This design comes from an exercise in tuning for small area, a short achievable clock period and few clock cycles on the open sky130 flow, not from production work. Only simulation tests tie the RTL to the original design; equivalence was not proved. Not every run is shown, and edits may drop behaviour that the tests do not exercise. No activity file was given, so power comes from the tool's default toggle rates.

[flow/constraint.sdc]
create_clock -name core_clock -period 10.0 [get_ports {Clk}]
set_input_delay 2.0000 -clock core_clock [delete_from_list [all_inputs] [get_ports {Clk}]]
set_output_delay 2.0000 -clock core_clock [all_outputs]
set_load 0.01 [all_outputs]
[flow/standard.sh]
#!/bin/bash
# synth_recipe.tcl (not shown) runs the flow's synth.tcl, then flattens the netlist and writes it again
# the make line also repeats each setting of config.mk as NAME=value (left out here)
make -C /OpenROAD-flow-scripts/flow DESIGN_CONFIG=/design/flow/config.mk WORK_HOME=/design/flow/orfs CLKGATE_MAP_FILE= SYNTH_SCRIPT=/design/flow/synth_recipe.tcl "${@:-finish}"
[flow/config.mk]
export PLATFORM = sky130hd
export DESIGN_NAME = fullyconnect_4
export DESIGN_NICKNAME = fullyconnect_4
export VERILOG_FILES = /design/flow/design.v
export SDC_FILE = /design/flow/constraint.sdc
export NUM_CORES = 4
export LEC_CHECK = 0
export CAP_MARGIN = 20
export CORE_MARGIN = 2
export CORE_UTILIZATION = 40
export PLACE_DENSITY = 0.6
export SLEW_MARGIN = 20
[flow/flow/run.sh]
#!/bin/bash
# Layout flow: the standard ORFS flow (standard.sh) with two changes:
#  - synthesis runs the standard script with yosys's early generic ABC pass
#    skipped (synth -noabc), so that extract_fa sees the adders as written;
#  - timing repair (floorplan, CTS, global route) aims for SETUP_MARGIN ns of
#    setup slack beyond the design's clock period.
# Every tool's output stays in ORFS's logs under orfs/logs; make's output is
# in standard.log.
set -euo pipefail
SETUP_MARGIN=7.0
NOABC=1
SYN=$PWD/synth_recipe.tcl
if [[ $NOABC == 1 ]]; then
  sed 's/yosys synth -nofsm -noshare /yosys synth -nofsm -noshare -noabc /' synth_recipe.tcl > synth_recipe_noabc.tcl
  grep -q -- '-noabc' synth_recipe_noabc.tcl
  SYN=$PWD/synth_recipe_noabc.tcl
fi
bash standard.sh SYNTH_SCRIPT=$SYN SETUP_SLACK_MARGIN=$SETUP_MARGIN finish > standard.log 2>&1
[flow/design.v]
module Mult (
    input  logic [31:0] d,
    input  logic [15:0] e_one, e_two, e_neg,
    output logic [197:0] rows
);
    logic pp0_0;
    logic pp0_1;
    logic pp0_2;
    logic pp0_3;
    logic pp0_4;
    logic pp0_5;
    logic pp0_6;
    logic pp0_7;
    logic pp0_8;
    logic pp0_9;
    logic pp0_10;
    logic pp0_11;
    logic pp0_12;
    logic pp0_13;
    logic pp0_14;
    logic pp0_15;
    logic pp0_16;
    logic pp0_17;
    logic pp0_18;
    logic pp0_19;
    logic pp0_20;
    logic pp0_21;
    logic pp0_22;
    logic pp0_23;
    logic pp0_24;
    logic pp0_25;
    logic pp0_26;
    logic pp0_27;
    logic pp0_28;
    logic pp0_29;
    logic pp0_30;
    logic pp0_31;
    logic pp0_32;
    logic pp1_0;
    logic pp1_1;
    logic pp1_2;
    logic pp1_3;
    logic pp1_4;
    logic pp1_5;
    logic pp1_6;
    logic pp1_7;
    logic pp1_8;
    logic pp1_9;
    logic pp1_10;
    logic pp1_11;
    logic pp1_12;
    logic pp1_13;
    logic pp1_14;
    logic pp1_15;
    logic pp1_16;
    logic pp1_17;
    logic pp1_18;
    logic pp1_19;
    logic pp1_20;
    logic pp1_21;
    logic pp1_22;
    logic pp1_23;
    logic pp1_24;
    logic pp1_25;
    logic pp1_26;
    logic pp1_27;
    logic pp1_28;
    logic pp1_29;
    logic pp1_30;
    logic pp1_31;
    logic pp1_32;
    logic pp2_0;
    logic pp2_1;
    logic pp2_2;
    logic pp2_3;
    logic pp2_4;
    logic pp2_5;
    logic pp2_6;
    logic pp2_7;
    logic pp2_8;
    logic pp2_9;
    logic pp2_10;
    logic pp2_11;
    logic pp2_12;
    logic pp2_13;
    logic pp2_14;
    logic pp2_15;
    logic pp2_16;
    logic pp2_17;
    logic pp2_18;
    logic pp2_19;
    logic pp2_20;
    logic pp2_21;
    logic pp2_22;
    logic pp2_23;
    logic pp2_24;
    logic pp2_25;
    logic pp2_26;
    logic pp2_27;
    logic pp2_28;
    logic pp2_29;
    logic pp2_30;
    logic pp2_31;
    logic pp2_32;
    logic pp3_0;
    logic pp3_1;
    logic pp3_2;
    logic pp3_3;
    logic pp3_4;
    logic pp3_5;
    logic pp3_6;
    logic pp3_7;
    logic pp3_8;
    logic pp3_9;
    logic pp3_10;
    logic pp3_11;
    logic pp3_12;
    logic pp3_13;
    logic pp3_14;
    logic pp3_15;
    logic pp3_16;
    logic pp3_17;
    logic pp3_18;
    logic pp3_19;
    logic pp3_20;
    logic pp3_21;
    logic pp3_22;
    logic pp3_23;
    logic pp3_24;
    logic pp3_25;
    logic pp3_26;
    logic pp3_27;
    logic pp3_28;
    logic pp3_29;
    logic pp3_30;
    logic pp3_31;
    logic pp3_32;
    logic pp4_0;
    logic pp4_1;
    logic pp4_2;
    logic pp4_3;
    logic pp4_4;
    logic pp4_5;
    logic pp4_6;
    logic pp4_7;
    logic pp4_8;
    logic pp4_9;
    logic pp4_10;
    logic pp4_11;
    logic pp4_12;
    logic pp4_13;
    logic pp4_14;
    logic pp4_15;
    logic pp4_16;
    logic pp4_17;
    logic pp4_18;
    logic pp4_19;
    logic pp4_20;
    logic pp4_21;
    logic pp4_22;
    logic pp4_23;
    logic pp4_24;
    logic pp4_25;
    logic pp4_26;
    logic pp4_27;
    logic pp4_28;
    logic pp4_29;
    logic pp4_30;
    logic pp4_31;
    logic pp4_32;
    logic pp5_0;
    logic pp5_1;
    logic pp5_2;
    logic pp5_3;
    logic pp5_4;
    logic pp5_5;
    logic pp5_6;
    logic pp5_7;
    logic pp5_8;
    logic pp5_9;
    logic pp5_10;
    logic pp5_11;
    logic pp5_12;
    logic pp5_13;
    logic pp5_14;
    logic pp5_15;
    logic pp5_16;
    logic pp5_17;
    logic pp5_18;
    logic pp5_19;
    logic pp5_20;
    logic pp5_21;
    logic pp5_22;
    logic pp5_23;
    logic pp5_24;
    logic pp5_25;
    logic pp5_26;
    logic pp5_27;
    logic pp5_28;
    logic pp5_29;
    logic pp5_30;
    logic pp5_31;
    logic pp5_32;
    logic pp6_0;
    logic pp6_1;
    logic pp6_2;
    logic pp6_3;
    logic pp6_4;
    logic pp6_5;
    logic pp6_6;
    logic pp6_7;
    logic pp6_8;
    logic pp6_9;
    logic pp6_10;
    logic pp6_11;
    logic pp6_12;
    logic pp6_13;
    logic pp6_14;
    logic pp6_15;
    logic pp6_16;
    logic pp6_17;
    logic pp6_18;
    logic pp6_19;
    logic pp6_20;
    logic pp6_21;
    logic pp6_22;
    logic pp6_23;
    logic pp6_24;
    logic pp6_25;
    logic pp6_26;
    logic pp6_27;
    logic pp6_28;
    logic pp6_29;
    logic pp6_30;
    logic pp6_31;
    logic pp6_32;
    logic pp7_0;
    logic pp7_1;
    logic pp7_2;
    logic pp7_3;
    logic pp7_4;
    logic pp7_5;
    logic pp7_6;
    logic pp7_7;
    logic pp7_8;
    logic pp7_9;
    logic pp7_10;
    logic pp7_11;
    logic pp7_12;
    logic pp7_13;
    logic pp7_14;
    logic pp7_15;
    logic pp7_16;
    logic pp7_17;
    logic pp7_18;
    logic pp7_19;
    logic pp7_20;
    logic pp7_21;
    logic pp7_22;
    logic pp7_23;
    logic pp7_24;
    logic pp7_25;
    logic pp7_26;
    logic pp7_27;
    logic pp7_28;
    logic pp7_29;
    logic pp7_30;
    logic pp7_31;
    logic pp7_32;
    logic pp8_0;
    logic pp8_1;
    logic pp8_2;
    logic pp8_3;
    logic pp8_4;
    logic pp8_5;
    logic pp8_6;
    logic pp8_7;
    logic pp8_8;
    logic pp8_9;
    logic pp8_10;
    logic pp8_11;
    logic pp8_12;
    logic pp8_13;
    logic pp8_14;
    logic pp8_15;
    logic pp8_16;
    logic pp8_17;
    logic pp8_18;
    logic pp8_19;
    logic pp8_20;
    logic pp8_21;
    logic pp8_22;
    logic pp8_23;
    logic pp8_24;
    logic pp8_25;
    logic pp8_26;
    logic pp8_27;
    logic pp8_28;
    logic pp8_29;
    logic pp8_30;
    logic pp8_31;
    logic pp8_32;
    logic pp9_0;
    logic pp9_1;
    logic pp9_2;
    logic pp9_3;
    logic pp9_4;
    logic pp9_5;
    logic pp9_6;
    logic pp9_7;
    logic pp9_8;
    logic pp9_9;
    logic pp9_10;
    logic pp9_11;
    logic pp9_12;
    logic pp9_13;
    logic pp9_14;
    logic pp9_15;
    logic pp9_16;
    logic pp9_17;
    logic pp9_18;
    logic pp9_19;
    logic pp9_20;
    logic pp9_21;
    logic pp9_22;
    logic pp9_23;
    logic pp9_24;
    logic pp9_25;
    logic pp9_26;
    logic pp9_27;
    logic pp9_28;
    logic pp9_29;
    logic pp9_30;
    logic pp9_31;
    logic pp9_32;
    logic pp10_0;
    logic pp10_1;
    logic pp10_2;
    logic pp10_3;
    logic pp10_4;
    logic pp10_5;
    logic pp10_6;
    logic pp10_7;
    logic pp10_8;
    logic pp10_9;
    logic pp10_10;
    logic pp10_11;
    logic pp10_12;
    logic pp10_13;
    logic pp10_14;
    logic pp10_15;
    logic pp10_16;
    logic pp10_17;
    logic pp10_18;
    logic pp10_19;
    logic pp10_20;
    logic pp10_21;
    logic pp10_22;
    logic pp10_23;
    logic pp10_24;
    logic pp10_25;
    logic pp10_26;
    logic pp10_27;
    logic pp10_28;
    logic pp10_29;
    logic pp10_30;
    logic pp10_31;
    logic pp10_32;
    logic pp11_0;
    logic pp11_1;
    logic pp11_2;
    logic pp11_3;
    logic pp11_4;
    logic pp11_5;
    logic pp11_6;
    logic pp11_7;
    logic pp11_8;
    logic pp11_9;
    logic pp11_10;
    logic pp11_11;
    logic pp11_12;
    logic pp11_13;
    logic pp11_14;
    logic pp11_15;
    logic pp11_16;
    logic pp11_17;
    logic pp11_18;
    logic pp11_19;
    logic pp11_20;
    logic pp11_21;
    logic pp11_22;
    logic pp11_23;
    logic pp11_24;
    logic pp11_25;
    logic pp11_26;
    logic pp11_27;
    logic pp11_28;
    logic pp11_29;
    logic pp11_30;
    logic pp11_31;
    logic pp11_32;
    logic pp12_0;
    logic pp12_1;
    logic pp12_2;
    logic pp12_3;
    logic pp12_4;
    logic pp12_5;
    logic pp12_6;
    logic pp12_7;
    logic pp12_8;
    logic pp12_9;
    logic pp12_10;
    logic pp12_11;
    logic pp12_12;
    logic pp12_13;
    logic pp12_14;
    logic pp12_15;
    logic pp12_16;
    logic pp12_17;
    logic pp12_18;
    logic pp12_19;
    logic pp12_20;
    logic pp12_21;
    logic pp12_22;
    logic pp12_23;
    logic pp12_24;
    logic pp12_25;
    logic pp12_26;
    logic pp12_27;
    logic pp12_28;
    logic pp12_29;
    logic pp12_30;
    logic pp12_31;
    logic pp13_0;
    logic pp13_1;
    logic pp13_2;
    logic pp13_3;
    logic pp13_4;
    logic pp13_5;
    logic pp13_6;
    logic pp13_7;
    logic pp13_8;
    logic pp13_9;
    logic pp13_10;
    logic pp13_11;
    logic pp13_12;
    logic pp13_13;
    logic pp13_14;
    logic pp13_15;
    logic pp13_16;
    logic pp13_17;
    logic pp13_18;
    logic pp13_19;
    logic pp13_20;
    logic pp13_21;
    logic pp13_22;
    logic pp13_23;
    logic pp13_24;
    logic pp13_25;
    logic pp13_26;
    logic pp13_27;
    logic pp13_28;
    logic pp13_29;
    logic pp14_0;
    logic pp14_1;
    logic pp14_2;
    logic pp14_3;
    logic pp14_4;
    logic pp14_5;
    logic pp14_6;
    logic pp14_7;
    logic pp14_8;
    logic pp14_9;
    logic pp14_10;
    logic pp14_11;
    logic pp14_12;
    logic pp14_13;
    logic pp14_14;
    logic pp14_15;
    logic pp14_16;
    logic pp14_17;
    logic pp14_18;
    logic pp14_19;
    logic pp14_20;
    logic pp14_21;
    logic pp14_22;
    logic pp14_23;
    logic pp14_24;
    logic pp14_25;
    logic pp14_26;
    logic pp14_27;
    logic pp15_0;
    logic pp15_1;
    logic pp15_2;
    logic pp15_3;
    logic pp15_4;
    logic pp15_5;
    logic pp15_6;
    logic pp15_7;
    logic pp15_8;
    logic pp15_9;
    logic pp15_10;
    logic pp15_11;
    logic pp15_12;
    logic pp15_13;
    logic pp15_14;
    logic pp15_15;
    logic pp15_16;
    logic pp15_17;
    logic pp15_18;
    logic pp15_19;
    logic pp15_20;
    logic pp15_21;
    logic pp15_22;
    logic pp15_23;
    logic pp15_24;
    logic pp15_25;
    logic s1;
    logic c2;
    logic s3;
    logic c4;
    logic s5;
    logic c6;
    logic s7;
    logic c8;
    logic s9;
    logic c10;
    logic s11;
    logic c12;
    logic s13;
    logic c14;
    logic s15;
    logic c16;
    logic s17;
    logic c18;
    logic s19;
    logic c20;
    logic s21;
    logic c22;
    logic s23;
    logic c24;
    logic s25;
    logic c26;
    logic s27;
    logic c28;
    logic s29;
    logic c30;
    logic s31;
    logic c32;
    logic s33;
    logic c34;
    logic s35;
    logic c36;
    logic s37;
    logic c38;
    logic s39;
    logic c40;
    logic s41;
    logic c42;
    logic s43;
    logic c44;
    logic s45;
    logic c46;
    logic s47;
    logic c48;
    logic s49;
    logic c50;
    logic s51;
    logic c52;
    logic s53;
    logic c54;
    logic s55;
    logic c56;
    logic s57;
    logic c58;
    logic s59;
    logic c60;
    logic s61;
    logic c62;
    logic s63;
    logic c64;
    logic s65;
    logic c66;
    logic s67;
    logic c68;
    logic s69;
    logic c70;
    logic s71;
    logic c72;
    logic s73;
    logic c74;
    logic s75;
    logic c76;
    logic s77;
    logic c78;
    logic s79;
    logic c80;
    logic s81;
    logic c82;
    logic s83;
    logic c84;
    logic s85;
    logic c86;
    logic s87;
    logic c88;
    logic s89;
    logic c90;
    logic s91;
    logic c92;
    logic s93;
    logic c94;
    logic s95;
    logic c96;
    logic s97;
    logic c98;
    logic s99;
    logic c100;
    logic s101;
    logic c102;
    logic s103;
    logic c104;
    logic s105;
    logic c106;
    logic s107;
    logic c108;
    logic s109;
    logic c110;
    logic s111;
    logic c112;
    logic s113;
    logic c114;
    logic s115;
    logic c116;
    logic s117;
    logic c118;
    logic s119;
    logic c120;
    logic s121;
    logic c122;
    logic s123;
    logic c124;
    logic s125;
    logic c126;
    logic s127;
    logic c128;
    logic s129;
    logic c130;
    logic s131;
    logic c132;
    logic s133;
    logic c134;
    logic s135;
    logic c136;
    logic s137;
    logic c138;
    logic s139;
    logic c140;
    logic s141;
    logic c142;
    logic s143;
    logic c144;
    logic s145;
    logic c146;
    logic s147;
    logic c148;
    logic s149;
    logic c150;
    logic s151;
    logic c152;
    logic s153;
    logic c154;
    logic s155;
    logic c156;
    logic s157;
    logic c158;
    logic s159;
    logic c160;
    logic s161;
    logic c162;
    logic s163;
    logic c164;
    logic s165;
    logic c166;
    logic s167;
    logic c168;
    logic s169;
    logic c170;
    logic s171;
    logic c172;
    logic s173;
    logic c174;
    logic s175;
    logic c176;
    logic s177;
    logic c178;
    logic s179;
    logic c180;
    logic s181;
    logic c182;
    logic s183;
    logic c184;
    logic s185;
    logic c186;
    logic s187;
    logic c188;
    logic s189;
    logic c190;
    logic s191;
    logic c192;
    logic s193;
    logic c194;
    logic s195;
    logic c196;
    logic s197;
    logic c198;
    logic s199;
    logic c200;
    logic s201;
    logic c202;
    logic s203;
    logic c204;
    logic s205;
    logic c206;
    logic s207;
    logic c208;
    logic s209;
    logic c210;
    logic s211;
    logic c212;
    logic s213;
    logic c214;
    logic s215;
    logic c216;
    logic s217;
    logic c218;
    logic s219;
    logic c220;
    logic s221;
    logic c222;
    logic s223;
    logic c224;
    logic s225;
    logic c226;
    logic s227;
    logic c228;
    logic s229;
    logic c230;
    logic s231;
    logic c232;
    logic s233;
    logic c234;
    logic s235;
    logic c236;
    logic s237;
    logic c238;
    logic s239;
    logic c240;
    logic s241;
    logic c242;
    logic s243;
    logic c244;
    logic s245;
    logic c246;
    logic s247;
    logic c248;
    logic s249;
    logic c250;
    logic s251;
    logic c252;
    logic s253;
    logic c254;
    logic s255;
    logic c256;
    logic s257;
    logic c258;
    logic s259;
    logic c260;
    logic s261;
    logic c262;
    logic s263;
    logic c264;
    logic s265;
    logic c266;
    logic s267;
    logic c268;
    logic s269;
    logic c270;
    logic s271;
    logic c272;
    logic s273;
    logic c274;
    logic s275;
    logic c276;
    logic s277;
    logic c278;
    logic s279;
    logic c280;
    logic s281;
    logic c282;
    logic s283;
    logic c284;
    logic s285;
    logic c286;
    logic s287;
    logic c288;
    logic s289;
    logic c290;
    logic s291;
    logic c292;
    logic s293;
    logic c294;
    logic s295;
    logic c296;
    logic s297;
    logic c298;
    logic s299;
    logic c300;
    logic s301;
    logic c302;
    logic s303;
    logic c304;
    logic s305;
    logic c306;
    logic s307;
    logic c308;
    logic s309;
    logic c310;
    logic s311;
    logic c312;
    logic s313;
    logic c314;
    logic s315;
    logic c316;
    logic s317;
    logic c318;
    logic s319;
    logic c320;
    logic s321;
    logic c322;
    logic s323;
    logic c324;
    logic s325;
    logic c326;
    logic s327;
    logic c328;
    logic s329;
    logic c330;
    logic s331;
    logic c332;
    logic s333;
    logic c334;
    logic s335;
    logic c336;
    logic s337;
    logic c338;
    logic s339;
    logic c340;
    logic s341;
    logic c342;
    logic s343;
    logic c344;
    logic s345;
    logic c346;
    logic s347;
    logic c348;
    logic s349;
    logic c350;
    logic s351;
    logic c352;
    logic s353;
    logic c354;
    logic s355;
    logic c356;
    logic s357;
    logic c358;
    logic s359;
    logic c360;
    logic s361;
    logic c362;
    logic s363;
    logic c364;
    logic s365;
    logic c366;
    logic s367;
    logic c368;
    logic s369;
    logic c370;
    logic s371;
    logic c372;
    logic s373;
    logic c374;
    logic s375;
    logic c376;
    logic s377;
    logic c378;
    logic s379;
    logic c380;
    logic s381;
    logic c382;
    logic s383;
    logic c384;
    logic s385;
    logic c386;
    logic s387;
    logic c388;
    logic s389;
    logic c390;
    logic s391;
    logic c392;
    logic s393;
    logic c394;
    logic s395;
    logic c396;
    logic s397;
    logic c398;
    logic s399;
    logic c400;
    logic s401;
    logic c402;
    logic s403;
    logic c404;
    logic s405;
    logic c406;
    logic s407;
    logic c408;
    logic s409;
    logic c410;
    logic s411;
    logic c412;
    logic s413;
    logic c414;
    logic s415;
    logic c416;
    logic s417;
    logic c418;
    logic s419;
    logic c420;
    logic s421;
    logic c422;
    logic s423;
    logic c424;
    logic s425;
    logic c426;
    logic s427;
    logic c428;
    logic s429;
    logic c430;
    logic s431;
    logic c432;
    logic s433;
    logic c434;
    logic s435;
    logic c436;
    logic s437;
    logic c438;
    logic s439;
    logic c440;
    logic s441;
    logic c442;
    logic s443;
    logic c444;
    logic s445;
    logic c446;
    logic s447;
    logic c448;
    logic s449;
    logic c450;
    logic s451;
    logic c452;
    logic s453;
    logic c454;
    logic s455;
    logic c456;
    logic s457;
    logic c458;
    logic s459;
    logic c460;
    logic s461;
    logic c462;
    logic s463;
    logic c464;
    logic s465;
    logic c466;
    logic s467;
    logic c468;
    logic s469;
    logic c470;
    logic s471;
    logic c472;
    logic s473;
    logic c474;
    logic s475;
    logic c476;
    logic s477;
    logic c478;
    logic s479;
    logic c480;
    logic s481;
    logic c482;
    logic s483;
    logic c484;
    logic s485;
    logic c486;
    logic s487;
    logic c488;
    logic s489;
    logic c490;
    logic s491;
    logic c492;
    logic s493;
    logic c494;
    logic s495;
    logic c496;
    logic s497;
    logic c498;
    logic s499;
    logic c500;
    logic s501;
    logic c502;
    logic s503;
    logic c504;
    logic s505;
    logic c506;
    logic s507;
    logic c508;
    logic s509;
    logic c510;
    logic s511;
    logic c512;
    logic s513;
    logic c514;
    logic s515;
    logic c516;
    logic s517;
    logic c518;
    logic s519;
    logic c520;
    logic s521;
    logic c522;
    logic s523;
    logic c524;
    logic s525;
    logic c526;
    logic s527;
    logic c528;
    logic s529;
    logic c530;
    logic s531;
    logic c532;
    logic s533;
    logic c534;
    logic s535;
    logic c536;
    logic s537;
    logic c538;
    logic s539;
    logic c540;
    logic s541;
    logic c542;
    logic s543;
    logic c544;
    logic s545;
    logic c546;
    logic s547;
    logic c548;
    logic s549;
    logic c550;
    logic s551;
    logic c552;
    logic s553;
    logic c554;
    logic s555;
    logic c556;
    logic s557;
    logic c558;
    logic s559;
    logic c560;
    logic s561;
    logic c562;
    logic s563;
    logic c564;
    logic s565;
    logic c566;
    logic s567;
    logic c568;
    logic s569;
    logic c570;
    logic s571;
    logic c572;
    logic s573;
    logic c574;
    logic s575;
    logic c576;
    logic s577;
    logic c578;
    logic s579;
    logic c580;
    logic s581;
    logic c582;
    logic s583;
    logic c584;
    logic s585;
    logic c586;
    logic s587;
    logic c588;
    logic s589;
    logic c590;
    logic s591;
    logic c592;
    logic s593;
    logic c594;
    logic s595;
    logic c596;
    logic s597;
    logic c598;
    logic s599;
    logic c600;
    logic s601;
    logic c602;
    logic s603;
    logic c604;
    logic s605;
    logic c606;
    logic s607;
    logic c608;
    logic s609;
    logic c610;
    logic s611;
    logic c612;
    logic s613;
    logic c614;
    logic s615;
    logic c616;
    logic s617;
    logic c618;
    logic s619;
    logic c620;
    logic s621;
    logic c622;
    logic s623;
    logic c624;
    logic s625;
    logic c626;
    logic s627;
    logic c628;
    logic s629;
    logic c630;
    logic s631;
    logic c632;
    logic s633;
    logic c634;
    logic s635;
    logic c636;
    logic s637;
    logic c638;
    logic s639;
    logic c640;
    logic s641;
    logic c642;
    logic s643;
    logic c644;
    logic s645;
    logic c646;
    logic s647;
    logic c648;
    logic s649;
    logic c650;
    logic s651;
    logic c652;
    logic s653;
    logic c654;
    logic s655;
    logic c656;
    logic s657;
    logic c658;
    logic s659;
    logic c660;
    logic s661;
    logic c662;
    logic s663;
    logic c664;
    logic s665;
    logic c666;
    logic s667;
    logic c668;
    logic s669;
    logic c670;
    logic s671;
    logic c672;
    logic s673;
    logic c674;
    logic s675;
    logic c676;
    logic s677;
    logic c678;
    logic s679;
    logic c680;
    assign pp0_0 = (e_one[0] & d[0]) ^ e_neg[0];
    assign pp0_1 = ((e_one[0] & d[1]) | (e_two[0] & d[0])) ^ e_neg[0];
    assign pp0_2 = ((e_one[0] & d[2]) | (e_two[0] & d[1])) ^ e_neg[0];
    assign pp0_3 = ((e_one[0] & d[3]) | (e_two[0] & d[2])) ^ e_neg[0];
    assign pp0_4 = ((e_one[0] & d[4]) | (e_two[0] & d[3])) ^ e_neg[0];
    assign pp0_5 = ((e_one[0] & d[5]) | (e_two[0] & d[4])) ^ e_neg[0];
    assign pp0_6 = ((e_one[0] & d[6]) | (e_two[0] & d[5])) ^ e_neg[0];
    assign pp0_7 = ((e_one[0] & d[7]) | (e_two[0] & d[6])) ^ e_neg[0];
    assign pp0_8 = ((e_one[0] & d[8]) | (e_two[0] & d[7])) ^ e_neg[0];
    assign pp0_9 = ((e_one[0] & d[9]) | (e_two[0] & d[8])) ^ e_neg[0];
    assign pp0_10 = ((e_one[0] & d[10]) | (e_two[0] & d[9])) ^ e_neg[0];
    assign pp0_11 = ((e_one[0] & d[11]) | (e_two[0] & d[10])) ^ e_neg[0];
    assign pp0_12 = ((e_one[0] & d[12]) | (e_two[0] & d[11])) ^ e_neg[0];
    assign pp0_13 = ((e_one[0] & d[13]) | (e_two[0] & d[12])) ^ e_neg[0];
    assign pp0_14 = ((e_one[0] & d[14]) | (e_two[0] & d[13])) ^ e_neg[0];
    assign pp0_15 = ((e_one[0] & d[15]) | (e_two[0] & d[14])) ^ e_neg[0];
    assign pp0_16 = ((e_one[0] & d[16]) | (e_two[0] & d[15])) ^ e_neg[0];
    assign pp0_17 = ((e_one[0] & d[17]) | (e_two[0] & d[16])) ^ e_neg[0];
    assign pp0_18 = ((e_one[0] & d[18]) | (e_two[0] & d[17])) ^ e_neg[0];
    assign pp0_19 = ((e_one[0] & d[19]) | (e_two[0] & d[18])) ^ e_neg[0];
    assign pp0_20 = ((e_one[0] & d[20]) | (e_two[0] & d[19])) ^ e_neg[0];
    assign pp0_21 = ((e_one[0] & d[21]) | (e_two[0] & d[20])) ^ e_neg[0];
    assign pp0_22 = ((e_one[0] & d[22]) | (e_two[0] & d[21])) ^ e_neg[0];
    assign pp0_23 = ((e_one[0] & d[23]) | (e_two[0] & d[22])) ^ e_neg[0];
    assign pp0_24 = ((e_one[0] & d[24]) | (e_two[0] & d[23])) ^ e_neg[0];
    assign pp0_25 = ((e_one[0] & d[25]) | (e_two[0] & d[24])) ^ e_neg[0];
    assign pp0_26 = ((e_one[0] & d[26]) | (e_two[0] & d[25])) ^ e_neg[0];
    assign pp0_27 = ((e_one[0] & d[27]) | (e_two[0] & d[26])) ^ e_neg[0];
    assign pp0_28 = ((e_one[0] & d[28]) | (e_two[0] & d[27])) ^ e_neg[0];
    assign pp0_29 = ((e_one[0] & d[29]) | (e_two[0] & d[28])) ^ e_neg[0];
    assign pp0_30 = ((e_one[0] & d[30]) | (e_two[0] & d[29])) ^ e_neg[0];
    assign pp0_31 = ((e_one[0] & d[31]) | (e_two[0] & d[30])) ^ e_neg[0];
    assign pp0_32 = ~(((e_one[0] | e_two[0]) & d[31]) ^ e_neg[0]);
    assign pp1_0 = (e_one[1] & d[0]) ^ e_neg[1];
    assign pp1_1 = ((e_one[1] & d[1]) | (e_two[1] & d[0])) ^ e_neg[1];
    assign pp1_2 = ((e_one[1] & d[2]) | (e_two[1] & d[1])) ^ e_neg[1];
    assign pp1_3 = ((e_one[1] & d[3]) | (e_two[1] & d[2])) ^ e_neg[1];
    assign pp1_4 = ((e_one[1] & d[4]) | (e_two[1] & d[3])) ^ e_neg[1];
    assign pp1_5 = ((e_one[1] & d[5]) | (e_two[1] & d[4])) ^ e_neg[1];
    assign pp1_6 = ((e_one[1] & d[6]) | (e_two[1] & d[5])) ^ e_neg[1];
    assign pp1_7 = ((e_one[1] & d[7]) | (e_two[1] & d[6])) ^ e_neg[1];
    assign pp1_8 = ((e_one[1] & d[8]) | (e_two[1] & d[7])) ^ e_neg[1];
    assign pp1_9 = ((e_one[1] & d[9]) | (e_two[1] & d[8])) ^ e_neg[1];
    assign pp1_10 = ((e_one[1] & d[10]) | (e_two[1] & d[9])) ^ e_neg[1];
    assign pp1_11 = ((e_one[1] & d[11]) | (e_two[1] & d[10])) ^ e_neg[1];
    assign pp1_12 = ((e_one[1] & d[12]) | (e_two[1] & d[11])) ^ e_neg[1];
    assign pp1_13 = ((e_one[1] & d[13]) | (e_two[1] & d[12])) ^ e_neg[1];
    assign pp1_14 = ((e_one[1] & d[14]) | (e_two[1] & d[13])) ^ e_neg[1];
    assign pp1_15 = ((e_one[1] & d[15]) | (e_two[1] & d[14])) ^ e_neg[1];
    assign pp1_16 = ((e_one[1] & d[16]) | (e_two[1] & d[15])) ^ e_neg[1];
    assign pp1_17 = ((e_one[1] & d[17]) | (e_two[1] & d[16])) ^ e_neg[1];
    assign pp1_18 = ((e_one[1] & d[18]) | (e_two[1] & d[17])) ^ e_neg[1];
    assign pp1_19 = ((e_one[1] & d[19]) | (e_two[1] & d[18])) ^ e_neg[1];
    assign pp1_20 = ((e_one[1] & d[20]) | (e_two[1] & d[19])) ^ e_neg[1];
    assign pp1_21 = ((e_one[1] & d[21]) | (e_two[1] & d[20])) ^ e_neg[1];
    assign pp1_22 = ((e_one[1] & d[22]) | (e_two[1] & d[21])) ^ e_neg[1];
    assign pp1_23 = ((e_one[1] & d[23]) | (e_two[1] & d[22])) ^ e_neg[1];
    assign pp1_24 = ((e_one[1] & d[24]) | (e_two[1] & d[23])) ^ e_neg[1];
    assign pp1_25 = ((e_one[1] & d[25]) | (e_two[1] & d[24])) ^ e_neg[1];
    assign pp1_26 = ((e_one[1] & d[26]) | (e_two[1] & d[25])) ^ e_neg[1];
    assign pp1_27 = ((e_one[1] & d[27]) | (e_two[1] & d[26])) ^ e_neg[1];
    assign pp1_28 = ((e_one[1] & d[28]) | (e_two[1] & d[27])) ^ e_neg[1];
    assign pp1_29 = ((e_one[1] & d[29]) | (e_two[1] & d[28])) ^ e_neg[1];
    assign pp1_30 = ((e_one[1] & d[30]) | (e_two[1] & d[29])) ^ e_neg[1];
    assign pp1_31 = ((e_one[1] & d[31]) | (e_two[1] & d[30])) ^ e_neg[1];
    assign pp1_32 = ~(((e_one[1] | e_two[1]) & d[31]) ^ e_neg[1]);
    assign pp2_0 = (e_one[2] & d[0]) ^ e_neg[2];
    assign pp2_1 = ((e_one[2] & d[1]) | (e_two[2] & d[0])) ^ e_neg[2];
    assign pp2_2 = ((e_one[2] & d[2]) | (e_two[2] & d[1])) ^ e_neg[2];
    assign pp2_3 = ((e_one[2] & d[3]) | (e_two[2] & d[2])) ^ e_neg[2];
    assign pp2_4 = ((e_one[2] & d[4]) | (e_two[2] & d[3])) ^ e_neg[2];
    assign pp2_5 = ((e_one[2] & d[5]) | (e_two[2] & d[4])) ^ e_neg[2];
    assign pp2_6 = ((e_one[2] & d[6]) | (e_two[2] & d[5])) ^ e_neg[2];
    assign pp2_7 = ((e_one[2] & d[7]) | (e_two[2] & d[6])) ^ e_neg[2];
    assign pp2_8 = ((e_one[2] & d[8]) | (e_two[2] & d[7])) ^ e_neg[2];
    assign pp2_9 = ((e_one[2] & d[9]) | (e_two[2] & d[8])) ^ e_neg[2];
    assign pp2_10 = ((e_one[2] & d[10]) | (e_two[2] & d[9])) ^ e_neg[2];
    assign pp2_11 = ((e_one[2] & d[11]) | (e_two[2] & d[10])) ^ e_neg[2];
    assign pp2_12 = ((e_one[2] & d[12]) | (e_two[2] & d[11])) ^ e_neg[2];
    assign pp2_13 = ((e_one[2] & d[13]) | (e_two[2] & d[12])) ^ e_neg[2];
    assign pp2_14 = ((e_one[2] & d[14]) | (e_two[2] & d[13])) ^ e_neg[2];
    assign pp2_15 = ((e_one[2] & d[15]) | (e_two[2] & d[14])) ^ e_neg[2];
    assign pp2_16 = ((e_one[2] & d[16]) | (e_two[2] & d[15])) ^ e_neg[2];
    assign pp2_17 = ((e_one[2] & d[17]) | (e_two[2] & d[16])) ^ e_neg[2];
    assign pp2_18 = ((e_one[2] & d[18]) | (e_two[2] & d[17])) ^ e_neg[2];
    assign pp2_19 = ((e_one[2] & d[19]) | (e_two[2] & d[18])) ^ e_neg[2];
    assign pp2_20 = ((e_one[2] & d[20]) | (e_two[2] & d[19])) ^ e_neg[2];
    assign pp2_21 = ((e_one[2] & d[21]) | (e_two[2] & d[20])) ^ e_neg[2];
    assign pp2_22 = ((e_one[2] & d[22]) | (e_two[2] & d[21])) ^ e_neg[2];
    assign pp2_23 = ((e_one[2] & d[23]) | (e_two[2] & d[22])) ^ e_neg[2];
    assign pp2_24 = ((e_one[2] & d[24]) | (e_two[2] & d[23])) ^ e_neg[2];
    assign pp2_25 = ((e_one[2] & d[25]) | (e_two[2] & d[24])) ^ e_neg[2];
    assign pp2_26 = ((e_one[2] & d[26]) | (e_two[2] & d[25])) ^ e_neg[2];
    assign pp2_27 = ((e_one[2] & d[27]) | (e_two[2] & d[26])) ^ e_neg[2];
    assign pp2_28 = ((e_one[2] & d[28]) | (e_two[2] & d[27])) ^ e_neg[2];
    assign pp2_29 = ((e_one[2] & d[29]) | (e_two[2] & d[28])) ^ e_neg[2];
    assign pp2_30 = ((e_one[2] & d[30]) | (e_two[2] & d[29])) ^ e_neg[2];
    assign pp2_31 = ((e_one[2] & d[31]) | (e_two[2] & d[30])) ^ e_neg[2];
    assign pp2_32 = ~(((e_one[2] | e_two[2]) & d[31]) ^ e_neg[2]);
    assign pp3_0 = (e_one[3] & d[0]) ^ e_neg[3];
    assign pp3_1 = ((e_one[3] & d[1]) | (e_two[3] & d[0])) ^ e_neg[3];
    assign pp3_2 = ((e_one[3] & d[2]) | (e_two[3] & d[1])) ^ e_neg[3];
    assign pp3_3 = ((e_one[3] & d[3]) | (e_two[3] & d[2])) ^ e_neg[3];
    assign pp3_4 = ((e_one[3] & d[4]) | (e_two[3] & d[3])) ^ e_neg[3];
    assign pp3_5 = ((e_one[3] & d[5]) | (e_two[3] & d[4])) ^ e_neg[3];
    assign pp3_6 = ((e_one[3] & d[6]) | (e_two[3] & d[5])) ^ e_neg[3];
    assign pp3_7 = ((e_one[3] & d[7]) | (e_two[3] & d[6])) ^ e_neg[3];
    assign pp3_8 = ((e_one[3] & d[8]) | (e_two[3] & d[7])) ^ e_neg[3];
    assign pp3_9 = ((e_one[3] & d[9]) | (e_two[3] & d[8])) ^ e_neg[3];
    assign pp3_10 = ((e_one[3] & d[10]) | (e_two[3] & d[9])) ^ e_neg[3];
    assign pp3_11 = ((e_one[3] & d[11]) | (e_two[3] & d[10])) ^ e_neg[3];
    assign pp3_12 = ((e_one[3] & d[12]) | (e_two[3] & d[11])) ^ e_neg[3];
    assign pp3_13 = ((e_one[3] & d[13]) | (e_two[3] & d[12])) ^ e_neg[3];
    assign pp3_14 = ((e_one[3] & d[14]) | (e_two[3] & d[13])) ^ e_neg[3];
    assign pp3_15 = ((e_one[3] & d[15]) | (e_two[3] & d[14])) ^ e_neg[3];
    assign pp3_16 = ((e_one[3] & d[16]) | (e_two[3] & d[15])) ^ e_neg[3];
    assign pp3_17 = ((e_one[3] & d[17]) | (e_two[3] & d[16])) ^ e_neg[3];
    assign pp3_18 = ((e_one[3] & d[18]) | (e_two[3] & d[17])) ^ e_neg[3];
    assign pp3_19 = ((e_one[3] & d[19]) | (e_two[3] & d[18])) ^ e_neg[3];
    assign pp3_20 = ((e_one[3] & d[20]) | (e_two[3] & d[19])) ^ e_neg[3];
    assign pp3_21 = ((e_one[3] & d[21]) | (e_two[3] & d[20])) ^ e_neg[3];
    assign pp3_22 = ((e_one[3] & d[22]) | (e_two[3] & d[21])) ^ e_neg[3];
    assign pp3_23 = ((e_one[3] & d[23]) | (e_two[3] & d[22])) ^ e_neg[3];
    assign pp3_24 = ((e_one[3] & d[24]) | (e_two[3] & d[23])) ^ e_neg[3];
    assign pp3_25 = ((e_one[3] & d[25]) | (e_two[3] & d[24])) ^ e_neg[3];
    assign pp3_26 = ((e_one[3] & d[26]) | (e_two[3] & d[25])) ^ e_neg[3];
    assign pp3_27 = ((e_one[3] & d[27]) | (e_two[3] & d[26])) ^ e_neg[3];
    assign pp3_28 = ((e_one[3] & d[28]) | (e_two[3] & d[27])) ^ e_neg[3];
    assign pp3_29 = ((e_one[3] & d[29]) | (e_two[3] & d[28])) ^ e_neg[3];
    assign pp3_30 = ((e_one[3] & d[30]) | (e_two[3] & d[29])) ^ e_neg[3];
    assign pp3_31 = ((e_one[3] & d[31]) | (e_two[3] & d[30])) ^ e_neg[3];
    assign pp3_32 = ~(((e_one[3] | e_two[3]) & d[31]) ^ e_neg[3]);
    assign pp4_0 = (e_one[4] & d[0]) ^ e_neg[4];
    assign pp4_1 = ((e_one[4] & d[1]) | (e_two[4] & d[0])) ^ e_neg[4];
    assign pp4_2 = ((e_one[4] & d[2]) | (e_two[4] & d[1])) ^ e_neg[4];
    assign pp4_3 = ((e_one[4] & d[3]) | (e_two[4] & d[2])) ^ e_neg[4];
    assign pp4_4 = ((e_one[4] & d[4]) | (e_two[4] & d[3])) ^ e_neg[4];
    assign pp4_5 = ((e_one[4] & d[5]) | (e_two[4] & d[4])) ^ e_neg[4];
    assign pp4_6 = ((e_one[4] & d[6]) | (e_two[4] & d[5])) ^ e_neg[4];
    assign pp4_7 = ((e_one[4] & d[7]) | (e_two[4] & d[6])) ^ e_neg[4];
    assign pp4_8 = ((e_one[4] & d[8]) | (e_two[4] & d[7])) ^ e_neg[4];
    assign pp4_9 = ((e_one[4] & d[9]) | (e_two[4] & d[8])) ^ e_neg[4];
    assign pp4_10 = ((e_one[4] & d[10]) | (e_two[4] & d[9])) ^ e_neg[4];
    assign pp4_11 = ((e_one[4] & d[11]) | (e_two[4] & d[10])) ^ e_neg[4];
    assign pp4_12 = ((e_one[4] & d[12]) | (e_two[4] & d[11])) ^ e_neg[4];
    assign pp4_13 = ((e_one[4] & d[13]) | (e_two[4] & d[12])) ^ e_neg[4];
    assign pp4_14 = ((e_one[4] & d[14]) | (e_two[4] & d[13])) ^ e_neg[4];
    assign pp4_15 = ((e_one[4] & d[15]) | (e_two[4] & d[14])) ^ e_neg[4];
    assign pp4_16 = ((e_one[4] & d[16]) | (e_two[4] & d[15])) ^ e_neg[4];
    assign pp4_17 = ((e_one[4] & d[17]) | (e_two[4] & d[16])) ^ e_neg[4];
    assign pp4_18 = ((e_one[4] & d[18]) | (e_two[4] & d[17])) ^ e_neg[4];
    assign pp4_19 = ((e_one[4] & d[19]) | (e_two[4] & d[18])) ^ e_neg[4];
    assign pp4_20 = ((e_one[4] & d[20]) | (e_two[4] & d[19])) ^ e_neg[4];
    assign pp4_21 = ((e_one[4] & d[21]) | (e_two[4] & d[20])) ^ e_neg[4];
    assign pp4_22 = ((e_one[4] & d[22]) | (e_two[4] & d[21])) ^ e_neg[4];
    assign pp4_23 = ((e_one[4] & d[23]) | (e_two[4] & d[22])) ^ e_neg[4];
    assign pp4_24 = ((e_one[4] & d[24]) | (e_two[4] & d[23])) ^ e_neg[4];
    assign pp4_25 = ((e_one[4] & d[25]) | (e_two[4] & d[24])) ^ e_neg[4];
    assign pp4_26 = ((e_one[4] & d[26]) | (e_two[4] & d[25])) ^ e_neg[4];
    assign pp4_27 = ((e_one[4] & d[27]) | (e_two[4] & d[26])) ^ e_neg[4];
    assign pp4_28 = ((e_one[4] & d[28]) | (e_two[4] & d[27])) ^ e_neg[4];
    assign pp4_29 = ((e_one[4] & d[29]) | (e_two[4] & d[28])) ^ e_neg[4];
    assign pp4_30 = ((e_one[4] & d[30]) | (e_two[4] & d[29])) ^ e_neg[4];
    assign pp4_31 = ((e_one[4] & d[31]) | (e_two[4] & d[30])) ^ e_neg[4];
    assign pp4_32 = ~(((e_one[4] | e_two[4]) & d[31]) ^ e_neg[4]);
    assign pp5_0 = (e_one[5] & d[0]) ^ e_neg[5];
    assign pp5_1 = ((e_one[5] & d[1]) | (e_two[5] & d[0])) ^ e_neg[5];
    assign pp5_2 = ((e_one[5] & d[2]) | (e_two[5] & d[1])) ^ e_neg[5];
    assign pp5_3 = ((e_one[5] & d[3]) | (e_two[5] & d[2])) ^ e_neg[5];
    assign pp5_4 = ((e_one[5] & d[4]) | (e_two[5] & d[3])) ^ e_neg[5];
    assign pp5_5 = ((e_one[5] & d[5]) | (e_two[5] & d[4])) ^ e_neg[5];
    assign pp5_6 = ((e_one[5] & d[6]) | (e_two[5] & d[5])) ^ e_neg[5];
    assign pp5_7 = ((e_one[5] & d[7]) | (e_two[5] & d[6])) ^ e_neg[5];
    assign pp5_8 = ((e_one[5] & d[8]) | (e_two[5] & d[7])) ^ e_neg[5];
    assign pp5_9 = ((e_one[5] & d[9]) | (e_two[5] & d[8])) ^ e_neg[5];
    assign pp5_10 = ((e_one[5] & d[10]) | (e_two[5] & d[9])) ^ e_neg[5];
    assign pp5_11 = ((e_one[5] & d[11]) | (e_two[5] & d[10])) ^ e_neg[5];
    assign pp5_12 = ((e_one[5] & d[12]) | (e_two[5] & d[11])) ^ e_neg[5];
    assign pp5_13 = ((e_one[5] & d[13]) | (e_two[5] & d[12])) ^ e_neg[5];
    assign pp5_14 = ((e_one[5] & d[14]) | (e_two[5] & d[13])) ^ e_neg[5];
    assign pp5_15 = ((e_one[5] & d[15]) | (e_two[5] & d[14])) ^ e_neg[5];
    assign pp5_16 = ((e_one[5] & d[16]) | (e_two[5] & d[15])) ^ e_neg[5];
    assign pp5_17 = ((e_one[5] & d[17]) | (e_two[5] & d[16])) ^ e_neg[5];
    assign pp5_18 = ((e_one[5] & d[18]) | (e_two[5] & d[17])) ^ e_neg[5];
    assign pp5_19 = ((e_one[5] & d[19]) | (e_two[5] & d[18])) ^ e_neg[5];
    assign pp5_20 = ((e_one[5] & d[20]) | (e_two[5] & d[19])) ^ e_neg[5];
    assign pp5_21 = ((e_one[5] & d[21]) | (e_two[5] & d[20])) ^ e_neg[5];
    assign pp5_22 = ((e_one[5] & d[22]) | (e_two[5] & d[21])) ^ e_neg[5];
    assign pp5_23 = ((e_one[5] & d[23]) | (e_two[5] & d[22])) ^ e_neg[5];
    assign pp5_24 = ((e_one[5] & d[24]) | (e_two[5] & d[23])) ^ e_neg[5];
    assign pp5_25 = ((e_one[5] & d[25]) | (e_two[5] & d[24])) ^ e_neg[5];
    assign pp5_26 = ((e_one[5] & d[26]) | (e_two[5] & d[25])) ^ e_neg[5];
    assign pp5_27 = ((e_one[5] & d[27]) | (e_two[5] & d[26])) ^ e_neg[5];
    assign pp5_28 = ((e_one[5] & d[28]) | (e_two[5] & d[27])) ^ e_neg[5];
    assign pp5_29 = ((e_one[5] & d[29]) | (e_two[5] & d[28])) ^ e_neg[5];
    assign pp5_30 = ((e_one[5] & d[30]) | (e_two[5] & d[29])) ^ e_neg[5];
    assign pp5_31 = ((e_one[5] & d[31]) | (e_two[5] & d[30])) ^ e_neg[5];
    assign pp5_32 = ~(((e_one[5] | e_two[5]) & d[31]) ^ e_neg[5]);
    assign pp6_0 = (e_one[6] & d[0]) ^ e_neg[6];
    assign pp6_1 = ((e_one[6] & d[1]) | (e_two[6] & d[0])) ^ e_neg[6];
    assign pp6_2 = ((e_one[6] & d[2]) | (e_two[6] & d[1])) ^ e_neg[6];
    assign pp6_3 = ((e_one[6] & d[3]) | (e_two[6] & d[2])) ^ e_neg[6];
    assign pp6_4 = ((e_one[6] & d[4]) | (e_two[6] & d[3])) ^ e_neg[6];
    assign pp6_5 = ((e_one[6] & d[5]) | (e_two[6] & d[4])) ^ e_neg[6];
    assign pp6_6 = ((e_one[6] & d[6]) | (e_two[6] & d[5])) ^ e_neg[6];
    assign pp6_7 = ((e_one[6] & d[7]) | (e_two[6] & d[6])) ^ e_neg[6];
    assign pp6_8 = ((e_one[6] & d[8]) | (e_two[6] & d[7])) ^ e_neg[6];
    assign pp6_9 = ((e_one[6] & d[9]) | (e_two[6] & d[8])) ^ e_neg[6];
    assign pp6_10 = ((e_one[6] & d[10]) | (e_two[6] & d[9])) ^ e_neg[6];
    assign pp6_11 = ((e_one[6] & d[11]) | (e_two[6] & d[10])) ^ e_neg[6];
    assign pp6_12 = ((e_one[6] & d[12]) | (e_two[6] & d[11])) ^ e_neg[6];
    assign pp6_13 = ((e_one[6] & d[13]) | (e_two[6] & d[12])) ^ e_neg[6];
    assign pp6_14 = ((e_one[6] & d[14]) | (e_two[6] & d[13])) ^ e_neg[6];
    assign pp6_15 = ((e_one[6] & d[15]) | (e_two[6] & d[14])) ^ e_neg[6];
    assign pp6_16 = ((e_one[6] & d[16]) | (e_two[6] & d[15])) ^ e_neg[6];
    assign pp6_17 = ((e_one[6] & d[17]) | (e_two[6] & d[16])) ^ e_neg[6];
    assign pp6_18 = ((e_one[6] & d[18]) | (e_two[6] & d[17])) ^ e_neg[6];
    assign pp6_19 = ((e_one[6] & d[19]) | (e_two[6] & d[18])) ^ e_neg[6];
    assign pp6_20 = ((e_one[6] & d[20]) | (e_two[6] & d[19])) ^ e_neg[6];
    assign pp6_21 = ((e_one[6] & d[21]) | (e_two[6] & d[20])) ^ e_neg[6];
    assign pp6_22 = ((e_one[6] & d[22]) | (e_two[6] & d[21])) ^ e_neg[6];
    assign pp6_23 = ((e_one[6] & d[23]) | (e_two[6] & d[22])) ^ e_neg[6];
    assign pp6_24 = ((e_one[6] & d[24]) | (e_two[6] & d[23])) ^ e_neg[6];
    assign pp6_25 = ((e_one[6] & d[25]) | (e_two[6] & d[24])) ^ e_neg[6];
    assign pp6_26 = ((e_one[6] & d[26]) | (e_two[6] & d[25])) ^ e_neg[6];
    assign pp6_27 = ((e_one[6] & d[27]) | (e_two[6] & d[26])) ^ e_neg[6];
    assign pp6_28 = ((e_one[6] & d[28]) | (e_two[6] & d[27])) ^ e_neg[6];
    assign pp6_29 = ((e_one[6] & d[29]) | (e_two[6] & d[28])) ^ e_neg[6];
    assign pp6_30 = ((e_one[6] & d[30]) | (e_two[6] & d[29])) ^ e_neg[6];
    assign pp6_31 = ((e_one[6] & d[31]) | (e_two[6] & d[30])) ^ e_neg[6];
    assign pp6_32 = ~(((e_one[6] | e_two[6]) & d[31]) ^ e_neg[6]);
    assign pp7_0 = (e_one[7] & d[0]) ^ e_neg[7];
    assign pp7_1 = ((e_one[7] & d[1]) | (e_two[7] & d[0])) ^ e_neg[7];
    assign pp7_2 = ((e_one[7] & d[2]) | (e_two[7] & d[1])) ^ e_neg[7];
    assign pp7_3 = ((e_one[7] & d[3]) | (e_two[7] & d[2])) ^ e_neg[7];
    assign pp7_4 = ((e_one[7] & d[4]) | (e_two[7] & d[3])) ^ e_neg[7];
    assign pp7_5 = ((e_one[7] & d[5]) | (e_two[7] & d[4])) ^ e_neg[7];
    assign pp7_6 = ((e_one[7] & d[6]) | (e_two[7] & d[5])) ^ e_neg[7];
    assign pp7_7 = ((e_one[7] & d[7]) | (e_two[7] & d[6])) ^ e_neg[7];
    assign pp7_8 = ((e_one[7] & d[8]) | (e_two[7] & d[7])) ^ e_neg[7];
    assign pp7_9 = ((e_one[7] & d[9]) | (e_two[7] & d[8])) ^ e_neg[7];
    assign pp7_10 = ((e_one[7] & d[10]) | (e_two[7] & d[9])) ^ e_neg[7];
    assign pp7_11 = ((e_one[7] & d[11]) | (e_two[7] & d[10])) ^ e_neg[7];
    assign pp7_12 = ((e_one[7] & d[12]) | (e_two[7] & d[11])) ^ e_neg[7];
    assign pp7_13 = ((e_one[7] & d[13]) | (e_two[7] & d[12])) ^ e_neg[7];
    assign pp7_14 = ((e_one[7] & d[14]) | (e_two[7] & d[13])) ^ e_neg[7];
    assign pp7_15 = ((e_one[7] & d[15]) | (e_two[7] & d[14])) ^ e_neg[7];
    assign pp7_16 = ((e_one[7] & d[16]) | (e_two[7] & d[15])) ^ e_neg[7];
    assign pp7_17 = ((e_one[7] & d[17]) | (e_two[7] & d[16])) ^ e_neg[7];
    assign pp7_18 = ((e_one[7] & d[18]) | (e_two[7] & d[17])) ^ e_neg[7];
    assign pp7_19 = ((e_one[7] & d[19]) | (e_two[7] & d[18])) ^ e_neg[7];
    assign pp7_20 = ((e_one[7] & d[20]) | (e_two[7] & d[19])) ^ e_neg[7];
    assign pp7_21 = ((e_one[7] & d[21]) | (e_two[7] & d[20])) ^ e_neg[7];
    assign pp7_22 = ((e_one[7] & d[22]) | (e_two[7] & d[21])) ^ e_neg[7];
    assign pp7_23 = ((e_one[7] & d[23]) | (e_two[7] & d[22])) ^ e_neg[7];
    assign pp7_24 = ((e_one[7] & d[24]) | (e_two[7] & d[23])) ^ e_neg[7];
    assign pp7_25 = ((e_one[7] & d[25]) | (e_two[7] & d[24])) ^ e_neg[7];
    assign pp7_26 = ((e_one[7] & d[26]) | (e_two[7] & d[25])) ^ e_neg[7];
    assign pp7_27 = ((e_one[7] & d[27]) | (e_two[7] & d[26])) ^ e_neg[7];
    assign pp7_28 = ((e_one[7] & d[28]) | (e_two[7] & d[27])) ^ e_neg[7];
    assign pp7_29 = ((e_one[7] & d[29]) | (e_two[7] & d[28])) ^ e_neg[7];
    assign pp7_30 = ((e_one[7] & d[30]) | (e_two[7] & d[29])) ^ e_neg[7];
    assign pp7_31 = ((e_one[7] & d[31]) | (e_two[7] & d[30])) ^ e_neg[7];
    assign pp7_32 = ~(((e_one[7] | e_two[7]) & d[31]) ^ e_neg[7]);
    assign pp8_0 = (e_one[8] & d[0]) ^ e_neg[8];
    assign pp8_1 = ((e_one[8] & d[1]) | (e_two[8] & d[0])) ^ e_neg[8];
    assign pp8_2 = ((e_one[8] & d[2]) | (e_two[8] & d[1])) ^ e_neg[8];
    assign pp8_3 = ((e_one[8] & d[3]) | (e_two[8] & d[2])) ^ e_neg[8];
    assign pp8_4 = ((e_one[8] & d[4]) | (e_two[8] & d[3])) ^ e_neg[8];
    assign pp8_5 = ((e_one[8] & d[5]) | (e_two[8] & d[4])) ^ e_neg[8];
    assign pp8_6 = ((e_one[8] & d[6]) | (e_two[8] & d[5])) ^ e_neg[8];
    assign pp8_7 = ((e_one[8] & d[7]) | (e_two[8] & d[6])) ^ e_neg[8];
    assign pp8_8 = ((e_one[8] & d[8]) | (e_two[8] & d[7])) ^ e_neg[8];
    assign pp8_9 = ((e_one[8] & d[9]) | (e_two[8] & d[8])) ^ e_neg[8];
    assign pp8_10 = ((e_one[8] & d[10]) | (e_two[8] & d[9])) ^ e_neg[8];
    assign pp8_11 = ((e_one[8] & d[11]) | (e_two[8] & d[10])) ^ e_neg[8];
    assign pp8_12 = ((e_one[8] & d[12]) | (e_two[8] & d[11])) ^ e_neg[8];
    assign pp8_13 = ((e_one[8] & d[13]) | (e_two[8] & d[12])) ^ e_neg[8];
    assign pp8_14 = ((e_one[8] & d[14]) | (e_two[8] & d[13])) ^ e_neg[8];
    assign pp8_15 = ((e_one[8] & d[15]) | (e_two[8] & d[14])) ^ e_neg[8];
    assign pp8_16 = ((e_one[8] & d[16]) | (e_two[8] & d[15])) ^ e_neg[8];
    assign pp8_17 = ((e_one[8] & d[17]) | (e_two[8] & d[16])) ^ e_neg[8];
    assign pp8_18 = ((e_one[8] & d[18]) | (e_two[8] & d[17])) ^ e_neg[8];
    assign pp8_19 = ((e_one[8] & d[19]) | (e_two[8] & d[18])) ^ e_neg[8];
    assign pp8_20 = ((e_one[8] & d[20]) | (e_two[8] & d[19])) ^ e_neg[8];
    assign pp8_21 = ((e_one[8] & d[21]) | (e_two[8] & d[20])) ^ e_neg[8];
    assign pp8_22 = ((e_one[8] & d[22]) | (e_two[8] & d[21])) ^ e_neg[8];
    assign pp8_23 = ((e_one[8] & d[23]) | (e_two[8] & d[22])) ^ e_neg[8];
    assign pp8_24 = ((e_one[8] & d[24]) | (e_two[8] & d[23])) ^ e_neg[8];
    assign pp8_25 = ((e_one[8] & d[25]) | (e_two[8] & d[24])) ^ e_neg[8];
    assign pp8_26 = ((e_one[8] & d[26]) | (e_two[8] & d[25])) ^ e_neg[8];
    assign pp8_27 = ((e_one[8] & d[27]) | (e_two[8] & d[26])) ^ e_neg[8];
    assign pp8_28 = ((e_one[8] & d[28]) | (e_two[8] & d[27])) ^ e_neg[8];
    assign pp8_29 = ((e_one[8] & d[29]) | (e_two[8] & d[28])) ^ e_neg[8];
    assign pp8_30 = ((e_one[8] & d[30]) | (e_two[8] & d[29])) ^ e_neg[8];
    assign pp8_31 = ((e_one[8] & d[31]) | (e_two[8] & d[30])) ^ e_neg[8];
    assign pp8_32 = ~(((e_one[8] | e_two[8]) & d[31]) ^ e_neg[8]);
    assign pp9_0 = (e_one[9] & d[0]) ^ e_neg[9];
    assign pp9_1 = ((e_one[9] & d[1]) | (e_two[9] & d[0])) ^ e_neg[9];
    assign pp9_2 = ((e_one[9] & d[2]) | (e_two[9] & d[1])) ^ e_neg[9];
    assign pp9_3 = ((e_one[9] & d[3]) | (e_two[9] & d[2])) ^ e_neg[9];
    assign pp9_4 = ((e_one[9] & d[4]) | (e_two[9] & d[3])) ^ e_neg[9];
    assign pp9_5 = ((e_one[9] & d[5]) | (e_two[9] & d[4])) ^ e_neg[9];
    assign pp9_6 = ((e_one[9] & d[6]) | (e_two[9] & d[5])) ^ e_neg[9];
    assign pp9_7 = ((e_one[9] & d[7]) | (e_two[9] & d[6])) ^ e_neg[9];
    assign pp9_8 = ((e_one[9] & d[8]) | (e_two[9] & d[7])) ^ e_neg[9];
    assign pp9_9 = ((e_one[9] & d[9]) | (e_two[9] & d[8])) ^ e_neg[9];
    assign pp9_10 = ((e_one[9] & d[10]) | (e_two[9] & d[9])) ^ e_neg[9];
    assign pp9_11 = ((e_one[9] & d[11]) | (e_two[9] & d[10])) ^ e_neg[9];
    assign pp9_12 = ((e_one[9] & d[12]) | (e_two[9] & d[11])) ^ e_neg[9];
    assign pp9_13 = ((e_one[9] & d[13]) | (e_two[9] & d[12])) ^ e_neg[9];
    assign pp9_14 = ((e_one[9] & d[14]) | (e_two[9] & d[13])) ^ e_neg[9];
    assign pp9_15 = ((e_one[9] & d[15]) | (e_two[9] & d[14])) ^ e_neg[9];
    assign pp9_16 = ((e_one[9] & d[16]) | (e_two[9] & d[15])) ^ e_neg[9];
    assign pp9_17 = ((e_one[9] & d[17]) | (e_two[9] & d[16])) ^ e_neg[9];
    assign pp9_18 = ((e_one[9] & d[18]) | (e_two[9] & d[17])) ^ e_neg[9];
    assign pp9_19 = ((e_one[9] & d[19]) | (e_two[9] & d[18])) ^ e_neg[9];
    assign pp9_20 = ((e_one[9] & d[20]) | (e_two[9] & d[19])) ^ e_neg[9];
    assign pp9_21 = ((e_one[9] & d[21]) | (e_two[9] & d[20])) ^ e_neg[9];
    assign pp9_22 = ((e_one[9] & d[22]) | (e_two[9] & d[21])) ^ e_neg[9];
    assign pp9_23 = ((e_one[9] & d[23]) | (e_two[9] & d[22])) ^ e_neg[9];
    assign pp9_24 = ((e_one[9] & d[24]) | (e_two[9] & d[23])) ^ e_neg[9];
    assign pp9_25 = ((e_one[9] & d[25]) | (e_two[9] & d[24])) ^ e_neg[9];
    assign pp9_26 = ((e_one[9] & d[26]) | (e_two[9] & d[25])) ^ e_neg[9];
    assign pp9_27 = ((e_one[9] & d[27]) | (e_two[9] & d[26])) ^ e_neg[9];
    assign pp9_28 = ((e_one[9] & d[28]) | (e_two[9] & d[27])) ^ e_neg[9];
    assign pp9_29 = ((e_one[9] & d[29]) | (e_two[9] & d[28])) ^ e_neg[9];
    assign pp9_30 = ((e_one[9] & d[30]) | (e_two[9] & d[29])) ^ e_neg[9];
    assign pp9_31 = ((e_one[9] & d[31]) | (e_two[9] & d[30])) ^ e_neg[9];
    assign pp9_32 = ~(((e_one[9] | e_two[9]) & d[31]) ^ e_neg[9]);
    assign pp10_0 = (e_one[10] & d[0]) ^ e_neg[10];
    assign pp10_1 = ((e_one[10] & d[1]) | (e_two[10] & d[0])) ^ e_neg[10];
    assign pp10_2 = ((e_one[10] & d[2]) | (e_two[10] & d[1])) ^ e_neg[10];
    assign pp10_3 = ((e_one[10] & d[3]) | (e_two[10] & d[2])) ^ e_neg[10];
    assign pp10_4 = ((e_one[10] & d[4]) | (e_two[10] & d[3])) ^ e_neg[10];
    assign pp10_5 = ((e_one[10] & d[5]) | (e_two[10] & d[4])) ^ e_neg[10];
    assign pp10_6 = ((e_one[10] & d[6]) | (e_two[10] & d[5])) ^ e_neg[10];
    assign pp10_7 = ((e_one[10] & d[7]) | (e_two[10] & d[6])) ^ e_neg[10];
    assign pp10_8 = ((e_one[10] & d[8]) | (e_two[10] & d[7])) ^ e_neg[10];
    assign pp10_9 = ((e_one[10] & d[9]) | (e_two[10] & d[8])) ^ e_neg[10];
    assign pp10_10 = ((e_one[10] & d[10]) | (e_two[10] & d[9])) ^ e_neg[10];
    assign pp10_11 = ((e_one[10] & d[11]) | (e_two[10] & d[10])) ^ e_neg[10];
    assign pp10_12 = ((e_one[10] & d[12]) | (e_two[10] & d[11])) ^ e_neg[10];
    assign pp10_13 = ((e_one[10] & d[13]) | (e_two[10] & d[12])) ^ e_neg[10];
    assign pp10_14 = ((e_one[10] & d[14]) | (e_two[10] & d[13])) ^ e_neg[10];
    assign pp10_15 = ((e_one[10] & d[15]) | (e_two[10] & d[14])) ^ e_neg[10];
    assign pp10_16 = ((e_one[10] & d[16]) | (e_two[10] & d[15])) ^ e_neg[10];
    assign pp10_17 = ((e_one[10] & d[17]) | (e_two[10] & d[16])) ^ e_neg[10];
    assign pp10_18 = ((e_one[10] & d[18]) | (e_two[10] & d[17])) ^ e_neg[10];
    assign pp10_19 = ((e_one[10] & d[19]) | (e_two[10] & d[18])) ^ e_neg[10];
    assign pp10_20 = ((e_one[10] & d[20]) | (e_two[10] & d[19])) ^ e_neg[10];
    assign pp10_21 = ((e_one[10] & d[21]) | (e_two[10] & d[20])) ^ e_neg[10];
    assign pp10_22 = ((e_one[10] & d[22]) | (e_two[10] & d[21])) ^ e_neg[10];
    assign pp10_23 = ((e_one[10] & d[23]) | (e_two[10] & d[22])) ^ e_neg[10];
    assign pp10_24 = ((e_one[10] & d[24]) | (e_two[10] & d[23])) ^ e_neg[10];
    assign pp10_25 = ((e_one[10] & d[25]) | (e_two[10] & d[24])) ^ e_neg[10];
    assign pp10_26 = ((e_one[10] & d[26]) | (e_two[10] & d[25])) ^ e_neg[10];
    assign pp10_27 = ((e_one[10] & d[27]) | (e_two[10] & d[26])) ^ e_neg[10];
    assign pp10_28 = ((e_one[10] & d[28]) | (e_two[10] & d[27])) ^ e_neg[10];
    assign pp10_29 = ((e_one[10] & d[29]) | (e_two[10] & d[28])) ^ e_neg[10];
    assign pp10_30 = ((e_one[10] & d[30]) | (e_two[10] & d[29])) ^ e_neg[10];
    assign pp10_31 = ((e_one[10] & d[31]) | (e_two[10] & d[30])) ^ e_neg[10];
    assign pp10_32 = ~(((e_one[10] | e_two[10]) & d[31]) ^ e_neg[10]);
    assign pp11_0 = (e_one[11] & d[0]) ^ e_neg[11];
    assign pp11_1 = ((e_one[11] & d[1]) | (e_two[11] & d[0])) ^ e_neg[11];
    assign pp11_2 = ((e_one[11] & d[2]) | (e_two[11] & d[1])) ^ e_neg[11];
    assign pp11_3 = ((e_one[11] & d[3]) | (e_two[11] & d[2])) ^ e_neg[11];
    assign pp11_4 = ((e_one[11] & d[4]) | (e_two[11] & d[3])) ^ e_neg[11];
    assign pp11_5 = ((e_one[11] & d[5]) | (e_two[11] & d[4])) ^ e_neg[11];
    assign pp11_6 = ((e_one[11] & d[6]) | (e_two[11] & d[5])) ^ e_neg[11];
    assign pp11_7 = ((e_one[11] & d[7]) | (e_two[11] & d[6])) ^ e_neg[11];
    assign pp11_8 = ((e_one[11] & d[8]) | (e_two[11] & d[7])) ^ e_neg[11];
    assign pp11_9 = ((e_one[11] & d[9]) | (e_two[11] & d[8])) ^ e_neg[11];
    assign pp11_10 = ((e_one[11] & d[10]) | (e_two[11] & d[9])) ^ e_neg[11];
    assign pp11_11 = ((e_one[11] & d[11]) | (e_two[11] & d[10])) ^ e_neg[11];
    assign pp11_12 = ((e_one[11] & d[12]) | (e_two[11] & d[11])) ^ e_neg[11];
    assign pp11_13 = ((e_one[11] & d[13]) | (e_two[11] & d[12])) ^ e_neg[11];
    assign pp11_14 = ((e_one[11] & d[14]) | (e_two[11] & d[13])) ^ e_neg[11];
    assign pp11_15 = ((e_one[11] & d[15]) | (e_two[11] & d[14])) ^ e_neg[11];
    assign pp11_16 = ((e_one[11] & d[16]) | (e_two[11] & d[15])) ^ e_neg[11];
    assign pp11_17 = ((e_one[11] & d[17]) | (e_two[11] & d[16])) ^ e_neg[11];
    assign pp11_18 = ((e_one[11] & d[18]) | (e_two[11] & d[17])) ^ e_neg[11];
    assign pp11_19 = ((e_one[11] & d[19]) | (e_two[11] & d[18])) ^ e_neg[11];
    assign pp11_20 = ((e_one[11] & d[20]) | (e_two[11] & d[19])) ^ e_neg[11];
    assign pp11_21 = ((e_one[11] & d[21]) | (e_two[11] & d[20])) ^ e_neg[11];
    assign pp11_22 = ((e_one[11] & d[22]) | (e_two[11] & d[21])) ^ e_neg[11];
    assign pp11_23 = ((e_one[11] & d[23]) | (e_two[11] & d[22])) ^ e_neg[11];
    assign pp11_24 = ((e_one[11] & d[24]) | (e_two[11] & d[23])) ^ e_neg[11];
    assign pp11_25 = ((e_one[11] & d[25]) | (e_two[11] & d[24])) ^ e_neg[11];
    assign pp11_26 = ((e_one[11] & d[26]) | (e_two[11] & d[25])) ^ e_neg[11];
    assign pp11_27 = ((e_one[11] & d[27]) | (e_two[11] & d[26])) ^ e_neg[11];
    assign pp11_28 = ((e_one[11] & d[28]) | (e_two[11] & d[27])) ^ e_neg[11];
    assign pp11_29 = ((e_one[11] & d[29]) | (e_two[11] & d[28])) ^ e_neg[11];
    assign pp11_30 = ((e_one[11] & d[30]) | (e_two[11] & d[29])) ^ e_neg[11];
    assign pp11_31 = ((e_one[11] & d[31]) | (e_two[11] & d[30])) ^ e_neg[11];
    assign pp11_32 = ~(((e_one[11] | e_two[11]) & d[31]) ^ e_neg[11]);
    assign pp12_0 = (e_one[12] & d[0]) ^ e_neg[12];
    assign pp12_1 = ((e_one[12] & d[1]) | (e_two[12] & d[0])) ^ e_neg[12];
    assign pp12_2 = ((e_one[12] & d[2]) | (e_two[12] & d[1])) ^ e_neg[12];
    assign pp12_3 = ((e_one[12] & d[3]) | (e_two[12] & d[2])) ^ e_neg[12];
    assign pp12_4 = ((e_one[12] & d[4]) | (e_two[12] & d[3])) ^ e_neg[12];
    assign pp12_5 = ((e_one[12] & d[5]) | (e_two[12] & d[4])) ^ e_neg[12];
    assign pp12_6 = ((e_one[12] & d[6]) | (e_two[12] & d[5])) ^ e_neg[12];
    assign pp12_7 = ((e_one[12] & d[7]) | (e_two[12] & d[6])) ^ e_neg[12];
    assign pp12_8 = ((e_one[12] & d[8]) | (e_two[12] & d[7])) ^ e_neg[12];
    assign pp12_9 = ((e_one[12] & d[9]) | (e_two[12] & d[8])) ^ e_neg[12];
    assign pp12_10 = ((e_one[12] & d[10]) | (e_two[12] & d[9])) ^ e_neg[12];
    assign pp12_11 = ((e_one[12] & d[11]) | (e_two[12] & d[10])) ^ e_neg[12];
    assign pp12_12 = ((e_one[12] & d[12]) | (e_two[12] & d[11])) ^ e_neg[12];
    assign pp12_13 = ((e_one[12] & d[13]) | (e_two[12] & d[12])) ^ e_neg[12];
    assign pp12_14 = ((e_one[12] & d[14]) | (e_two[12] & d[13])) ^ e_neg[12];
    assign pp12_15 = ((e_one[12] & d[15]) | (e_two[12] & d[14])) ^ e_neg[12];
    assign pp12_16 = ((e_one[12] & d[16]) | (e_two[12] & d[15])) ^ e_neg[12];
    assign pp12_17 = ((e_one[12] & d[17]) | (e_two[12] & d[16])) ^ e_neg[12];
    assign pp12_18 = ((e_one[12] & d[18]) | (e_two[12] & d[17])) ^ e_neg[12];
    assign pp12_19 = ((e_one[12] & d[19]) | (e_two[12] & d[18])) ^ e_neg[12];
    assign pp12_20 = ((e_one[12] & d[20]) | (e_two[12] & d[19])) ^ e_neg[12];
    assign pp12_21 = ((e_one[12] & d[21]) | (e_two[12] & d[20])) ^ e_neg[12];
    assign pp12_22 = ((e_one[12] & d[22]) | (e_two[12] & d[21])) ^ e_neg[12];
    assign pp12_23 = ((e_one[12] & d[23]) | (e_two[12] & d[22])) ^ e_neg[12];
    assign pp12_24 = ((e_one[12] & d[24]) | (e_two[12] & d[23])) ^ e_neg[12];
    assign pp12_25 = ((e_one[12] & d[25]) | (e_two[12] & d[24])) ^ e_neg[12];
    assign pp12_26 = ((e_one[12] & d[26]) | (e_two[12] & d[25])) ^ e_neg[12];
    assign pp12_27 = ((e_one[12] & d[27]) | (e_two[12] & d[26])) ^ e_neg[12];
    assign pp12_28 = ((e_one[12] & d[28]) | (e_two[12] & d[27])) ^ e_neg[12];
    assign pp12_29 = ((e_one[12] & d[29]) | (e_two[12] & d[28])) ^ e_neg[12];
    assign pp12_30 = ((e_one[12] & d[30]) | (e_two[12] & d[29])) ^ e_neg[12];
    assign pp12_31 = ((e_one[12] & d[31]) | (e_two[12] & d[30])) ^ e_neg[12];
    assign pp13_0 = (e_one[13] & d[0]) ^ e_neg[13];
    assign pp13_1 = ((e_one[13] & d[1]) | (e_two[13] & d[0])) ^ e_neg[13];
    assign pp13_2 = ((e_one[13] & d[2]) | (e_two[13] & d[1])) ^ e_neg[13];
    assign pp13_3 = ((e_one[13] & d[3]) | (e_two[13] & d[2])) ^ e_neg[13];
    assign pp13_4 = ((e_one[13] & d[4]) | (e_two[13] & d[3])) ^ e_neg[13];
    assign pp13_5 = ((e_one[13] & d[5]) | (e_two[13] & d[4])) ^ e_neg[13];
    assign pp13_6 = ((e_one[13] & d[6]) | (e_two[13] & d[5])) ^ e_neg[13];
    assign pp13_7 = ((e_one[13] & d[7]) | (e_two[13] & d[6])) ^ e_neg[13];
    assign pp13_8 = ((e_one[13] & d[8]) | (e_two[13] & d[7])) ^ e_neg[13];
    assign pp13_9 = ((e_one[13] & d[9]) | (e_two[13] & d[8])) ^ e_neg[13];
    assign pp13_10 = ((e_one[13] & d[10]) | (e_two[13] & d[9])) ^ e_neg[13];
    assign pp13_11 = ((e_one[13] & d[11]) | (e_two[13] & d[10])) ^ e_neg[13];
    assign pp13_12 = ((e_one[13] & d[12]) | (e_two[13] & d[11])) ^ e_neg[13];
    assign pp13_13 = ((e_one[13] & d[13]) | (e_two[13] & d[12])) ^ e_neg[13];
    assign pp13_14 = ((e_one[13] & d[14]) | (e_two[13] & d[13])) ^ e_neg[13];
    assign pp13_15 = ((e_one[13] & d[15]) | (e_two[13] & d[14])) ^ e_neg[13];
    assign pp13_16 = ((e_one[13] & d[16]) | (e_two[13] & d[15])) ^ e_neg[13];
    assign pp13_17 = ((e_one[13] & d[17]) | (e_two[13] & d[16])) ^ e_neg[13];
    assign pp13_18 = ((e_one[13] & d[18]) | (e_two[13] & d[17])) ^ e_neg[13];
    assign pp13_19 = ((e_one[13] & d[19]) | (e_two[13] & d[18])) ^ e_neg[13];
    assign pp13_20 = ((e_one[13] & d[20]) | (e_two[13] & d[19])) ^ e_neg[13];
    assign pp13_21 = ((e_one[13] & d[21]) | (e_two[13] & d[20])) ^ e_neg[13];
    assign pp13_22 = ((e_one[13] & d[22]) | (e_two[13] & d[21])) ^ e_neg[13];
    assign pp13_23 = ((e_one[13] & d[23]) | (e_two[13] & d[22])) ^ e_neg[13];
    assign pp13_24 = ((e_one[13] & d[24]) | (e_two[13] & d[23])) ^ e_neg[13];
    assign pp13_25 = ((e_one[13] & d[25]) | (e_two[13] & d[24])) ^ e_neg[13];
    assign pp13_26 = ((e_one[13] & d[26]) | (e_two[13] & d[25])) ^ e_neg[13];
    assign pp13_27 = ((e_one[13] & d[27]) | (e_two[13] & d[26])) ^ e_neg[13];
    assign pp13_28 = ((e_one[13] & d[28]) | (e_two[13] & d[27])) ^ e_neg[13];
    assign pp13_29 = ((e_one[13] & d[29]) | (e_two[13] & d[28])) ^ e_neg[13];
    assign pp14_0 = (e_one[14] & d[0]) ^ e_neg[14];
    assign pp14_1 = ((e_one[14] & d[1]) | (e_two[14] & d[0])) ^ e_neg[14];
    assign pp14_2 = ((e_one[14] & d[2]) | (e_two[14] & d[1])) ^ e_neg[14];
    assign pp14_3 = ((e_one[14] & d[3]) | (e_two[14] & d[2])) ^ e_neg[14];
    assign pp14_4 = ((e_one[14] & d[4]) | (e_two[14] & d[3])) ^ e_neg[14];
    assign pp14_5 = ((e_one[14] & d[5]) | (e_two[14] & d[4])) ^ e_neg[14];
    assign pp14_6 = ((e_one[14] & d[6]) | (e_two[14] & d[5])) ^ e_neg[14];
    assign pp14_7 = ((e_one[14] & d[7]) | (e_two[14] & d[6])) ^ e_neg[14];
    assign pp14_8 = ((e_one[14] & d[8]) | (e_two[14] & d[7])) ^ e_neg[14];
    assign pp14_9 = ((e_one[14] & d[9]) | (e_two[14] & d[8])) ^ e_neg[14];
    assign pp14_10 = ((e_one[14] & d[10]) | (e_two[14] & d[9])) ^ e_neg[14];
    assign pp14_11 = ((e_one[14] & d[11]) | (e_two[14] & d[10])) ^ e_neg[14];
    assign pp14_12 = ((e_one[14] & d[12]) | (e_two[14] & d[11])) ^ e_neg[14];
    assign pp14_13 = ((e_one[14] & d[13]) | (e_two[14] & d[12])) ^ e_neg[14];
    assign pp14_14 = ((e_one[14] & d[14]) | (e_two[14] & d[13])) ^ e_neg[14];
    assign pp14_15 = ((e_one[14] & d[15]) | (e_two[14] & d[14])) ^ e_neg[14];
    assign pp14_16 = ((e_one[14] & d[16]) | (e_two[14] & d[15])) ^ e_neg[14];
    assign pp14_17 = ((e_one[14] & d[17]) | (e_two[14] & d[16])) ^ e_neg[14];
    assign pp14_18 = ((e_one[14] & d[18]) | (e_two[14] & d[17])) ^ e_neg[14];
    assign pp14_19 = ((e_one[14] & d[19]) | (e_two[14] & d[18])) ^ e_neg[14];
    assign pp14_20 = ((e_one[14] & d[20]) | (e_two[14] & d[19])) ^ e_neg[14];
    assign pp14_21 = ((e_one[14] & d[21]) | (e_two[14] & d[20])) ^ e_neg[14];
    assign pp14_22 = ((e_one[14] & d[22]) | (e_two[14] & d[21])) ^ e_neg[14];
    assign pp14_23 = ((e_one[14] & d[23]) | (e_two[14] & d[22])) ^ e_neg[14];
    assign pp14_24 = ((e_one[14] & d[24]) | (e_two[14] & d[23])) ^ e_neg[14];
    assign pp14_25 = ((e_one[14] & d[25]) | (e_two[14] & d[24])) ^ e_neg[14];
    assign pp14_26 = ((e_one[14] & d[26]) | (e_two[14] & d[25])) ^ e_neg[14];
    assign pp14_27 = ((e_one[14] & d[27]) | (e_two[14] & d[26])) ^ e_neg[14];
    assign pp15_0 = (e_one[15] & d[0]) ^ e_neg[15];
    assign pp15_1 = ((e_one[15] & d[1]) | (e_two[15] & d[0])) ^ e_neg[15];
    assign pp15_2 = ((e_one[15] & d[2]) | (e_two[15] & d[1])) ^ e_neg[15];
    assign pp15_3 = ((e_one[15] & d[3]) | (e_two[15] & d[2])) ^ e_neg[15];
    assign pp15_4 = ((e_one[15] & d[4]) | (e_two[15] & d[3])) ^ e_neg[15];
    assign pp15_5 = ((e_one[15] & d[5]) | (e_two[15] & d[4])) ^ e_neg[15];
    assign pp15_6 = ((e_one[15] & d[6]) | (e_two[15] & d[5])) ^ e_neg[15];
    assign pp15_7 = ((e_one[15] & d[7]) | (e_two[15] & d[6])) ^ e_neg[15];
    assign pp15_8 = ((e_one[15] & d[8]) | (e_two[15] & d[7])) ^ e_neg[15];
    assign pp15_9 = ((e_one[15] & d[9]) | (e_two[15] & d[8])) ^ e_neg[15];
    assign pp15_10 = ((e_one[15] & d[10]) | (e_two[15] & d[9])) ^ e_neg[15];
    assign pp15_11 = ((e_one[15] & d[11]) | (e_two[15] & d[10])) ^ e_neg[15];
    assign pp15_12 = ((e_one[15] & d[12]) | (e_two[15] & d[11])) ^ e_neg[15];
    assign pp15_13 = ((e_one[15] & d[13]) | (e_two[15] & d[12])) ^ e_neg[15];
    assign pp15_14 = ((e_one[15] & d[14]) | (e_two[15] & d[13])) ^ e_neg[15];
    assign pp15_15 = ((e_one[15] & d[15]) | (e_two[15] & d[14])) ^ e_neg[15];
    assign pp15_16 = ((e_one[15] & d[16]) | (e_two[15] & d[15])) ^ e_neg[15];
    assign pp15_17 = ((e_one[15] & d[17]) | (e_two[15] & d[16])) ^ e_neg[15];
    assign pp15_18 = ((e_one[15] & d[18]) | (e_two[15] & d[17])) ^ e_neg[15];
    assign pp15_19 = ((e_one[15] & d[19]) | (e_two[15] & d[18])) ^ e_neg[15];
    assign pp15_20 = ((e_one[15] & d[20]) | (e_two[15] & d[19])) ^ e_neg[15];
    assign pp15_21 = ((e_one[15] & d[21]) | (e_two[15] & d[20])) ^ e_neg[15];
    assign pp15_22 = ((e_one[15] & d[22]) | (e_two[15] & d[21])) ^ e_neg[15];
    assign pp15_23 = ((e_one[15] & d[23]) | (e_two[15] & d[22])) ^ e_neg[15];
    assign pp15_24 = ((e_one[15] & d[24]) | (e_two[15] & d[23])) ^ e_neg[15];
    assign pp15_25 = ((e_one[15] & d[25]) | (e_two[15] & d[24])) ^ e_neg[15];
    assign s1 = e_neg[1] ^ pp0_2 ^ pp1_0;
    assign c2 = (e_neg[1] & pp0_2) | (e_neg[1] & pp1_0) | (pp0_2 & pp1_0);
    assign s3 = pp0_3 ^ pp1_1 ^ c2;
    assign c4 = (pp0_3 & pp1_1) | (pp0_3 & c2) | (pp1_1 & c2);
    assign s5 = e_neg[2] ^ pp0_4 ^ pp1_2;
    assign c6 = (e_neg[2] & pp0_4) | (e_neg[2] & pp1_2) | (pp0_4 & pp1_2);
    assign s7 = pp2_0 ^ s5 ^ c4;
    assign c8 = (pp2_0 & s5) | (pp2_0 & c4) | (s5 & c4);
    assign s9 = pp0_5 ^ pp1_3 ^ pp2_1;
    assign c10 = (pp0_5 & pp1_3) | (pp0_5 & pp2_1) | (pp1_3 & pp2_1);
    assign s11 = e_neg[3] ^ pp0_6 ^ pp1_4;
    assign c12 = (e_neg[3] & pp0_6) | (e_neg[3] & pp1_4) | (pp0_6 & pp1_4);
    assign s13 = pp2_2 ^ pp3_0 ^ c10;
    assign c14 = (pp2_2 & pp3_0) | (pp2_2 & c10) | (pp3_0 & c10);
    assign s15 = pp0_7 ^ pp1_5 ^ pp2_3;
    assign c16 = (pp0_7 & pp1_5) | (pp0_7 & pp2_3) | (pp1_5 & pp2_3);
    assign s17 = pp3_1 ^ c12 ^ s15;
    assign c18 = (pp3_1 & c12) | (pp3_1 & s15) | (c12 & s15);
    assign s19 = e_neg[4] ^ pp0_8 ^ pp1_6;
    assign c20 = (e_neg[4] & pp0_8) | (e_neg[4] & pp1_6) | (pp0_8 & pp1_6);
    assign s21 = pp2_4 ^ pp3_2 ^ pp4_0;
    assign c22 = (pp2_4 & pp3_2) | (pp2_4 & pp4_0) | (pp3_2 & pp4_0);
    assign s23 = c16 ^ s19 ^ s21;
    assign c24 = (c16 & s19) | (c16 & s21) | (s19 & s21);
    assign s25 = pp0_9 ^ pp1_7 ^ pp2_5;
    assign c26 = (pp0_9 & pp1_7) | (pp0_9 & pp2_5) | (pp1_7 & pp2_5);
    assign s27 = pp3_3 ^ pp4_1 ^ c20;
    assign c28 = (pp3_3 & pp4_1) | (pp3_3 & c20) | (pp4_1 & c20);
    assign s29 = c22 ^ s25 ^ c24;
    assign c30 = (c22 & s25) | (c22 & c24) | (s25 & c24);
    assign s31 = e_neg[5] ^ pp0_10 ^ pp1_8;
    assign c32 = (e_neg[5] & pp0_10) | (e_neg[5] & pp1_8) | (pp0_10 & pp1_8);
    assign s33 = pp2_6 ^ pp3_4 ^ pp4_2;
    assign c34 = (pp2_6 & pp3_4) | (pp2_6 & pp4_2) | (pp3_4 & pp4_2);
    assign s35 = pp5_0 ^ c26 ^ s31;
    assign c36 = (pp5_0 & c26) | (pp5_0 & s31) | (c26 & s31);
    assign s37 = s33 ^ c28 ^ s35;
    assign c38 = (s33 & c28) | (s33 & s35) | (c28 & s35);
    assign s39 = pp0_11 ^ pp1_9 ^ pp2_7;
    assign c40 = (pp0_11 & pp1_9) | (pp0_11 & pp2_7) | (pp1_9 & pp2_7);
    assign s41 = pp3_5 ^ pp4_3 ^ pp5_1;
    assign c42 = (pp3_5 & pp4_3) | (pp3_5 & pp5_1) | (pp4_3 & pp5_1);
    assign s43 = c32 ^ c34 ^ s39;
    assign c44 = (c32 & c34) | (c32 & s39) | (c34 & s39);
    assign s45 = s41 ^ c36 ^ s43;
    assign c46 = (s41 & c36) | (s41 & s43) | (c36 & s43);
    assign s47 = e_neg[6] ^ pp0_12 ^ pp1_10;
    assign c48 = (e_neg[6] & pp0_12) | (e_neg[6] & pp1_10) | (pp0_12 & pp1_10);
    assign s49 = pp2_8 ^ pp3_6 ^ pp4_4;
    assign c50 = (pp2_8 & pp3_6) | (pp2_8 & pp4_4) | (pp3_6 & pp4_4);
    assign s51 = pp5_2 ^ pp6_0 ^ c40;
    assign c52 = (pp5_2 & pp6_0) | (pp5_2 & c40) | (pp6_0 & c40);
    assign s53 = c42 ^ s47 ^ s49;
    assign c54 = (c42 & s47) | (c42 & s49) | (s47 & s49);
    assign s55 = c44 ^ s51 ^ s53;
    assign c56 = (c44 & s51) | (c44 & s53) | (s51 & s53);
    assign s57 = pp0_13 ^ pp1_11 ^ pp2_9;
    assign c58 = (pp0_13 & pp1_11) | (pp0_13 & pp2_9) | (pp1_11 & pp2_9);
    assign s59 = pp3_7 ^ pp4_5 ^ pp5_3;
    assign c60 = (pp3_7 & pp4_5) | (pp3_7 & pp5_3) | (pp4_5 & pp5_3);
    assign s61 = pp6_1 ^ c48 ^ c50;
    assign c62 = (pp6_1 & c48) | (pp6_1 & c50) | (c48 & c50);
    assign s63 = s57 ^ s59 ^ c52;
    assign c64 = (s57 & s59) | (s57 & c52) | (s59 & c52);
    assign s65 = e_neg[7] ^ pp0_14 ^ pp1_12;
    assign c66 = (e_neg[7] & pp0_14) | (e_neg[7] & pp1_12) | (pp0_14 & pp1_12);
    assign s67 = pp2_10 ^ pp3_8 ^ pp4_6;
    assign c68 = (pp2_10 & pp3_8) | (pp2_10 & pp4_6) | (pp3_8 & pp4_6);
    assign s69 = pp5_4 ^ pp6_2 ^ pp7_0;
    assign c70 = (pp5_4 & pp6_2) | (pp5_4 & pp7_0) | (pp6_2 & pp7_0);
    assign s71 = c58 ^ c60 ^ s65;
    assign c72 = (c58 & c60) | (c58 & s65) | (c60 & s65);
    assign s73 = s67 ^ s69 ^ c62;
    assign c74 = (s67 & s69) | (s67 & c62) | (s69 & c62);
    assign s75 = pp0_15 ^ pp1_13 ^ pp2_11;
    assign c76 = (pp0_15 & pp1_13) | (pp0_15 & pp2_11) | (pp1_13 & pp2_11);
    assign s77 = pp3_9 ^ pp4_7 ^ pp5_5;
    assign c78 = (pp3_9 & pp4_7) | (pp3_9 & pp5_5) | (pp4_7 & pp5_5);
    assign s79 = pp6_3 ^ pp7_1 ^ c66;
    assign c80 = (pp6_3 & pp7_1) | (pp6_3 & c66) | (pp7_1 & c66);
    assign s81 = c68 ^ c70 ^ s75;
    assign c82 = (c68 & c70) | (c68 & s75) | (c70 & s75);
    assign s83 = s77 ^ c72 ^ s79;
    assign c84 = (s77 & c72) | (s77 & s79) | (c72 & s79);
    assign s85 = e_neg[8] ^ pp0_16 ^ pp1_14;
    assign c86 = (e_neg[8] & pp0_16) | (e_neg[8] & pp1_14) | (pp0_16 & pp1_14);
    assign s87 = pp2_12 ^ pp3_10 ^ pp4_8;
    assign c88 = (pp2_12 & pp3_10) | (pp2_12 & pp4_8) | (pp3_10 & pp4_8);
    assign s89 = pp5_6 ^ pp6_4 ^ pp7_2;
    assign c90 = (pp5_6 & pp6_4) | (pp5_6 & pp7_2) | (pp6_4 & pp7_2);
    assign s91 = pp8_0 ^ c76 ^ c78;
    assign c92 = (pp8_0 & c76) | (pp8_0 & c78) | (c76 & c78);
    assign s93 = s85 ^ s87 ^ s89;
    assign c94 = (s85 & s87) | (s85 & s89) | (s87 & s89);
    assign s95 = c80 ^ c82 ^ s91;
    assign c96 = (c80 & c82) | (c80 & s91) | (c82 & s91);
    assign s97 = pp0_17 ^ pp1_15 ^ pp2_13;
    assign c98 = (pp0_17 & pp1_15) | (pp0_17 & pp2_13) | (pp1_15 & pp2_13);
    assign s99 = pp3_11 ^ pp4_9 ^ pp5_7;
    assign c100 = (pp3_11 & pp4_9) | (pp3_11 & pp5_7) | (pp4_9 & pp5_7);
    assign s101 = pp6_5 ^ pp7_3 ^ pp8_1;
    assign c102 = (pp6_5 & pp7_3) | (pp6_5 & pp8_1) | (pp7_3 & pp8_1);
    assign s103 = c86 ^ c88 ^ c90;
    assign c104 = (c86 & c88) | (c86 & c90) | (c88 & c90);
    assign s105 = s97 ^ s99 ^ s101;
    assign c106 = (s97 & s99) | (s97 & s101) | (s99 & s101);
    assign s107 = c92 ^ c94 ^ s103;
    assign c108 = (c92 & c94) | (c92 & s103) | (c94 & s103);
    assign s109 = e_neg[9] ^ pp0_18 ^ pp1_16;
    assign c110 = (e_neg[9] & pp0_18) | (e_neg[9] & pp1_16) | (pp0_18 & pp1_16);
    assign s111 = pp2_14 ^ pp3_12 ^ pp4_10;
    assign c112 = (pp2_14 & pp3_12) | (pp2_14 & pp4_10) | (pp3_12 & pp4_10);
    assign s113 = pp5_8 ^ pp6_6 ^ pp7_4;
    assign c114 = (pp5_8 & pp6_6) | (pp5_8 & pp7_4) | (pp6_6 & pp7_4);
    assign s115 = pp8_2 ^ pp9_0 ^ c98;
    assign c116 = (pp8_2 & pp9_0) | (pp8_2 & c98) | (pp9_0 & c98);
    assign s117 = c100 ^ c102 ^ s109;
    assign c118 = (c100 & c102) | (c100 & s109) | (c102 & s109);
    assign s119 = s111 ^ s113 ^ c104;
    assign c120 = (s111 & s113) | (s111 & c104) | (s113 & c104);
    assign s121 = c106 ^ s115 ^ s117;
    assign c122 = (c106 & s115) | (c106 & s117) | (s115 & s117);
    assign s123 = pp0_19 ^ pp1_17 ^ pp2_15;
    assign c124 = (pp0_19 & pp1_17) | (pp0_19 & pp2_15) | (pp1_17 & pp2_15);
    assign s125 = pp3_13 ^ pp4_11 ^ pp5_9;
    assign c126 = (pp3_13 & pp4_11) | (pp3_13 & pp5_9) | (pp4_11 & pp5_9);
    assign s127 = pp6_7 ^ pp7_5 ^ pp8_3;
    assign c128 = (pp6_7 & pp7_5) | (pp6_7 & pp8_3) | (pp7_5 & pp8_3);
    assign s129 = pp9_1 ^ c110 ^ c112;
    assign c130 = (pp9_1 & c110) | (pp9_1 & c112) | (c110 & c112);
    assign s131 = c114 ^ s123 ^ s125;
    assign c132 = (c114 & s123) | (c114 & s125) | (s123 & s125);
    assign s133 = s127 ^ c116 ^ c118;
    assign c134 = (s127 & c116) | (s127 & c118) | (c116 & c118);
    assign s135 = e_neg[10] ^ pp0_20 ^ pp1_18;
    assign c136 = (e_neg[10] & pp0_20) | (e_neg[10] & pp1_18) | (pp0_20 & pp1_18);
    assign s137 = pp2_16 ^ pp3_14 ^ pp4_12;
    assign c138 = (pp2_16 & pp3_14) | (pp2_16 & pp4_12) | (pp3_14 & pp4_12);
    assign s139 = pp5_10 ^ pp6_8 ^ pp7_6;
    assign c140 = (pp5_10 & pp6_8) | (pp5_10 & pp7_6) | (pp6_8 & pp7_6);
    assign s141 = pp8_4 ^ pp9_2 ^ pp10_0;
    assign c142 = (pp8_4 & pp9_2) | (pp8_4 & pp10_0) | (pp9_2 & pp10_0);
    assign s143 = c124 ^ c126 ^ c128;
    assign c144 = (c124 & c126) | (c124 & c128) | (c126 & c128);
    assign s145 = s135 ^ s137 ^ s139;
    assign c146 = (s135 & s137) | (s135 & s139) | (s137 & s139);
    assign s147 = s141 ^ c130 ^ c132;
    assign c148 = (s141 & c130) | (s141 & c132) | (c130 & c132);
    assign s149 = pp0_21 ^ pp1_19 ^ pp2_17;
    assign c150 = (pp0_21 & pp1_19) | (pp0_21 & pp2_17) | (pp1_19 & pp2_17);
    assign s151 = pp3_15 ^ pp4_13 ^ pp5_11;
    assign c152 = (pp3_15 & pp4_13) | (pp3_15 & pp5_11) | (pp4_13 & pp5_11);
    assign s153 = pp6_9 ^ pp7_7 ^ pp8_5;
    assign c154 = (pp6_9 & pp7_7) | (pp6_9 & pp8_5) | (pp7_7 & pp8_5);
    assign s155 = pp9_3 ^ pp10_1 ^ c136;
    assign c156 = (pp9_3 & pp10_1) | (pp9_3 & c136) | (pp10_1 & c136);
    assign s157 = c138 ^ c140 ^ c142;
    assign c158 = (c138 & c140) | (c138 & c142) | (c140 & c142);
    assign s159 = s149 ^ s151 ^ s153;
    assign c160 = (s149 & s151) | (s149 & s153) | (s151 & s153);
    assign s161 = c144 ^ c146 ^ s155;
    assign c162 = (c144 & c146) | (c144 & s155) | (c146 & s155);
    assign s163 = e_neg[11] ^ pp0_22 ^ pp1_20;
    assign c164 = (e_neg[11] & pp0_22) | (e_neg[11] & pp1_20) | (pp0_22 & pp1_20);
    assign s165 = pp2_18 ^ pp3_16 ^ pp4_14;
    assign c166 = (pp2_18 & pp3_16) | (pp2_18 & pp4_14) | (pp3_16 & pp4_14);
    assign s167 = pp5_12 ^ pp6_10 ^ pp7_8;
    assign c168 = (pp5_12 & pp6_10) | (pp5_12 & pp7_8) | (pp6_10 & pp7_8);
    assign s169 = pp8_6 ^ pp9_4 ^ pp10_2;
    assign c170 = (pp8_6 & pp9_4) | (pp8_6 & pp10_2) | (pp9_4 & pp10_2);
    assign s171 = pp11_0 ^ c150 ^ c152;
    assign c172 = (pp11_0 & c150) | (pp11_0 & c152) | (c150 & c152);
    assign s173 = c154 ^ s163 ^ s165;
    assign c174 = (c154 & s163) | (c154 & s165) | (s163 & s165);
    assign s175 = s167 ^ s169 ^ c156;
    assign c176 = (s167 & s169) | (s167 & c156) | (s169 & c156);
    assign s177 = c158 ^ c160 ^ s171;
    assign c178 = (c158 & c160) | (c158 & s171) | (c160 & s171);
    assign s179 = pp0_23 ^ pp1_21 ^ pp2_19;
    assign c180 = (pp0_23 & pp1_21) | (pp0_23 & pp2_19) | (pp1_21 & pp2_19);
    assign s181 = pp3_17 ^ pp4_15 ^ pp5_13;
    assign c182 = (pp3_17 & pp4_15) | (pp3_17 & pp5_13) | (pp4_15 & pp5_13);
    assign s183 = pp6_11 ^ pp7_9 ^ pp8_7;
    assign c184 = (pp6_11 & pp7_9) | (pp6_11 & pp8_7) | (pp7_9 & pp8_7);
    assign s185 = pp9_5 ^ pp10_3 ^ pp11_1;
    assign c186 = (pp9_5 & pp10_3) | (pp9_5 & pp11_1) | (pp10_3 & pp11_1);
    assign s187 = c164 ^ c166 ^ c168;
    assign c188 = (c164 & c166) | (c164 & c168) | (c166 & c168);
    assign s189 = c170 ^ s179 ^ s181;
    assign c190 = (c170 & s179) | (c170 & s181) | (s179 & s181);
    assign s191 = s183 ^ s185 ^ c172;
    assign c192 = (s183 & s185) | (s183 & c172) | (s185 & c172);
    assign s193 = c174 ^ s187 ^ s189;
    assign c194 = (c174 & s187) | (c174 & s189) | (s187 & s189);
    assign s195 = e_neg[12] ^ pp0_24 ^ pp1_22;
    assign c196 = (e_neg[12] & pp0_24) | (e_neg[12] & pp1_22) | (pp0_24 & pp1_22);
    assign s197 = pp2_20 ^ pp3_18 ^ pp4_16;
    assign c198 = (pp2_20 & pp3_18) | (pp2_20 & pp4_16) | (pp3_18 & pp4_16);
    assign s199 = pp5_14 ^ pp6_12 ^ pp7_10;
    assign c200 = (pp5_14 & pp6_12) | (pp5_14 & pp7_10) | (pp6_12 & pp7_10);
    assign s201 = pp8_8 ^ pp9_6 ^ pp10_4;
    assign c202 = (pp8_8 & pp9_6) | (pp8_8 & pp10_4) | (pp9_6 & pp10_4);
    assign s203 = pp11_2 ^ pp12_0 ^ c180;
    assign c204 = (pp11_2 & pp12_0) | (pp11_2 & c180) | (pp12_0 & c180);
    assign s205 = c182 ^ c184 ^ c186;
    assign c206 = (c182 & c184) | (c182 & c186) | (c184 & c186);
    assign s207 = s195 ^ s197 ^ s199;
    assign c208 = (s195 & s197) | (s195 & s199) | (s197 & s199);
    assign s209 = s201 ^ c188 ^ c190;
    assign c210 = (s201 & c188) | (s201 & c190) | (c188 & c190);
    assign s211 = s203 ^ s205 ^ s207;
    assign c212 = (s203 & s205) | (s203 & s207) | (s205 & s207);
    assign s213 = pp0_25 ^ pp1_23 ^ pp2_21;
    assign c214 = (pp0_25 & pp1_23) | (pp0_25 & pp2_21) | (pp1_23 & pp2_21);
    assign s215 = pp3_19 ^ pp4_17 ^ pp5_15;
    assign c216 = (pp3_19 & pp4_17) | (pp3_19 & pp5_15) | (pp4_17 & pp5_15);
    assign s217 = pp6_13 ^ pp7_11 ^ pp8_9;
    assign c218 = (pp6_13 & pp7_11) | (pp6_13 & pp8_9) | (pp7_11 & pp8_9);
    assign s219 = pp9_7 ^ pp10_5 ^ pp11_3;
    assign c220 = (pp9_7 & pp10_5) | (pp9_7 & pp11_3) | (pp10_5 & pp11_3);
    assign s221 = pp12_1 ^ c196 ^ c198;
    assign c222 = (pp12_1 & c196) | (pp12_1 & c198) | (c196 & c198);
    assign s223 = c200 ^ c202 ^ s213;
    assign c224 = (c200 & c202) | (c200 & s213) | (c202 & s213);
    assign s225 = s215 ^ s217 ^ s219;
    assign c226 = (s215 & s217) | (s215 & s219) | (s217 & s219);
    assign s227 = c204 ^ c206 ^ c208;
    assign c228 = (c204 & c206) | (c204 & c208) | (c206 & c208);
    assign s229 = s221 ^ s223 ^ s225;
    assign c230 = (s221 & s223) | (s221 & s225) | (s223 & s225);
    assign s231 = e_neg[13] ^ pp0_26 ^ pp1_24;
    assign c232 = (e_neg[13] & pp0_26) | (e_neg[13] & pp1_24) | (pp0_26 & pp1_24);
    assign s233 = pp2_22 ^ pp3_20 ^ pp4_18;
    assign c234 = (pp2_22 & pp3_20) | (pp2_22 & pp4_18) | (pp3_20 & pp4_18);
    assign s235 = pp5_16 ^ pp6_14 ^ pp7_12;
    assign c236 = (pp5_16 & pp6_14) | (pp5_16 & pp7_12) | (pp6_14 & pp7_12);
    assign s237 = pp8_10 ^ pp9_8 ^ pp10_6;
    assign c238 = (pp8_10 & pp9_8) | (pp8_10 & pp10_6) | (pp9_8 & pp10_6);
    assign s239 = pp11_4 ^ pp12_2 ^ pp13_0;
    assign c240 = (pp11_4 & pp12_2) | (pp11_4 & pp13_0) | (pp12_2 & pp13_0);
    assign s241 = c214 ^ c216 ^ c218;
    assign c242 = (c214 & c216) | (c214 & c218) | (c216 & c218);
    assign s243 = c220 ^ s231 ^ s233;
    assign c244 = (c220 & s231) | (c220 & s233) | (s231 & s233);
    assign s245 = s235 ^ s237 ^ s239;
    assign c246 = (s235 & s237) | (s235 & s239) | (s237 & s239);
    assign s247 = c222 ^ c224 ^ c226;
    assign c248 = (c222 & c224) | (c222 & c226) | (c224 & c226);
    assign s249 = s241 ^ s243 ^ s245;
    assign c250 = (s241 & s243) | (s241 & s245) | (s243 & s245);
    assign s251 = pp0_27 ^ pp1_25 ^ pp2_23;
    assign c252 = (pp0_27 & pp1_25) | (pp0_27 & pp2_23) | (pp1_25 & pp2_23);
    assign s253 = pp3_21 ^ pp4_19 ^ pp5_17;
    assign c254 = (pp3_21 & pp4_19) | (pp3_21 & pp5_17) | (pp4_19 & pp5_17);
    assign s255 = pp6_15 ^ pp7_13 ^ pp8_11;
    assign c256 = (pp6_15 & pp7_13) | (pp6_15 & pp8_11) | (pp7_13 & pp8_11);
    assign s257 = pp9_9 ^ pp10_7 ^ pp11_5;
    assign c258 = (pp9_9 & pp10_7) | (pp9_9 & pp11_5) | (pp10_7 & pp11_5);
    assign s259 = pp12_3 ^ pp13_1 ^ c232;
    assign c260 = (pp12_3 & pp13_1) | (pp12_3 & c232) | (pp13_1 & c232);
    assign s261 = c234 ^ c236 ^ c238;
    assign c262 = (c234 & c236) | (c234 & c238) | (c236 & c238);
    assign s263 = c240 ^ s251 ^ s253;
    assign c264 = (c240 & s251) | (c240 & s253) | (s251 & s253);
    assign s265 = s255 ^ s257 ^ c242;
    assign c266 = (s255 & s257) | (s255 & c242) | (s257 & c242);
    assign s267 = c244 ^ c246 ^ s259;
    assign c268 = (c244 & c246) | (c244 & s259) | (c246 & s259);
    assign s269 = e_neg[14] ^ pp0_28 ^ pp1_26;
    assign c270 = (e_neg[14] & pp0_28) | (e_neg[14] & pp1_26) | (pp0_28 & pp1_26);
    assign s271 = pp2_24 ^ pp3_22 ^ pp4_20;
    assign c272 = (pp2_24 & pp3_22) | (pp2_24 & pp4_20) | (pp3_22 & pp4_20);
    assign s273 = pp5_18 ^ pp6_16 ^ pp7_14;
    assign c274 = (pp5_18 & pp6_16) | (pp5_18 & pp7_14) | (pp6_16 & pp7_14);
    assign s275 = pp8_12 ^ pp9_10 ^ pp10_8;
    assign c276 = (pp8_12 & pp9_10) | (pp8_12 & pp10_8) | (pp9_10 & pp10_8);
    assign s277 = pp11_6 ^ pp12_4 ^ pp13_2;
    assign c278 = (pp11_6 & pp12_4) | (pp11_6 & pp13_2) | (pp12_4 & pp13_2);
    assign s279 = pp14_0 ^ c252 ^ c254;
    assign c280 = (pp14_0 & c252) | (pp14_0 & c254) | (c252 & c254);
    assign s281 = c256 ^ c258 ^ s269;
    assign c282 = (c256 & c258) | (c256 & s269) | (c258 & s269);
    assign s283 = s271 ^ s273 ^ s275;
    assign c284 = (s271 & s273) | (s271 & s275) | (s273 & s275);
    assign s285 = s277 ^ c260 ^ c262;
    assign c286 = (s277 & c260) | (s277 & c262) | (c260 & c262);
    assign s287 = c264 ^ s279 ^ s281;
    assign c288 = (c264 & s279) | (c264 & s281) | (s279 & s281);
    assign s289 = pp0_29 ^ pp1_27 ^ pp2_25;
    assign c290 = (pp0_29 & pp1_27) | (pp0_29 & pp2_25) | (pp1_27 & pp2_25);
    assign s291 = pp3_23 ^ pp4_21 ^ pp5_19;
    assign c292 = (pp3_23 & pp4_21) | (pp3_23 & pp5_19) | (pp4_21 & pp5_19);
    assign s293 = pp6_17 ^ pp7_15 ^ pp8_13;
    assign c294 = (pp6_17 & pp7_15) | (pp6_17 & pp8_13) | (pp7_15 & pp8_13);
    assign s295 = pp9_11 ^ pp10_9 ^ pp11_7;
    assign c296 = (pp9_11 & pp10_9) | (pp9_11 & pp11_7) | (pp10_9 & pp11_7);
    assign s297 = pp12_5 ^ pp13_3 ^ pp14_1;
    assign c298 = (pp12_5 & pp13_3) | (pp12_5 & pp14_1) | (pp13_3 & pp14_1);
    assign s299 = c270 ^ c272 ^ c274;
    assign c300 = (c270 & c272) | (c270 & c274) | (c272 & c274);
    assign s301 = c276 ^ c278 ^ s289;
    assign c302 = (c276 & c278) | (c276 & s289) | (c278 & s289);
    assign s303 = s291 ^ s293 ^ s295;
    assign c304 = (s291 & s293) | (s291 & s295) | (s293 & s295);
    assign s305 = s297 ^ c280 ^ c282;
    assign c306 = (s297 & c280) | (s297 & c282) | (c280 & c282);
    assign s307 = c284 ^ s299 ^ s301;
    assign c308 = (c284 & s299) | (c284 & s301) | (s299 & s301);
    assign s309 = e_neg[15] ^ pp0_30 ^ pp1_28;
    assign c310 = (e_neg[15] & pp0_30) | (e_neg[15] & pp1_28) | (pp0_30 & pp1_28);
    assign s311 = pp2_26 ^ pp3_24 ^ pp4_22;
    assign c312 = (pp2_26 & pp3_24) | (pp2_26 & pp4_22) | (pp3_24 & pp4_22);
    assign s313 = pp5_20 ^ pp6_18 ^ pp7_16;
    assign c314 = (pp5_20 & pp6_18) | (pp5_20 & pp7_16) | (pp6_18 & pp7_16);
    assign s315 = pp8_14 ^ pp9_12 ^ pp10_10;
    assign c316 = (pp8_14 & pp9_12) | (pp8_14 & pp10_10) | (pp9_12 & pp10_10);
    assign s317 = pp11_8 ^ pp12_6 ^ pp13_4;
    assign c318 = (pp11_8 & pp12_6) | (pp11_8 & pp13_4) | (pp12_6 & pp13_4);
    assign s319 = pp14_2 ^ pp15_0 ^ c290;
    assign c320 = (pp14_2 & pp15_0) | (pp14_2 & c290) | (pp15_0 & c290);
    assign s321 = c292 ^ c294 ^ c296;
    assign c322 = (c292 & c294) | (c292 & c296) | (c294 & c296);
    assign s323 = c298 ^ s309 ^ s311;
    assign c324 = (c298 & s309) | (c298 & s311) | (s309 & s311);
    assign s325 = s313 ^ s315 ^ s317;
    assign c326 = (s313 & s315) | (s313 & s317) | (s315 & s317);
    assign s327 = c300 ^ c302 ^ c304;
    assign c328 = (c300 & c302) | (c300 & c304) | (c302 & c304);
    assign s329 = s319 ^ s321 ^ s323;
    assign c330 = (s319 & s321) | (s319 & s323) | (s321 & s323);
    assign s331 = pp0_31 ^ pp1_29 ^ pp2_27;
    assign c332 = (pp0_31 & pp1_29) | (pp0_31 & pp2_27) | (pp1_29 & pp2_27);
    assign s333 = pp3_25 ^ pp4_23 ^ pp5_21;
    assign c334 = (pp3_25 & pp4_23) | (pp3_25 & pp5_21) | (pp4_23 & pp5_21);
    assign s335 = pp6_19 ^ pp7_17 ^ pp8_15;
    assign c336 = (pp6_19 & pp7_17) | (pp6_19 & pp8_15) | (pp7_17 & pp8_15);
    assign s337 = pp9_13 ^ pp10_11 ^ pp11_9;
    assign c338 = (pp9_13 & pp10_11) | (pp9_13 & pp11_9) | (pp10_11 & pp11_9);
    assign s339 = pp12_7 ^ pp13_5 ^ pp14_3;
    assign c340 = (pp12_7 & pp13_5) | (pp12_7 & pp14_3) | (pp13_5 & pp14_3);
    assign s341 = pp15_1 ^ c310 ^ c312;
    assign c342 = (pp15_1 & c310) | (pp15_1 & c312) | (c310 & c312);
    assign s343 = c314 ^ c316 ^ c318;
    assign c344 = (c314 & c316) | (c314 & c318) | (c316 & c318);
    assign s345 = s331 ^ s333 ^ s335;
    assign c346 = (s331 & s333) | (s331 & s335) | (s333 & s335);
    assign s347 = s337 ^ s339 ^ c320;
    assign c348 = (s337 & s339) | (s337 & c320) | (s339 & c320);
    assign s349 = c322 ^ c324 ^ c326;
    assign c350 = (c322 & c324) | (c322 & c326) | (c324 & c326);
    assign s351 = s341 ^ s343 ^ s345;
    assign c352 = (s341 & s343) | (s341 & s345) | (s343 & s345);
    assign s353 = 1'b1 ^ pp0_32 ^ pp1_30;
    assign c354 = (1'b1 & pp0_32) | (1'b1 & pp1_30) | (pp0_32 & pp1_30);
    assign s355 = pp2_28 ^ pp3_26 ^ pp4_24;
    assign c356 = (pp2_28 & pp3_26) | (pp2_28 & pp4_24) | (pp3_26 & pp4_24);
    assign s357 = pp5_22 ^ pp6_20 ^ pp7_18;
    assign c358 = (pp5_22 & pp6_20) | (pp5_22 & pp7_18) | (pp6_20 & pp7_18);
    assign s359 = pp8_16 ^ pp9_14 ^ pp10_12;
    assign c360 = (pp8_16 & pp9_14) | (pp8_16 & pp10_12) | (pp9_14 & pp10_12);
    assign s361 = pp11_10 ^ pp12_8 ^ pp13_6;
    assign c362 = (pp11_10 & pp12_8) | (pp11_10 & pp13_6) | (pp12_8 & pp13_6);
    assign s363 = pp14_4 ^ pp15_2 ^ c332;
    assign c364 = (pp14_4 & pp15_2) | (pp14_4 & c332) | (pp15_2 & c332);
    assign s365 = c334 ^ c336 ^ c338;
    assign c366 = (c334 & c336) | (c334 & c338) | (c336 & c338);
    assign s367 = c340 ^ s353 ^ s355;
    assign c368 = (c340 & s353) | (c340 & s355) | (s353 & s355);
    assign s369 = s357 ^ s359 ^ s361;
    assign c370 = (s357 & s359) | (s357 & s361) | (s359 & s361);
    assign s371 = c342 ^ c344 ^ c346;
    assign c372 = (c342 & c344) | (c342 & c346) | (c344 & c346);
    assign s373 = s363 ^ s365 ^ s367;
    assign c374 = (s363 & s365) | (s363 & s367) | (s365 & s367);
    assign s375 = 1'b1 ^ pp1_31 ^ pp2_29;
    assign c376 = (1'b1 & pp1_31) | (1'b1 & pp2_29) | (pp1_31 & pp2_29);
    assign s377 = pp3_27 ^ pp4_25 ^ pp5_23;
    assign c378 = (pp3_27 & pp4_25) | (pp3_27 & pp5_23) | (pp4_25 & pp5_23);
    assign s379 = pp6_21 ^ pp7_19 ^ pp8_17;
    assign c380 = (pp6_21 & pp7_19) | (pp6_21 & pp8_17) | (pp7_19 & pp8_17);
    assign s381 = pp9_15 ^ pp10_13 ^ pp11_11;
    assign c382 = (pp9_15 & pp10_13) | (pp9_15 & pp11_11) | (pp10_13 & pp11_11);
    assign s383 = pp12_9 ^ pp13_7 ^ pp14_5;
    assign c384 = (pp12_9 & pp13_7) | (pp12_9 & pp14_5) | (pp13_7 & pp14_5);
    assign s385 = pp15_3 ^ c354 ^ c356;
    assign c386 = (pp15_3 & c354) | (pp15_3 & c356) | (c354 & c356);
    assign s387 = c358 ^ c360 ^ c362;
    assign c388 = (c358 & c360) | (c358 & c362) | (c360 & c362);
    assign s389 = s375 ^ s377 ^ s379;
    assign c390 = (s375 & s377) | (s375 & s379) | (s377 & s379);
    assign s391 = s381 ^ s383 ^ c364;
    assign c392 = (s381 & s383) | (s381 & c364) | (s383 & c364);
    assign s393 = c366 ^ c368 ^ c370;
    assign c394 = (c366 & c368) | (c366 & c370) | (c368 & c370);
    assign s395 = s385 ^ s387 ^ s389;
    assign c396 = (s385 & s387) | (s385 & s389) | (s387 & s389);
    assign s397 = pp1_32 ^ pp2_30 ^ pp3_28;
    assign c398 = (pp1_32 & pp2_30) | (pp1_32 & pp3_28) | (pp2_30 & pp3_28);
    assign s399 = pp4_26 ^ pp5_24 ^ pp6_22;
    assign c400 = (pp4_26 & pp5_24) | (pp4_26 & pp6_22) | (pp5_24 & pp6_22);
    assign s401 = pp7_20 ^ pp8_18 ^ pp9_16;
    assign c402 = (pp7_20 & pp8_18) | (pp7_20 & pp9_16) | (pp8_18 & pp9_16);
    assign s403 = pp10_14 ^ pp11_12 ^ pp12_10;
    assign c404 = (pp10_14 & pp11_12) | (pp10_14 & pp12_10) | (pp11_12 & pp12_10);
    assign s405 = pp13_8 ^ pp14_6 ^ pp15_4;
    assign c406 = (pp13_8 & pp14_6) | (pp13_8 & pp15_4) | (pp14_6 & pp15_4);
    assign s407 = c376 ^ c378 ^ c380;
    assign c408 = (c376 & c378) | (c376 & c380) | (c378 & c380);
    assign s409 = c382 ^ c384 ^ s397;
    assign c410 = (c382 & c384) | (c382 & s397) | (c384 & s397);
    assign s411 = s399 ^ s401 ^ s403;
    assign c412 = (s399 & s401) | (s399 & s403) | (s401 & s403);
    assign s413 = s405 ^ c386 ^ c388;
    assign c414 = (s405 & c386) | (s405 & c388) | (c386 & c388);
    assign s415 = c390 ^ s407 ^ s409;
    assign c416 = (c390 & s407) | (c390 & s409) | (s407 & s409);
    assign s417 = 1'b1 ^ pp2_31 ^ pp3_29;
    assign c418 = (1'b1 & pp2_31) | (1'b1 & pp3_29) | (pp2_31 & pp3_29);
    assign s419 = pp4_27 ^ pp5_25 ^ pp6_23;
    assign c420 = (pp4_27 & pp5_25) | (pp4_27 & pp6_23) | (pp5_25 & pp6_23);
    assign s421 = pp7_21 ^ pp8_19 ^ pp9_17;
    assign c422 = (pp7_21 & pp8_19) | (pp7_21 & pp9_17) | (pp8_19 & pp9_17);
    assign s423 = pp10_15 ^ pp11_13 ^ pp12_11;
    assign c424 = (pp10_15 & pp11_13) | (pp10_15 & pp12_11) | (pp11_13 & pp12_11);
    assign s425 = pp13_9 ^ pp14_7 ^ pp15_5;
    assign c426 = (pp13_9 & pp14_7) | (pp13_9 & pp15_5) | (pp14_7 & pp15_5);
    assign s427 = c398 ^ c400 ^ c402;
    assign c428 = (c398 & c400) | (c398 & c402) | (c400 & c402);
    assign s429 = c404 ^ c406 ^ s417;
    assign c430 = (c404 & c406) | (c404 & s417) | (c406 & s417);
    assign s431 = s419 ^ s421 ^ s423;
    assign c432 = (s419 & s421) | (s419 & s423) | (s421 & s423);
    assign s433 = s425 ^ c408 ^ c410;
    assign c434 = (s425 & c408) | (s425 & c410) | (c408 & c410);
    assign s435 = c412 ^ s427 ^ s429;
    assign c436 = (c412 & s427) | (c412 & s429) | (s427 & s429);
    assign s437 = pp2_32 ^ pp3_30 ^ pp4_28;
    assign c438 = (pp2_32 & pp3_30) | (pp2_32 & pp4_28) | (pp3_30 & pp4_28);
    assign s439 = pp5_26 ^ pp6_24 ^ pp7_22;
    assign c440 = (pp5_26 & pp6_24) | (pp5_26 & pp7_22) | (pp6_24 & pp7_22);
    assign s441 = pp8_20 ^ pp9_18 ^ pp10_16;
    assign c442 = (pp8_20 & pp9_18) | (pp8_20 & pp10_16) | (pp9_18 & pp10_16);
    assign s443 = pp11_14 ^ pp12_12 ^ pp13_10;
    assign c444 = (pp11_14 & pp12_12) | (pp11_14 & pp13_10) | (pp12_12 & pp13_10);
    assign s445 = pp14_8 ^ pp15_6 ^ c418;
    assign c446 = (pp14_8 & pp15_6) | (pp14_8 & c418) | (pp15_6 & c418);
    assign s447 = c420 ^ c422 ^ c424;
    assign c448 = (c420 & c422) | (c420 & c424) | (c422 & c424);
    assign s449 = c426 ^ s437 ^ s439;
    assign c450 = (c426 & s437) | (c426 & s439) | (s437 & s439);
    assign s451 = s441 ^ s443 ^ c428;
    assign c452 = (s441 & s443) | (s441 & c428) | (s443 & c428);
    assign s453 = c430 ^ c432 ^ s445;
    assign c454 = (c430 & c432) | (c430 & s445) | (c432 & s445);
    assign s455 = 1'b1 ^ pp3_31 ^ pp4_29;
    assign c456 = (1'b1 & pp3_31) | (1'b1 & pp4_29) | (pp3_31 & pp4_29);
    assign s457 = pp5_27 ^ pp6_25 ^ pp7_23;
    assign c458 = (pp5_27 & pp6_25) | (pp5_27 & pp7_23) | (pp6_25 & pp7_23);
    assign s459 = pp8_21 ^ pp9_19 ^ pp10_17;
    assign c460 = (pp8_21 & pp9_19) | (pp8_21 & pp10_17) | (pp9_19 & pp10_17);
    assign s461 = pp11_15 ^ pp12_13 ^ pp13_11;
    assign c462 = (pp11_15 & pp12_13) | (pp11_15 & pp13_11) | (pp12_13 & pp13_11);
    assign s463 = pp14_9 ^ pp15_7 ^ c438;
    assign c464 = (pp14_9 & pp15_7) | (pp14_9 & c438) | (pp15_7 & c438);
    assign s465 = c440 ^ c442 ^ c444;
    assign c466 = (c440 & c442) | (c440 & c444) | (c442 & c444);
    assign s467 = s455 ^ s457 ^ s459;
    assign c468 = (s455 & s457) | (s455 & s459) | (s457 & s459);
    assign s469 = s461 ^ c446 ^ c448;
    assign c470 = (s461 & c446) | (s461 & c448) | (c446 & c448);
    assign s471 = c450 ^ s463 ^ s465;
    assign c472 = (c450 & s463) | (c450 & s465) | (s463 & s465);
    assign s473 = pp3_32 ^ pp4_30 ^ pp5_28;
    assign c474 = (pp3_32 & pp4_30) | (pp3_32 & pp5_28) | (pp4_30 & pp5_28);
    assign s475 = pp6_26 ^ pp7_24 ^ pp8_22;
    assign c476 = (pp6_26 & pp7_24) | (pp6_26 & pp8_22) | (pp7_24 & pp8_22);
    assign s477 = pp9_20 ^ pp10_18 ^ pp11_16;
    assign c478 = (pp9_20 & pp10_18) | (pp9_20 & pp11_16) | (pp10_18 & pp11_16);
    assign s479 = pp12_14 ^ pp13_12 ^ pp14_10;
    assign c480 = (pp12_14 & pp13_12) | (pp12_14 & pp14_10) | (pp13_12 & pp14_10);
    assign s481 = pp15_8 ^ c456 ^ c458;
    assign c482 = (pp15_8 & c456) | (pp15_8 & c458) | (c456 & c458);
    assign s483 = c460 ^ c462 ^ s473;
    assign c484 = (c460 & c462) | (c460 & s473) | (c462 & s473);
    assign s485 = s475 ^ s477 ^ s479;
    assign c486 = (s475 & s477) | (s475 & s479) | (s477 & s479);
    assign s487 = c464 ^ c466 ^ c468;
    assign c488 = (c464 & c466) | (c464 & c468) | (c466 & c468);
    assign s489 = s481 ^ s483 ^ s485;
    assign c490 = (s481 & s483) | (s481 & s485) | (s483 & s485);
    assign s491 = 1'b1 ^ pp4_31 ^ pp5_29;
    assign c492 = (1'b1 & pp4_31) | (1'b1 & pp5_29) | (pp4_31 & pp5_29);
    assign s493 = pp6_27 ^ pp7_25 ^ pp8_23;
    assign c494 = (pp6_27 & pp7_25) | (pp6_27 & pp8_23) | (pp7_25 & pp8_23);
    assign s495 = pp9_21 ^ pp10_19 ^ pp11_17;
    assign c496 = (pp9_21 & pp10_19) | (pp9_21 & pp11_17) | (pp10_19 & pp11_17);
    assign s497 = pp12_15 ^ pp13_13 ^ pp14_11;
    assign c498 = (pp12_15 & pp13_13) | (pp12_15 & pp14_11) | (pp13_13 & pp14_11);
    assign s499 = pp15_9 ^ c474 ^ c476;
    assign c500 = (pp15_9 & c474) | (pp15_9 & c476) | (c474 & c476);
    assign s501 = c478 ^ c480 ^ s491;
    assign c502 = (c478 & c480) | (c478 & s491) | (c480 & s491);
    assign s503 = s493 ^ s495 ^ s497;
    assign c504 = (s493 & s495) | (s493 & s497) | (s495 & s497);
    assign s505 = c482 ^ c484 ^ c486;
    assign c506 = (c482 & c484) | (c482 & c486) | (c484 & c486);
    assign s507 = s499 ^ s501 ^ s503;
    assign c508 = (s499 & s501) | (s499 & s503) | (s501 & s503);
    assign s509 = pp4_32 ^ pp5_30 ^ pp6_28;
    assign c510 = (pp4_32 & pp5_30) | (pp4_32 & pp6_28) | (pp5_30 & pp6_28);
    assign s511 = pp7_26 ^ pp8_24 ^ pp9_22;
    assign c512 = (pp7_26 & pp8_24) | (pp7_26 & pp9_22) | (pp8_24 & pp9_22);
    assign s513 = pp10_20 ^ pp11_18 ^ pp12_16;
    assign c514 = (pp10_20 & pp11_18) | (pp10_20 & pp12_16) | (pp11_18 & pp12_16);
    assign s515 = pp13_14 ^ pp14_12 ^ pp15_10;
    assign c516 = (pp13_14 & pp14_12) | (pp13_14 & pp15_10) | (pp14_12 & pp15_10);
    assign s517 = c492 ^ c494 ^ c496;
    assign c518 = (c492 & c494) | (c492 & c496) | (c494 & c496);
    assign s519 = c498 ^ s509 ^ s511;
    assign c520 = (c498 & s509) | (c498 & s511) | (s509 & s511);
    assign s521 = s513 ^ s515 ^ c500;
    assign c522 = (s513 & s515) | (s513 & c500) | (s515 & c500);
    assign s523 = c502 ^ c504 ^ s517;
    assign c524 = (c502 & c504) | (c502 & s517) | (c504 & s517);
    assign s525 = 1'b1 ^ pp5_31 ^ pp6_29;
    assign c526 = (1'b1 & pp5_31) | (1'b1 & pp6_29) | (pp5_31 & pp6_29);
    assign s527 = pp7_27 ^ pp8_25 ^ pp9_23;
    assign c528 = (pp7_27 & pp8_25) | (pp7_27 & pp9_23) | (pp8_25 & pp9_23);
    assign s529 = pp10_21 ^ pp11_19 ^ pp12_17;
    assign c530 = (pp10_21 & pp11_19) | (pp10_21 & pp12_17) | (pp11_19 & pp12_17);
    assign s531 = pp13_15 ^ pp14_13 ^ pp15_11;
    assign c532 = (pp13_15 & pp14_13) | (pp13_15 & pp15_11) | (pp14_13 & pp15_11);
    assign s533 = c510 ^ c512 ^ c514;
    assign c534 = (c510 & c512) | (c510 & c514) | (c512 & c514);
    assign s535 = c516 ^ s525 ^ s527;
    assign c536 = (c516 & s525) | (c516 & s527) | (s525 & s527);
    assign s537 = s529 ^ s531 ^ c518;
    assign c538 = (s529 & s531) | (s529 & c518) | (s531 & c518);
    assign s539 = c520 ^ s533 ^ s535;
    assign c540 = (c520 & s533) | (c520 & s535) | (s533 & s535);
    assign s541 = pp5_32 ^ pp6_30 ^ pp7_28;
    assign c542 = (pp5_32 & pp6_30) | (pp5_32 & pp7_28) | (pp6_30 & pp7_28);
    assign s543 = pp8_26 ^ pp9_24 ^ pp10_22;
    assign c544 = (pp8_26 & pp9_24) | (pp8_26 & pp10_22) | (pp9_24 & pp10_22);
    assign s545 = pp11_20 ^ pp12_18 ^ pp13_16;
    assign c546 = (pp11_20 & pp12_18) | (pp11_20 & pp13_16) | (pp12_18 & pp13_16);
    assign s547 = pp14_14 ^ pp15_12 ^ c526;
    assign c548 = (pp14_14 & pp15_12) | (pp14_14 & c526) | (pp15_12 & c526);
    assign s549 = c528 ^ c530 ^ c532;
    assign c550 = (c528 & c530) | (c528 & c532) | (c530 & c532);
    assign s551 = s541 ^ s543 ^ s545;
    assign c552 = (s541 & s543) | (s541 & s545) | (s543 & s545);
    assign s553 = c534 ^ c536 ^ s547;
    assign c554 = (c534 & c536) | (c534 & s547) | (c536 & s547);
    assign s555 = 1'b1 ^ pp6_31 ^ pp7_29;
    assign c556 = (1'b1 & pp6_31) | (1'b1 & pp7_29) | (pp6_31 & pp7_29);
    assign s557 = pp8_27 ^ pp9_25 ^ pp10_23;
    assign c558 = (pp8_27 & pp9_25) | (pp8_27 & pp10_23) | (pp9_25 & pp10_23);
    assign s559 = pp11_21 ^ pp12_19 ^ pp13_17;
    assign c560 = (pp11_21 & pp12_19) | (pp11_21 & pp13_17) | (pp12_19 & pp13_17);
    assign s561 = pp14_15 ^ pp15_13 ^ c542;
    assign c562 = (pp14_15 & pp15_13) | (pp14_15 & c542) | (pp15_13 & c542);
    assign s563 = c544 ^ c546 ^ s555;
    assign c564 = (c544 & c546) | (c544 & s555) | (c546 & s555);
    assign s565 = s557 ^ s559 ^ c548;
    assign c566 = (s557 & s559) | (s557 & c548) | (s559 & c548);
    assign s567 = c550 ^ c552 ^ s561;
    assign c568 = (c550 & c552) | (c550 & s561) | (c552 & s561);
    assign s569 = pp6_32 ^ pp7_30 ^ pp8_28;
    assign c570 = (pp6_32 & pp7_30) | (pp6_32 & pp8_28) | (pp7_30 & pp8_28);
    assign s571 = pp9_26 ^ pp10_24 ^ pp11_22;
    assign c572 = (pp9_26 & pp10_24) | (pp9_26 & pp11_22) | (pp10_24 & pp11_22);
    assign s573 = pp12_20 ^ pp13_18 ^ pp14_16;
    assign c574 = (pp12_20 & pp13_18) | (pp12_20 & pp14_16) | (pp13_18 & pp14_16);
    assign s575 = pp15_14 ^ c556 ^ c558;
    assign c576 = (pp15_14 & c556) | (pp15_14 & c558) | (c556 & c558);
    assign s577 = c560 ^ s569 ^ s571;
    assign c578 = (c560 & s569) | (c560 & s571) | (s569 & s571);
    assign s579 = s573 ^ c562 ^ c564;
    assign c580 = (s573 & c562) | (s573 & c564) | (c562 & c564);
    assign s581 = 1'b1 ^ pp7_31 ^ pp8_29;
    assign c582 = (1'b1 & pp7_31) | (1'b1 & pp8_29) | (pp7_31 & pp8_29);
    assign s583 = pp9_27 ^ pp10_25 ^ pp11_23;
    assign c584 = (pp9_27 & pp10_25) | (pp9_27 & pp11_23) | (pp10_25 & pp11_23);
    assign s585 = pp12_21 ^ pp13_19 ^ pp14_17;
    assign c586 = (pp12_21 & pp13_19) | (pp12_21 & pp14_17) | (pp13_19 & pp14_17);
    assign s587 = pp15_15 ^ c570 ^ c572;
    assign c588 = (pp15_15 & c570) | (pp15_15 & c572) | (c570 & c572);
    assign s589 = c574 ^ s581 ^ s583;
    assign c590 = (c574 & s581) | (c574 & s583) | (s581 & s583);
    assign s591 = s585 ^ c576 ^ c578;
    assign c592 = (s585 & c576) | (s585 & c578) | (c576 & c578);
    assign s593 = pp7_32 ^ pp8_30 ^ pp9_28;
    assign c594 = (pp7_32 & pp8_30) | (pp7_32 & pp9_28) | (pp8_30 & pp9_28);
    assign s595 = pp10_26 ^ pp11_24 ^ pp12_22;
    assign c596 = (pp10_26 & pp11_24) | (pp10_26 & pp12_22) | (pp11_24 & pp12_22);
    assign s597 = pp13_20 ^ pp14_18 ^ pp15_16;
    assign c598 = (pp13_20 & pp14_18) | (pp13_20 & pp15_16) | (pp14_18 & pp15_16);
    assign s599 = c582 ^ c584 ^ c586;
    assign c600 = (c582 & c584) | (c582 & c586) | (c584 & c586);
    assign s601 = s593 ^ s595 ^ s597;
    assign c602 = (s593 & s595) | (s593 & s597) | (s595 & s597);
    assign s603 = c588 ^ c590 ^ s599;
    assign c604 = (c588 & c590) | (c588 & s599) | (c590 & s599);
    assign s605 = 1'b1 ^ pp8_31 ^ pp9_29;
    assign c606 = (1'b1 & pp8_31) | (1'b1 & pp9_29) | (pp8_31 & pp9_29);
    assign s607 = pp10_27 ^ pp11_25 ^ pp12_23;
    assign c608 = (pp10_27 & pp11_25) | (pp10_27 & pp12_23) | (pp11_25 & pp12_23);
    assign s609 = pp13_21 ^ pp14_19 ^ pp15_17;
    assign c610 = (pp13_21 & pp14_19) | (pp13_21 & pp15_17) | (pp14_19 & pp15_17);
    assign s611 = c594 ^ c596 ^ c598;
    assign c612 = (c594 & c596) | (c594 & c598) | (c596 & c598);
    assign s613 = s605 ^ s607 ^ s609;
    assign c614 = (s605 & s607) | (s605 & s609) | (s607 & s609);
    assign s615 = c600 ^ c602 ^ s611;
    assign c616 = (c600 & c602) | (c600 & s611) | (c602 & s611);
    assign s617 = pp8_32 ^ pp9_30 ^ pp10_28;
    assign c618 = (pp8_32 & pp9_30) | (pp8_32 & pp10_28) | (pp9_30 & pp10_28);
    assign s619 = pp11_26 ^ pp12_24 ^ pp13_22;
    assign c620 = (pp11_26 & pp12_24) | (pp11_26 & pp13_22) | (pp12_24 & pp13_22);
    assign s621 = pp14_20 ^ pp15_18 ^ c606;
    assign c622 = (pp14_20 & pp15_18) | (pp14_20 & c606) | (pp15_18 & c606);
    assign s623 = c608 ^ c610 ^ s617;
    assign c624 = (c608 & c610) | (c608 & s617) | (c610 & s617);
    assign s625 = s619 ^ c612 ^ c614;
    assign c626 = (s619 & c612) | (s619 & c614) | (c612 & c614);
    assign s627 = 1'b1 ^ pp9_31 ^ pp10_29;
    assign c628 = (1'b1 & pp9_31) | (1'b1 & pp10_29) | (pp9_31 & pp10_29);
    assign s629 = pp11_27 ^ pp12_25 ^ pp13_23;
    assign c630 = (pp11_27 & pp12_25) | (pp11_27 & pp13_23) | (pp12_25 & pp13_23);
    assign s631 = pp14_21 ^ pp15_19 ^ c618;
    assign c632 = (pp14_21 & pp15_19) | (pp14_21 & c618) | (pp15_19 & c618);
    assign s633 = c620 ^ s627 ^ s629;
    assign c634 = (c620 & s627) | (c620 & s629) | (s627 & s629);
    assign s635 = c622 ^ c624 ^ s631;
    assign c636 = (c622 & c624) | (c622 & s631) | (c624 & s631);
    assign s637 = pp9_32 ^ pp10_30 ^ pp11_28;
    assign c638 = (pp9_32 & pp10_30) | (pp9_32 & pp11_28) | (pp10_30 & pp11_28);
    assign s639 = pp12_26 ^ pp13_24 ^ pp14_22;
    assign c640 = (pp12_26 & pp13_24) | (pp12_26 & pp14_22) | (pp13_24 & pp14_22);
    assign s641 = pp15_20 ^ c628 ^ c630;
    assign c642 = (pp15_20 & c628) | (pp15_20 & c630) | (c628 & c630);
    assign s643 = s637 ^ s639 ^ c632;
    assign c644 = (s637 & s639) | (s637 & c632) | (s639 & c632);
    assign s645 = 1'b1 ^ pp10_31 ^ pp11_29;
    assign c646 = (1'b1 & pp10_31) | (1'b1 & pp11_29) | (pp10_31 & pp11_29);
    assign s647 = pp12_27 ^ pp13_25 ^ pp14_23;
    assign c648 = (pp12_27 & pp13_25) | (pp12_27 & pp14_23) | (pp13_25 & pp14_23);
    assign s649 = pp15_21 ^ c638 ^ c640;
    assign c650 = (pp15_21 & c638) | (pp15_21 & c640) | (c638 & c640);
    assign s651 = s645 ^ s647 ^ c642;
    assign c652 = (s645 & s647) | (s645 & c642) | (s647 & c642);
    assign s653 = pp10_32 ^ pp11_30 ^ pp12_28;
    assign c654 = (pp10_32 & pp11_30) | (pp10_32 & pp12_28) | (pp11_30 & pp12_28);
    assign s655 = pp13_26 ^ pp14_24 ^ pp15_22;
    assign c656 = (pp13_26 & pp14_24) | (pp13_26 & pp15_22) | (pp14_24 & pp15_22);
    assign s657 = c646 ^ c648 ^ s653;
    assign c658 = (c646 & c648) | (c646 & s653) | (c648 & s653);
    assign s659 = s655 ^ c650 ^ s657;
    assign c660 = (s655 & c650) | (s655 & s657) | (c650 & s657);
    assign s661 = 1'b1 ^ pp11_31 ^ pp12_29;
    assign c662 = (1'b1 & pp11_31) | (1'b1 & pp12_29) | (pp11_31 & pp12_29);
    assign s663 = pp13_27 ^ pp14_25 ^ pp15_23;
    assign c664 = (pp13_27 & pp14_25) | (pp13_27 & pp15_23) | (pp14_25 & pp15_23);
    assign s665 = c654 ^ c656 ^ s661;
    assign c666 = (c654 & c656) | (c654 & s661) | (c656 & s661);
    assign s667 = s663 ^ c658 ^ s665;
    assign c668 = (s663 & c658) | (s663 & s665) | (c658 & s665);
    assign s669 = pp11_32 ^ pp12_30 ^ pp13_28;
    assign c670 = (pp11_32 & pp12_30) | (pp11_32 & pp13_28) | (pp12_30 & pp13_28);
    assign s671 = pp14_26 ^ pp15_24 ^ c662;
    assign c672 = (pp14_26 & pp15_24) | (pp14_26 & c662) | (pp15_24 & c662);
    assign s673 = c664 ^ s669 ^ c666;
    assign c674 = (c664 & s669) | (c664 & c666) | (s669 & c666);
    assign s675 = 1'b1 ^ pp12_31 ^ pp13_29;
    assign c676 = (1'b1 & pp12_31) | (1'b1 & pp13_29) | (pp12_31 & pp13_29);
    assign s677 = pp14_27 ^ pp15_25 ^ c670;
    assign c678 = (pp14_27 & pp15_25) | (pp14_27 & c670) | (pp15_25 & c670);
    assign s679 = s675 ^ c672 ^ s677;
    assign c680 = (s675 & c672) | (s675 & s677) | (c672 & s677);
    assign rows = {s679, c674, s673, c668, s671, s667, c660, s659, c652, s651, c644, s649, s643, c636, s641, c634, s635, c626, s633, s625, c616, s623, s621, s615, c604, s613, s603, c592, s601, s591, c580, s589, s587, s579, c568, c566, s577, s575, s567, s565, c554, s563, s553, c540, c538, s551, s549, s539, s537, c524, c522, s523, s521, c508, c506, s519, s507, s505, c490, c488, s489, s487, c472, c470, s471, s469, c454, c452, s467, s453, s451, c436, c434, s449, s447, s435, s433, c416, c414, s431, s415, s413, c396, c394, c392, s411, s395, s393, s391, c374, c372, s373, s371, c352, c350, c348, s369, s351, s349, s347, c330, c328, s329, s327, c308, c306, s325, s307, s305, c288, c286, s303, s287, s285, c268, c266, s283, s267, s265, c250, c248, s263, s261, s249, s247, c230, c228, s229, s227, c212, c210, s211, s209, c194, c192, s193, s191, c178, c176, s177, s175, c162, s173, s161, c148, s159, s157, s147, c134, s145, s143, s133, c122, c120, s131, s129, s121, s119, c108, s107, c96, s105, s95, c84, s93, s83, c74, s81, s73, c64, s71, s63, c56, s61, c54, s55, c46, s45, c38, s37, c30, s29, s27, s23, c18, s17, c14, s13, s11, s9, c8, c6, s7, s3, s1, pp0_1, e_neg[0], pp0_0};
endmodule
module fullyconnect_4(
	input logic 				  Clk, Reset, start,
	input logic signed [31:0] curdata,
	input logic signed [31:0] curweight,
	input logic signed [31:0] curbias,
	output logic 		 [13:0] data_addr,
	output logic 		 [13:0] weight_addr,
	output logic 		 [9:0]  bias_addr,
	output logic 		 [13:0] temp_addr,
	output logic signed[31:0] temp_data,
	output logic     			  temp_wren,
	output logic 				  ready
);
	logic        running;    
	logic [5:0]  step;       
	logic [5:0]  neuron;     
	logic [11:0] waddr;      
	logic        go, step_last, layer_last;
	assign data_addr   = {8'd0, step};
	assign weight_addr = {2'd0, waddr};
	assign bias_addr   = {4'd0, neuron};
	assign go = running;
	assign step_last  = (step == 6'd59);
	assign layer_last = step_last & (neuron == 6'd47);
	always_ff @(posedge Clk) begin
		if (Reset) begin
			running <= 1'b0;
			step    <= 6'd0;
			neuron  <= 6'd0;
			waddr   <= 12'd0;
		end else if (go) begin
			if (layer_last) begin
				running <= 1'b0;
				step    <= 6'd0;
				neuron  <= 6'd0;
				waddr   <= 12'd0;
			end else begin
				running <= 1'b1;
				step    <= step_last ? 6'd0 : step + 6'd1;
				neuron  <= neuron + {5'd0, step_last};
				waddr   <= waddr + 12'd1;
			end
		end else if (start) begin
			running <= 1'b1;
		end
	end
	logic v0, f0, l0, e0, v1, f1, l1, e1, wr, rdy, wr2, rdy2;
	always_ff @(posedge Clk) begin
		if (Reset) begin
			v0   <= 1'b0;
			v1   <= 1'b0;
			wr   <= 1'b0;
			rdy  <= 1'b0;
			wr2  <= 1'b0;
			rdy2 <= 1'b0;
		end else begin
			v0   <= go;
			v1   <= v0;
			wr   <= v1 & l1;
			rdy  <= v1 & l1 & e1;
			wr2  <= wr;
			rdy2 <= rdy;
		end
		f0 <= (step == 6'd0);
		l0 <= step_last;
		e0 <= layer_last;
		f1 <= f0;
		l1 <= l0;
		e1 <= e0;
	end
	logic [31:0] d;
	logic [15:0] e_one, e_two, e_neg;
	logic [32:0] wx;
	assign wx = {curweight, 1'b0};
	always_ff @(posedge Clk) begin
		d <= curdata;
		for (int i = 0; i < 16; i++) begin
			e_one[i] <= wx[2*i+1] ^ wx[2*i];
			e_two[i] <= (wx[2*i+2] & ~wx[2*i+1] & ~wx[2*i]) | (~wx[2*i+2] & wx[2*i+1] & wx[2*i]);
			e_neg[i] <= wx[2*i+2] & ~(wx[2*i+1] & wx[2*i]);
		end
	end
	logic [197:0] rows, r1;
	logic [31:0] bias;
	Mult kernel(.d(d), .e_one(e_one), .e_two(e_two), .e_neg(e_neg), .rows(rows));
	always_ff @(posedge Clk) begin
		r1   <= rows;
		bias <= curbias;    
	end
	logic [31:0] acc_s, acc_c, xs, xc;    
	logic        dc, cin;
	assign xs  = f1 ? bias : acc_s;
	assign xc  = f1 ? 32'd0 : acc_c;
	assign cin = dc & ~f1;
	logic s1;
	logic c2;
	logic s3;
	logic c4;
	logic s5;
	logic c6;
	logic s7;
	logic c8;
	logic s9;
	logic c10;
	logic s11;
	logic c12;
	logic s13;
	logic c14;
	logic s15;
	logic c16;
	logic s17;
	logic c18;
	logic s19;
	logic c20;
	logic s21;
	logic c22;
	logic s23;
	logic c24;
	logic s25;
	logic c26;
	logic s27;
	logic c28;
	logic s29;
	logic c30;
	logic s31;
	logic c32;
	logic s33;
	logic c34;
	logic s35;
	logic c36;
	logic s37;
	logic c38;
	logic s39;
	logic c40;
	logic s41;
	logic c42;
	logic s43;
	logic c44;
	logic s45;
	logic c46;
	logic s47;
	logic c48;
	logic s49;
	logic c50;
	logic s51;
	logic c52;
	logic s53;
	logic c54;
	logic s55;
	logic c56;
	logic s57;
	logic c58;
	logic s59;
	logic c60;
	logic s61;
	logic c62;
	logic s63;
	logic c64;
	logic s65;
	logic c66;
	logic s67;
	logic c68;
	logic s69;
	logic c70;
	logic s71;
	logic c72;
	logic s73;
	logic c74;
	logic s75;
	logic c76;
	logic s77;
	logic c78;
	logic s79;
	logic c80;
	logic s81;
	logic c82;
	logic s83;
	logic c84;
	logic s85;
	logic c86;
	logic s87;
	logic c88;
	logic s89;
	logic c90;
	logic s91;
	logic c92;
	logic s93;
	logic c94;
	logic s95;
	logic c96;
	logic s97;
	logic c98;
	logic s99;
	logic c100;
	logic s101;
	logic c102;
	logic s103;
	logic c104;
	logic s105;
	logic c106;
	logic s107;
	logic c108;
	logic s109;
	logic c110;
	logic s111;
	logic c112;
	logic s113;
	logic c114;
	logic s115;
	logic c116;
	logic s117;
	logic c118;
	logic s119;
	logic c120;
	logic s121;
	logic c122;
	logic s123;
	logic c124;
	logic s125;
	logic c126;
	logic s127;
	logic c128;
	logic s129;
	logic c130;
	logic s131;
	logic c132;
	logic s133;
	logic c134;
	logic s135;
	logic c136;
	logic s137;
	logic c138;
	logic s139;
	logic c140;
	logic s141;
	logic c142;
	logic s143;
	logic c144;
	logic s145;
	logic c146;
	logic s147;
	logic c148;
	logic s149;
	logic c150;
	logic s151;
	logic c152;
	logic s153;
	logic c154;
	logic s155;
	logic c156;
	logic s157;
	logic c158;
	logic s159;
	logic c160;
	logic s161;
	logic c162;
	logic s163;
	logic c164;
	logic s165;
	logic c166;
	logic s167;
	logic c168;
	logic s169;
	logic c170;
	logic s171;
	logic c172;
	logic s173;
	logic c174;
	logic s175;
	logic c176;
	logic s177;
	logic c178;
	logic s179;
	logic c180;
	logic s181;
	logic c182;
	logic s183;
	logic c184;
	logic s185;
	logic c186;
	logic s187;
	logic c188;
	logic s189;
	logic c190;
	logic s191;
	logic c192;
	logic s193;
	logic c194;
	logic s195;
	logic c196;
	logic s197;
	logic c198;
	logic s199;
	logic c200;
	logic s201;
	logic c202;
	logic s203;
	logic c204;
	logic s205;
	logic c206;
	logic s207;
	logic c208;
	logic s209;
	logic c210;
	logic s211;
	logic c212;
	logic s213;
	logic c214;
	logic s215;
	logic c216;
	logic s217;
	logic c218;
	logic s219;
	logic c220;
	logic s221;
	logic c222;
	logic s223;
	logic c224;
	logic s225;
	logic c226;
	logic s227;
	logic c228;
	logic s229;
	logic c230;
	logic s231;
	logic c232;
	logic s233;
	logic c234;
	logic s235;
	logic c236;
	logic s237;
	logic c238;
	logic s239;
	logic c240;
	logic s241;
	logic c242;
	logic s243;
	logic c244;
	logic s245;
	logic c246;
	logic s247;
	logic c248;
	logic s249;
	logic c250;
	logic s251;
	logic c252;
	logic s253;
	logic c254;
	logic s255;
	logic c256;
	logic s257;
	logic c258;
	logic s259;
	logic c260;
	logic s261;
	logic c262;
	logic s263;
	logic c264;
	logic s265;
	logic c266;
	logic s267;
	logic c268;
	logic s269;
	logic c270;
	logic s271;
	logic c272;
	logic s273;
	logic c274;
	logic s275;
	logic c276;
	logic s277;
	logic c278;
	logic s279;
	logic c280;
	logic s281;
	logic c282;
	logic s283;
	logic c284;
	logic s285;
	logic c286;
	logic s287;
	logic c288;
	logic s289;
	logic c290;
	logic s291;
	logic c292;
	logic s293;
	logic c294;
	logic s295;
	logic c296;
	logic s297;
	logic c298;
	logic s299;
	logic c300;
	logic s301;
	logic c302;
	logic s303;
	logic c304;
	logic s305;
	logic c306;
	logic s307;
	logic c308;
	logic s309;
	logic c310;
	logic s311;
	logic c312;
	logic s313;
	logic c314;
	logic s315;
	logic c316;
	logic s317;
	logic c318;
	logic s319;
	logic c320;
	logic s321;
	logic c322;
	logic s323;
	logic c324;
	logic s325;
	logic c326;
	logic s327;
	logic c328;
	logic s329;
	logic c330;
	logic s331;
	logic c332;
	logic s333;
	logic c334;
	logic s335;
	logic c336;
	logic s337;
	logic c338;
	logic s339;
	logic c340;
	logic s341;
	logic c342;
	logic s343;
	logic c344;
	logic s345;
	logic c346;
	logic s347;
	logic c348;
	logic s349;
	logic c350;
	logic s351;
	logic c352;
	logic s353;
	logic c354;
	logic s355;
	logic c356;
	logic s357;
	logic c358;
	logic s359;
	logic c360;
	logic s361;
	logic c362;
	logic s363;
	logic c364;
	logic s365;
	logic c366;
	logic s367;
	logic c368;
	logic s369;
	logic c370;
	logic s371;
	logic c372;
	logic s373;
	logic c374;
	logic s375;
	logic c376;
	logic s377;
	logic c378;
	logic s379;
	logic c380;
	logic s381;
	logic c382;
	logic s383;
	logic c384;
	logic s385;
	logic c386;
	logic s387;
	logic c388;
	assign s1 = r1[42] ^ r1[43];
	assign c2 = r1[42] & r1[43];
	assign s3 = r1[47] ^ r1[48];
	assign c4 = r1[47] & r1[48];
	assign s5 = r1[51] ^ r1[52];
	assign c6 = r1[51] & r1[52];
	assign s7 = r1[55] ^ r1[56];
	assign c8 = r1[55] & r1[56];
	assign s9 = r1[59] ^ r1[60];
	assign c10 = r1[59] & r1[60];
	assign s11 = r1[23] ^ r1[24];
	assign c12 = r1[23] & r1[24];
	assign s13 = r1[27] ^ r1[28];
	assign c14 = r1[27] & r1[28];
	assign s15 = r1[30] ^ r1[31];
	assign c16 = r1[30] & r1[31];
	assign s17 = r1[33] ^ r1[34];
	assign c18 = r1[33] & r1[34];
	assign s19 = r1[36] ^ r1[37];
	assign c20 = r1[36] & r1[37];
	assign s21 = r1[39] ^ r1[40];
	assign c22 = r1[39] & r1[40];
	assign s23 = r1[44] ^ r1[45] ^ r1[46];
	assign c24 = (r1[44] & r1[45]) | (r1[44] & r1[46]) | (r1[45] & r1[46]);
	assign s25 = r1[49] ^ r1[50] ^ s3;
	assign c26 = (r1[49] & r1[50]) | (r1[49] & s3) | (r1[50] & s3);
	assign s27 = r1[53] ^ r1[54] ^ s5;
	assign c28 = (r1[53] & r1[54]) | (r1[53] & s5) | (r1[54] & s5);
	assign s29 = r1[57] ^ r1[58] ^ s7;
	assign c30 = (r1[57] & r1[58]) | (r1[57] & s7) | (r1[58] & s7);
	assign s31 = r1[61] ^ r1[62] ^ s9;
	assign c32 = (r1[61] & r1[62]) | (r1[61] & s9) | (r1[62] & s9);
	assign s33 = r1[6] ^ r1[7];
	assign c34 = r1[6] & r1[7];
	assign s35 = r1[9] ^ r1[10];
	assign c36 = r1[9] & r1[10];
	assign s37 = r1[11] ^ r1[12];
	assign c38 = r1[11] & r1[12];
	assign s39 = r1[13] ^ r1[14];
	assign c40 = r1[13] & r1[14];
	assign s41 = r1[15] ^ r1[16];
	assign c42 = r1[15] & r1[16];
	assign s43 = r1[17] ^ r1[18];
	assign c44 = r1[17] & r1[18];
	assign s45 = r1[19] ^ r1[20];
	assign c46 = r1[19] & r1[20];
	assign s47 = r1[21] ^ r1[22];
	assign c48 = r1[21] & r1[22];
	assign s49 = r1[25] ^ r1[26] ^ s11;
	assign c50 = (r1[25] & r1[26]) | (r1[25] & s11) | (r1[26] & s11);
	assign s51 = r1[29] ^ s13 ^ c12;
	assign c52 = (r1[29] & s13) | (r1[29] & c12) | (s13 & c12);
	assign s53 = r1[32] ^ s15 ^ c14;
	assign c54 = (r1[32] & s15) | (r1[32] & c14) | (s15 & c14);
	assign s55 = r1[35] ^ s17 ^ c16;
	assign c56 = (r1[35] & s17) | (r1[35] & c16) | (s17 & c16);
	assign s57 = r1[38] ^ s19 ^ c18;
	assign c58 = (r1[38] & s19) | (r1[38] & c18) | (s19 & c18);
	assign s59 = r1[41] ^ s21 ^ c20;
	assign c60 = (r1[41] & s21) | (r1[41] & c20) | (s21 & c20);
	assign s61 = s1 ^ c22 ^ s23;
	assign c62 = (s1 & c22) | (s1 & s23) | (c22 & s23);
	assign s63 = c2 ^ c24 ^ s25;
	assign c64 = (c2 & c24) | (c2 & s25) | (c24 & s25);
	assign s65 = c4 ^ s27 ^ c26;
	assign c66 = (c4 & s27) | (c4 & c26) | (s27 & c26);
	assign s67 = c6 ^ s29 ^ c28;
	assign c68 = (c6 & s29) | (c6 & c28) | (s29 & c28);
	assign s69 = c8 ^ s31 ^ c30;
	assign c70 = (c8 & s31) | (c8 & c30) | (s31 & c30);
	assign s71 = r1[63] ^ r1[64];
	assign c72 = r1[63] & r1[64];
	assign s73 = r1[65] ^ r1[66] ^ cin;
	assign c74 = (r1[65] & r1[66]) | (r1[65] & cin) | (r1[66] & cin);
	assign s75 = s71 ^ xs[0];
	assign c76 = s71 & xs[0];
	assign s77 = r1[67] ^ r1[68] ^ r1[69];
	assign c78 = (r1[67] & r1[68]) | (r1[67] & r1[69]) | (r1[68] & r1[69]);
	assign s79 = r1[70] ^ xs[1];
	assign c80 = r1[70] & xs[1];
	assign s81 = r1[71] ^ r1[72] ^ r1[73];
	assign c82 = (r1[71] & r1[72]) | (r1[71] & r1[73]) | (r1[72] & r1[73]);
	assign s83 = r1[75] ^ r1[76] ^ r1[77];
	assign c84 = (r1[75] & r1[76]) | (r1[75] & r1[77]) | (r1[76] & r1[77]);
	assign s85 = r1[78] ^ r1[79];
	assign c86 = r1[78] & r1[79];
	assign s87 = r1[81] ^ r1[82] ^ r1[83];
	assign c88 = (r1[81] & r1[82]) | (r1[81] & r1[83]) | (r1[82] & r1[83]);
	assign s89 = r1[84] ^ r1[85];
	assign c90 = r1[84] & r1[85];
	assign s91 = r1[86] ^ r1[87] ^ r1[88];
	assign c92 = (r1[86] & r1[87]) | (r1[86] & r1[88]) | (r1[87] & r1[88]);
	assign s93 = r1[89] ^ r1[90];
	assign c94 = r1[89] & r1[90];
	assign s95 = r1[91] ^ r1[92] ^ r1[93];
	assign c96 = (r1[91] & r1[92]) | (r1[91] & r1[93]) | (r1[92] & r1[93]);
	assign s97 = r1[94] ^ r1[95];
	assign c98 = r1[94] & r1[95];
	assign s99 = r1[96] ^ r1[97] ^ r1[98];
	assign c100 = (r1[96] & r1[97]) | (r1[96] & r1[98]) | (r1[97] & r1[98]);
	assign s101 = r1[99] ^ r1[100];
	assign c102 = r1[99] & r1[100];
	assign s103 = r1[101] ^ r1[102] ^ r1[103];
	assign c104 = (r1[101] & r1[102]) | (r1[101] & r1[103]) | (r1[102] & r1[103]);
	assign s105 = r1[104] ^ r1[105] ^ r1[106];
	assign c106 = (r1[104] & r1[105]) | (r1[104] & r1[106]) | (r1[105] & r1[106]);
	assign s107 = r1[107] ^ r1[108] ^ r1[109];
	assign c108 = (r1[107] & r1[108]) | (r1[107] & r1[109]) | (r1[108] & r1[109]);
	assign s109 = r1[110] ^ r1[111];
	assign c110 = r1[110] & r1[111];
	assign s111 = r1[112] ^ r1[113] ^ r1[114];
	assign c112 = (r1[112] & r1[113]) | (r1[112] & r1[114]) | (r1[113] & r1[114]);
	assign s113 = r1[115] ^ r1[116] ^ r1[117];
	assign c114 = (r1[115] & r1[116]) | (r1[115] & r1[117]) | (r1[116] & r1[117]);
	assign s115 = r1[118] ^ r1[119] ^ r1[120];
	assign c116 = (r1[118] & r1[119]) | (r1[118] & r1[120]) | (r1[119] & r1[120]);
	assign s117 = r1[121] ^ r1[122];
	assign c118 = r1[121] & r1[122];
	assign s119 = r1[123] ^ r1[124] ^ r1[125];
	assign c120 = (r1[123] & r1[124]) | (r1[123] & r1[125]) | (r1[124] & r1[125]);
	assign s121 = r1[126] ^ r1[127] ^ r1[128];
	assign c122 = (r1[126] & r1[127]) | (r1[126] & r1[128]) | (r1[127] & r1[128]);
	assign s123 = r1[129] ^ r1[130] ^ r1[131];
	assign c124 = (r1[129] & r1[130]) | (r1[129] & r1[131]) | (r1[130] & r1[131]);
	assign s125 = r1[132] ^ r1[133];
	assign c126 = r1[132] & r1[133];
	assign s127 = r1[134] ^ r1[135] ^ r1[136];
	assign c128 = (r1[134] & r1[135]) | (r1[134] & r1[136]) | (r1[135] & r1[136]);
	assign s129 = r1[138] ^ r1[139];
	assign c130 = r1[138] & r1[139];
	assign s131 = r1[142] ^ r1[143] ^ r1[144];
	assign c132 = (r1[142] & r1[143]) | (r1[142] & r1[144]) | (r1[143] & r1[144]);
	assign s133 = r1[147] ^ r1[148];
	assign c134 = r1[147] & r1[148];
	assign s135 = r1[151] ^ r1[152] ^ r1[153];
	assign c136 = (r1[151] & r1[152]) | (r1[151] & r1[153]) | (r1[152] & r1[153]);
	assign s137 = r1[156] ^ r1[157];
	assign c138 = r1[156] & r1[157];
	assign s139 = r1[160] ^ r1[161] ^ r1[162];
	assign c140 = (r1[160] & r1[161]) | (r1[160] & r1[162]) | (r1[161] & r1[162]);
	assign s141 = r1[165] ^ r1[166];
	assign c142 = r1[165] & r1[166];
	assign s143 = xc[0] ^ c10 ^ s75;
	assign c144 = (xc[0] & c10) | (xc[0] & s75) | (c10 & s75);
	assign s145 = xc[1] ^ c72 ^ s77;
	assign c146 = (xc[1] & c72) | (xc[1] & s77) | (c72 & s77);
	assign s147 = s79 ^ c76;
	assign c148 = s79 & c76;
	assign s149 = r1[74] ^ xs[2] ^ xc[2];
	assign c150 = (r1[74] & xs[2]) | (r1[74] & xc[2]) | (xs[2] & xc[2]);
	assign s151 = s81 ^ c78 ^ c80;
	assign c152 = (s81 & c78) | (s81 & c80) | (c78 & c80);
	assign s153 = r1[80] ^ s85 ^ xs[3];
	assign c154 = (r1[80] & s85) | (r1[80] & xs[3]) | (s85 & xs[3]);
	assign s155 = xc[3] ^ s83 ^ c82;
	assign c156 = (xc[3] & s83) | (xc[3] & c82) | (s83 & c82);
	assign s157 = s89 ^ xs[4] ^ xc[4];
	assign c158 = (s89 & xs[4]) | (s89 & xc[4]) | (xs[4] & xc[4]);
	assign s159 = c86 ^ s87 ^ c84;
	assign c160 = (c86 & s87) | (c86 & c84) | (s87 & c84);
	assign s161 = s93 ^ xs[5] ^ xc[5];
	assign c162 = (s93 & xs[5]) | (s93 & xc[5]) | (xs[5] & xc[5]);
	assign s163 = c90 ^ s91 ^ c88;
	assign c164 = (c90 & s91) | (c90 & c88) | (s91 & c88);
	assign s165 = s97 ^ xs[6] ^ xc[6];
	assign c166 = (s97 & xs[6]) | (s97 & xc[6]) | (xs[6] & xc[6]);
	assign s167 = c94 ^ s95 ^ c92;
	assign c168 = (c94 & s95) | (c94 & c92) | (s95 & c92);
	assign s169 = s101 ^ xs[7] ^ xc[7];
	assign c170 = (s101 & xs[7]) | (s101 & xc[7]) | (xs[7] & xc[7]);
	assign s171 = c98 ^ s99 ^ c96;
	assign c172 = (c98 & s99) | (c98 & c96) | (s99 & c96);
	assign s173 = xs[8] ^ xc[8] ^ c102;
	assign c174 = (xs[8] & xc[8]) | (xs[8] & c102) | (xc[8] & c102);
	assign s175 = s103 ^ s105 ^ c100;
	assign c176 = (s103 & s105) | (s103 & c100) | (s105 & c100);
	assign s177 = s109 ^ xs[9] ^ xc[9];
	assign c178 = (s109 & xs[9]) | (s109 & xc[9]) | (xs[9] & xc[9]);
	assign s179 = s107 ^ c104 ^ c106;
	assign c180 = (s107 & c104) | (s107 & c106) | (c104 & c106);
	assign s181 = xs[10] ^ xc[10] ^ c110;
	assign c182 = (xs[10] & xc[10]) | (xs[10] & c110) | (xc[10] & c110);
	assign s183 = s111 ^ s113 ^ c108;
	assign c184 = (s111 & s113) | (s111 & c108) | (s113 & c108);
	assign s185 = s117 ^ xs[11] ^ xc[11];
	assign c186 = (s117 & xs[11]) | (s117 & xc[11]) | (xs[11] & xc[11]);
	assign s187 = s115 ^ c112 ^ c114;
	assign c188 = (s115 & c112) | (s115 & c114) | (c112 & c114);
	assign s189 = xs[12] ^ xc[12] ^ c118;
	assign c190 = (xs[12] & xc[12]) | (xs[12] & c118) | (xc[12] & c118);
	assign s191 = s119 ^ s121 ^ c116;
	assign c192 = (s119 & s121) | (s119 & c116) | (s121 & c116);
	assign s193 = s125 ^ xs[13] ^ xc[13];
	assign c194 = (s125 & xs[13]) | (s125 & xc[13]) | (xs[13] & xc[13]);
	assign s195 = s123 ^ c120 ^ c122;
	assign c196 = (s123 & c120) | (s123 & c122) | (c120 & c122);
	assign s197 = r1[137] ^ xs[14] ^ xc[14];
	assign c198 = (r1[137] & xs[14]) | (r1[137] & xc[14]) | (xs[14] & xc[14]);
	assign s199 = c126 ^ s127 ^ c124;
	assign c200 = (c126 & s127) | (c126 & c124) | (s127 & c124);
	assign s201 = r1[140] ^ r1[141] ^ s129;
	assign c202 = (r1[140] & r1[141]) | (r1[140] & s129) | (r1[141] & s129);
	assign s203 = xs[15] ^ xc[15] ^ c128;
	assign c204 = (xs[15] & xc[15]) | (xs[15] & c128) | (xc[15] & c128);
	assign s205 = r1[145] ^ r1[146] ^ xs[16];
	assign c206 = (r1[145] & r1[146]) | (r1[145] & xs[16]) | (r1[146] & xs[16]);
	assign s207 = xc[16] ^ c130 ^ s131;
	assign c208 = (xc[16] & c130) | (xc[16] & s131) | (c130 & s131);
	assign s209 = r1[149] ^ r1[150] ^ s133;
	assign c210 = (r1[149] & r1[150]) | (r1[149] & s133) | (r1[150] & s133);
	assign s211 = xs[17] ^ xc[17] ^ c132;
	assign c212 = (xs[17] & xc[17]) | (xs[17] & c132) | (xc[17] & c132);
	assign s213 = r1[154] ^ r1[155] ^ xs[18];
	assign c214 = (r1[154] & r1[155]) | (r1[154] & xs[18]) | (r1[155] & xs[18]);
	assign s215 = xc[18] ^ c134 ^ s135;
	assign c216 = (xc[18] & c134) | (xc[18] & s135) | (c134 & s135);
	assign s217 = r1[158] ^ r1[159] ^ s137;
	assign c218 = (r1[158] & r1[159]) | (r1[158] & s137) | (r1[159] & s137);
	assign s219 = xs[19] ^ xc[19] ^ c136;
	assign c220 = (xs[19] & xc[19]) | (xs[19] & c136) | (xc[19] & c136);
	assign s221 = r1[163] ^ r1[164] ^ xs[20];
	assign c222 = (r1[163] & r1[164]) | (r1[163] & xs[20]) | (r1[164] & xs[20]);
	assign s223 = xc[20] ^ c138 ^ s139;
	assign c224 = (xc[20] & c138) | (xc[20] & s139) | (c138 & s139);
	assign s225 = r1[167] ^ r1[168] ^ s141;
	assign c226 = (r1[167] & r1[168]) | (r1[167] & s141) | (r1[168] & s141);
	assign s227 = xs[21] ^ xc[21] ^ c140;
	assign c228 = (xs[21] & xc[21]) | (xs[21] & c140) | (xc[21] & c140);
	assign s229 = r1[169] ^ r1[170] ^ r1[171];
	assign c230 = (r1[169] & r1[170]) | (r1[169] & r1[171]) | (r1[170] & r1[171]);
	assign s231 = xs[22] ^ xc[22] ^ c142;
	assign c232 = (xs[22] & xc[22]) | (xs[22] & c142) | (xc[22] & c142);
	assign s233 = r1[172] ^ r1[173] ^ r1[174];
	assign c234 = (r1[172] & r1[173]) | (r1[172] & r1[174]) | (r1[173] & r1[174]);
	assign s235 = xs[23] ^ xc[23];
	assign c236 = xs[23] & xc[23];
	assign s237 = r1[175] ^ r1[176] ^ r1[177];
	assign c238 = (r1[175] & r1[176]) | (r1[175] & r1[177]) | (r1[176] & r1[177]);
	assign s239 = r1[178] ^ xs[24] ^ xc[24];
	assign c240 = (r1[178] & xs[24]) | (r1[178] & xc[24]) | (xs[24] & xc[24]);
	assign s241 = r1[179] ^ r1[180] ^ r1[181];
	assign c242 = (r1[179] & r1[180]) | (r1[179] & r1[181]) | (r1[180] & r1[181]);
	assign s243 = xs[25] ^ xc[25];
	assign c244 = xs[25] & xc[25];
	assign s245 = r1[182] ^ r1[183] ^ r1[184];
	assign c246 = (r1[182] & r1[183]) | (r1[182] & r1[184]) | (r1[183] & r1[184]);
	assign s247 = r1[185] ^ xs[26] ^ xc[26];
	assign c248 = (r1[185] & xs[26]) | (r1[185] & xc[26]) | (xs[26] & xc[26]);
	assign s249 = r1[186] ^ r1[187] ^ r1[188];
	assign c250 = (r1[186] & r1[187]) | (r1[186] & r1[188]) | (r1[187] & r1[188]);
	assign s251 = xs[27] ^ xc[27];
	assign c252 = xs[27] & xc[27];
	assign s253 = r1[189] ^ r1[190] ^ xs[28];
	assign c254 = (r1[189] & r1[190]) | (r1[189] & xs[28]) | (r1[190] & xs[28]);
	assign s255 = r1[191] ^ r1[192];
	assign c256 = r1[191] & r1[192];
	assign s257 = r1[193] ^ r1[194] ^ r1[195];
	assign c258 = (r1[193] & r1[194]) | (r1[193] & r1[195]) | (r1[194] & r1[195]);
	assign s259 = r1[196] ^ r1[197];
	assign c260 = r1[196] & r1[197];
	assign s261 = s73 ^ c32;
	assign c262 = s73 & c32;
	assign s263 = c74 ^ s145 ^ s147;
	assign c264 = (c74 & s145) | (c74 & s147) | (s145 & s147);
	assign s265 = s149 ^ c146 ^ c148;
	assign c266 = (s149 & c146) | (s149 & c148) | (c146 & c148);
	assign s267 = s153 ^ c150 ^ s155;
	assign c268 = (s153 & c150) | (s153 & s155) | (c150 & s155);
	assign s269 = s157 ^ c154 ^ s159;
	assign c270 = (s157 & c154) | (s157 & s159) | (c154 & s159);
	assign s271 = s161 ^ c158 ^ s163;
	assign c272 = (s161 & c158) | (s161 & s163) | (c158 & s163);
	assign s273 = s165 ^ c162 ^ s167;
	assign c274 = (s165 & c162) | (s165 & s167) | (c162 & s167);
	assign s275 = s169 ^ c166 ^ s171;
	assign c276 = (s169 & c166) | (s169 & s171) | (c166 & s171);
	assign s277 = s173 ^ c170 ^ s175;
	assign c278 = (s173 & c170) | (s173 & s175) | (c170 & s175);
	assign s279 = s177 ^ c174 ^ s179;
	assign c280 = (s177 & c174) | (s177 & s179) | (c174 & s179);
	assign s281 = s181 ^ c178 ^ s183;
	assign c282 = (s181 & c178) | (s181 & s183) | (c178 & s183);
	assign s283 = s185 ^ c182 ^ s187;
	assign c284 = (s185 & c182) | (s185 & s187) | (c182 & s187);
	assign s285 = s189 ^ c186 ^ s191;
	assign c286 = (s189 & c186) | (s189 & s191) | (c186 & s191);
	assign s287 = s193 ^ c190 ^ s195;
	assign c288 = (s193 & c190) | (s193 & s195) | (c190 & s195);
	assign s289 = s197 ^ c194 ^ s199;
	assign c290 = (s197 & c194) | (s197 & s199) | (c194 & s199);
	assign s291 = s201 ^ c198 ^ s203;
	assign c292 = (s201 & c198) | (s201 & s203) | (c198 & s203);
	assign s293 = s205 ^ c202 ^ s207;
	assign c294 = (s205 & c202) | (s205 & s207) | (c202 & s207);
	assign s295 = s209 ^ c206 ^ s211;
	assign c296 = (s209 & c206) | (s209 & s211) | (c206 & s211);
	assign s297 = s213 ^ c210 ^ s215;
	assign c298 = (s213 & c210) | (s213 & s215) | (c210 & s215);
	assign s299 = s217 ^ c214 ^ s219;
	assign c300 = (s217 & c214) | (s217 & s219) | (c214 & s219);
	assign s301 = s221 ^ c218 ^ s223;
	assign c302 = (s221 & c218) | (s221 & s223) | (c218 & s223);
	assign s303 = s225 ^ c222 ^ s227;
	assign c304 = (s225 & c222) | (s225 & s227) | (c222 & s227);
	assign s305 = s229 ^ s231 ^ c226;
	assign c306 = (s229 & s231) | (s229 & c226) | (s231 & c226);
	assign s307 = s233 ^ c230 ^ s235;
	assign c308 = (s233 & c230) | (s233 & s235) | (c230 & s235);
	assign s309 = s237 ^ c234 ^ c236;
	assign c310 = (s237 & c234) | (s237 & c236) | (c234 & c236);
	assign s311 = s241 ^ c238 ^ s243;
	assign c312 = (s241 & c238) | (s241 & s243) | (c238 & s243);
	assign s313 = s245 ^ c242 ^ c244;
	assign c314 = (s245 & c242) | (s245 & c244) | (c242 & c244);
	assign s315 = s249 ^ c246 ^ s251;
	assign c316 = (s249 & c246) | (s249 & s251) | (c246 & s251);
	assign s317 = xc[28] ^ c250 ^ c252;
	assign c318 = (xc[28] & c250) | (xc[28] & c252) | (c250 & c252);
	assign s319 = s255 ^ xs[29] ^ xc[29];
	assign c320 = (s255 & xs[29]) | (s255 & xc[29]) | (xs[29] & xc[29]);
	assign s321 = xs[30] ^ xc[30] ^ c256;
	assign c322 = (xs[30] & xc[30]) | (xs[30] & c256) | (xc[30] & c256);
	assign s323 = s259 ^ xs[31] ^ xc[31];
	assign c324 = (s259 & xs[31]) | (s259 & xc[31]) | (xs[31] & xc[31]);
	assign s325 = s261 ^ s143;
	assign c326 = s261 & s143;
	assign s327 = c144 ^ c262 ^ s263;
	assign c328 = (c144 & c262) | (c144 & s263) | (c262 & s263);
	assign s329 = s151 ^ s265 ^ c264;
	assign c330 = (s151 & s265) | (s151 & c264) | (s265 & c264);
	assign s331 = c152 ^ s267 ^ c266;
	assign c332 = (c152 & s267) | (c152 & c266) | (s267 & c266);
	assign s333 = c156 ^ s269 ^ c268;
	assign c334 = (c156 & s269) | (c156 & c268) | (s269 & c268);
	assign s335 = c160 ^ s271 ^ c270;
	assign c336 = (c160 & s271) | (c160 & c270) | (s271 & c270);
	assign s337 = c164 ^ s273 ^ c272;
	assign c338 = (c164 & s273) | (c164 & c272) | (s273 & c272);
	assign s339 = c168 ^ s275 ^ c274;
	assign c340 = (c168 & s275) | (c168 & c274) | (s275 & c274);
	assign s341 = c172 ^ s277 ^ c276;
	assign c342 = (c172 & s277) | (c172 & c276) | (s277 & c276);
	assign s343 = c176 ^ s279 ^ c278;
	assign c344 = (c176 & s279) | (c176 & c278) | (s279 & c278);
	assign s345 = c180 ^ s281 ^ c280;
	assign c346 = (c180 & s281) | (c180 & c280) | (s281 & c280);
	assign s347 = c184 ^ s283 ^ c282;
	assign c348 = (c184 & s283) | (c184 & c282) | (s283 & c282);
	assign s349 = c188 ^ s285 ^ c284;
	assign c350 = (c188 & s285) | (c188 & c284) | (s285 & c284);
	assign s351 = c192 ^ s287 ^ c286;
	assign c352 = (c192 & s287) | (c192 & c286) | (s287 & c286);
	assign s353 = c196 ^ s289 ^ c288;
	assign c354 = (c196 & s289) | (c196 & c288) | (s289 & c288);
	assign s355 = c200 ^ s291 ^ c290;
	assign c356 = (c200 & s291) | (c200 & c290) | (s291 & c290);
	assign s357 = c204 ^ s293 ^ c292;
	assign c358 = (c204 & s293) | (c204 & c292) | (s293 & c292);
	assign s359 = c208 ^ s295 ^ c294;
	assign c360 = (c208 & s295) | (c208 & c294) | (s295 & c294);
	assign s361 = c212 ^ s297 ^ c296;
	assign c362 = (c212 & s297) | (c212 & c296) | (s297 & c296);
	assign s363 = c216 ^ s299 ^ c298;
	assign c364 = (c216 & s299) | (c216 & c298) | (s299 & c298);
	assign s365 = c220 ^ s301 ^ c300;
	assign c366 = (c220 & s301) | (c220 & c300) | (s301 & c300);
	assign s367 = c224 ^ s303 ^ c302;
	assign c368 = (c224 & s303) | (c224 & c302) | (s303 & c302);
	assign s369 = c228 ^ s305 ^ c304;
	assign c370 = (c228 & s305) | (c228 & c304) | (s305 & c304);
	assign s371 = c232 ^ s307 ^ c306;
	assign c372 = (c232 & s307) | (c232 & c306) | (s307 & c306);
	assign s373 = s239 ^ s309 ^ c308;
	assign c374 = (s239 & s309) | (s239 & c308) | (s309 & c308);
	assign s375 = c240 ^ s311 ^ c310;
	assign c376 = (c240 & s311) | (c240 & c310) | (s311 & c310);
	assign s377 = s247 ^ s313 ^ c312;
	assign c378 = (s247 & s313) | (s247 & c312) | (s313 & c312);
	assign s379 = c248 ^ s315 ^ c314;
	assign c380 = (c248 & s315) | (c248 & c314) | (s315 & c314);
	assign s381 = s253 ^ s317 ^ c316;
	assign c382 = (s253 & s317) | (s253 & c316) | (s317 & c316);
	assign s383 = s319 ^ c254 ^ c318;
	assign c384 = (s319 & c254) | (s319 & c318) | (c254 & c318);
	assign s385 = s257 ^ s321 ^ c320;
	assign c386 = (s257 & s321) | (s257 & c320) | (s321 & c320);
	assign s387 = c258 ^ s323 ^ c322;
	assign c388 = (c258 & s323) | (c258 & c322) | (s323 & c322);
	logic [23:0] la, lb;
	logic [24:0] lsum;
	logic [31:0] ha, hb;
	assign la = {s69, s67, s65, s63, s61, s59, s57, s55, s53, s51, s49, s47, s45, s43, s41, s39, s37, s35, s33, r1[5], r1[4], r1[3], r1[2], r1[0]};
	assign lb = {c68, c66, c64, c62, c60, c58, c56, c54, c52, c50, c48, c46, c44, c42, c40, c38, c36, c34, r1[8], 1'b0, 1'b0, 1'b0, 1'b0, r1[1]};
	assign ha = {s387, s385, s383, s381, s379, s377, s375, s373, s371, s369, s367, s365, s363, s361, s359, s357, s355, s353, s351, s349, s347, s345, s343, s341, s339, s337, s335, s333, s331, s329, s327, s325};
	assign hb = {c386, c384, c382, c380, c378, c376, c374, c372, c370, c368, c366, c364, c362, c360, c358, c356, c354, c352, c350, c348, c346, c344, c342, c340, c338, c336, c334, c332, c330, c328, c326, c70};
	assign lsum = {1'b0, la} + {1'b0, lb};
	logic [31:0] tdata, res;
	logic [5:0]  oaddr;
	assign res = acc_s + acc_c + {31'd0, dc};
	always_ff @(posedge Clk) begin
		acc_s <= ha;
		acc_c <= hb;
		dc  <= lsum[24];
		tdata <= res[31] ? 32'd0 : res;
		if (Reset)
			oaddr <= 6'd0;
		else if (wr2)
			oaddr <= rdy2 ? 6'd0 : oaddr + 6'd1;
	end
	assign temp_wren = wr2;
	assign ready     = rdy2;
	assign temp_addr = {8'd0, oaddr};
	assign temp_data = tdata;
endmodule
Figure 1. Clock wiring as the flow saved it (run 1).
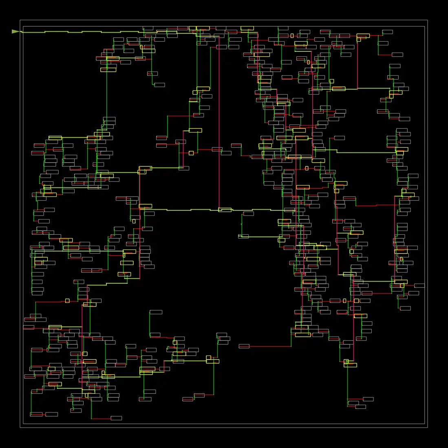
P_clk: 2.02 mW
Clock Latency Late Sink: 0.61 ns
clkbuf count: 66

Figure 2. Placed cells, one color a class (run 1).
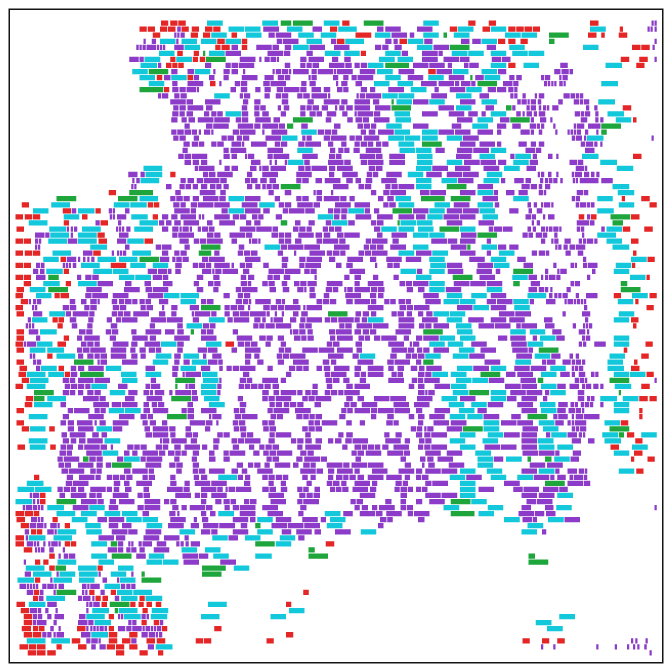
class	color	cells	share of their area
remaining buffers and delay cells	red	251	6.4%
combinational and other logic	purple	2272	63%
sequential cells	cyan	449	25%
clock drivers and dummy loads	green	95	5.0%
Core Region: 82400 sq um
Finished Cell Area: 37900 sq um
Core Util, Final: 46.1%
num rows: 105

Figure 3. Wiring by layer (run 1).
Scale bar: 100 um.
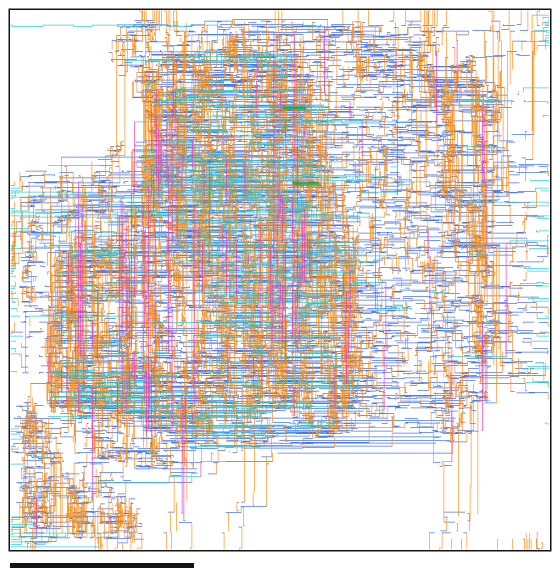
layer	color	wire length
metal 4	magenta	5040 um
metal 3	cyan	12900 um
metal 5	green	23.9 um
metal 2	orange	45.8 mm
metal 1	blue	44.0 mm
DR vias: 24400
GRT Util Overall: 24.8%
Routed WL: 108000 um
wire length per cell: 26.1 um

==> key figures, run 1 <==
Run status
  – Status: complete, no violations

Floorplan
  – Die area: 85800 sq um
  – # IOs: 185
  – Die Y: between 200 and 300 um
  – Die width: around 300 um
  – Starting Density: 40.5%

STA
  – Final worst path period share: 30.8%
  – Final worst setup slack: 6.92 ns
  – RSZ-0062 raised after global routing: yes
  – Final setup viols: 0
  – Fin. Hold Viols: 0
  – Slew @ Worst Pin: about 0.8 ns
  – Hold Slack: between 0.3 and 0.4 ns
  – Min cycle time layout: a little over 3 ns
  – Setup Skew: 0.0143 ns
  – Setup_tns: 0 ns
  – FMAX: approximately 320 MHz
  – Slew headroom: between 40% and 50%
  – Final Max Tran Viols: 0

Worst setup path
  – Worst EP arrival: about 1.1 ns
  – Register-to-Register Path Depth: 5
  – Crit-path max FO: 2
  – R2r setup slk: about 7.0 ns
  – Worst Path Required: ~8.0 ns
  – Critical path launch point type: flip-flop
  – Critical path class: reg -> out
  – Worst r2r dst: r1[70]
  – Launch point of the worst path: waddr[3]
  – Crit path to: weight_addr[3]
  – Largest stage delay, worst path: approximately 0.36 ns
  – Number of cells on the critical path: 1
  – FF-to-FF Start: e_neg[11]
  – Worst Path Buf+Inv: 1
  – CP top delay family: flip-flops
  – Crit-path cells: buf_6
  – CP max-delay cell: dfxtp_4
  – CP Capture Type: output port

Synth
  – Seq/Total Area, Yosys: ~27%
  – Synth top cells by count: 487 x xnor2_1, 485 x a22oi_1, 477 x fa_1, 449 x dfxtp_1, 246 x clkbuf_1
  – Simple-gate share of the synthesized area: around 5%
  – Count leader, synth: xnor2_1
  – Leading area contributor after synthesis: fa_1
  – Cells after synthesis: a little over 3000
  – Post-Syn Area: approximately 33000 sq um
  – Number of synthesized flops with an enable pin: 0
  – Synthesized area per cell: approximately 11 sq um
  – Largest family of logic cells by synthesized area: adder cells
  – Synth unique cells: 60
  – Yosys top cell area share: 28.6%
  – YS warnings: 1
  – #FFs+latches synth: 449
  – XOR/XNOR Fraction of Synth Area: ~15%
  – Async set-reset flop share out of synthesis: 0%
  – Multiplexer share of the synthesized area: under 10%
  – Synth Area in Adders: 33.3%
  – Top FF cell, synth: dfxtp_1
  – Area contributors post-synth: fa_1 29%, dfxtp_1 27%, xnor2_1 13%
  – Synth Area in Compound Gates: around 14%

GRT
  – First-pass GRT wire length: 163000 um
  – Vias in the first global route: 26800
  – Largest net degree at the start of global routing: 66
  – Initial antenna violation count: 2
  – Gr ovfl total: 0

Hold path
  – Hold Path Class: reg -> reg

Cells and area
  – Share of layout cells above drive strength 1: about an eighth
  – Final net count: between 3000 and 4000
  – Antenna diode count: 0
  – Fillcell total: ~7400
  – Area Overhead vs Synth: 13.7%

Clock network
  – Largest buffer count on any clock path: 3
  – Clock Sinks: 449
  – Post-CTS Setup Bufs: 29
  – Worst-path clk slew: 0.06 ns
  – Num CTS Buffers: 52
  – Hold-fix buffers, CTS: 0
  – TritonCTS clock tree: built
  – Root Buffer: clkbuf_16
  – Post-CTS resize count: 392
  – # H-tree levels: 2

Pwr
  – Sequential power share: a little under a quarter
  – Worst vdd ir: around 0.19 mV
  – Internal Power: between 7 and 8 mW
  – Clock share of power: about 15%
  – Comb pwr share: between 60 and 70%
  – LEAKAGE: 14.6 nW
  – P_sw: 5.65 mW
  – Switch share: 43.1%
  – Power per cell area: ~350 nW/um^2

Detailed routing
  – Vias per inst: roughly 5.9
  – Antenna Nets Post-Route: 0
  – DRC viols: 0
  – 1st-iter DRT viols: 2616
  – Drt pass-1 iters: 7

Place
  – Dpl hpwl: 67800 um
  – Final GP Congestion: 0.863
  – Post-Place Worst Slack: about 6.4 ns
  – Number of port buffers: approximately 160

Job
  – Max-Cap Viols: 0
Testbench counts for the RTL of run 1, summed over its fixed seeds: cycles 69,240.
run 1: final cells by class:
cell class | count | area (sq um) | share of cell area (%)
clock buffers | 66 | 1460 | 3.84
clock inverters | 29 | 379 | 0.999
inverters | 61 | 229 | 0.604
multi-input cells | 2211 | 23000 | 60.5
flip-flops and latches | 449 | 9230 | 24.3
well taps | 1070 | 1340 | 3.53
repair buffers | 251 | 2340 | 6.17
run 1: per-layer routing:
layer	vias to the layer above	part of all wire [%]	GRT usage, %	wire length (um)
met3	363	12	8.34	12900
met2	1660	42	37.1	45800
met5	-	0.021	0	23
met1	12200	41	32.6	44000
met4	4	4.7	11.3	5040
li1	10200	-	-	-
run 1: power by group through the flow:
| stage | sequential, mW | combinational (mW) | clock [mW] |
|---|---|---|---|
| after global routing | 3.20 | 9.04 | 2.14 |
| after global placement | 3.14 | 7.73 | 0 |
| after CTS | 3.13 | 7.94 | 2.08 |
| after detailed placement | 3.16 | 7.91 | 0 |
| after floorplan | 2.95 | 5.42 | 0 |
| final | 3.13 | 7.97 | 2.02 |
run 1: flip-flops by register name, indices dropped and copies added (netlist names), 31 cells and up:
signal  count
acc_c      32
acc_s      32
bias       32
tdata      31
r1        198
d          32
run 1: placed cells by master, fill, tap and decap left out, types with 8 or more instances in the layout:
cell type and count:
a21o_1 28, a21oi_1 49, a22oi_1 485, and3_1 8, buf_2 14, buf_4 79, buf_6 58, clkbuf_16 54
clkdlybuf4s50_1 97, conb_1 23, dfxtp_1 353, dfxtp_2 46, dfxtp_4 50, fa_1 477, ha_1 126, inv_1 61
mux2_2 31, nand2_1 83, nand3_1 22, nand4_1 19, nor2_1 76, nor2b_1 54, nor3_1 32, o21ai_0 50
xnor2_1 487, xor2_1 73
run 1: stage by stage:
step           power, mW  area [sq um]  cells
2_1_floorplan       8.37         33500   3042
3_3_place_gp        10.9         35500   4002
3_5_place_dp        11.1         35500   4002
4_1_cts             13.1         37700   4126
5_1_grt             14.4         37900   4137
6_report            13.1         37900   4137
run 1: worst min-delay path by stage:
stage	start	endpoint	slack (ns)	depth (start not counted)
after floorplan	e0	e1	0.31	0
after global placement	l0	l1	0.31	0
after detailed placement	f0	f1	0.32	0
after CTS	f0	f1	0.34	0
after global routing	l0	l1	0.34	0
final	f0	f1	0.33	0
==> inputs of run 2 (changes only) <==
==> flow/flow/run.sh (replaced) <==
#!/bin/bash
# Layout flow: the standard ORFS flow (standard.sh) with these changes:
#  - synthesis runs the standard script with yosys's early generic ABC pass
#    skipped (synth -noabc), so that extract_fa sees the adders as written;
#  - timing repair (floorplan, CTS, global route) aims for SETUP_MARGIN ns of
#    setup slack beyond the design's clock period;
#  - every port still gets a buffer, but a plain buffer cell (PORT_BUF) rather
#    than the delay cell buffer_ports picks by default; repair may upsize it.
# Every tool's output stays in ORFS's logs under orfs/logs; make's output is
# in standard.log.
set -euo pipefail
SETUP_MARGIN=7.0
PORT_BUF=sky130_fd_sc_hd__buf_1
sed 's/yosys synth -nofsm -noshare /yosys synth -nofsm -noshare -noabc /' synth_recipe.tcl > synth_recipe_noabc.tcl
grep -q -- '-noabc' synth_recipe_noabc.tcl
bash standard.sh SYNTH_SCRIPT=$PWD/synth_recipe_noabc.tcl SETUP_SLACK_MARGIN=$SETUP_MARGIN \
  "BUFFER_PORTS_ARGS=-buffer_cell $PORT_BUF" finish > standard.log 2>&1
Figure 4. Placed cells, one color a class (run 2).
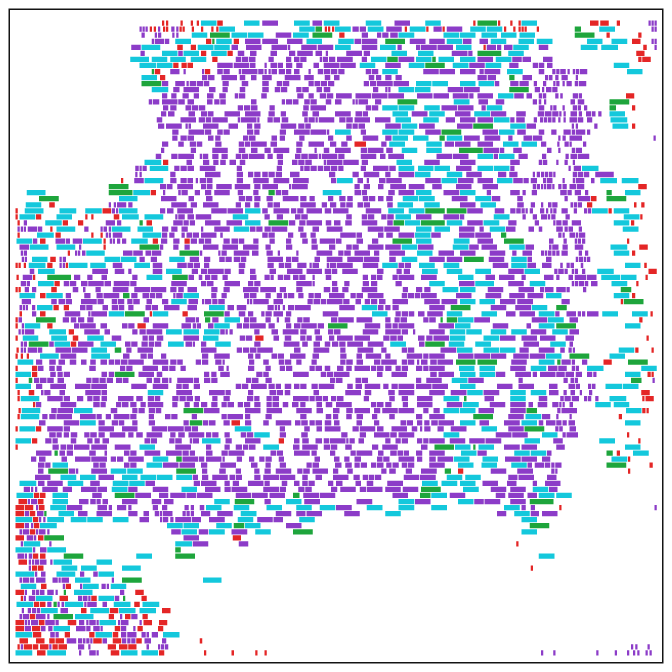
class	color	cells	share of their area
remaining buffers and delay cells	red	253	4.7%
sequential cells	cyan	449	26%
clock drivers and dummy loads	green	101	5.2%
combinational and other logic	purple	2272	65%
Finished Cell Area: 37300 sq um
sequential portion of the cell area: 24.7%
Core Util, Final: 45.3%

Figure 5. Cell density map (run 2).
The die is cut into 29 by 29 equal tiles; white is low, dark blue is high, 0 to 100% covered.
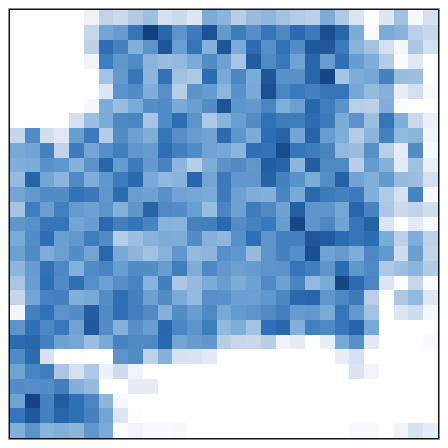
fullest tile	94%
emptiest ninth of the die	south-east
mean over tiles	42%
tiles over 75% full	8.2%
nearly empty tiles	21%
Starting Density: 40.5%

Figure 6. I/O nets highlighted (run 2).
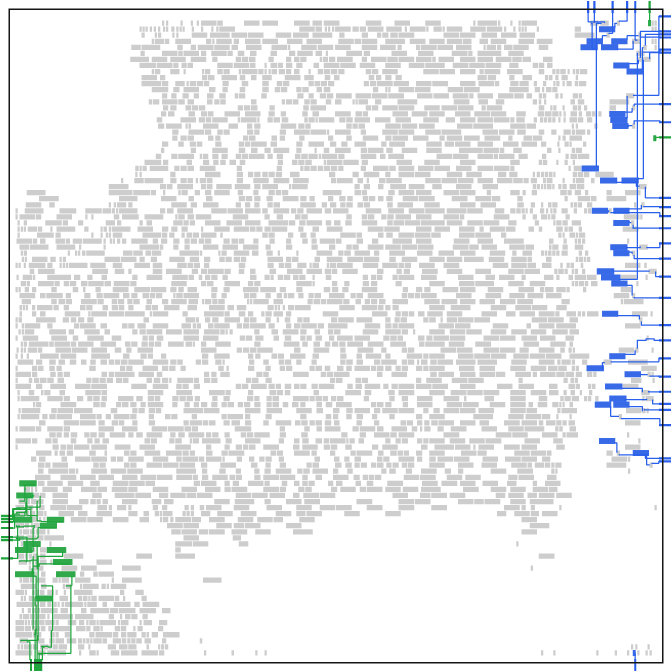
port	color	direction	edge	end cells	buffers	wire
weight_addr	green	output	7 west, 5 south, 1 east, 1 north	14	12	521 um
temp_data	blue	output	26 east, 5 north, 1 south	32	31	837 um
# IOs: 185
number of port buffers: 161

Figure 7. Wiring by layer (run 2).
Scale bar: 100 um.
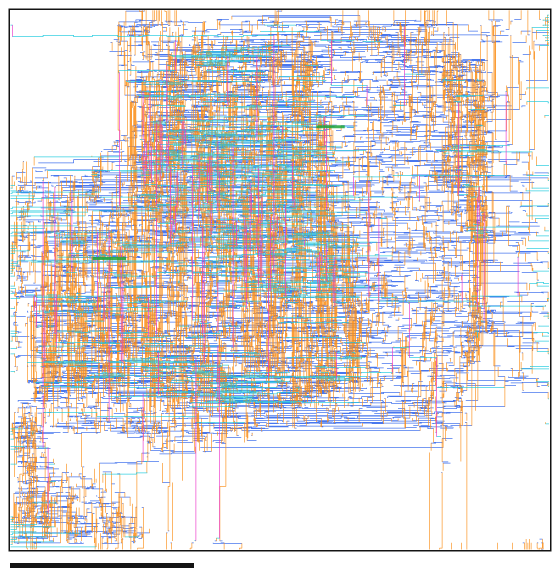
layer	color	wire length
metal 5	green	30.4 um
metal 2	orange	43.7 mm
metal 3	cyan	11100 um
metal 1	blue	43.0 mm
metal 4	magenta	3430 um
Routed WL: 101000 um
wire length per cell: 24.4 um
DR vias: 23600
GRT Util Overall: 23.7%

==> run 2 against run 1 <==
First-iteration DRC count down 10%; hold slack worse by 0.0046 ns; clock power up 2%; register-to-register slack better by 0.02 ns; cell count up 0.22%; non-clock buffer count up 2; largest cell class unchanged.
==> key figures, run 2 <==
Run status
  – Status: complete, no violations

Pwr
  – LEAKAGE: 14.3 nW (-1.8%)
  – Power per cell area: 347 nW/um^2 (+0.26%)
  – Worst vdd ir: 0.207 mV (+9.4%)

STA
  – Setup Skew: 0.0281 ns (+0.0138 ns)
  – Fin. Hold Viols: 0 (unchanged)
  – Final Max Tran Viols: 0 (unchanged)
  – Min cycle time layout: 3.08 ns (+0.00483 ns)
  – Final setup viols: 0 (unchanged)
  – RSZ-0062 raised after global routing: yes
  – Slew headroom: 44.9% (+0.080 points)
  – Final worst path period share: 30.8% (+0.048 points)
  – Setup_tns: 0 ns (unchanged)
  – Slew @ Worst Pin: 0.827 ns (+0.00512 ns)
  – FMAX: 324 MHz (-0.16%)

Worst setup path
  – Critical path launch point type: flip-flop
  – Critical path class: reg -> out
  – Worst Path Required: 8.00 ns (about the same)
  – Crit-path max FO: 2 (unchanged)
  – Worst EP arrival: 1.08 ns (about the same)
  – Largest stage delay, worst path: 0.35 ns (about the same)
  – CP max-delay cell: dfxtp_4
  – CP Capture Type: output port
  – Crit-path cells: buf_6
  – CP top delay family: flip-flops
  – Worst Path Buf+Inv: 1 (unchanged)

Cells and area
  – Biggest register: r1
  – Area Overhead vs Synth: 11.7%
  – Fillcell total: 7589 (+2.1%)
  – Post-route insts no fill: 4146 (+0.22%)
  – Final net count: 3732 (+0.11%)
  – Max reg flops: 198 (unchanged)
  – Sequential cell area: 9190 sq um (-0.43%)
  – Share of layout cells above drive strength 1: 12.6% (-0.098 points)
  – Commonest cells after routing, fill and taps aside: 487 x xnor2_1, 485 x a22oi_1, 477 x fa_1, 361 x dfxtp_1, 126 x ha_1
  – Most common cell after layout, fill and taps aside: xnor2_1
  – Footprint of the multi-input gates: 23000 sq um (about the same)

Synth
  – Synth Area in Compound Gates: 14.0% (unchanged)
  – Post-Syn Area: 33400 sq um (unchanged)
  – #FFs+latches synth: 449 (unchanged)
  – Leading area contributor after synthesis: fa_1
  – Seq/Total Area, Yosys: 26.9% (unchanged)
  – Top FF cell, synth: dfxtp_1
  – Synth top cells by count: 487 x xnor2_1, 485 x a22oi_1, 477 x fa_1, 449 x dfxtp_1, 246 x clkbuf_1
  – Area contributors post-synth: fa_1 29%, dfxtp_1 27%, xnor2_1 13%
  – Synth Area in Adders: 33.3% (unchanged)
  – Largest family of logic cells by synthesized area: adder cells
  – XOR/XNOR Fraction of Synth Area: 14.7% (unchanged)
  – Count leader, synth: xnor2_1
  – Yosys top cell area share: 28.6% (unchanged)
  – YS warnings: 1 (unchanged)
  – Cells after synthesis: 3020 (unchanged)
  – Number of synthesized flops with an enable pin: 0 (unchanged)
  – Async set-reset flop share out of synthesis: 0% (unchanged)
  – Synth unique cells: 60 (unchanged)
  – Synthesized area per cell: 11.1 sq um (unchanged)
  – Simple-gate share of the synthesized area: 5.15% (unchanged)
  – Multiplexer share of the synthesized area: 1.20% (unchanged)

Detailed routing
  – 1st-iter DRT viols: 2348 (-10%)
  – Antenna Nets Post-Route: 0 (unchanged)
  – Vias per inst: 5.70 (-3.5%)
  – Drt pass-1 iters: 6 (-1)
  – DRC viols: 0 (unchanged)

GRT
  – Largest net degree at the start of global routing: 66 (unchanged)
  – Initial antenna violation count: 3 (+1)
  – Vias in the first global route: 24900 (-6.8%)
  – First-pass GRT wire length: 156000 um (-4.2%)
  – Gr ovfl total: 0 (unchanged)

Clock network
  – Clock Latency Late Sink: 0.62 ns (about the same)
  – Worst-path clk slew: 0.06 ns (about the same)
  – Clock Sinks: 449 (unchanged)
  – # H-tree levels: 2 (unchanged)
  – TritonCTS clock tree: built
  – Root Buffer: clkbuf_16
  – Num CTS Buffers: 54 (+3.8%)
  – Largest buffer count on any clock path: 3 (unchanged)
  – Hold-fix buffers, CTS: 0 (unchanged)

Floorplan
  – Core Region: 82400 sq um (unchanged)
  – Die area: 85800 sq um (unchanged)
  – Die Y: 293 um (unchanged)
  – Num rows: 105 (unchanged)
  – Die width: 293 um (unchanged)

Hold path
  – Hold Path Class: reg -> reg

Place
  – Cell count after placement: 4007 (+0.12%)
  – Final GP Congestion: 0.887 (+2.7%)
  – Dpl hpwl: 64800 um (-4.4%)

Job
  – Max-Cap Viols: 0 (unchanged)
[run 2: cell count changes in the layout (fill, tap and decap cells not counted), moves of 3 or more]
cell,delta
clkdlybuf4s50_1,-97
dfxtp_1,+8
clkbuf_8,+3
buf_2,+5
buf_4,+7
dfxtp_4,-12
buf_6,-9
dfxtp_2,+4
buf_1,+98
[run 2: area by class of cell]
cell class,count,share of cell area (%)
multi-input cells,2211,61.6
flip-flops and latches,449,24.7
repair buffers,253,4.49
clock buffers,71,4.04
well taps,1070,3.59
clock inverters,30,1.01
inverters,61,0.614
diodes,1,0.00671
[run 2: final timing paths]
check                           depth (start not counted)  startpoint        end  slack [ns]
worst max register to register                          7    e_one[5]    r1[159]        7.04
worst min register to register                          0          e0         e1        0.33
worst max-delay path                                    1         wr2  temp_wren        6.92
worst min-delay path                                    0          e0         e1        0.33
[run 2: kinds of logic after synthesis]
logic type,after synthesis
other,1
and+or+nand+nor,335
adders and majority gates,603
buffers and inverters,382
DFF,449
xor gates and xnor gates,560
AOI/OAI and AO/OA,654
muxes,36
[run 2: through the flow]
stage / hold slack (ns) / setup WS [ns] / cell area (sq um) / total power, mW
2_1_floorplan: 0.310 / 7.01 / 33500 / 8.37
3_3_place_gp: 0.310 / 6.60 / 34600 / 10.7
3_5_place_dp: 0.318 / 6.70 / 34600 / 10.8
4_1_cts: 0.332 / 6.88 / 37100 / 13.0
5_1_grt: 0.335 / 6.89 / 37300 / 14.3
6_report: 0.330 / 6.92 / 37300 / 12.9
[run 2: layer usage]
layer / share of wire, % / vias up / wire length [um] / track usage, %
met2: 43 / 1382 / 43700 / 35.1
li1: - / 10300 / - / -
met4: 3.4 / 4 / 3430 / 8.63
met1: 42 / 11700 / 43000 / 33.1
met3: 11 / 247 / 11100 / 6.48
met5: 0.030 / - / 30 / 0
[run 2: repair_timing]
item | CTS | global route
endpoints found under the setup margin | 172 | 111
setup buffers | 29 | 8
pin swaps | 0 | 1
resized for setup | 184 | 26
[run 2: report_power, final]
group	switching (mW)	leakage [nW]	total, mW	internal [mW]
Clock	0.829	0.905	2.06	1.23
Sequential	0.458	3.80	3.11	2.65
Combinational	4.27	9.58	7.76	3.49
Figure 8. Clock wiring as the flow saved it (run 2).
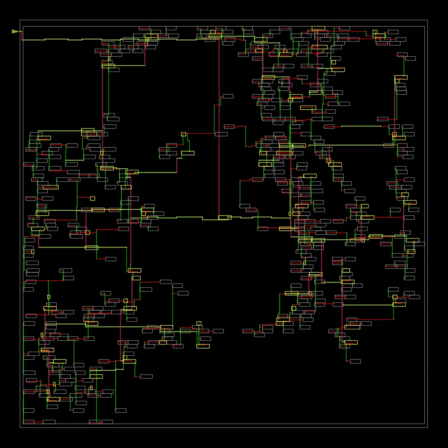

==> inputs of run 3 (changes only) <==
--- a/flow/flow/run.sh
+++ b/flow/flow/run.sh
@@ -11,3 +11,3 @@
 set -euo pipefail
-SETUP_MARGIN=7.0
+SETUP_MARGIN=7.3
 PORT_BUF=sky130_fd_sc_hd__buf_1
Figure 9. Clock wiring as the flow saved it (run 3).
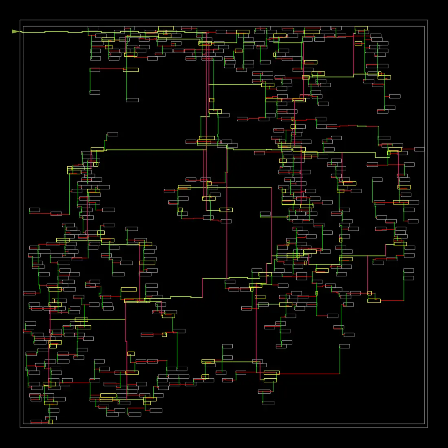
Clock Sinks: 449
sequential cell count: 449
Clock Latency Late Sink: 0.64 ns
P_clk: 2.20 mW
Setup Skew: 0.0282 ns

Figure 10. Placed cells, one color a class (run 3).
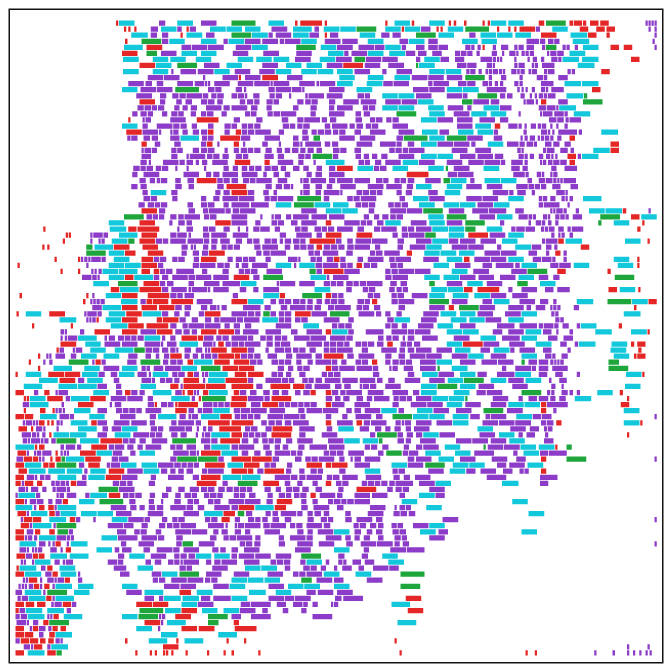
class	color	cells	share of their area
sequential cells	cyan	449	23%
combinational and other logic	purple	2273	59%
remaining buffers and delay cells	red	402	12%
clock drivers and dummy loads	green	99	5.1%
Finished Cell Area: 41000 sq um
sequential portion of the cell area: 22.6%
Core Util, Final: 49.8%

==> run 3 against run 2 <==
Still clean; maximum frequency shrank 0.52%; die area unchanged; clock power increased by 7%; synthesized cell count is the same; final area grew 9.9%; flip-flop and latch count unchanged; wire length increased by 21%; global-route usage up 2.8 points; synthesized area stayed put; first-iteration DRC count grew 39%; largest cell class unchanged; largest power group unchanged; highest routed layer unchanged.
==> key figures, run 3 <==
Cells and area
  – Footprint of the multi-input gates: 23400 sq um (+1.7%)
  – Final net count: 3882 (+4.0%)
  – Fillcell total: 7227 (-4.8%)
  – Commonest cells after routing, fill and taps aside: 486 x xnor2_1, 474 x a22oi_1, 459 x fa_1, 335 x dfxtp_1, 112 x ha_1
  – Biggest register: r1
  – Sequential cell area: 9260 sq um (+0.73%)
  – Antenna diode count: 0 (-1)
  – Most common cell after layout, fill and taps aside: xnor2_1
  – Area Overhead vs Synth: 22.8%

GRT
  – First-pass GRT wire length: 171000 um (+9.8%)
  – Vias in the first global route: 25900 (+3.9%)
  – GRT Util Overall: 26.5% (+2.8 points)
  – Gr ovfl total: 0 (unchanged)
  – Largest net degree at the start of global routing: 35 (-47%)
  – Initial antenna violation count: 4 (+1)

Synth
  – #FFs+latches synth: 449 (unchanged)
  – Synth top cells by count: 487 x xnor2_1, 485 x a22oi_1, 477 x fa_1, 449 x dfxtp_1, 246 x clkbuf_1
  – Synthesized area per cell: 11.1 sq um (unchanged)
  – YS warnings: 1 (unchanged)
  – Seq/Total Area, Yosys: 26.9% (unchanged)
  – Async set-reset flop share out of synthesis: 0% (unchanged)
  – Leading area contributor after synthesis: fa_1
  – Area contributors post-synth: fa_1 29%, dfxtp_1 27%, xnor2_1 13%
  – Top FF cell, synth: dfxtp_1
  – Number of synthesized flops with an enable pin: 0 (unchanged)

Clock network
  – Num CTS Buffers: 54 (unchanged)
  – Hold-fix buffers, CTS: 0 (unchanged)
  – Largest buffer count on any clock path: 3 (unchanged)

Worst setup path
  – Critical path launch point type: flip-flop
  – Crit-path cells: buf_6
  – CP top delay family: flip-flops
  – Worst Path Required: 8.00 ns (about the same)
  – CP max-delay cell: dfxtp_4
  – Critical path class: reg -> out
  – Worst EP arrival: 1.10 ns (+0.02 ns)
  – Crit-path max FO: 4 (+2)
  – Largest stage delay, worst path: 0.36 ns (about the same)
  – Worst Path Buf+Inv: 1 (unchanged)
  – CP Capture Type: output port

Floorplan
  – # IOs: 185 (unchanged)
  – Die width: 293 um (unchanged)
  – Core Region: 82400 sq um (unchanged)
  – Die Y: 293 um (unchanged)
  – Num rows: 105 (unchanged)
  – Die area: 85800 sq um (unchanged)
  – Starting Density: 40.5% (unchanged)

STA
  – Fin. Hold Viols: 0 (unchanged)
  – Slew @ Worst Pin: 1.20 ns (+0.373 ns)
  – Setup_tns: 0 ns (unchanged)
  – Final worst path period share: 31.0% (+0.16 points)
  – Slew headroom: 19.8% (-25 points)
  – Final Max Tran Viols: 0 (unchanged)
  – Final setup viols: 0 (unchanged)
  – FMAX: 323 MHz (-0.52%)

Pwr
  – Power, Total: 13.8 mW (+6.4%)
  – Comb pwr share: 61.5% (+1.5 points)
  – P_sw: 5.87 mW (+5.5%)
  – LEAKAGE: 15.8 nW (+11%)
  – Internal Power: 7.90 mW (+7.1%)
  – Power per cell area: 336 nW/um^2 (-3.2%)
  – Worst vdd ir: 0.205 mV (-1.3%)

Detailed routing
  – Vias per inst: 6.05 (+6.2%)
  – 1st-iter DRT viols: 3268 (+39%)

Run status
  – Status: complete, no violations

Job
  – Max-Cap Viols: 0 (unchanged)

Place
  – Dpl cell area: 34600 sq um (about the same)
  – Number of port buffers: 161 (unchanged)
  – Final GP Congestion: 0.877 (-1.1%)
Figure 11. Cell density map (run 3).
The die is cut into 29 by 29 equal tiles; white is low, dark blue is high, 0 to 100% covered.
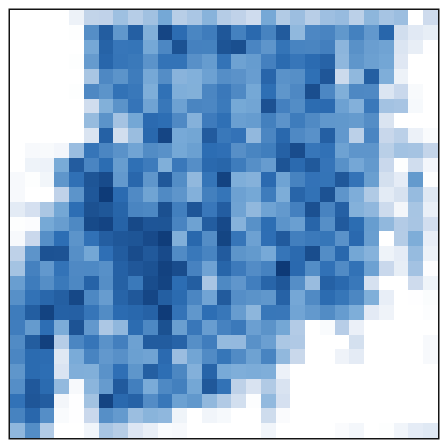
fullest tile	96%
nearly empty tiles	18%
densest ninth of the die	center
tiles over 75% full	19%
mean over tiles	46%

Figure 12. Wiring by layer (run 3).
Scale bar: 100 um.
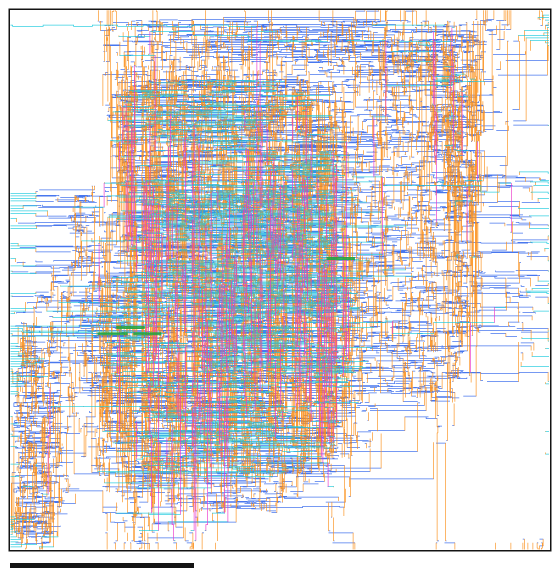
layer	color	wire length
metal 3	cyan	17600 um
metal 1	blue	47.2 mm
metal 4	magenta	7880 um
metal 2	orange	50.1 mm
metal 5	green	56.1 um
Routed WL: 123000 um
wire length per cell: 28.6 um
DR vias: 26000

## run 3: cell counts after synthesis
Identical to the previous run, type by type.
## run 3: timing repair
action | 4_1_cts | 5_1_grt
cloned | 4 | 23
gates resized for setup | 327 | 190
endpoints found under the setup margin | 300 | 189
pin swaps | 13 | 82
setup buffers | 79 | 78
## run 3: through the flow
stage	setup WS [ns]	hold WS, ns
after floorplan	7.30	0.310
final	6.90	0.331
after CTS	6.88	0.332
after global placement	6.54	0.311
after global routing	6.88	0.345
after detailed placement	6.74	0.321
## run 3: kinds of logic after synthesis
kind of cell	share of synthesized area (%)
buffers and inverters	4.65
XOR/XNOR	14.7
AND/OR/NAND/NOR	5.15
other	0.0112
AO/OA/AOI/OAI	14.0
multiplexers	1.20
adder cells (fa/ha/maj)	33.3
flip-flops	26.9
## run 3: routing by layer
metal  wire length [um]  global-route usage, %  vias to the layer above  part of all wire, %
li1                   -                      -                    10600                    -
met1              47200                   35.6                    12700                   38
met2              50100                   38.7                     2114                   41
met3              17600                   9.42                      581                   14
met4               7880                   11.1                        8                  6.4
met5                 56                      0                        -                0.046
## run 3: layout make-up
| cell class | instances | share of cell area [%] |
|---|---|---|
| multi-input combinational | 2212 | 57.0 |
| clock inverter | 27 | 1.12 |
| tap | 1070 | 3.27 |
| clock buffer | 72 | 3.78 |
| sequential | 449 | 22.6 |
| timing repair buffer | 402 | 11.7 |
| inverter | 61 | 0.559 |
## run 3: worst paths after layout
path / slack, ns / cells past startpoint / startpoint / end
setup reg to reg: 7.23 / 10 / dc / tdata[22]
setup / recovery: 6.90 / 1 / rdy2 / ready
hold / removal: 0.33 / 0 / f0 / f1
hold reg to reg: 0.33 / 0 / f0 / f1
## run 3: power groups by stage
stage	registers (mW)	logic (mW)	clock network (mW)
after floorplan	2.95	5.43	0
after global placement	3.16	7.34	0
after global routing	3.16	9.58	2.32
after CTS	3.11	7.98	2.24
after detailed placement	3.16	7.52	0
final	3.10	8.46	2.20
==> inputs of run 4 (changes only) <==
--- a/flow/flow/run.sh
+++ b/flow/flow/run.sh
@@ -7,3 +7,4 @@
 #  - every port still gets a buffer, but a plain buffer cell (PORT_BUF) rather
-#    than the delay cell buffer_ports picks by default; repair may upsize it.
+#    than the delay cell buffer_ports picks by default; repair may upsize it;
+#  - clock tree synthesis runs with ORFS's arguments plus CTS_EXTRA.
 # Every tool's output stays in ORFS's logs under orfs/logs; make's output is
@@ -11,4 +12,5 @@
 set -euo pipefail
-SETUP_MARGIN=7.3
+SETUP_MARGIN=7.0
 PORT_BUF=sky130_fd_sc_hd__buf_1
+CTS_EXTRA="-dont_use_dummy_load"
 sed 's/yosys synth -nofsm -noshare /yosys synth -nofsm -noshare -noabc /' synth_recipe.tcl > synth_recipe_noabc.tcl
@@ -16,2 +18,4 @@
 bash standard.sh SYNTH_SCRIPT=$PWD/synth_recipe_noabc.tcl SETUP_SLACK_MARGIN=$SETUP_MARGIN \
-  "BUFFER_PORTS_ARGS=-buffer_cell $PORT_BUF" finish > standard.log 2>&1
+  "BUFFER_PORTS_ARGS=-buffer_cell $PORT_BUF" \
+  "CTS_ARGS=-sink_clustering_enable -repair_clock_nets $CTS_EXTRA" \
+  finish > standard.log 2>&1
==> run 4 against run 3 <==
Clock skew up 0.018 ns; flip-flop and latch count unchanged; die area unchanged; maximum frequency up 1.2%; non-clock buffer count down 149; cell count down 4.5%; clock-buffer cell count down 18; largest power group unchanged; highest routed layer unchanged.
==> key figures, run 4 <==
Synth
  – Count leader, synth: xnor2_1
  – Seq/Total Area, Yosys: 26.9% (unchanged)
  – Number of synthesized flops with an enable pin: 0 (unchanged)
  – Area contributors post-synth: fa_1 29%, dfxtp_1 27%, xnor2_1 13%
  – Leading area contributor after synthesis: fa_1
  – Top FF cell, synth: dfxtp_1
  – YS warnings: 1 (unchanged)
  – Post-Syn Area: 33400 sq um
  – Synth unique cells: 60
  – Async set-reset flop share out of synthesis: 0% (unchanged)
  – Synthesized area per cell: 11.1 sq um (unchanged)
  – #FFs+latches synth: 449 (unchanged)
  – Cells after synthesis: between 3000 and 4000
  – Yosys top cell area share: 28.6%
  – Synth top cells by count: 487 x xnor2_1, 485 x a22oi_1, 477 x fa_1, 449 x dfxtp_1, 246 x clkbuf_1

GRT
  – First-pass GRT wire length: 155000 um (-9.3%)
  – Vias in the first global route: 24900 (-3.9%)
  – Largest net degree at the start of global routing: 66 (+89%)
  – Initial antenna violation count: 3 (-1)
  – Gr ovfl total: 0 (unchanged)

Worst setup path
  – FF-to-FF Start: e_neg[8]
  – CP top delay family: flip-flops
  – CP max-delay cell: dfxtp_4
  – Crit-path cells: buf_6
  – Worst Path Required: 8.00 ns (about the same)
  – CP Capture Type: output port
  – Launch point of the worst path: tdata[11]
  – Crit-path max FO: 1 (-3)
  – Critical path class: reg -> out
  – Crit path to: temp_data[11]
  – Critical path launch point type: flip-flop
  – Worst r2r dst: r1[117]
  – Worst Path Buf+Inv: 1 (unchanged)
  – Largest stage delay, worst path: 0.35 ns (about the same)
  – Number of cells on the critical path: 1 (unchanged)
  – Worst EP arrival: 1.06 ns (-0.04 ns)
  – Register-to-Register Path Depth: 5 (-5)
  – R2r setup slk: 7.06 ns (-0.17 ns)

Pwr
  – Worst vdd ir: 0.204 mV (-0.55%)
  – LEAKAGE: 14.0 nW (-11%)
  – Power per cell area: 341 nW/um^2 (+1.5%)

Place
  – Post-Place Worst Slack: 6.70 ns (-0.0452 ns)
  – Number of port buffers: 161 (unchanged)
  – Dpl hpwl: 64800 um
  – Final GP Congestion: 0.887 (+1.1%)

Cells and area
  – Area Overhead vs Synth: 10.1%
  – Commonest cells after routing, fill and taps aside: 487 x xnor2_1, 485 x a22oi_1, 477 x fa_1, 362 x dfxtp_1, 126 x ha_1
  – Most common cell after layout, fill and taps aside: xnor2_1
  – Fillcell total: 7631 (+5.6%)
  – Share of layout cells above drive strength 1: between 10% and 20%
  – Max reg flops: approximately 200
  – Final net count: 3732 (-3.9%)
  – Biggest register: r1

Clock network
  – Largest buffer count on any clock path: 3 (unchanged)
  – Worst-path clk slew: 0.06 ns
  – # H-tree levels: 2
  – Root Buffer: clkbuf_16
  – TritonCTS clock tree: built
  – Clock Sinks: 449 (unchanged)

STA
  – Final Max Tran Viols: 0 (unchanged)
  – Hold Slack: 0.329 ns (-0.00204 ns)
  – Final worst path period share: 30.6% (-0.37 points)
  – Final worst setup slack: 6.94 ns (+0.0366 ns)
  – Slew @ Worst Pin: 0.826 ns (-0.373 ns)
  – FMAX: 326 MHz (+1.2%)
  – Final setup viols: 0 (unchanged)
  – Fin. Hold Viols: 0 (unchanged)
  – Setup_tns: 0 ns (unchanged)
  – RSZ-0062 raised after global routing: yes
  – Slew headroom: 44.9% (+25 points)
  – Min cycle time layout: between 3 and 4 ns

Hold path
  – Hold Path Class: reg -> reg

Detailed routing
  – Antenna Nets Post-Route: 0
  – Drt pass-1 iters: 6
  – 1st-iter DRT viols: 2411 (-26%)
  – Vias per inst: 5.72 (-5.4%)
  – DRC viols: 0

Floorplan
  – Die area: 85800 sq um (unchanged)
  – Num rows: 105 (unchanged)
  – Core Region: 82400 sq um (unchanged)
  – Die Y: 293 um (unchanged)
  – Starting Density: 40.5% (unchanged)
  – Die width: 293 um (unchanged)
  – # IOs: 185 (unchanged)

Job
  – Max-Cap Viols: 0 (unchanged)

Run status
  – Status: complete, no violations
==> run 4: per-stage QoR <==
step	instances	area, sq um	utilization (%)	total power, mW
floorplan	3042	33500	-	8.37
global placement	4007	34600	41.9	10.7
detailed placement	4007	34600	41.9	10.8
CTS	4090	36600	44.4	12.6
global route	4098	36700	44.6	13.8
finish	4099	36700	44.6	12.5
==> run 4: per-layer routing <==
metal / vias up / GRT usage (%) / wire [um]
li1: 10200 / - / -
met1: 11600 / 33.0 / 43300
met2: 1342 / 35.1 / 43400
met3: 253 / 6.45 / 11000
met4: 4 / 8.47 / 3460
met5: - / 0 / 30
==> run 4: cell families after synthesis <==
kind of cell | after synthesis | share of synthesized area, %
AO/OA/AOI/OAI | 654 | 14.0
adder cells (fa/ha/maj) | 603 | 33.3
XOR/XNOR | 560 | 14.7
flip-flops | 449 | 26.9
buffers and inverters | 382 | 4.65
AND/OR/NAND/NOR | 335 | 5.15
multiplexers | 36 | 1.20
other | 1 | 0.0112
==> run 4: worst min path at each step <==
stage / start / endpoint / cells after the start
6_report: e0 / e1 / 0
5_1_grt: e0 / e1 / 0
4_1_cts: e0 / e1 / 0
3_5_place_dp: e0 / e1 / 0
3_3_place_gp: e0 / e1 / 0
2_1_floorplan: e0 / e1 / 0
==> run 4: area by class of cell <==
cell class	count	area, sq um	area share [%]
antenna	1	2.50	0.00681
clock buffer	54	1350	3.68
inverter	61	229	0.623
sequential	449	9190	25.0
timing repair buffer	253	1670	4.55
multi-input combinational	2211	23000	62.5
tap	1070	1340	3.64
==> run 4: timing repair <==
action	CTS	global route
setup endpoints to repair	154	116
pin swaps	0	1
gates resized for setup	182	27
buffers inserted	29	8
cloned	0	0
hold buffers	0	0
==> run 4: report_power, final <==
| part | internal, mW | total, mW | switching (mW) |
|---|---|---|---|
| logic | 3.50 | 7.78 | 4.28 |
| registers | 2.66 | 3.11 | 0.457 |
| clock network | 0.936 | 1.64 | 0.700 |
| total | 7.09 | 12.5 | 5.44 |
Figure 13. Placed cells, one color a class (run 4).
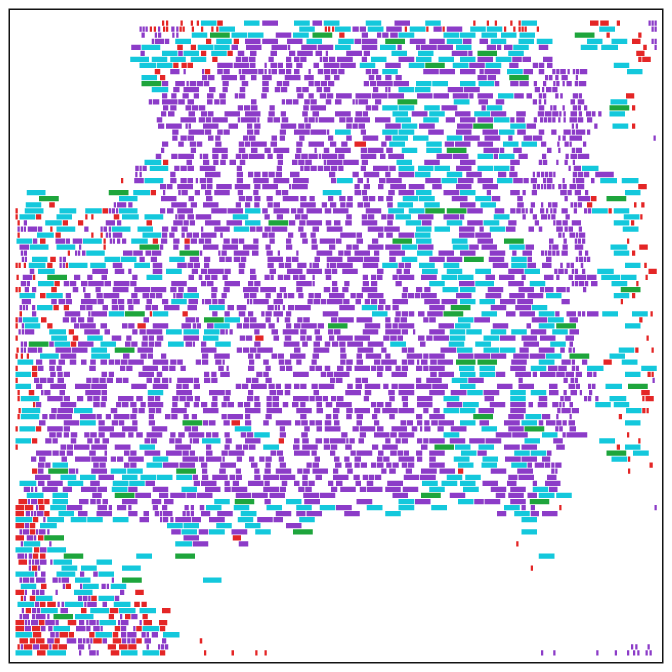
class	color	cells	share of their area
remaining buffers and delay cells	red	253	4.7%
combinational and other logic	purple	2272	65%
clock drivers	green	54	3.8%
sequential cells	cyan	449	26%
Core Util, Final: 44.6%
sequential portion of the cell area: 25.0%
Finished Cell Area: 36700 sq um

Figure 14. Clock wiring as the flow saved it (run 4).
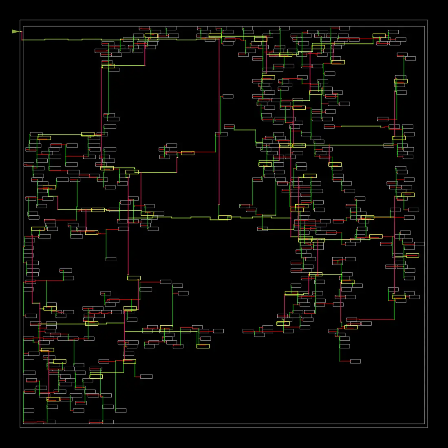
Clock Latency Late Sink: 0.61 ns
Num CTS Buffers: 54
Setup Skew: 0.0459 ns
clkbuf count: 54
P_clk: 1.64 mW

Figure 15. Wiring by layer (run 4).
Scale bar: 100 um.
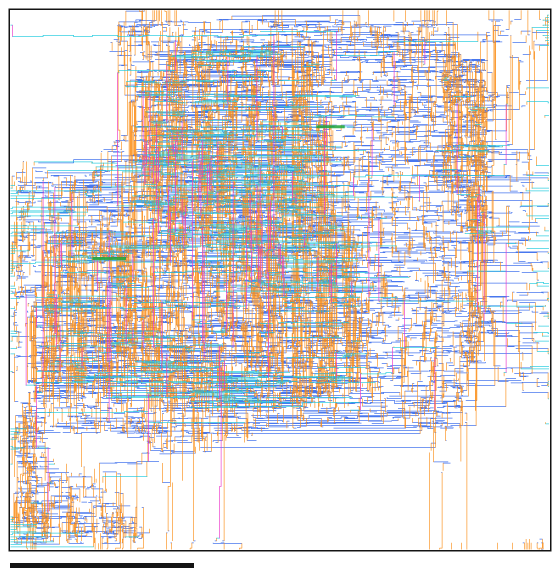
layer	color	wire length
metal 1	blue	43.3 mm
metal 4	magenta	3460 um
metal 2	orange	43.4 mm
metal 5	green	30.4 um
metal 3	cyan	11000 um
DR vias: 23400
GRT Util Overall: 23.7%
wire length per cell: 24.7 um
Routed WL: 101000 um

Figure 16. Cell density map (run 4).
The die is cut into 29 by 29 equal tiles; white is low, dark blue is high, 0 to 100% covered.
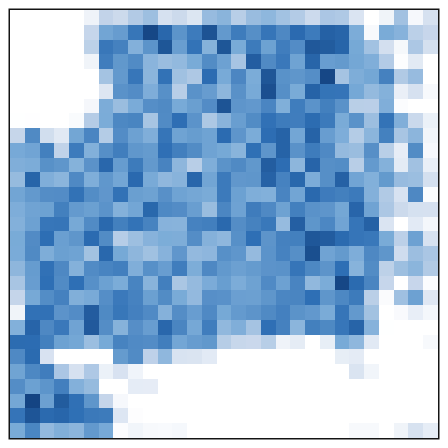
emptiest ninth of the die	south-east
fullest tile	92%
tiles over 75% full	7.5%
mean over tiles	41%
nearly empty tiles	20%

==> inputs of run 5 (changes only) <==
--- a/flow/flow/run.sh
+++ b/flow/flow/run.sh
@@ -14,3 +14,3 @@
 PORT_BUF=sky130_fd_sc_hd__buf_1
-CTS_EXTRA="-dont_use_dummy_load"
+CTS_EXTRA="-dont_use_dummy_load -buf_list sky130_fd_sc_hd__clkbuf_8"
 sed 's/yosys synth -nofsm -noshare /yosys synth -nofsm -noshare -noabc /' synth_recipe.tcl > synth_recipe_noabc.tcl
==> run 5 against run 4 <==
Final area is 0.60% lower; register-to-register slack worse by 0.06 ns; sequential share of layout area is 0.15 points higher; cell count is 0.76% higher; setup slack worse by 0.074 ns; clock skew is 0.037 ns higher; critical path type unchanged; largest cell class unchanged.
==> key figures, run 5 <==
Pwr
  – LEAKAGE: 14.0 nW (-0.59%)
  – Sequential power share: 25.3% (+0.5 points)
  – P_sw: 5.42 mW (-0.25%)
  – Clock share of power: 11.4% (-1.7 points)
  – Worst vdd ir: 0.218 mV (+6.8%)
  – Switch share: 44.1% (+0.73 points)

Cells and area
  – Commonest cells after routing, fill and taps aside: 487 x xnor2_1, 485 x a22oi_1, 477 x fa_1, 362 x dfxtp_1, 126 x ha_1
  – Area Overhead vs Synth: 9.45%
  – Share of layout cells above drive strength 1: 12.3% (+0.82 points)
  – Max reg flops: 198 (unchanged)
  – Sequential cell area: 9190 sq um (unchanged)
  – Fillcell total: 7670 (+0.51%)
  – Footprint of the multi-input gates: 23000 sq um (about the same)
  – Biggest register: r1

Worst setup path
  – FF-to-FF Start: d[18]
  – R2r setup slk: 7.00 ns (-0.06 ns)
  – Crit-path cells: buf_6
  – Critical path launch point type: flip-flop
  – CP Capture Type: output port
  – Worst Path Buf+Inv: 1 (unchanged)
  – Critical path class: reg -> out
  – Worst Path Required: 8.00 ns (about the same)
  – Crit-path max FO: 2 (+1)
  – Worst EP arrival: 1.14 ns (+0.08 ns)

Hold path
  – Hold Crit Start: e0
  – Hold Path Depth: 0 (unchanged)
  – End of the worst hold path: e1

Floorplan
  – Die width: 293 um (unchanged)
  – # IOs: 185 (unchanged)
  – Die Y: 293 um (unchanged)
  – Num rows: 105 (unchanged)
  – Starting Density: 40.5% (unchanged)

Synth
  – Synth top cells by count: 487 x xnor2_1, 485 x a22oi_1, 477 x fa_1, 449 x dfxtp_1, 246 x clkbuf_1
  – Synth Area in Adders: 33.3% (unchanged)
  – Synth Area in Compound Gates: 14.0% (unchanged)
  – Area contributors post-synth: fa_1 29%, dfxtp_1 27%, xnor2_1 13%
  – Leading area contributor after synthesis: fa_1
  – Count leader, synth: xnor2_1
  – Largest family of logic cells by synthesized area: adder cells
  – Seq/Total Area, Yosys: 26.9% (unchanged)
  – YS warnings: 1 (unchanged)
  – Post-Syn Area: 33400 sq um (unchanged)
  – Cells after synthesis: 3020 (unchanged)
  – Multiplexer share of the synthesized area: 1.20% (unchanged)
  – Synthesized area per cell: 11.1 sq um (unchanged)
  – Yosys top cell area share: 28.6% (unchanged)
  – Async set-reset flop share out of synthesis: 0% (unchanged)

GRT
  – Met3 GRT Util: 6.73% (+0.28 points)
  – Largest net degree at the start of global routing: 66 (unchanged)
  – Initial antenna violation count: 5 (+2)
  – Met2 usage: 34.9% (-0.17 points)
  – Gr ovfl total: 0 (unchanged)
  – First-pass GRT wire length: 156000 um (+0.40%)
  – Met1 Use GR: 33.2% (+0.11 points)
  – Busiest grt layer: met2

STA
  – Final Max Tran Viols: 0 (unchanged)
  – Final setup viols: 0 (unchanged)
  – Final worst setup slack: 6.86 ns (-0.0744 ns)
  – Setup_tns: 0 ns (unchanged)
  – FMAX: 319 MHz (-2.4%)
  – Fin. Hold Viols: 0 (unchanged)

Detailed routing
  – DR WL met2: 43200 um (-0.29%)
  – WL met1: 43300 um (about the same)
  – 1st-iter DRT viols: 2493 (+3.4%)
  – Antenna Nets Post-Route: 0 (unchanged)
  – Drt pass-1 iters: 6 (unchanged)
  – Vias per inst: 5.71 (-0.21%)
  – DR top layer: met5
  – DR WL met3: 11100 um (+1.0%)
  – DRC viols: 0 (unchanged)
  – Wire length per cell: 24.6 um (-0.44%)

Place
  – Number of port buffers: 161 (unchanged)
  – Final GP Congestion: 0.887 (unchanged)
  – Dpl hpwl: 64800 um (unchanged)

Clock network
  – Clock Latency Late Sink: 0.68 ns (+0.07 ns)
  – TritonCTS clock tree: built
  – Clock Sinks: 449 (unchanged)
  – Worst-path clk slew: 0.06 ns (about the same)
  – Largest buffer count on any clock path: 3 (unchanged)
  – Root Buffer: clkbuf_8

Job
  – Max-Cap Viols: 0 (unchanged)

Run status
  – Status: complete, no violations
[run 5: cell count changes in the layout (fill, tap and decap cells not counted)]
| cell | before | now |
|---|---|---|
| or3_4 | 0 | 1 |
| diode_2 | 1 | 5 |
| buf_8 | 1 | 0 |
| buf_6 | 48 | 50 |
| a211oi_2 | 2 | 1 |
| clkbuf_8 | 0 | 80 |
| a211oi_4 | 0 | 1 |
| or3_1 | 4 | 3 |
| clkbuf_16 | 54 | 0 |
[run 5: metrics by stage]
stage / instance area, sq um / power [mW] / cells / hold WS [ns]
2_1_floorplan: 33500 / 8.37 / 3042 / 0.310
3_3_place_gp: 34600 / 10.7 / 4007 / 0.310
3_5_place_dp: 34600 / 10.8 / 4007 / 0.318
4_1_cts: 36300 / 12.3 / 4116 / 0.332
5_1_grt: 36500 / 13.6 / 4130 / 0.335
6_report: 36500 / 12.3 / 4130 / 0.329
[run 5: cell families (layout without fill, tap and decap cells)]
logic type                 Yosys count  after routing
buffers and inverters              382            395
AOI/OAI and AO/OA                  654            654
adders and majority gates          603            603
muxes                               36             36
and+or+nand+nor                    335            335
other                                1             28
xor gates and xnor gates           560            560
DFF                                449            449
[run 5: cell type report]
cell class / instances / share of cell area, %
Inverter: 61 / 0.627
Multi-Input combinational cell: 2211 / 62.9
Clock buffer: 80 / 3.01
Timing Repair Buffer: 254 / 4.60
Antenna cell: 5 / 0.0343
Tap cell: 1070 / 3.67
Sequential cell: 449 / 25.2
[run 5: worst max path at each step]
stage | from | to | depth (start not counted)
5_1_grt | waddr[0] | weight_addr[0] | 1
4_1_cts | tdata[30] | temp_data[30] | 1
3_5_place_dp | Reset | waddr[9] | 3
2_1_floorplan | e_neg[13] | r1[74] | 7
3_3_place_gp | e_two[1] | r1[117] | 6
6_report | waddr[2] | weight_addr[2] | 1
[run 5: power groups by stage]
| stage | Sequential (mW) | Clock, mW | Combinational (mW) |
|---|---|---|---|
| after floorplan | 2.95 | 0 | 5.42 |
| after global placement | 3.13 | 0 | 7.59 |
| after detailed placement | 3.15 | 0 | 7.69 |
| after CTS | 3.11 | 1.46 | 7.78 |
| after global routing | 3.18 | 1.53 | 8.92 |
| final | 3.11 | 1.40 | 7.77 |
[run 5: repair_timing]
item,4_1_cts,5_1_grt
gates resized for setup,185,26
endpoints found under the setup margin,173,107
setup buffers,29,9
pin swaps,0,2
Figure 17. Placed cells, one color a class (run 5).
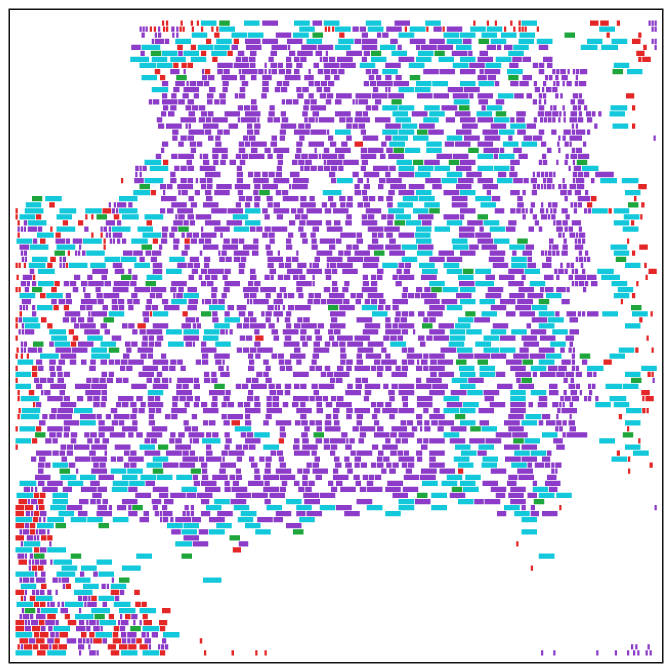
class	color	cells	share of their area
sequential cells	cyan	449	26%
remaining buffers and delay cells	red	254	4.8%
combinational and other logic	purple	2272	66%
clock drivers	green	80	3.1%
sequential portion of the cell area: 25.2%
Core Util, Final: 44.3%
Finished Cell Area: 36500 sq um

Figure 18. Clock wiring as the flow saved it (run 5).
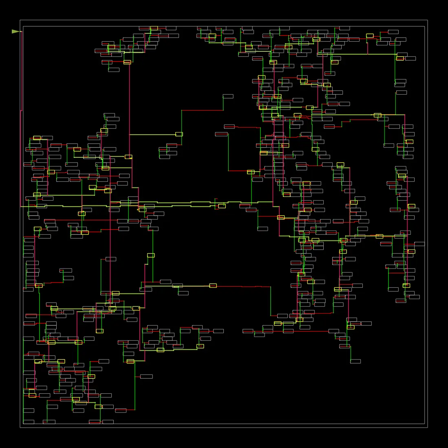
Num CTS Buffers: 80
clkbuf count: 80

Figure 19. Wiring by layer (run 5).
Scale bar: 100 um.
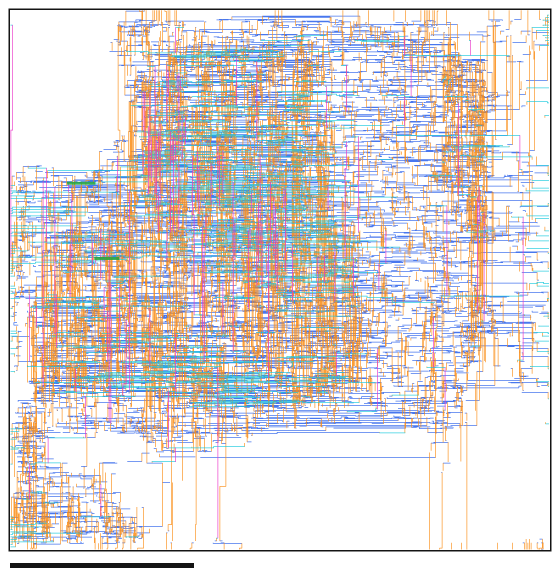
Routed WL: 101000 um
GRT Util Overall: 23.8%

Figure 20. I/O nets highlighted (run 5).
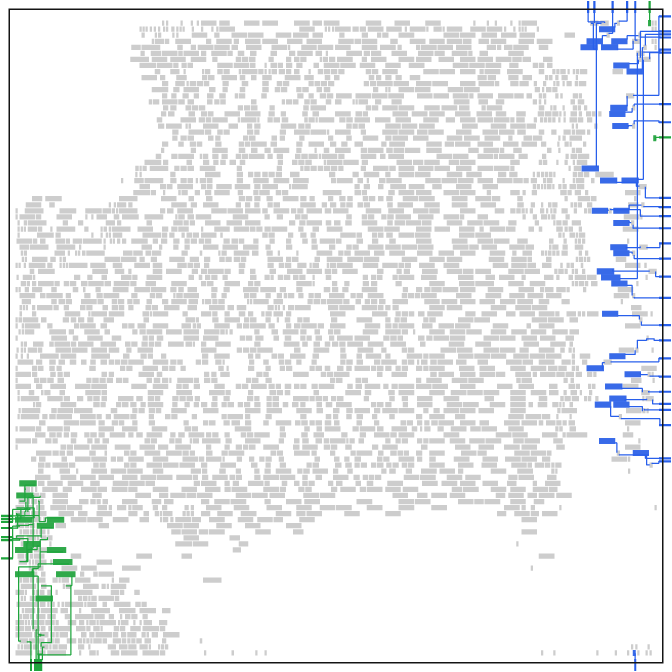

==> inputs of run 6 (changes only) <==
--- a/flow/flow/run.sh
+++ b/flow/flow/run.sh
@@ -14,3 +14,3 @@
 PORT_BUF=sky130_fd_sc_hd__buf_1
-CTS_EXTRA="-dont_use_dummy_load -buf_list sky130_fd_sc_hd__clkbuf_8"
+CTS_EXTRA="-dont_use_dummy_load -sink_clustering_size 28 -sink_clustering_max_diameter 120"
 sed 's/yosys synth -nofsm -noshare /yosys synth -nofsm -noshare -noabc /' synth_recipe.tcl > synth_recipe_noabc.tcl
Figure 21. Wiring by layer (run 6).
Scale bar: 100 um.
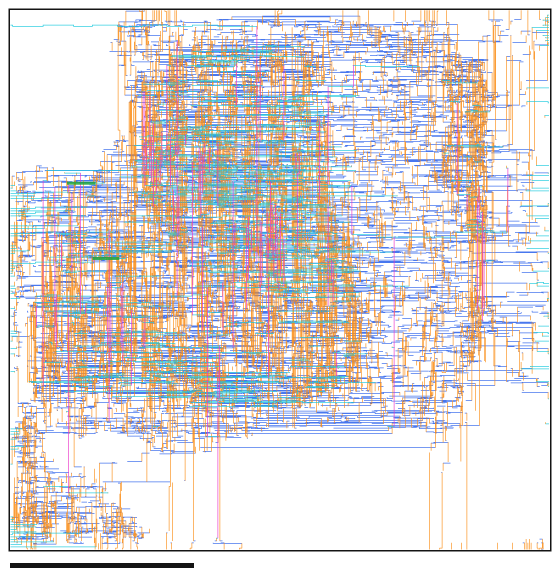
layer	color	wire length
metal 4	magenta	3330 um
metal 1	blue	43.4 mm
metal 2	orange	43.0 mm
metal 5	green	26.7 um
metal 3	cyan	10200 um
Routed WL: 99900 um
DR vias: 23200

Figure 22. I/O nets highlighted (run 6).
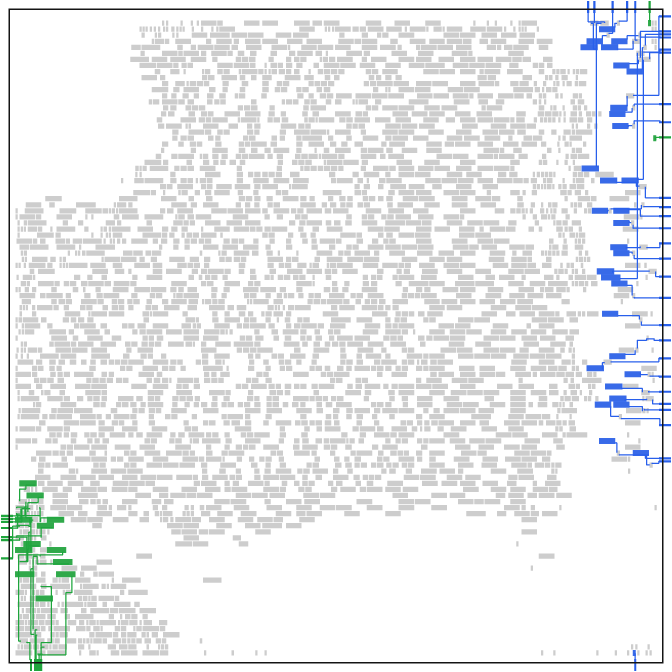

Figure 23. Placed cells, one color a class (run 6).
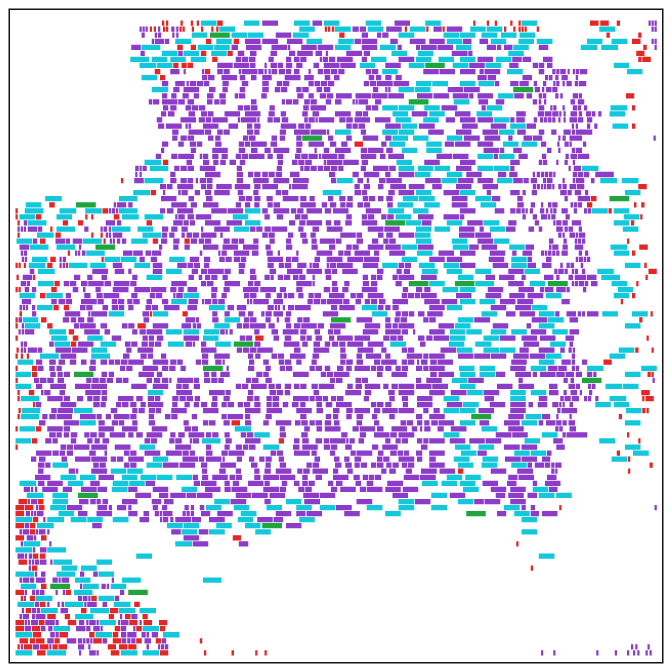
class	color	cells	share of their area
combinational and other logic	purple	2272	67%
clock drivers	green	23	1.7%
remaining buffers and delay cells	red	248	4.7%
sequential cells	cyan	449	27%
Core Util, Final: 43.6%
Finished Cell Area: 35900 sq um
sequential portion of the cell area: 25.6%

Figure 24. Cell density map (run 6).
The die is cut into 29 by 29 equal tiles; white is low, dark blue is high, 0 to 100% covered.
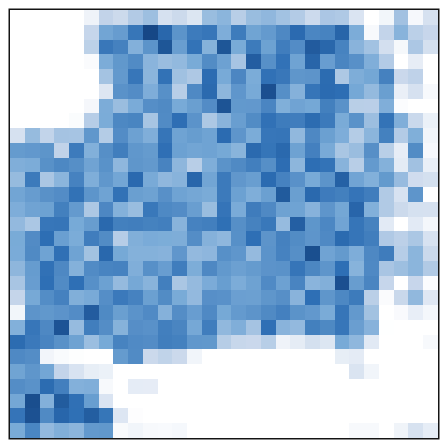

==> run 6 against run 5 <==
Clock-buffer cell count down 57; non-clock buffer count is 6 lower; final area down 1.6%; largest cell class unchanged; largest power group unchanged.
==> key figures, run 6 <==
STA
  – Setup Skew: 0.0530 ns
  – Slew headroom: 45.0%
  – Final worst path period share: about 31%
  – Hold Slack: 0.299 ns (-0.0295 ns)
  – Fin. Hold Viols: 0 (unchanged)
  – Final setup viols: 0 (unchanged)
  – FMAX: 326 MHz (+2.4%)
  – Slew @ Worst Pin: 0.825 ns
  – Min cycle time layout: approximately 3 ns
  – Final Max Tran Viols: 0 (unchanged)
  – Setup_tns: 0 ns (unchanged)
  – RSZ-0062 raised after global routing: yes

Detailed routing
  – Vias per inst: 5.71 (about the same)
  – DRC viols: 0 (unchanged)
  – Antenna Nets Post-Route: 0 (unchanged)
  – Wire length per cell: 24.6 um (+0.19%)
  – Drt pass-1 iters: 6 (unchanged)
  – 1st-iter DRT viols: 2328 (-6.6%)

Floorplan
  – # IOs: 185 (unchanged)
  – Die Y: 293 um (unchanged)
  – Core Region: roughly 82000 sq um
  – Starting Density: 40.5% (unchanged)
  – Die area: between 80000 and 90000 sq um
  – Die width: 293 um (unchanged)
  – Num rows: 105 (unchanged)

Cells and area
  – Biggest register: r1
  – Max reg flops: 198 (unchanged)
  – Share of layout cells above drive strength 1: 10.4% (-1.9 points)
  – Fillcell total: 7702 (+0.42%)
  – Commonest cells after routing, fill and taps aside: 487 x xnor2_1, 485 x a22oi_1, 477 x fa_1, 362 x dfxtp_1, 126 x ha_1
  – Area Overhead vs Synth: 7.70%
  – Most common cell after layout, fill and taps aside: xnor2_1
  – Footprint of the multi-input gates: 23000 sq um (about the same)
  – Sequential cell area: 9190 sq um (unchanged)
  – Final net count: approximately 3700
  – Antenna diode count: 0 (-5)

Pwr
  – LEAKAGE: 13.6 nW (-2.3%)
  – Worst vdd ir: 0.205 mV (-5.9%)
  – Power per cell area: around 330 nW/um^2

Synth
  – Synth unique cells: 60
  – Number of synthesized flops with an enable pin: 0
  – Top FF cell, synth: dfxtp_1
  – Async set-reset flop share out of synthesis: 0% (unchanged)
  – Synth top cells by count: 487 x xnor2_1, 485 x a22oi_1, 477 x fa_1, 449 x dfxtp_1, 246 x clkbuf_1
  – Post-Syn Area: 33400 sq um (unchanged)
  – Seq/Total Area, Yosys: 26.9% (unchanged)
  – Area contributors post-synth: fa_1 29%, dfxtp_1 27%, xnor2_1 13%
  – Yosys top cell area share: 28.6% (unchanged)
  – #FFs+latches synth: between 400 and 500
  – YS warnings: 1 (unchanged)
  – Leading area contributor after synthesis: fa_1
  – Count leader, synth: xnor2_1
  – Cells after synthesis: 3020 (unchanged)
  – Synthesized area per cell: 11.1 sq um (unchanged)

Worst setup path
  – CP max-delay cell: dfxtp_4
  – CP top delay family: flip-flops
  – Worst EP arrival: 1.06 ns (-0.08 ns)
  – Critical path launch point type: flip-flop
  – Worst Path Required: 8.00 ns (about the same)
  – Crit-path max FO: 2 (unchanged)
  – Largest stage delay, worst path: around 0.37 ns
  – Worst Path Buf+Inv: 1 (unchanged)
  – CP Capture Type: output port
  – Crit-path cells: buf_6
  – Critical path class: reg -> out

GRT
  – Met2 usage: 35.1% (+0.22 points)
  – Met3 GRT Util: 5.86% (-0.87 points)
  – Gr ovfl total: 0 (unchanged)
  – Initial antenna violation count: 2 (-3)
  – Vias in the first global route: roughly 25000
  – Met1 Use GR: 33.0% (-0.16 points)
  – GRT Util Overall: 23.4% (-0.47 points)
  – Largest net degree at the start of global routing: 66 (unchanged)
  – Busiest grt layer: met2
  – First-pass GRT wire length: 154000 um (-1.2%)

Job
  – Max-Cap Viols: 0 (unchanged)

Place
  – Final GP Congestion: 0.887 (unchanged)
  – Number of port buffers: 161 (unchanged)
  – Dpl hpwl: 64800 um (unchanged)

Clock network
  – # H-tree levels: 1
  – TritonCTS clock tree: built
  – Worst-path clk slew: 0.10 ns (+0.04 ns)
  – Clock Sinks: 449 (unchanged)
  – Hold-fix buffers, CTS: 0
  – Num CTS Buffers: 23 (-71%)
  – Largest buffer count on any clock path: 3 (unchanged)
  – Clock Latency Late Sink: 0.59 ns (-0.09 ns)
  – Root Buffer: clkbuf_16

Run status
  – Status: complete, no violations

Hold path
  – Hold Path Class: reg -> reg
## run 6: cell counts after synthesis
No cell type changed its count.
## run 6: worst paths after layout
path	from	endpoint	slack [ns]	cells past startpoint
setup / recovery	wr2	temp_wren	6.94	1
setup reg to reg	d[15]	r1[174]	7.07	6
hold / removal	l0	l1	0.30	0
hold reg to reg	l0	l1	0.30	0
## run 6: worst register-to-register path, cell delays in order (launching register included)
cell and delay (ns):
dfxtp_1 0.49, buf_6 0.34, a22oi_1 0.18, xnor2_1 0.18, fa_1 0.47, fa_1 0.53
fa_1 0.65
## run 6: where the power goes
part	switching, mW	internal (mW)
Sequential	0.456	2.65
Clock	0.586	0.411
Combinational	4.29	3.50
Total	5.33	6.56
## run 6: layout make-up
type	instances	area share [%]
clock buffers	23	1.60
inverters	61	0.637
multi-input cells	2211	63.9
flip-flops and latches	449	25.6
well taps	1070	3.72
repair buffers	248	4.54
## run 6: cell families after synthesis
| kind of cell | share of synthesized area, % |
|---|---|
| fa+ha+maj | 33.3 |
| other cells | 0.0112 |
| xor+xnor | 14.7 |
| mux | 1.20 |
| buf+inv | 4.65 |
| flops | 26.9 |
| compound gates | 14.0 |
| simple gates | 5.15 |
## run 6: stage by stage
step                      instances  total power, mW  cell area [sq um]  worst slack (ns)
final                          4062             11.9              35900              6.94
after global routing           4062             13.2              35900              6.89
after CTS                      4059             11.9              35800              6.89
after detailed placement       4007             10.8              34600              6.70
after global placement         4007             10.7              34600              6.60
after floorplan                3042             8.37              33500              7.01
## run 6: metal layers
| metal | routed length, um | up-vias | share of wire [%] |
|---|---|---|---|
| met1 | 43400 | 11600 | 43 |
| met2 | 43000 | 1290 | 43 |
| met5 | 26 | - | 0.026 |
| met4 | 3330 | 4 | 3.3 |
| li1 | - | 10100 | - |
| met3 | 10200 | 217 | 10 |
## run 6: what timing repair did
item                       4_1_cts  5_1_grt
cloned                           0        0
resized for setup              184       26
setup endpoints to repair      171      101
buffers inserted                29        3
pin swaps                        0        2
Figure 25. Clock wiring as the flow saved it (run 6).
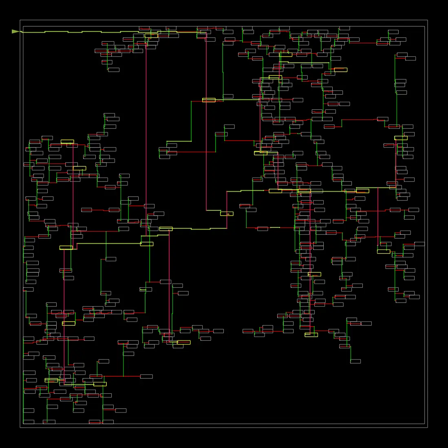

==> inputs of run 7 (changes only) <==
--- a/flow/flow/run.sh
+++ b/flow/flow/run.sh
@@ -14,3 +14,3 @@
 PORT_BUF=sky130_fd_sc_hd__buf_1
-CTS_EXTRA="-dont_use_dummy_load -sink_clustering_size 28 -sink_clustering_max_diameter 120"
+CTS_EXTRA="-dont_use_dummy_load -sink_clustering_size 24 -sink_clustering_max_diameter 100"
 sed 's/yosys synth -nofsm -noshare /yosys synth -nofsm -noshare -noabc /' synth_recipe.tcl > synth_recipe_noabc.tcl
Figure 26. Clock wiring as the flow saved it (run 7).
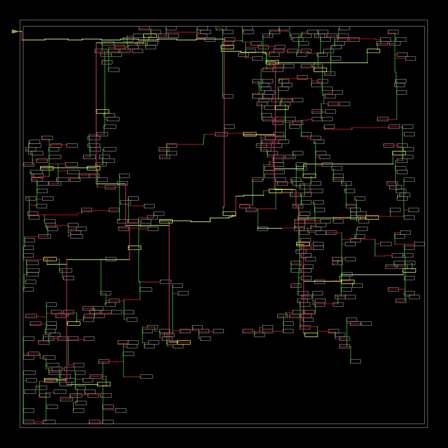
Clock Latency Late Sink: 0.62 ns
Num CTS Buffers: 26
clkbuf count: 26
Setup Skew: 0.0684 ns
P_clk: 1.06 mW

Figure 27. Placed cells, one color a class (run 7).
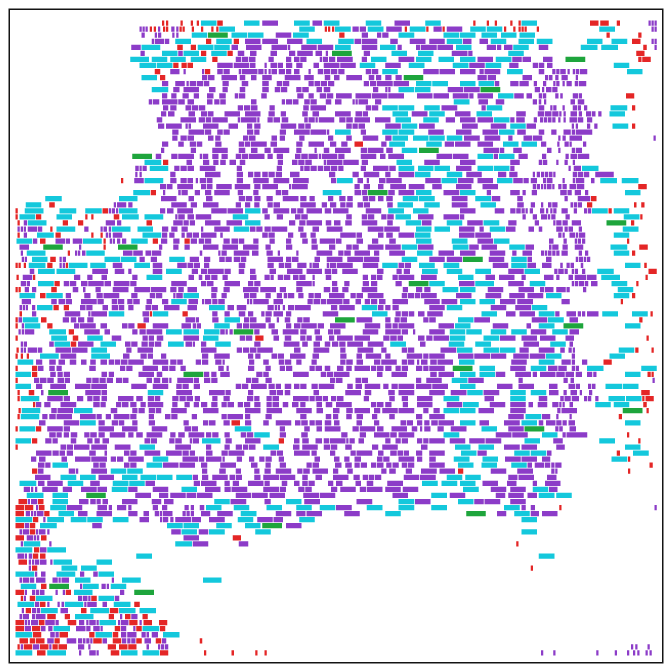
class	color	cells	share of their area
sequential cells	cyan	449	26%
combinational and other logic	purple	2272	67%
clock drivers	green	26	1.9%
remaining buffers and delay cells	red	251	4.8%
sequential portion of the cell area: 25.5%
Finished Cell Area: 36000 sq um
Core Util, Final: 43.8%

Figure 28. I/O nets highlighted (run 7).
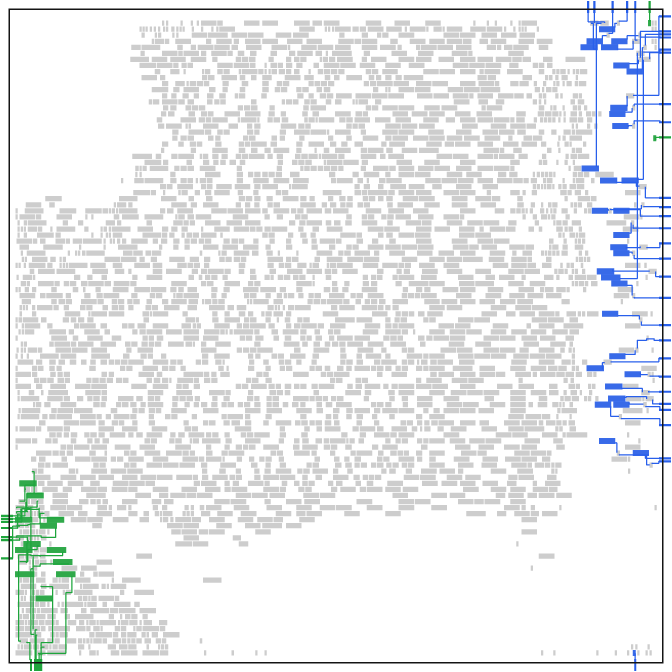
port	color	direction	edge	end cells	buffers	wire
temp_data	blue	output	26 east, 5 north, 1 south	32	31	838 um
weight_addr	green	output	7 west, 5 south, 1 east, 1 north	14	12	533 um

Figure 29. Cell density map (run 7).
The die is cut into 29 by 29 equal tiles; white is low, dark blue is high, 0 to 100% covered.
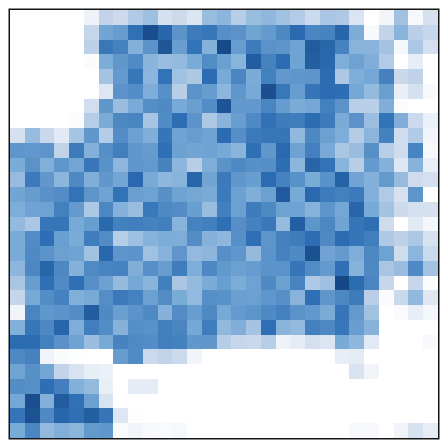

==> run 7 against run 6 <==
Still clean; clock-buffer cell count rose by 3; non-clock buffer count increased by 3; cell count is 0.15% higher; total power is 0.57% higher; via count is 0.40% higher; wire length increased by 0.63%; hold slack better by 0.036 ns; sequential power about the same; register-to-register slack better by 0.02 ns; setup slack gained 0.0036 ns; flip-flop and latch count unchanged; clock skew up 0.015 ns; largest cell class unchanged; largest power group unchanged; highest routed layer unchanged.
==> key figures, run 7 <==
Run status
  – Status: complete, no violations

Synth
  – Async set-reset flop share out of synthesis: 0% (unchanged)
  – Top FF cell, synth: dfxtp_1
  – Synthesized area per cell: 11.1 sq um (unchanged)
  – Yosys top cell area share: 28.6% (unchanged)
  – Area contributors post-synth: fa_1 29%, dfxtp_1 27%, xnor2_1 13%
  – Number of synthesized flops with an enable pin: 0 (unchanged)
  – Cells after synthesis: 3020 (unchanged)
  – YS warnings: 1 (unchanged)
  – Post-Syn Area: 33400 sq um (unchanged)
  – Synth top cells by count: 487 x xnor2_1, 485 x a22oi_1, 477 x fa_1, 449 x dfxtp_1, 246 x clkbuf_1
  – Count leader, synth: xnor2_1
  – Leading area contributor after synthesis: fa_1
  – Seq/Total Area, Yosys: 26.9% (unchanged)
  – Synth unique cells: 60 (unchanged)
  – #FFs+latches synth: 449 (unchanged)

Pwr
  – Sequential power share: 26.0% (about the same)
  – Internal Power: 6.61 mW (+0.78%)
  – Clock share of power: 8.9% (+0.5 points)
  – Power per cell area: 332 nW/um^2 (+0.30%)
  – P_sw: 5.34 mW (+0.32%)
  – Switch share: 44.7% (-0.11 points)
  – LEAKAGE: 13.7 nW (+0.39%)
  – Worst vdd ir: 0.205 mV (about the same)
  – Comb pwr share: 65.2% (-0.3 points)

Floorplan
  – # IOs: 185 (unchanged)
  – Die width: 293 um (unchanged)
  – Num rows: 105 (unchanged)
  – Die Y: 293 um (unchanged)
  – Starting Density: 40.5% (unchanged)
  – Die area: 85800 sq um (unchanged)
  – Core Region: 82400 sq um (unchanged)

Detailed routing
  – Vias per inst: 5.73 (+0.25%)
  – DR vias: 23300 (+0.40%)
  – Wire length per cell: 24.7 um (+0.48%)
  – Routed WL: 101000 um (+0.63%)
  – 1st-iter DRT viols: 2428 (+4.3%)
  – Drt pass-1 iters: 6 (unchanged)
  – Antenna Nets Post-Route: 0 (unchanged)
  – DRC viols: 0 (unchanged)

Cells and area
  – Area Overhead vs Synth: 8.00%
  – Share of layout cells above drive strength 1: 10.6% (+0.18 points)
  – Final net count: 3702 (+0.16%)
  – Max reg flops: 198 (unchanged)
  – Antenna diode count: 0 (unchanged)
  – Commonest cells after routing, fill and taps aside: 487 x xnor2_1, 485 x a22oi_1, 477 x fa_1, 362 x dfxtp_1, 126 x ha_1
  – Biggest register: r1
  – Most common cell after layout, fill and taps aside: xnor2_1

Worst setup path
  – Largest stage delay, worst path: 0.36 ns (about the same)
  – Critical path class: reg -> out
  – CP Capture Type: output port
  – Number of cells on the critical path: 1 (unchanged)
  – Worst EP arrival: 1.06 ns (about the same)
  – Worst Path Buf+Inv: 1 (unchanged)
  – FF-to-FF Start: e_neg[8]
  – Critical path launch point type: flip-flop
  – CP max-delay cell: dfxtp_4
  – Crit-path cells: buf_6
  – Register-to-Register Path Depth: 5 (-1)
  – Crit path to: temp_wren
  – Worst r2r dst: r1[117]
  – Crit-path max FO: 2 (unchanged)
  – Worst Path Required: 8.00 ns (about the same)
  – R2r setup slk: 7.09 ns (+0.02 ns)
  – Launch point of the worst path: wr2
  – CP top delay family: flip-flops

STA
  – Min cycle time layout: 3.06 ns (-0.00363 ns)
  – Setup_tns: 0 ns (unchanged)
  – Fin. Hold Viols: 0 (unchanged)
  – Slew @ Worst Pin: 0.829 ns (+0.00418 ns)
  – Slew headroom: 44.7% (-0.28 points)
  – FMAX: 327 MHz (+0.12%)
  – RSZ-0062 raised after global routing: yes
  – Final setup viols: 0 (unchanged)
  – Final worst path period share: 30.6% (-0.036 points)
  – Hold Slack: 0.335 ns (+0.0357 ns)
  – Final Max Tran Viols: 0 (unchanged)

Clock network
  – # H-tree levels: 1 (unchanged)
  – Hold-fix buffers, CTS: 0 (unchanged)
  – Worst-path clk slew: 0.09 ns (about the same)
  – Root Buffer: clkbuf_16
  – Clock Sinks: 449 (unchanged)
  – TritonCTS clock tree: built
  – Largest buffer count on any clock path: 3 (unchanged)

GRT
  – First-pass GRT wire length: 154000 um (+0.25%)
  – Vias in the first global route: 24600 (+0.48%)
  – GRT Util Overall: 23.4% (+0.077 points)
  – Largest net degree at the start of global routing: 66 (unchanged)
  – Gr ovfl total: 0 (unchanged)
  – Initial antenna violation count: 2 (unchanged)

Hold path
  – Hold Path Class: reg -> reg
  – Hold Crit Start: l0

Place
  – Number of port buffers: 161 (unchanged)
  – Dpl hpwl: 64800 um (unchanged)
  – Final GP Congestion: 0.887 (unchanged)

Job
  – Max-Cap Viols: 0 (unchanged)
==> run 7: through the flow <==
stage	instance area, sq um	worst slack, ns	total power, mW	instances
finish	36000	6.94	12.0	4068
global route	36000	6.89	13.3	4068
CTS	35900	6.88	12.0	4062
detailed placement	34600	6.70	10.8	4007
global placement	34600	6.60	10.7	4007
floorplan	33500	7.01	8.37	3042
==> run 7: power by group through the flow <==
stage / combinational (mW) / sequential, mW / clock [mW]
global route: 8.92 / 3.17 / 1.16
finish: 7.79 / 3.11 / 1.06
floorplan: 5.42 / 2.95 / 0
CTS: 7.79 / 3.10 / 1.11
global placement: 7.59 / 3.13 / 0
detailed placement: 7.69 / 3.15 / 0
==> run 7: cell type report <==
class / count / area [sq um]
fill: 7699 / 46300
inverter: 61 / 229
timing repair buffer: 251 / 1650
tap: 1070 / 1340
multi-input combinational: 2211 / 23000
sequential: 449 / 9190
clock buffer: 26 / 651
==> run 7: kinds of logic (layout without fill, tap and decap cells) <==
family,count (synthesis),after routing,synth area share [%]
fa+ha+maj,603,603,33.3
simple gates,335,335,5.15
buf+inv,382,338,4.65
xor+xnor,560,560,14.7
compound gates,654,654,14.0
flops,449,449,26.9
other cells,1,23,0.0112
mux,36,36,1.20
==> run 7: worst min path at each step <==
stage	endpoint	slack, ns	cells past startpoint
2_1_floorplan	e1	0.31	0
3_3_place_gp	e1	0.31	0
3_5_place_dp	e1	0.32	0
4_1_cts	e1	0.34	0
5_1_grt	e1	0.34	0
6_report	l1	0.33	0
==> run 7: timing repair <==
action	in CTS	in global routing
setup endpoints to repair	158	125
setup buffers	29	6
gates cloned	0	0
gates resized for setup	181	29
pin swaps	0	2
==> run 7: routing by layer <==
layer | up-vias | routed length (um) | GRT usage (%)
met4 | 4 | 3440 | 7.39
met5 | - | 30 | 0
met2 | 1328 | 43300 | 35.2
met1 | 11600 | 43200 | 33.0
li1 | 10100 | - | -
met3 | 246 | 10600 | 6.04
==> inputs of run 8 (changes only) <==
--- a/flow/flow/run.sh
+++ b/flow/flow/run.sh
@@ -14,3 +14,3 @@
 PORT_BUF=sky130_fd_sc_hd__buf_1
-CTS_EXTRA="-dont_use_dummy_load -sink_clustering_size 24 -sink_clustering_max_diameter 100"
+CTS_EXTRA="-dont_use_dummy_load -buf_list {sky130_fd_sc_hd__clkbuf_4 sky130_fd_sc_hd__clkbuf_8} -sink_clustering_size 20"
 sed 's/yosys synth -nofsm -noshare /yosys synth -nofsm -noshare -noabc /' synth_recipe.tcl > synth_recipe_noabc.tcl
==> run 8 against run 7 <==
Total power grew 2.9%; via count grew 1.5%; final area grew 1.3%; hold slack lost 0.0063 ns; clock-buffer cell count grew 54.
==> key figures, run 8 <==
STA
  – Final worst path period share: 31.5% (+0.85 points)
  – Final Max Tran Viols: 0 (unchanged)
  – Slew @ Worst Pin: 0.817 ns (-0.0121 ns)
  – Slew headroom: 45.5% (+0.81 points)
  – FMAX: 318 MHz (-2.7%)
  – Setup_tns: 0 ns (unchanged)
  – Final worst setup slack: 6.85 ns (-0.0848 ns)
  – Hold Slack: 0.329 ns (-0.00634 ns)
  – Final setup viols: 0 (unchanged)
  – Fin. Hold Viols: 0 (unchanged)
  – RSZ-0062 raised after global routing: yes

GRT
  – Gr ovfl total: 0 (unchanged)
  – Vias in the first global route: 25000 (+1.4%)
  – Largest net degree at the start of global routing: 66 (unchanged)
  – First-pass GRT wire length: 156000 um (+0.94%)
  – Initial antenna violation count: 5 (+3)

Clock network
  – Worst-path clk slew: 0.06 ns (-0.03 ns)
  – TritonCTS clock tree: built
  – Clock Sinks: 449 (unchanged)
  – Root Buffer: clkbuf_8
  – Num CTS Buffers: 80 (+210%)
  – # H-tree levels: 3 (+2)
  – Hold-fix buffers, CTS: 0 (unchanged)
  – Largest buffer count on any clock path: 3 (unchanged)

Cells and area
  – Area Overhead vs Synth: 9.45%
  – Final net count: 3759 (+1.5%)
  – Most common cell after layout, fill and taps aside: xnor2_1
  – Biggest register: r1
  – Post-route insts no fill: 4130 (+1.5%)
  – Share of layout cells above drive strength 1: 12.3% (+1.7 points)
  – Max reg flops: 198 (unchanged)
  – Commonest cells after routing, fill and taps aside: 487 x xnor2_1, 485 x a22oi_1, 477 x fa_1, 362 x dfxtp_1, 126 x ha_1

Worst setup path
  – Register-to-Register Path Depth: 5 (unchanged)
  – Worst EP arrival: 1.15 ns (+0.09 ns)
  – Crit-path cells: buf_6
  – Critical path launch point type: flip-flop
  – CP max-delay cell: dfxtp_4
  – Crit path to: weight_addr[2]
  – Largest stage delay, worst path: 0.35 ns (about the same)
  – Critical path class: reg -> out
  – Launch point of the worst path: waddr[2]
  – Worst r2r dst: r1[117]
  – R2r setup slk: 7.01 ns (-0.08 ns)
  – Number of cells on the critical path: 1 (unchanged)
  – Worst Path Buf+Inv: 1 (unchanged)
  – Worst Path Required: 8.00 ns (about the same)

Synth
  – YS warnings: 1 (unchanged)
  – Count leader, synth: xnor2_1
  – Seq/Total Area, Yosys: 26.9% (unchanged)
  – Number of synthesized flops with an enable pin: 0 (unchanged)
  – Synth top cells by count: 487 x xnor2_1, 485 x a22oi_1, 477 x fa_1, 449 x dfxtp_1, 246 x clkbuf_1
  – Synth unique cells: 60 (unchanged)
  – Area contributors post-synth: fa_1 29%, dfxtp_1 27%, xnor2_1 13%
  – Cells after synthesis: 3020 (unchanged)
  – Post-Syn Area: 33400 sq um (unchanged)
  – Leading area contributor after synthesis: fa_1
  – Top FF cell, synth: dfxtp_1
  – #FFs+latches synth: 449 (unchanged)
  – Async set-reset flop share out of synthesis: 0% (unchanged)
  – Synthesized area per cell: 11.1 sq um (unchanged)
  – Yosys top cell area share: 28.6% (unchanged)

Floorplan
  – # IOs: 185 (unchanged)
  – Num rows: 105 (unchanged)
  – Die width: 293 um (unchanged)
  – Starting Density: 40.5% (unchanged)
  – Core Region: 82400 sq um (unchanged)
  – Die Y: 293 um (unchanged)
  – Die area: 85800 sq um (unchanged)

Pwr
  – Power per cell area: 337 nW/um^2 (+1.5%)
  – Worst vdd ir: 0.217 mV (+6.0%)

Detailed routing
  – Vias per inst: 5.72 (about the same)
  – Drt pass-1 iters: 7 (+1)
  – Antenna Nets Post-Route: 0 (unchanged)
  – DRC viols: 0 (unchanged)

Run status
  – Status: complete, no violations

Place
  – Dpl cell area: 34600 sq um (unchanged)
  – Post-Place Worst Slack: 6.70 ns (unchanged)
  – Number of port buffers: 161 (unchanged)
  – Final GP Congestion: 0.887 (unchanged)
  – Cell count after placement: 4007 (unchanged)
==> run 8: cell counts after synthesis <==
Identical to the previous run, type by type.
==> run 8: area by class of cell <==
class | instances | area (sq um)
fillers | 7672 | 45800
multi-input cells | 2211 | 23000
flip-flops and latches | 449 | 9190
repair buffers | 254 | 1680
well taps | 1070 | 1340
clock buffers | 80 | 1100
inverters | 61 | 229
diodes | 5 | 12.5
==> run 8: timing repair <==
action | 4_1_cts | 5_1_grt
setup endpoints to repair | 173 | 107
pin swaps | 0 | 2
setup buffers | 29 | 9
resized for setup | 184 | 27
==> run 8: cells by family after synthesis <==
kind of cell	synth area share, %
adders and majority gates	33.3
xor gates and xnor gates	14.7
AOI/OAI and AO/OA	14.0
other	0.0112
buffers and inverters	4.65
and+or+nand+nor	5.15
DFF	26.9
muxes	1.20
==> run 8: power breakdown <==
part           leakage (nW)  internal [mW]  switching, mW
Clock                 0.575          0.701          0.703
Combinational          9.59           3.51           4.27
Sequential             3.80           2.66          0.456
==> run 8: metrics by stage <==
step	total power, mW	utilization, %
floorplan	8.37	-
CTS	12.3	44.1
finish	12.3	44.3
global placement	10.7	41.9
global route	13.6	44.3
detailed placement	10.8	41.9
==> run 8: metal layers <==
layer  part of all wire, %  vias to the layer above  wire, um  global-route usage, %
met1                    42                    11700     43100                   33.2
li1                      -                    10200         -                      -
met2                    43                     1395     43200                   34.9
met5                 0.025                        -        25                      0
met3                    11                      314     11100                   6.74
met4                   4.0                        4      4070                   9.42
==> run 8: worst min-delay path by stage <==
stage	slack, ns	start	endpoint	depth (start not counted)
after floorplan	0.31	e0	e1	0
after global placement	0.31	e0	e1	0
after detailed placement	0.32	e0	e1	0
after CTS	0.33	e0	e1	0
after global routing	0.34	e0	e1	0
final	0.33	e0	e1	0
Figure 30. Clock wiring as the flow saved it (run 8).
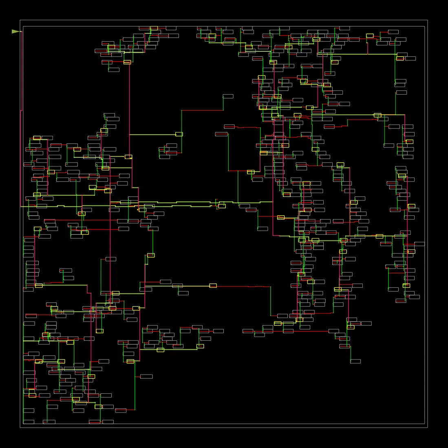
Setup Skew: 0.0853 ns
Clock Latency Late Sink: 0.68 ns

Figure 31. Wiring by layer (run 8).
Scale bar: 100 um.
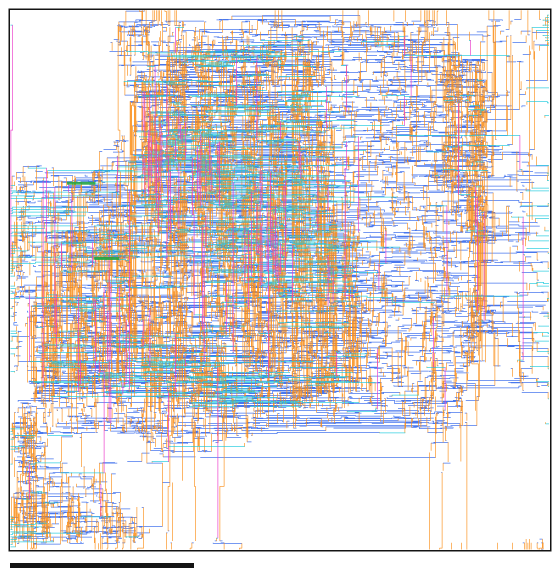
layer	color	wire length
metal 5	green	25.8 um
metal 1	blue	43.1 mm
metal 2	orange	43.2 mm
metal 4	magenta	4070 um
metal 3	cyan	11100 um
GRT Util Overall: 23.8%
DR vias: 23600
Routed WL: 102000 um

Figure 32. I/O nets highlighted (run 8).
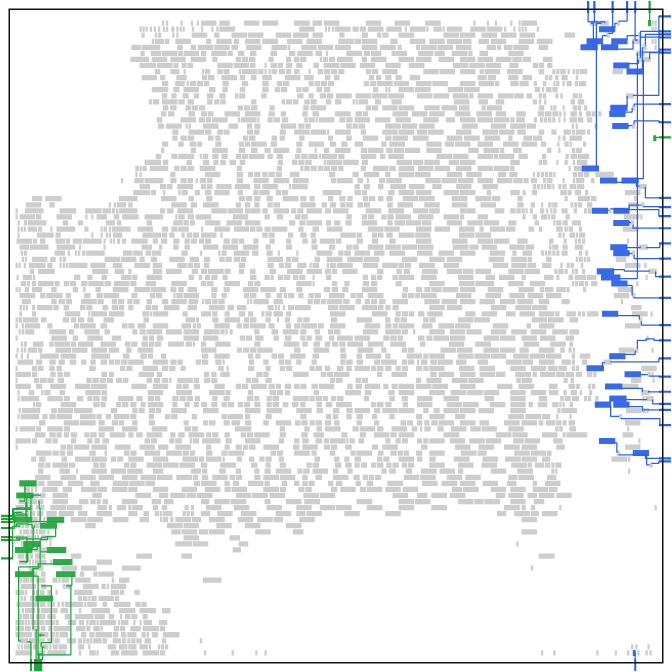

Figure 33. Cell density map (run 8).
The die is cut into 29 by 29 equal tiles; white is low, dark blue is high, 0 to 100% covered.
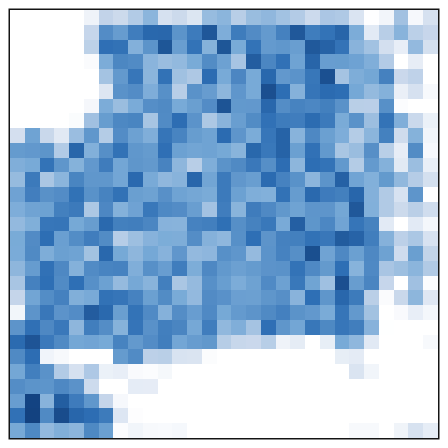
emptiest ninth of the die	south-east
tiles over 75% full	6.3%
fullest tile	93%
Core Util, Final: 44.3%

==> inputs of run 9 (changes only) <==
--- a/flow/flow/run.sh
+++ b/flow/flow/run.sh
@@ -14,3 +14,4 @@
 PORT_BUF=sky130_fd_sc_hd__buf_1
-CTS_EXTRA="-dont_use_dummy_load -buf_list {sky130_fd_sc_hd__clkbuf_4 sky130_fd_sc_hd__clkbuf_8} -sink_clustering_size 20"
+PLACE_DENSITY=0.75
+CTS_EXTRA="-dont_use_dummy_load"
 sed 's/yosys synth -nofsm -noshare /yosys synth -nofsm -noshare -noabc /' synth_recipe.tcl > synth_recipe_noabc.tcl
@@ -20,2 +21,2 @@
   "CTS_ARGS=-sink_clustering_enable -repair_clock_nets $CTS_EXTRA" \
-  finish > standard.log 2>&1
+  PLACE_DENSITY=$PLACE_DENSITY finish > standard.log 2>&1
Figure 34. Clock wiring as the flow saved it (run 9).
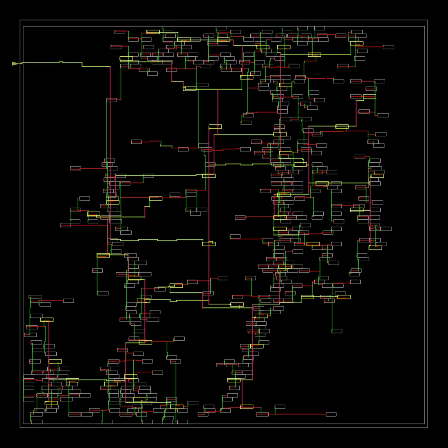
P_clk: 1.60 mW
Num CTS Buffers: 51
Clock Latency Late Sink: 0.63 ns
Setup Skew: 0.0973 ns

Figure 35. Cell density map (run 9).
The die is cut into 29 by 29 equal tiles; white is low, dark blue is high, 0 to 100% covered.
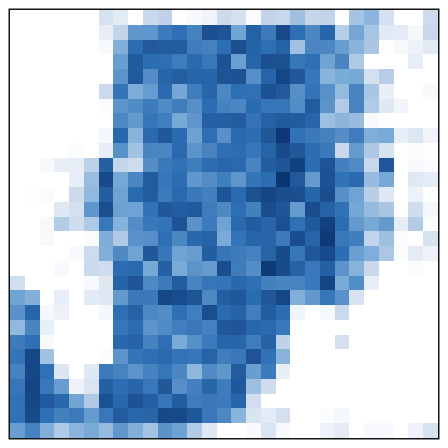
fullest tile	98%
nearly empty tiles	28%
emptiest ninth of the die	south-east
mean over tiles	42%
densest ninth of the die	center
tiles over 75% full	22%
Core Util, Final: 44.8%

Figure 36. Placed cells, one color a class (run 9).
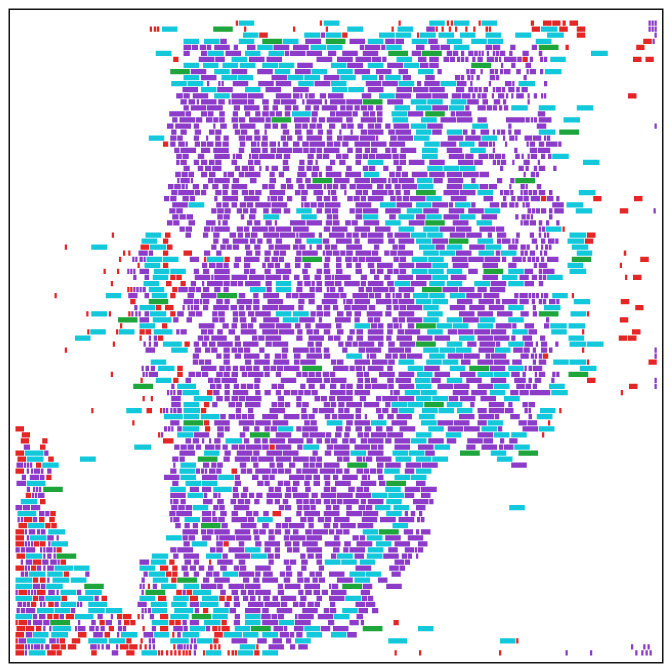
class	color	cells	share of their area
sequential cells	cyan	449	26%
combinational and other logic	purple	2273	65%
clock drivers	green	51	3.6%
remaining buffers and delay cells	red	268	5.4%
sequential portion of the cell area: 24.8%
Finished Cell Area: 36900 sq um

Figure 37. I/O nets highlighted (run 9).
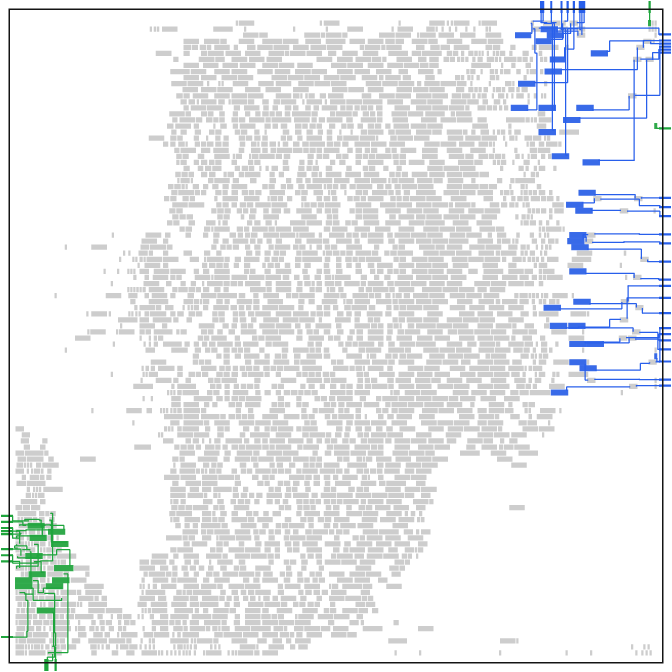
port	color	direction	edge	end cells	buffers	wire
weight_addr	green	output	9 west, 3 south, 1 east, 1 north	14	12	479 um
temp_data	blue	output	23 east, 9 north	32	31	1310 um

==> run 9 against run 8 <==
Critical path type unchanged; first-iteration DRC count up 20%; clock power up 14%; highest routed layer unchanged; synthesized area unchanged; core utilization up 0.47 points; wire length up 0.62%; register-to-register slack about the same; via count up 4.5%; hold slack worse by 0.00061 ns; critical path depth unchanged; final area up 1.1%.
==> key figures, run 9 <==
Pwr
  – Sequential power share: 24.8% (-0.5 points)
  – P_sw: 5.43 mW (about the same)
  – Power per cell area: 338 nW/um^2 (+0.56%)
  – Worst vdd ir: 0.222 mV (+2.4%)
  – Comb pwr share: 62.4% (-0.9 points)
  – Clock share of power: 12.8% (+1.4 points)
  – Switch share: 43.4% (-0.71 points)
  – Power, Total: 12.5 mW (+1.6%)
  – Internal Power: 7.07 mW (+2.9%)

GRT
  – GRT Util Overall: 23.5% (-0.35 points)
  – First-pass GRT wire length: 156000 um (-0.10%)
  – Initial antenna violation count: 18 (+13)
  – Largest net degree at the start of global routing: 66 (unchanged)
  – Gr ovfl total: 0 (unchanged)
  – Vias in the first global route: 25700 (+2.9%)

Cells and area
  – Most common cell after layout, fill and taps aside: xnor2_1
  – Final net count: 3745 (-0.37%)
  – Commonest cells after routing, fill and taps aside: 487 x xnor2_1, 485 x a22oi_1, 477 x fa_1, 356 x dfxtp_1, 124 x ha_1
  – Share of layout cells above drive strength 1: 12.1% (-0.14 points)
  – Max reg flops: 198 (unchanged)
  – Area Overhead vs Synth: 10.6%
  – Post-route insts no fill: 4113 (-0.41%)
  – Fillcell total: 7429 (-3.2%)
  – Biggest register: r1

Clock network
  – Hold-fix buffers, CTS: 0 (unchanged)
  – Clock Sinks: 449 (unchanged)
  – TritonCTS clock tree: built
  – Root Buffer: clkbuf_16
  – Worst-path clk slew: 0.06 ns (about the same)
  – # H-tree levels: 2 (-1)
  – Largest buffer count on any clock path: 3 (unchanged)

Place
  – Cell count after placement: 4020 (+0.32%)
  – Number of port buffers: 161 (unchanged)
  – Dpl hpwl: around 64000 um
  – Final GP Congestion: 0.910 (+2.6%)

Worst setup path
  – Worst EP arrival: 1.08 ns (-0.07 ns)
  – Largest stage delay, worst path: 0.35 ns (about the same)
  – Critical path launch point type: flip-flop
  – Crit-path cells: buf_6
  – Worst Path Required: 8.00 ns (about the same)
  – CP Capture Type: output port
  – Worst Path Buf+Inv: 1 (unchanged)
  – Critical path class: reg -> out
  – CP max-delay cell: dfxtp_2

Synth
  – Post-Syn Area: 33400 sq um (unchanged)
  – Area contributors post-synth: fa_1 29%, dfxtp_1 27%, xnor2_1 13%
  – Number of synthesized flops with an enable pin: 0 (unchanged)
  – #FFs+latches synth: 449 (unchanged)
  – Cells after synthesis: 3020 (unchanged)
  – Synthesized area per cell: 11.1 sq um (unchanged)
  – Leading area contributor after synthesis: fa_1
  – Synth top cells by count: 487 x xnor2_1, 485 x a22oi_1, 477 x fa_1, 449 x dfxtp_1, 246 x clkbuf_1
  – YS warnings: 1 (unchanged)
  – Top FF cell, synth: dfxtp_1
  – Yosys top cell area share: 28.6% (unchanged)
  – Count leader, synth: xnor2_1
  – Synth unique cells: 60 (unchanged)
  – Async set-reset flop share out of synthesis: 0% (unchanged)

Floorplan
  – Die Y: 293 um (unchanged)
  – Die width: 293 um (unchanged)
  – Num rows: 105 (unchanged)
  – Die area: 85800 sq um (unchanged)
  – Core Region: 82400 sq um (unchanged)
  – # IOs: 185 (unchanged)
  – Starting Density: 40.5% (unchanged)

Detailed routing
  – DR vias: 24700 (+4.5%)
  – DRC viols: 0 (unchanged)
  – Antenna Nets Post-Route: 0 (unchanged)
  – Routed WL: 102000 um (+0.62%)
  – Vias per inst: 6.00 (+5.0%)

STA
  – FMAX: 324 MHz (+2.0%)
  – Hold Slack: 0.328 ns (-0.000614 ns)
  – Final Max Tran Viols: 0 (unchanged)
  – Slew @ Worst Pin: 1.12 ns (+0.300 ns)
  – Final setup viols: 0 (unchanged)
  – Slew headroom: 25.3% (-20 points)
  – RSZ-0062 raised after global routing: yes
  – Setup_tns: 0 ns (unchanged)
  – Final worst path period share: 30.8% (-0.63 points)
  – Fin. Hold Viols: 0 (unchanged)

Run status
  – Status: complete, no violations

Hold path
  – Hold Path Class: reg -> reg
[run 9: cell counts after synthesis]
Identical to the previous run, type by type.
[run 9: cell families (layout without fill, tap and decap cells)]
logic type	Yosys count	after routing	share of synthesized area (%)
compound gates	654	655	14.0
fa+ha+maj	603	603	33.3
xor+xnor	560	560	14.7
flops	449	449	26.9
buf+inv	382	380	4.65
simple gates	335	335	5.15
mux	36	36	1.20
other cells	1	25	0.0112
[run 9: worst paths after layout]
path | slack [ns] | startpoint | cells past startpoint | end
hold reg to reg | 0.33 | e0 | 0 | e1
setup / recovery | 6.92 | tdata[20] | 1 | temp_data[20]
setup reg to reg | 7.02 | d[13] | 6 | r1[64]
hold / removal | 0.33 | e0 | 0 | e1
[run 9: per-stage QoR]
| stage | utilization, % | setup WS [ns] | instance area, sq um |
|---|---|---|---|
| detailed placement | 42.0 | 6.72 | 34600 |
| floorplan | - | 7.01 | 33500 |
| CTS | 44.6 | 6.88 | 36700 |
| global placement | 42.0 | 6.78 | 34600 |
| finish | 44.8 | 6.92 | 36900 |
| global route | 44.8 | 6.88 | 36900 |
[run 9: power groups by stage]
stage	registers [mW]	logic [mW]	clock network, mW
after global routing	3.17	8.79	1.70
after global placement	3.10	7.23	0
final	3.10	7.79	1.60
after CTS	3.09	7.74	1.64
after detailed placement	3.11	7.59	0
after floorplan	2.95	5.42	0
[run 9: final cells by class]
type,count,area [sq um],share of cell area (%)
diodes,2,5.00,0.0136
clock buffers,51,1280,3.46
inverters,61,229,0.620
multi-input cells,2212,23000,62.3
flip-flops and latches,449,9170,24.8
well taps,1070,1340,3.63
repair buffers,268,1910,5.18
[run 9: routing by layer]
layer	track usage, %	vias to the layer above	part of all wire, %
met5	0.567	-	0.26
met4	9.91	34	5.1
met3	9.74	546	14
met2	35.2	1916	43
met1	29.7	12000	38
li1	-	10200	-
[run 9: timing repair]
action,in CTS,in global routing
resized for setup,205,31
setup buffers,30,9
endpoints found under the setup margin,120,114
cloned,1,0
pin swaps,1,1

static timing again, ports no longer ideal:
In the flow no input, the clock included, has a driving cell. The finished layouts below were timed again as built, in two steps.
Step 1 (the two cells are an assumption about what drives the block):
set clk [get_ports {Clk}]
set_driving_cell -lib_cell sky130_fd_sc_hd__clkbuf_16 $clk
set_driving_cell -lib_cell sky130_fd_sc_hd__buf_2 [delete_from_list [all_inputs] $clk]
Step 2 also shifts input and output timing later by t, the mid clock arrival at the registers, as if the neighbouring blocks saw the same clock.
Slacks: ideal / step 1 / step 2; pairs: ideal / step 1.
run	shift t [ns]	slack for setup (ns)	worst setup path at the end	latest minus earliest clock arrival (ns)	pins driven straight from the clock port
run 1	0.670	6.921 / 6.852 / 6.814	input to register	0.015 / 0.016	1
run 2	0.674	6.916 / 6.846 / 6.734	input to register	0.030 / 0.030	1
run 3	0.690	6.900 / 6.833 / 7.021	input to register	0.029 / 0.030	1
run 4	0.658	6.937 / 6.867 / 6.713	input to register	0.048 / 0.048	1
run 5	0.703	6.863 / 6.795 / 6.748	input to register	0.086 / 0.086	1
run 6	0.633	6.935 / 6.867 / 6.723	input to register	0.054 / 0.055	1
run 7	0.649	6.939 / 6.871 / 6.720	input to register	0.069 / 0.069	1
run 8	0.703	6.854 / 6.787 / 6.749	input to register	0.086 / 0.086	1
run 9	0.640	6.916 / 6.854 / 6.704	input to register	0.098 / 0.098	1
After both steps every run listed still meets setup and hold. The setup slack of run 4, which loses most, moves by -0.070 ns with the drivers and by -0.224 ns with both steps.
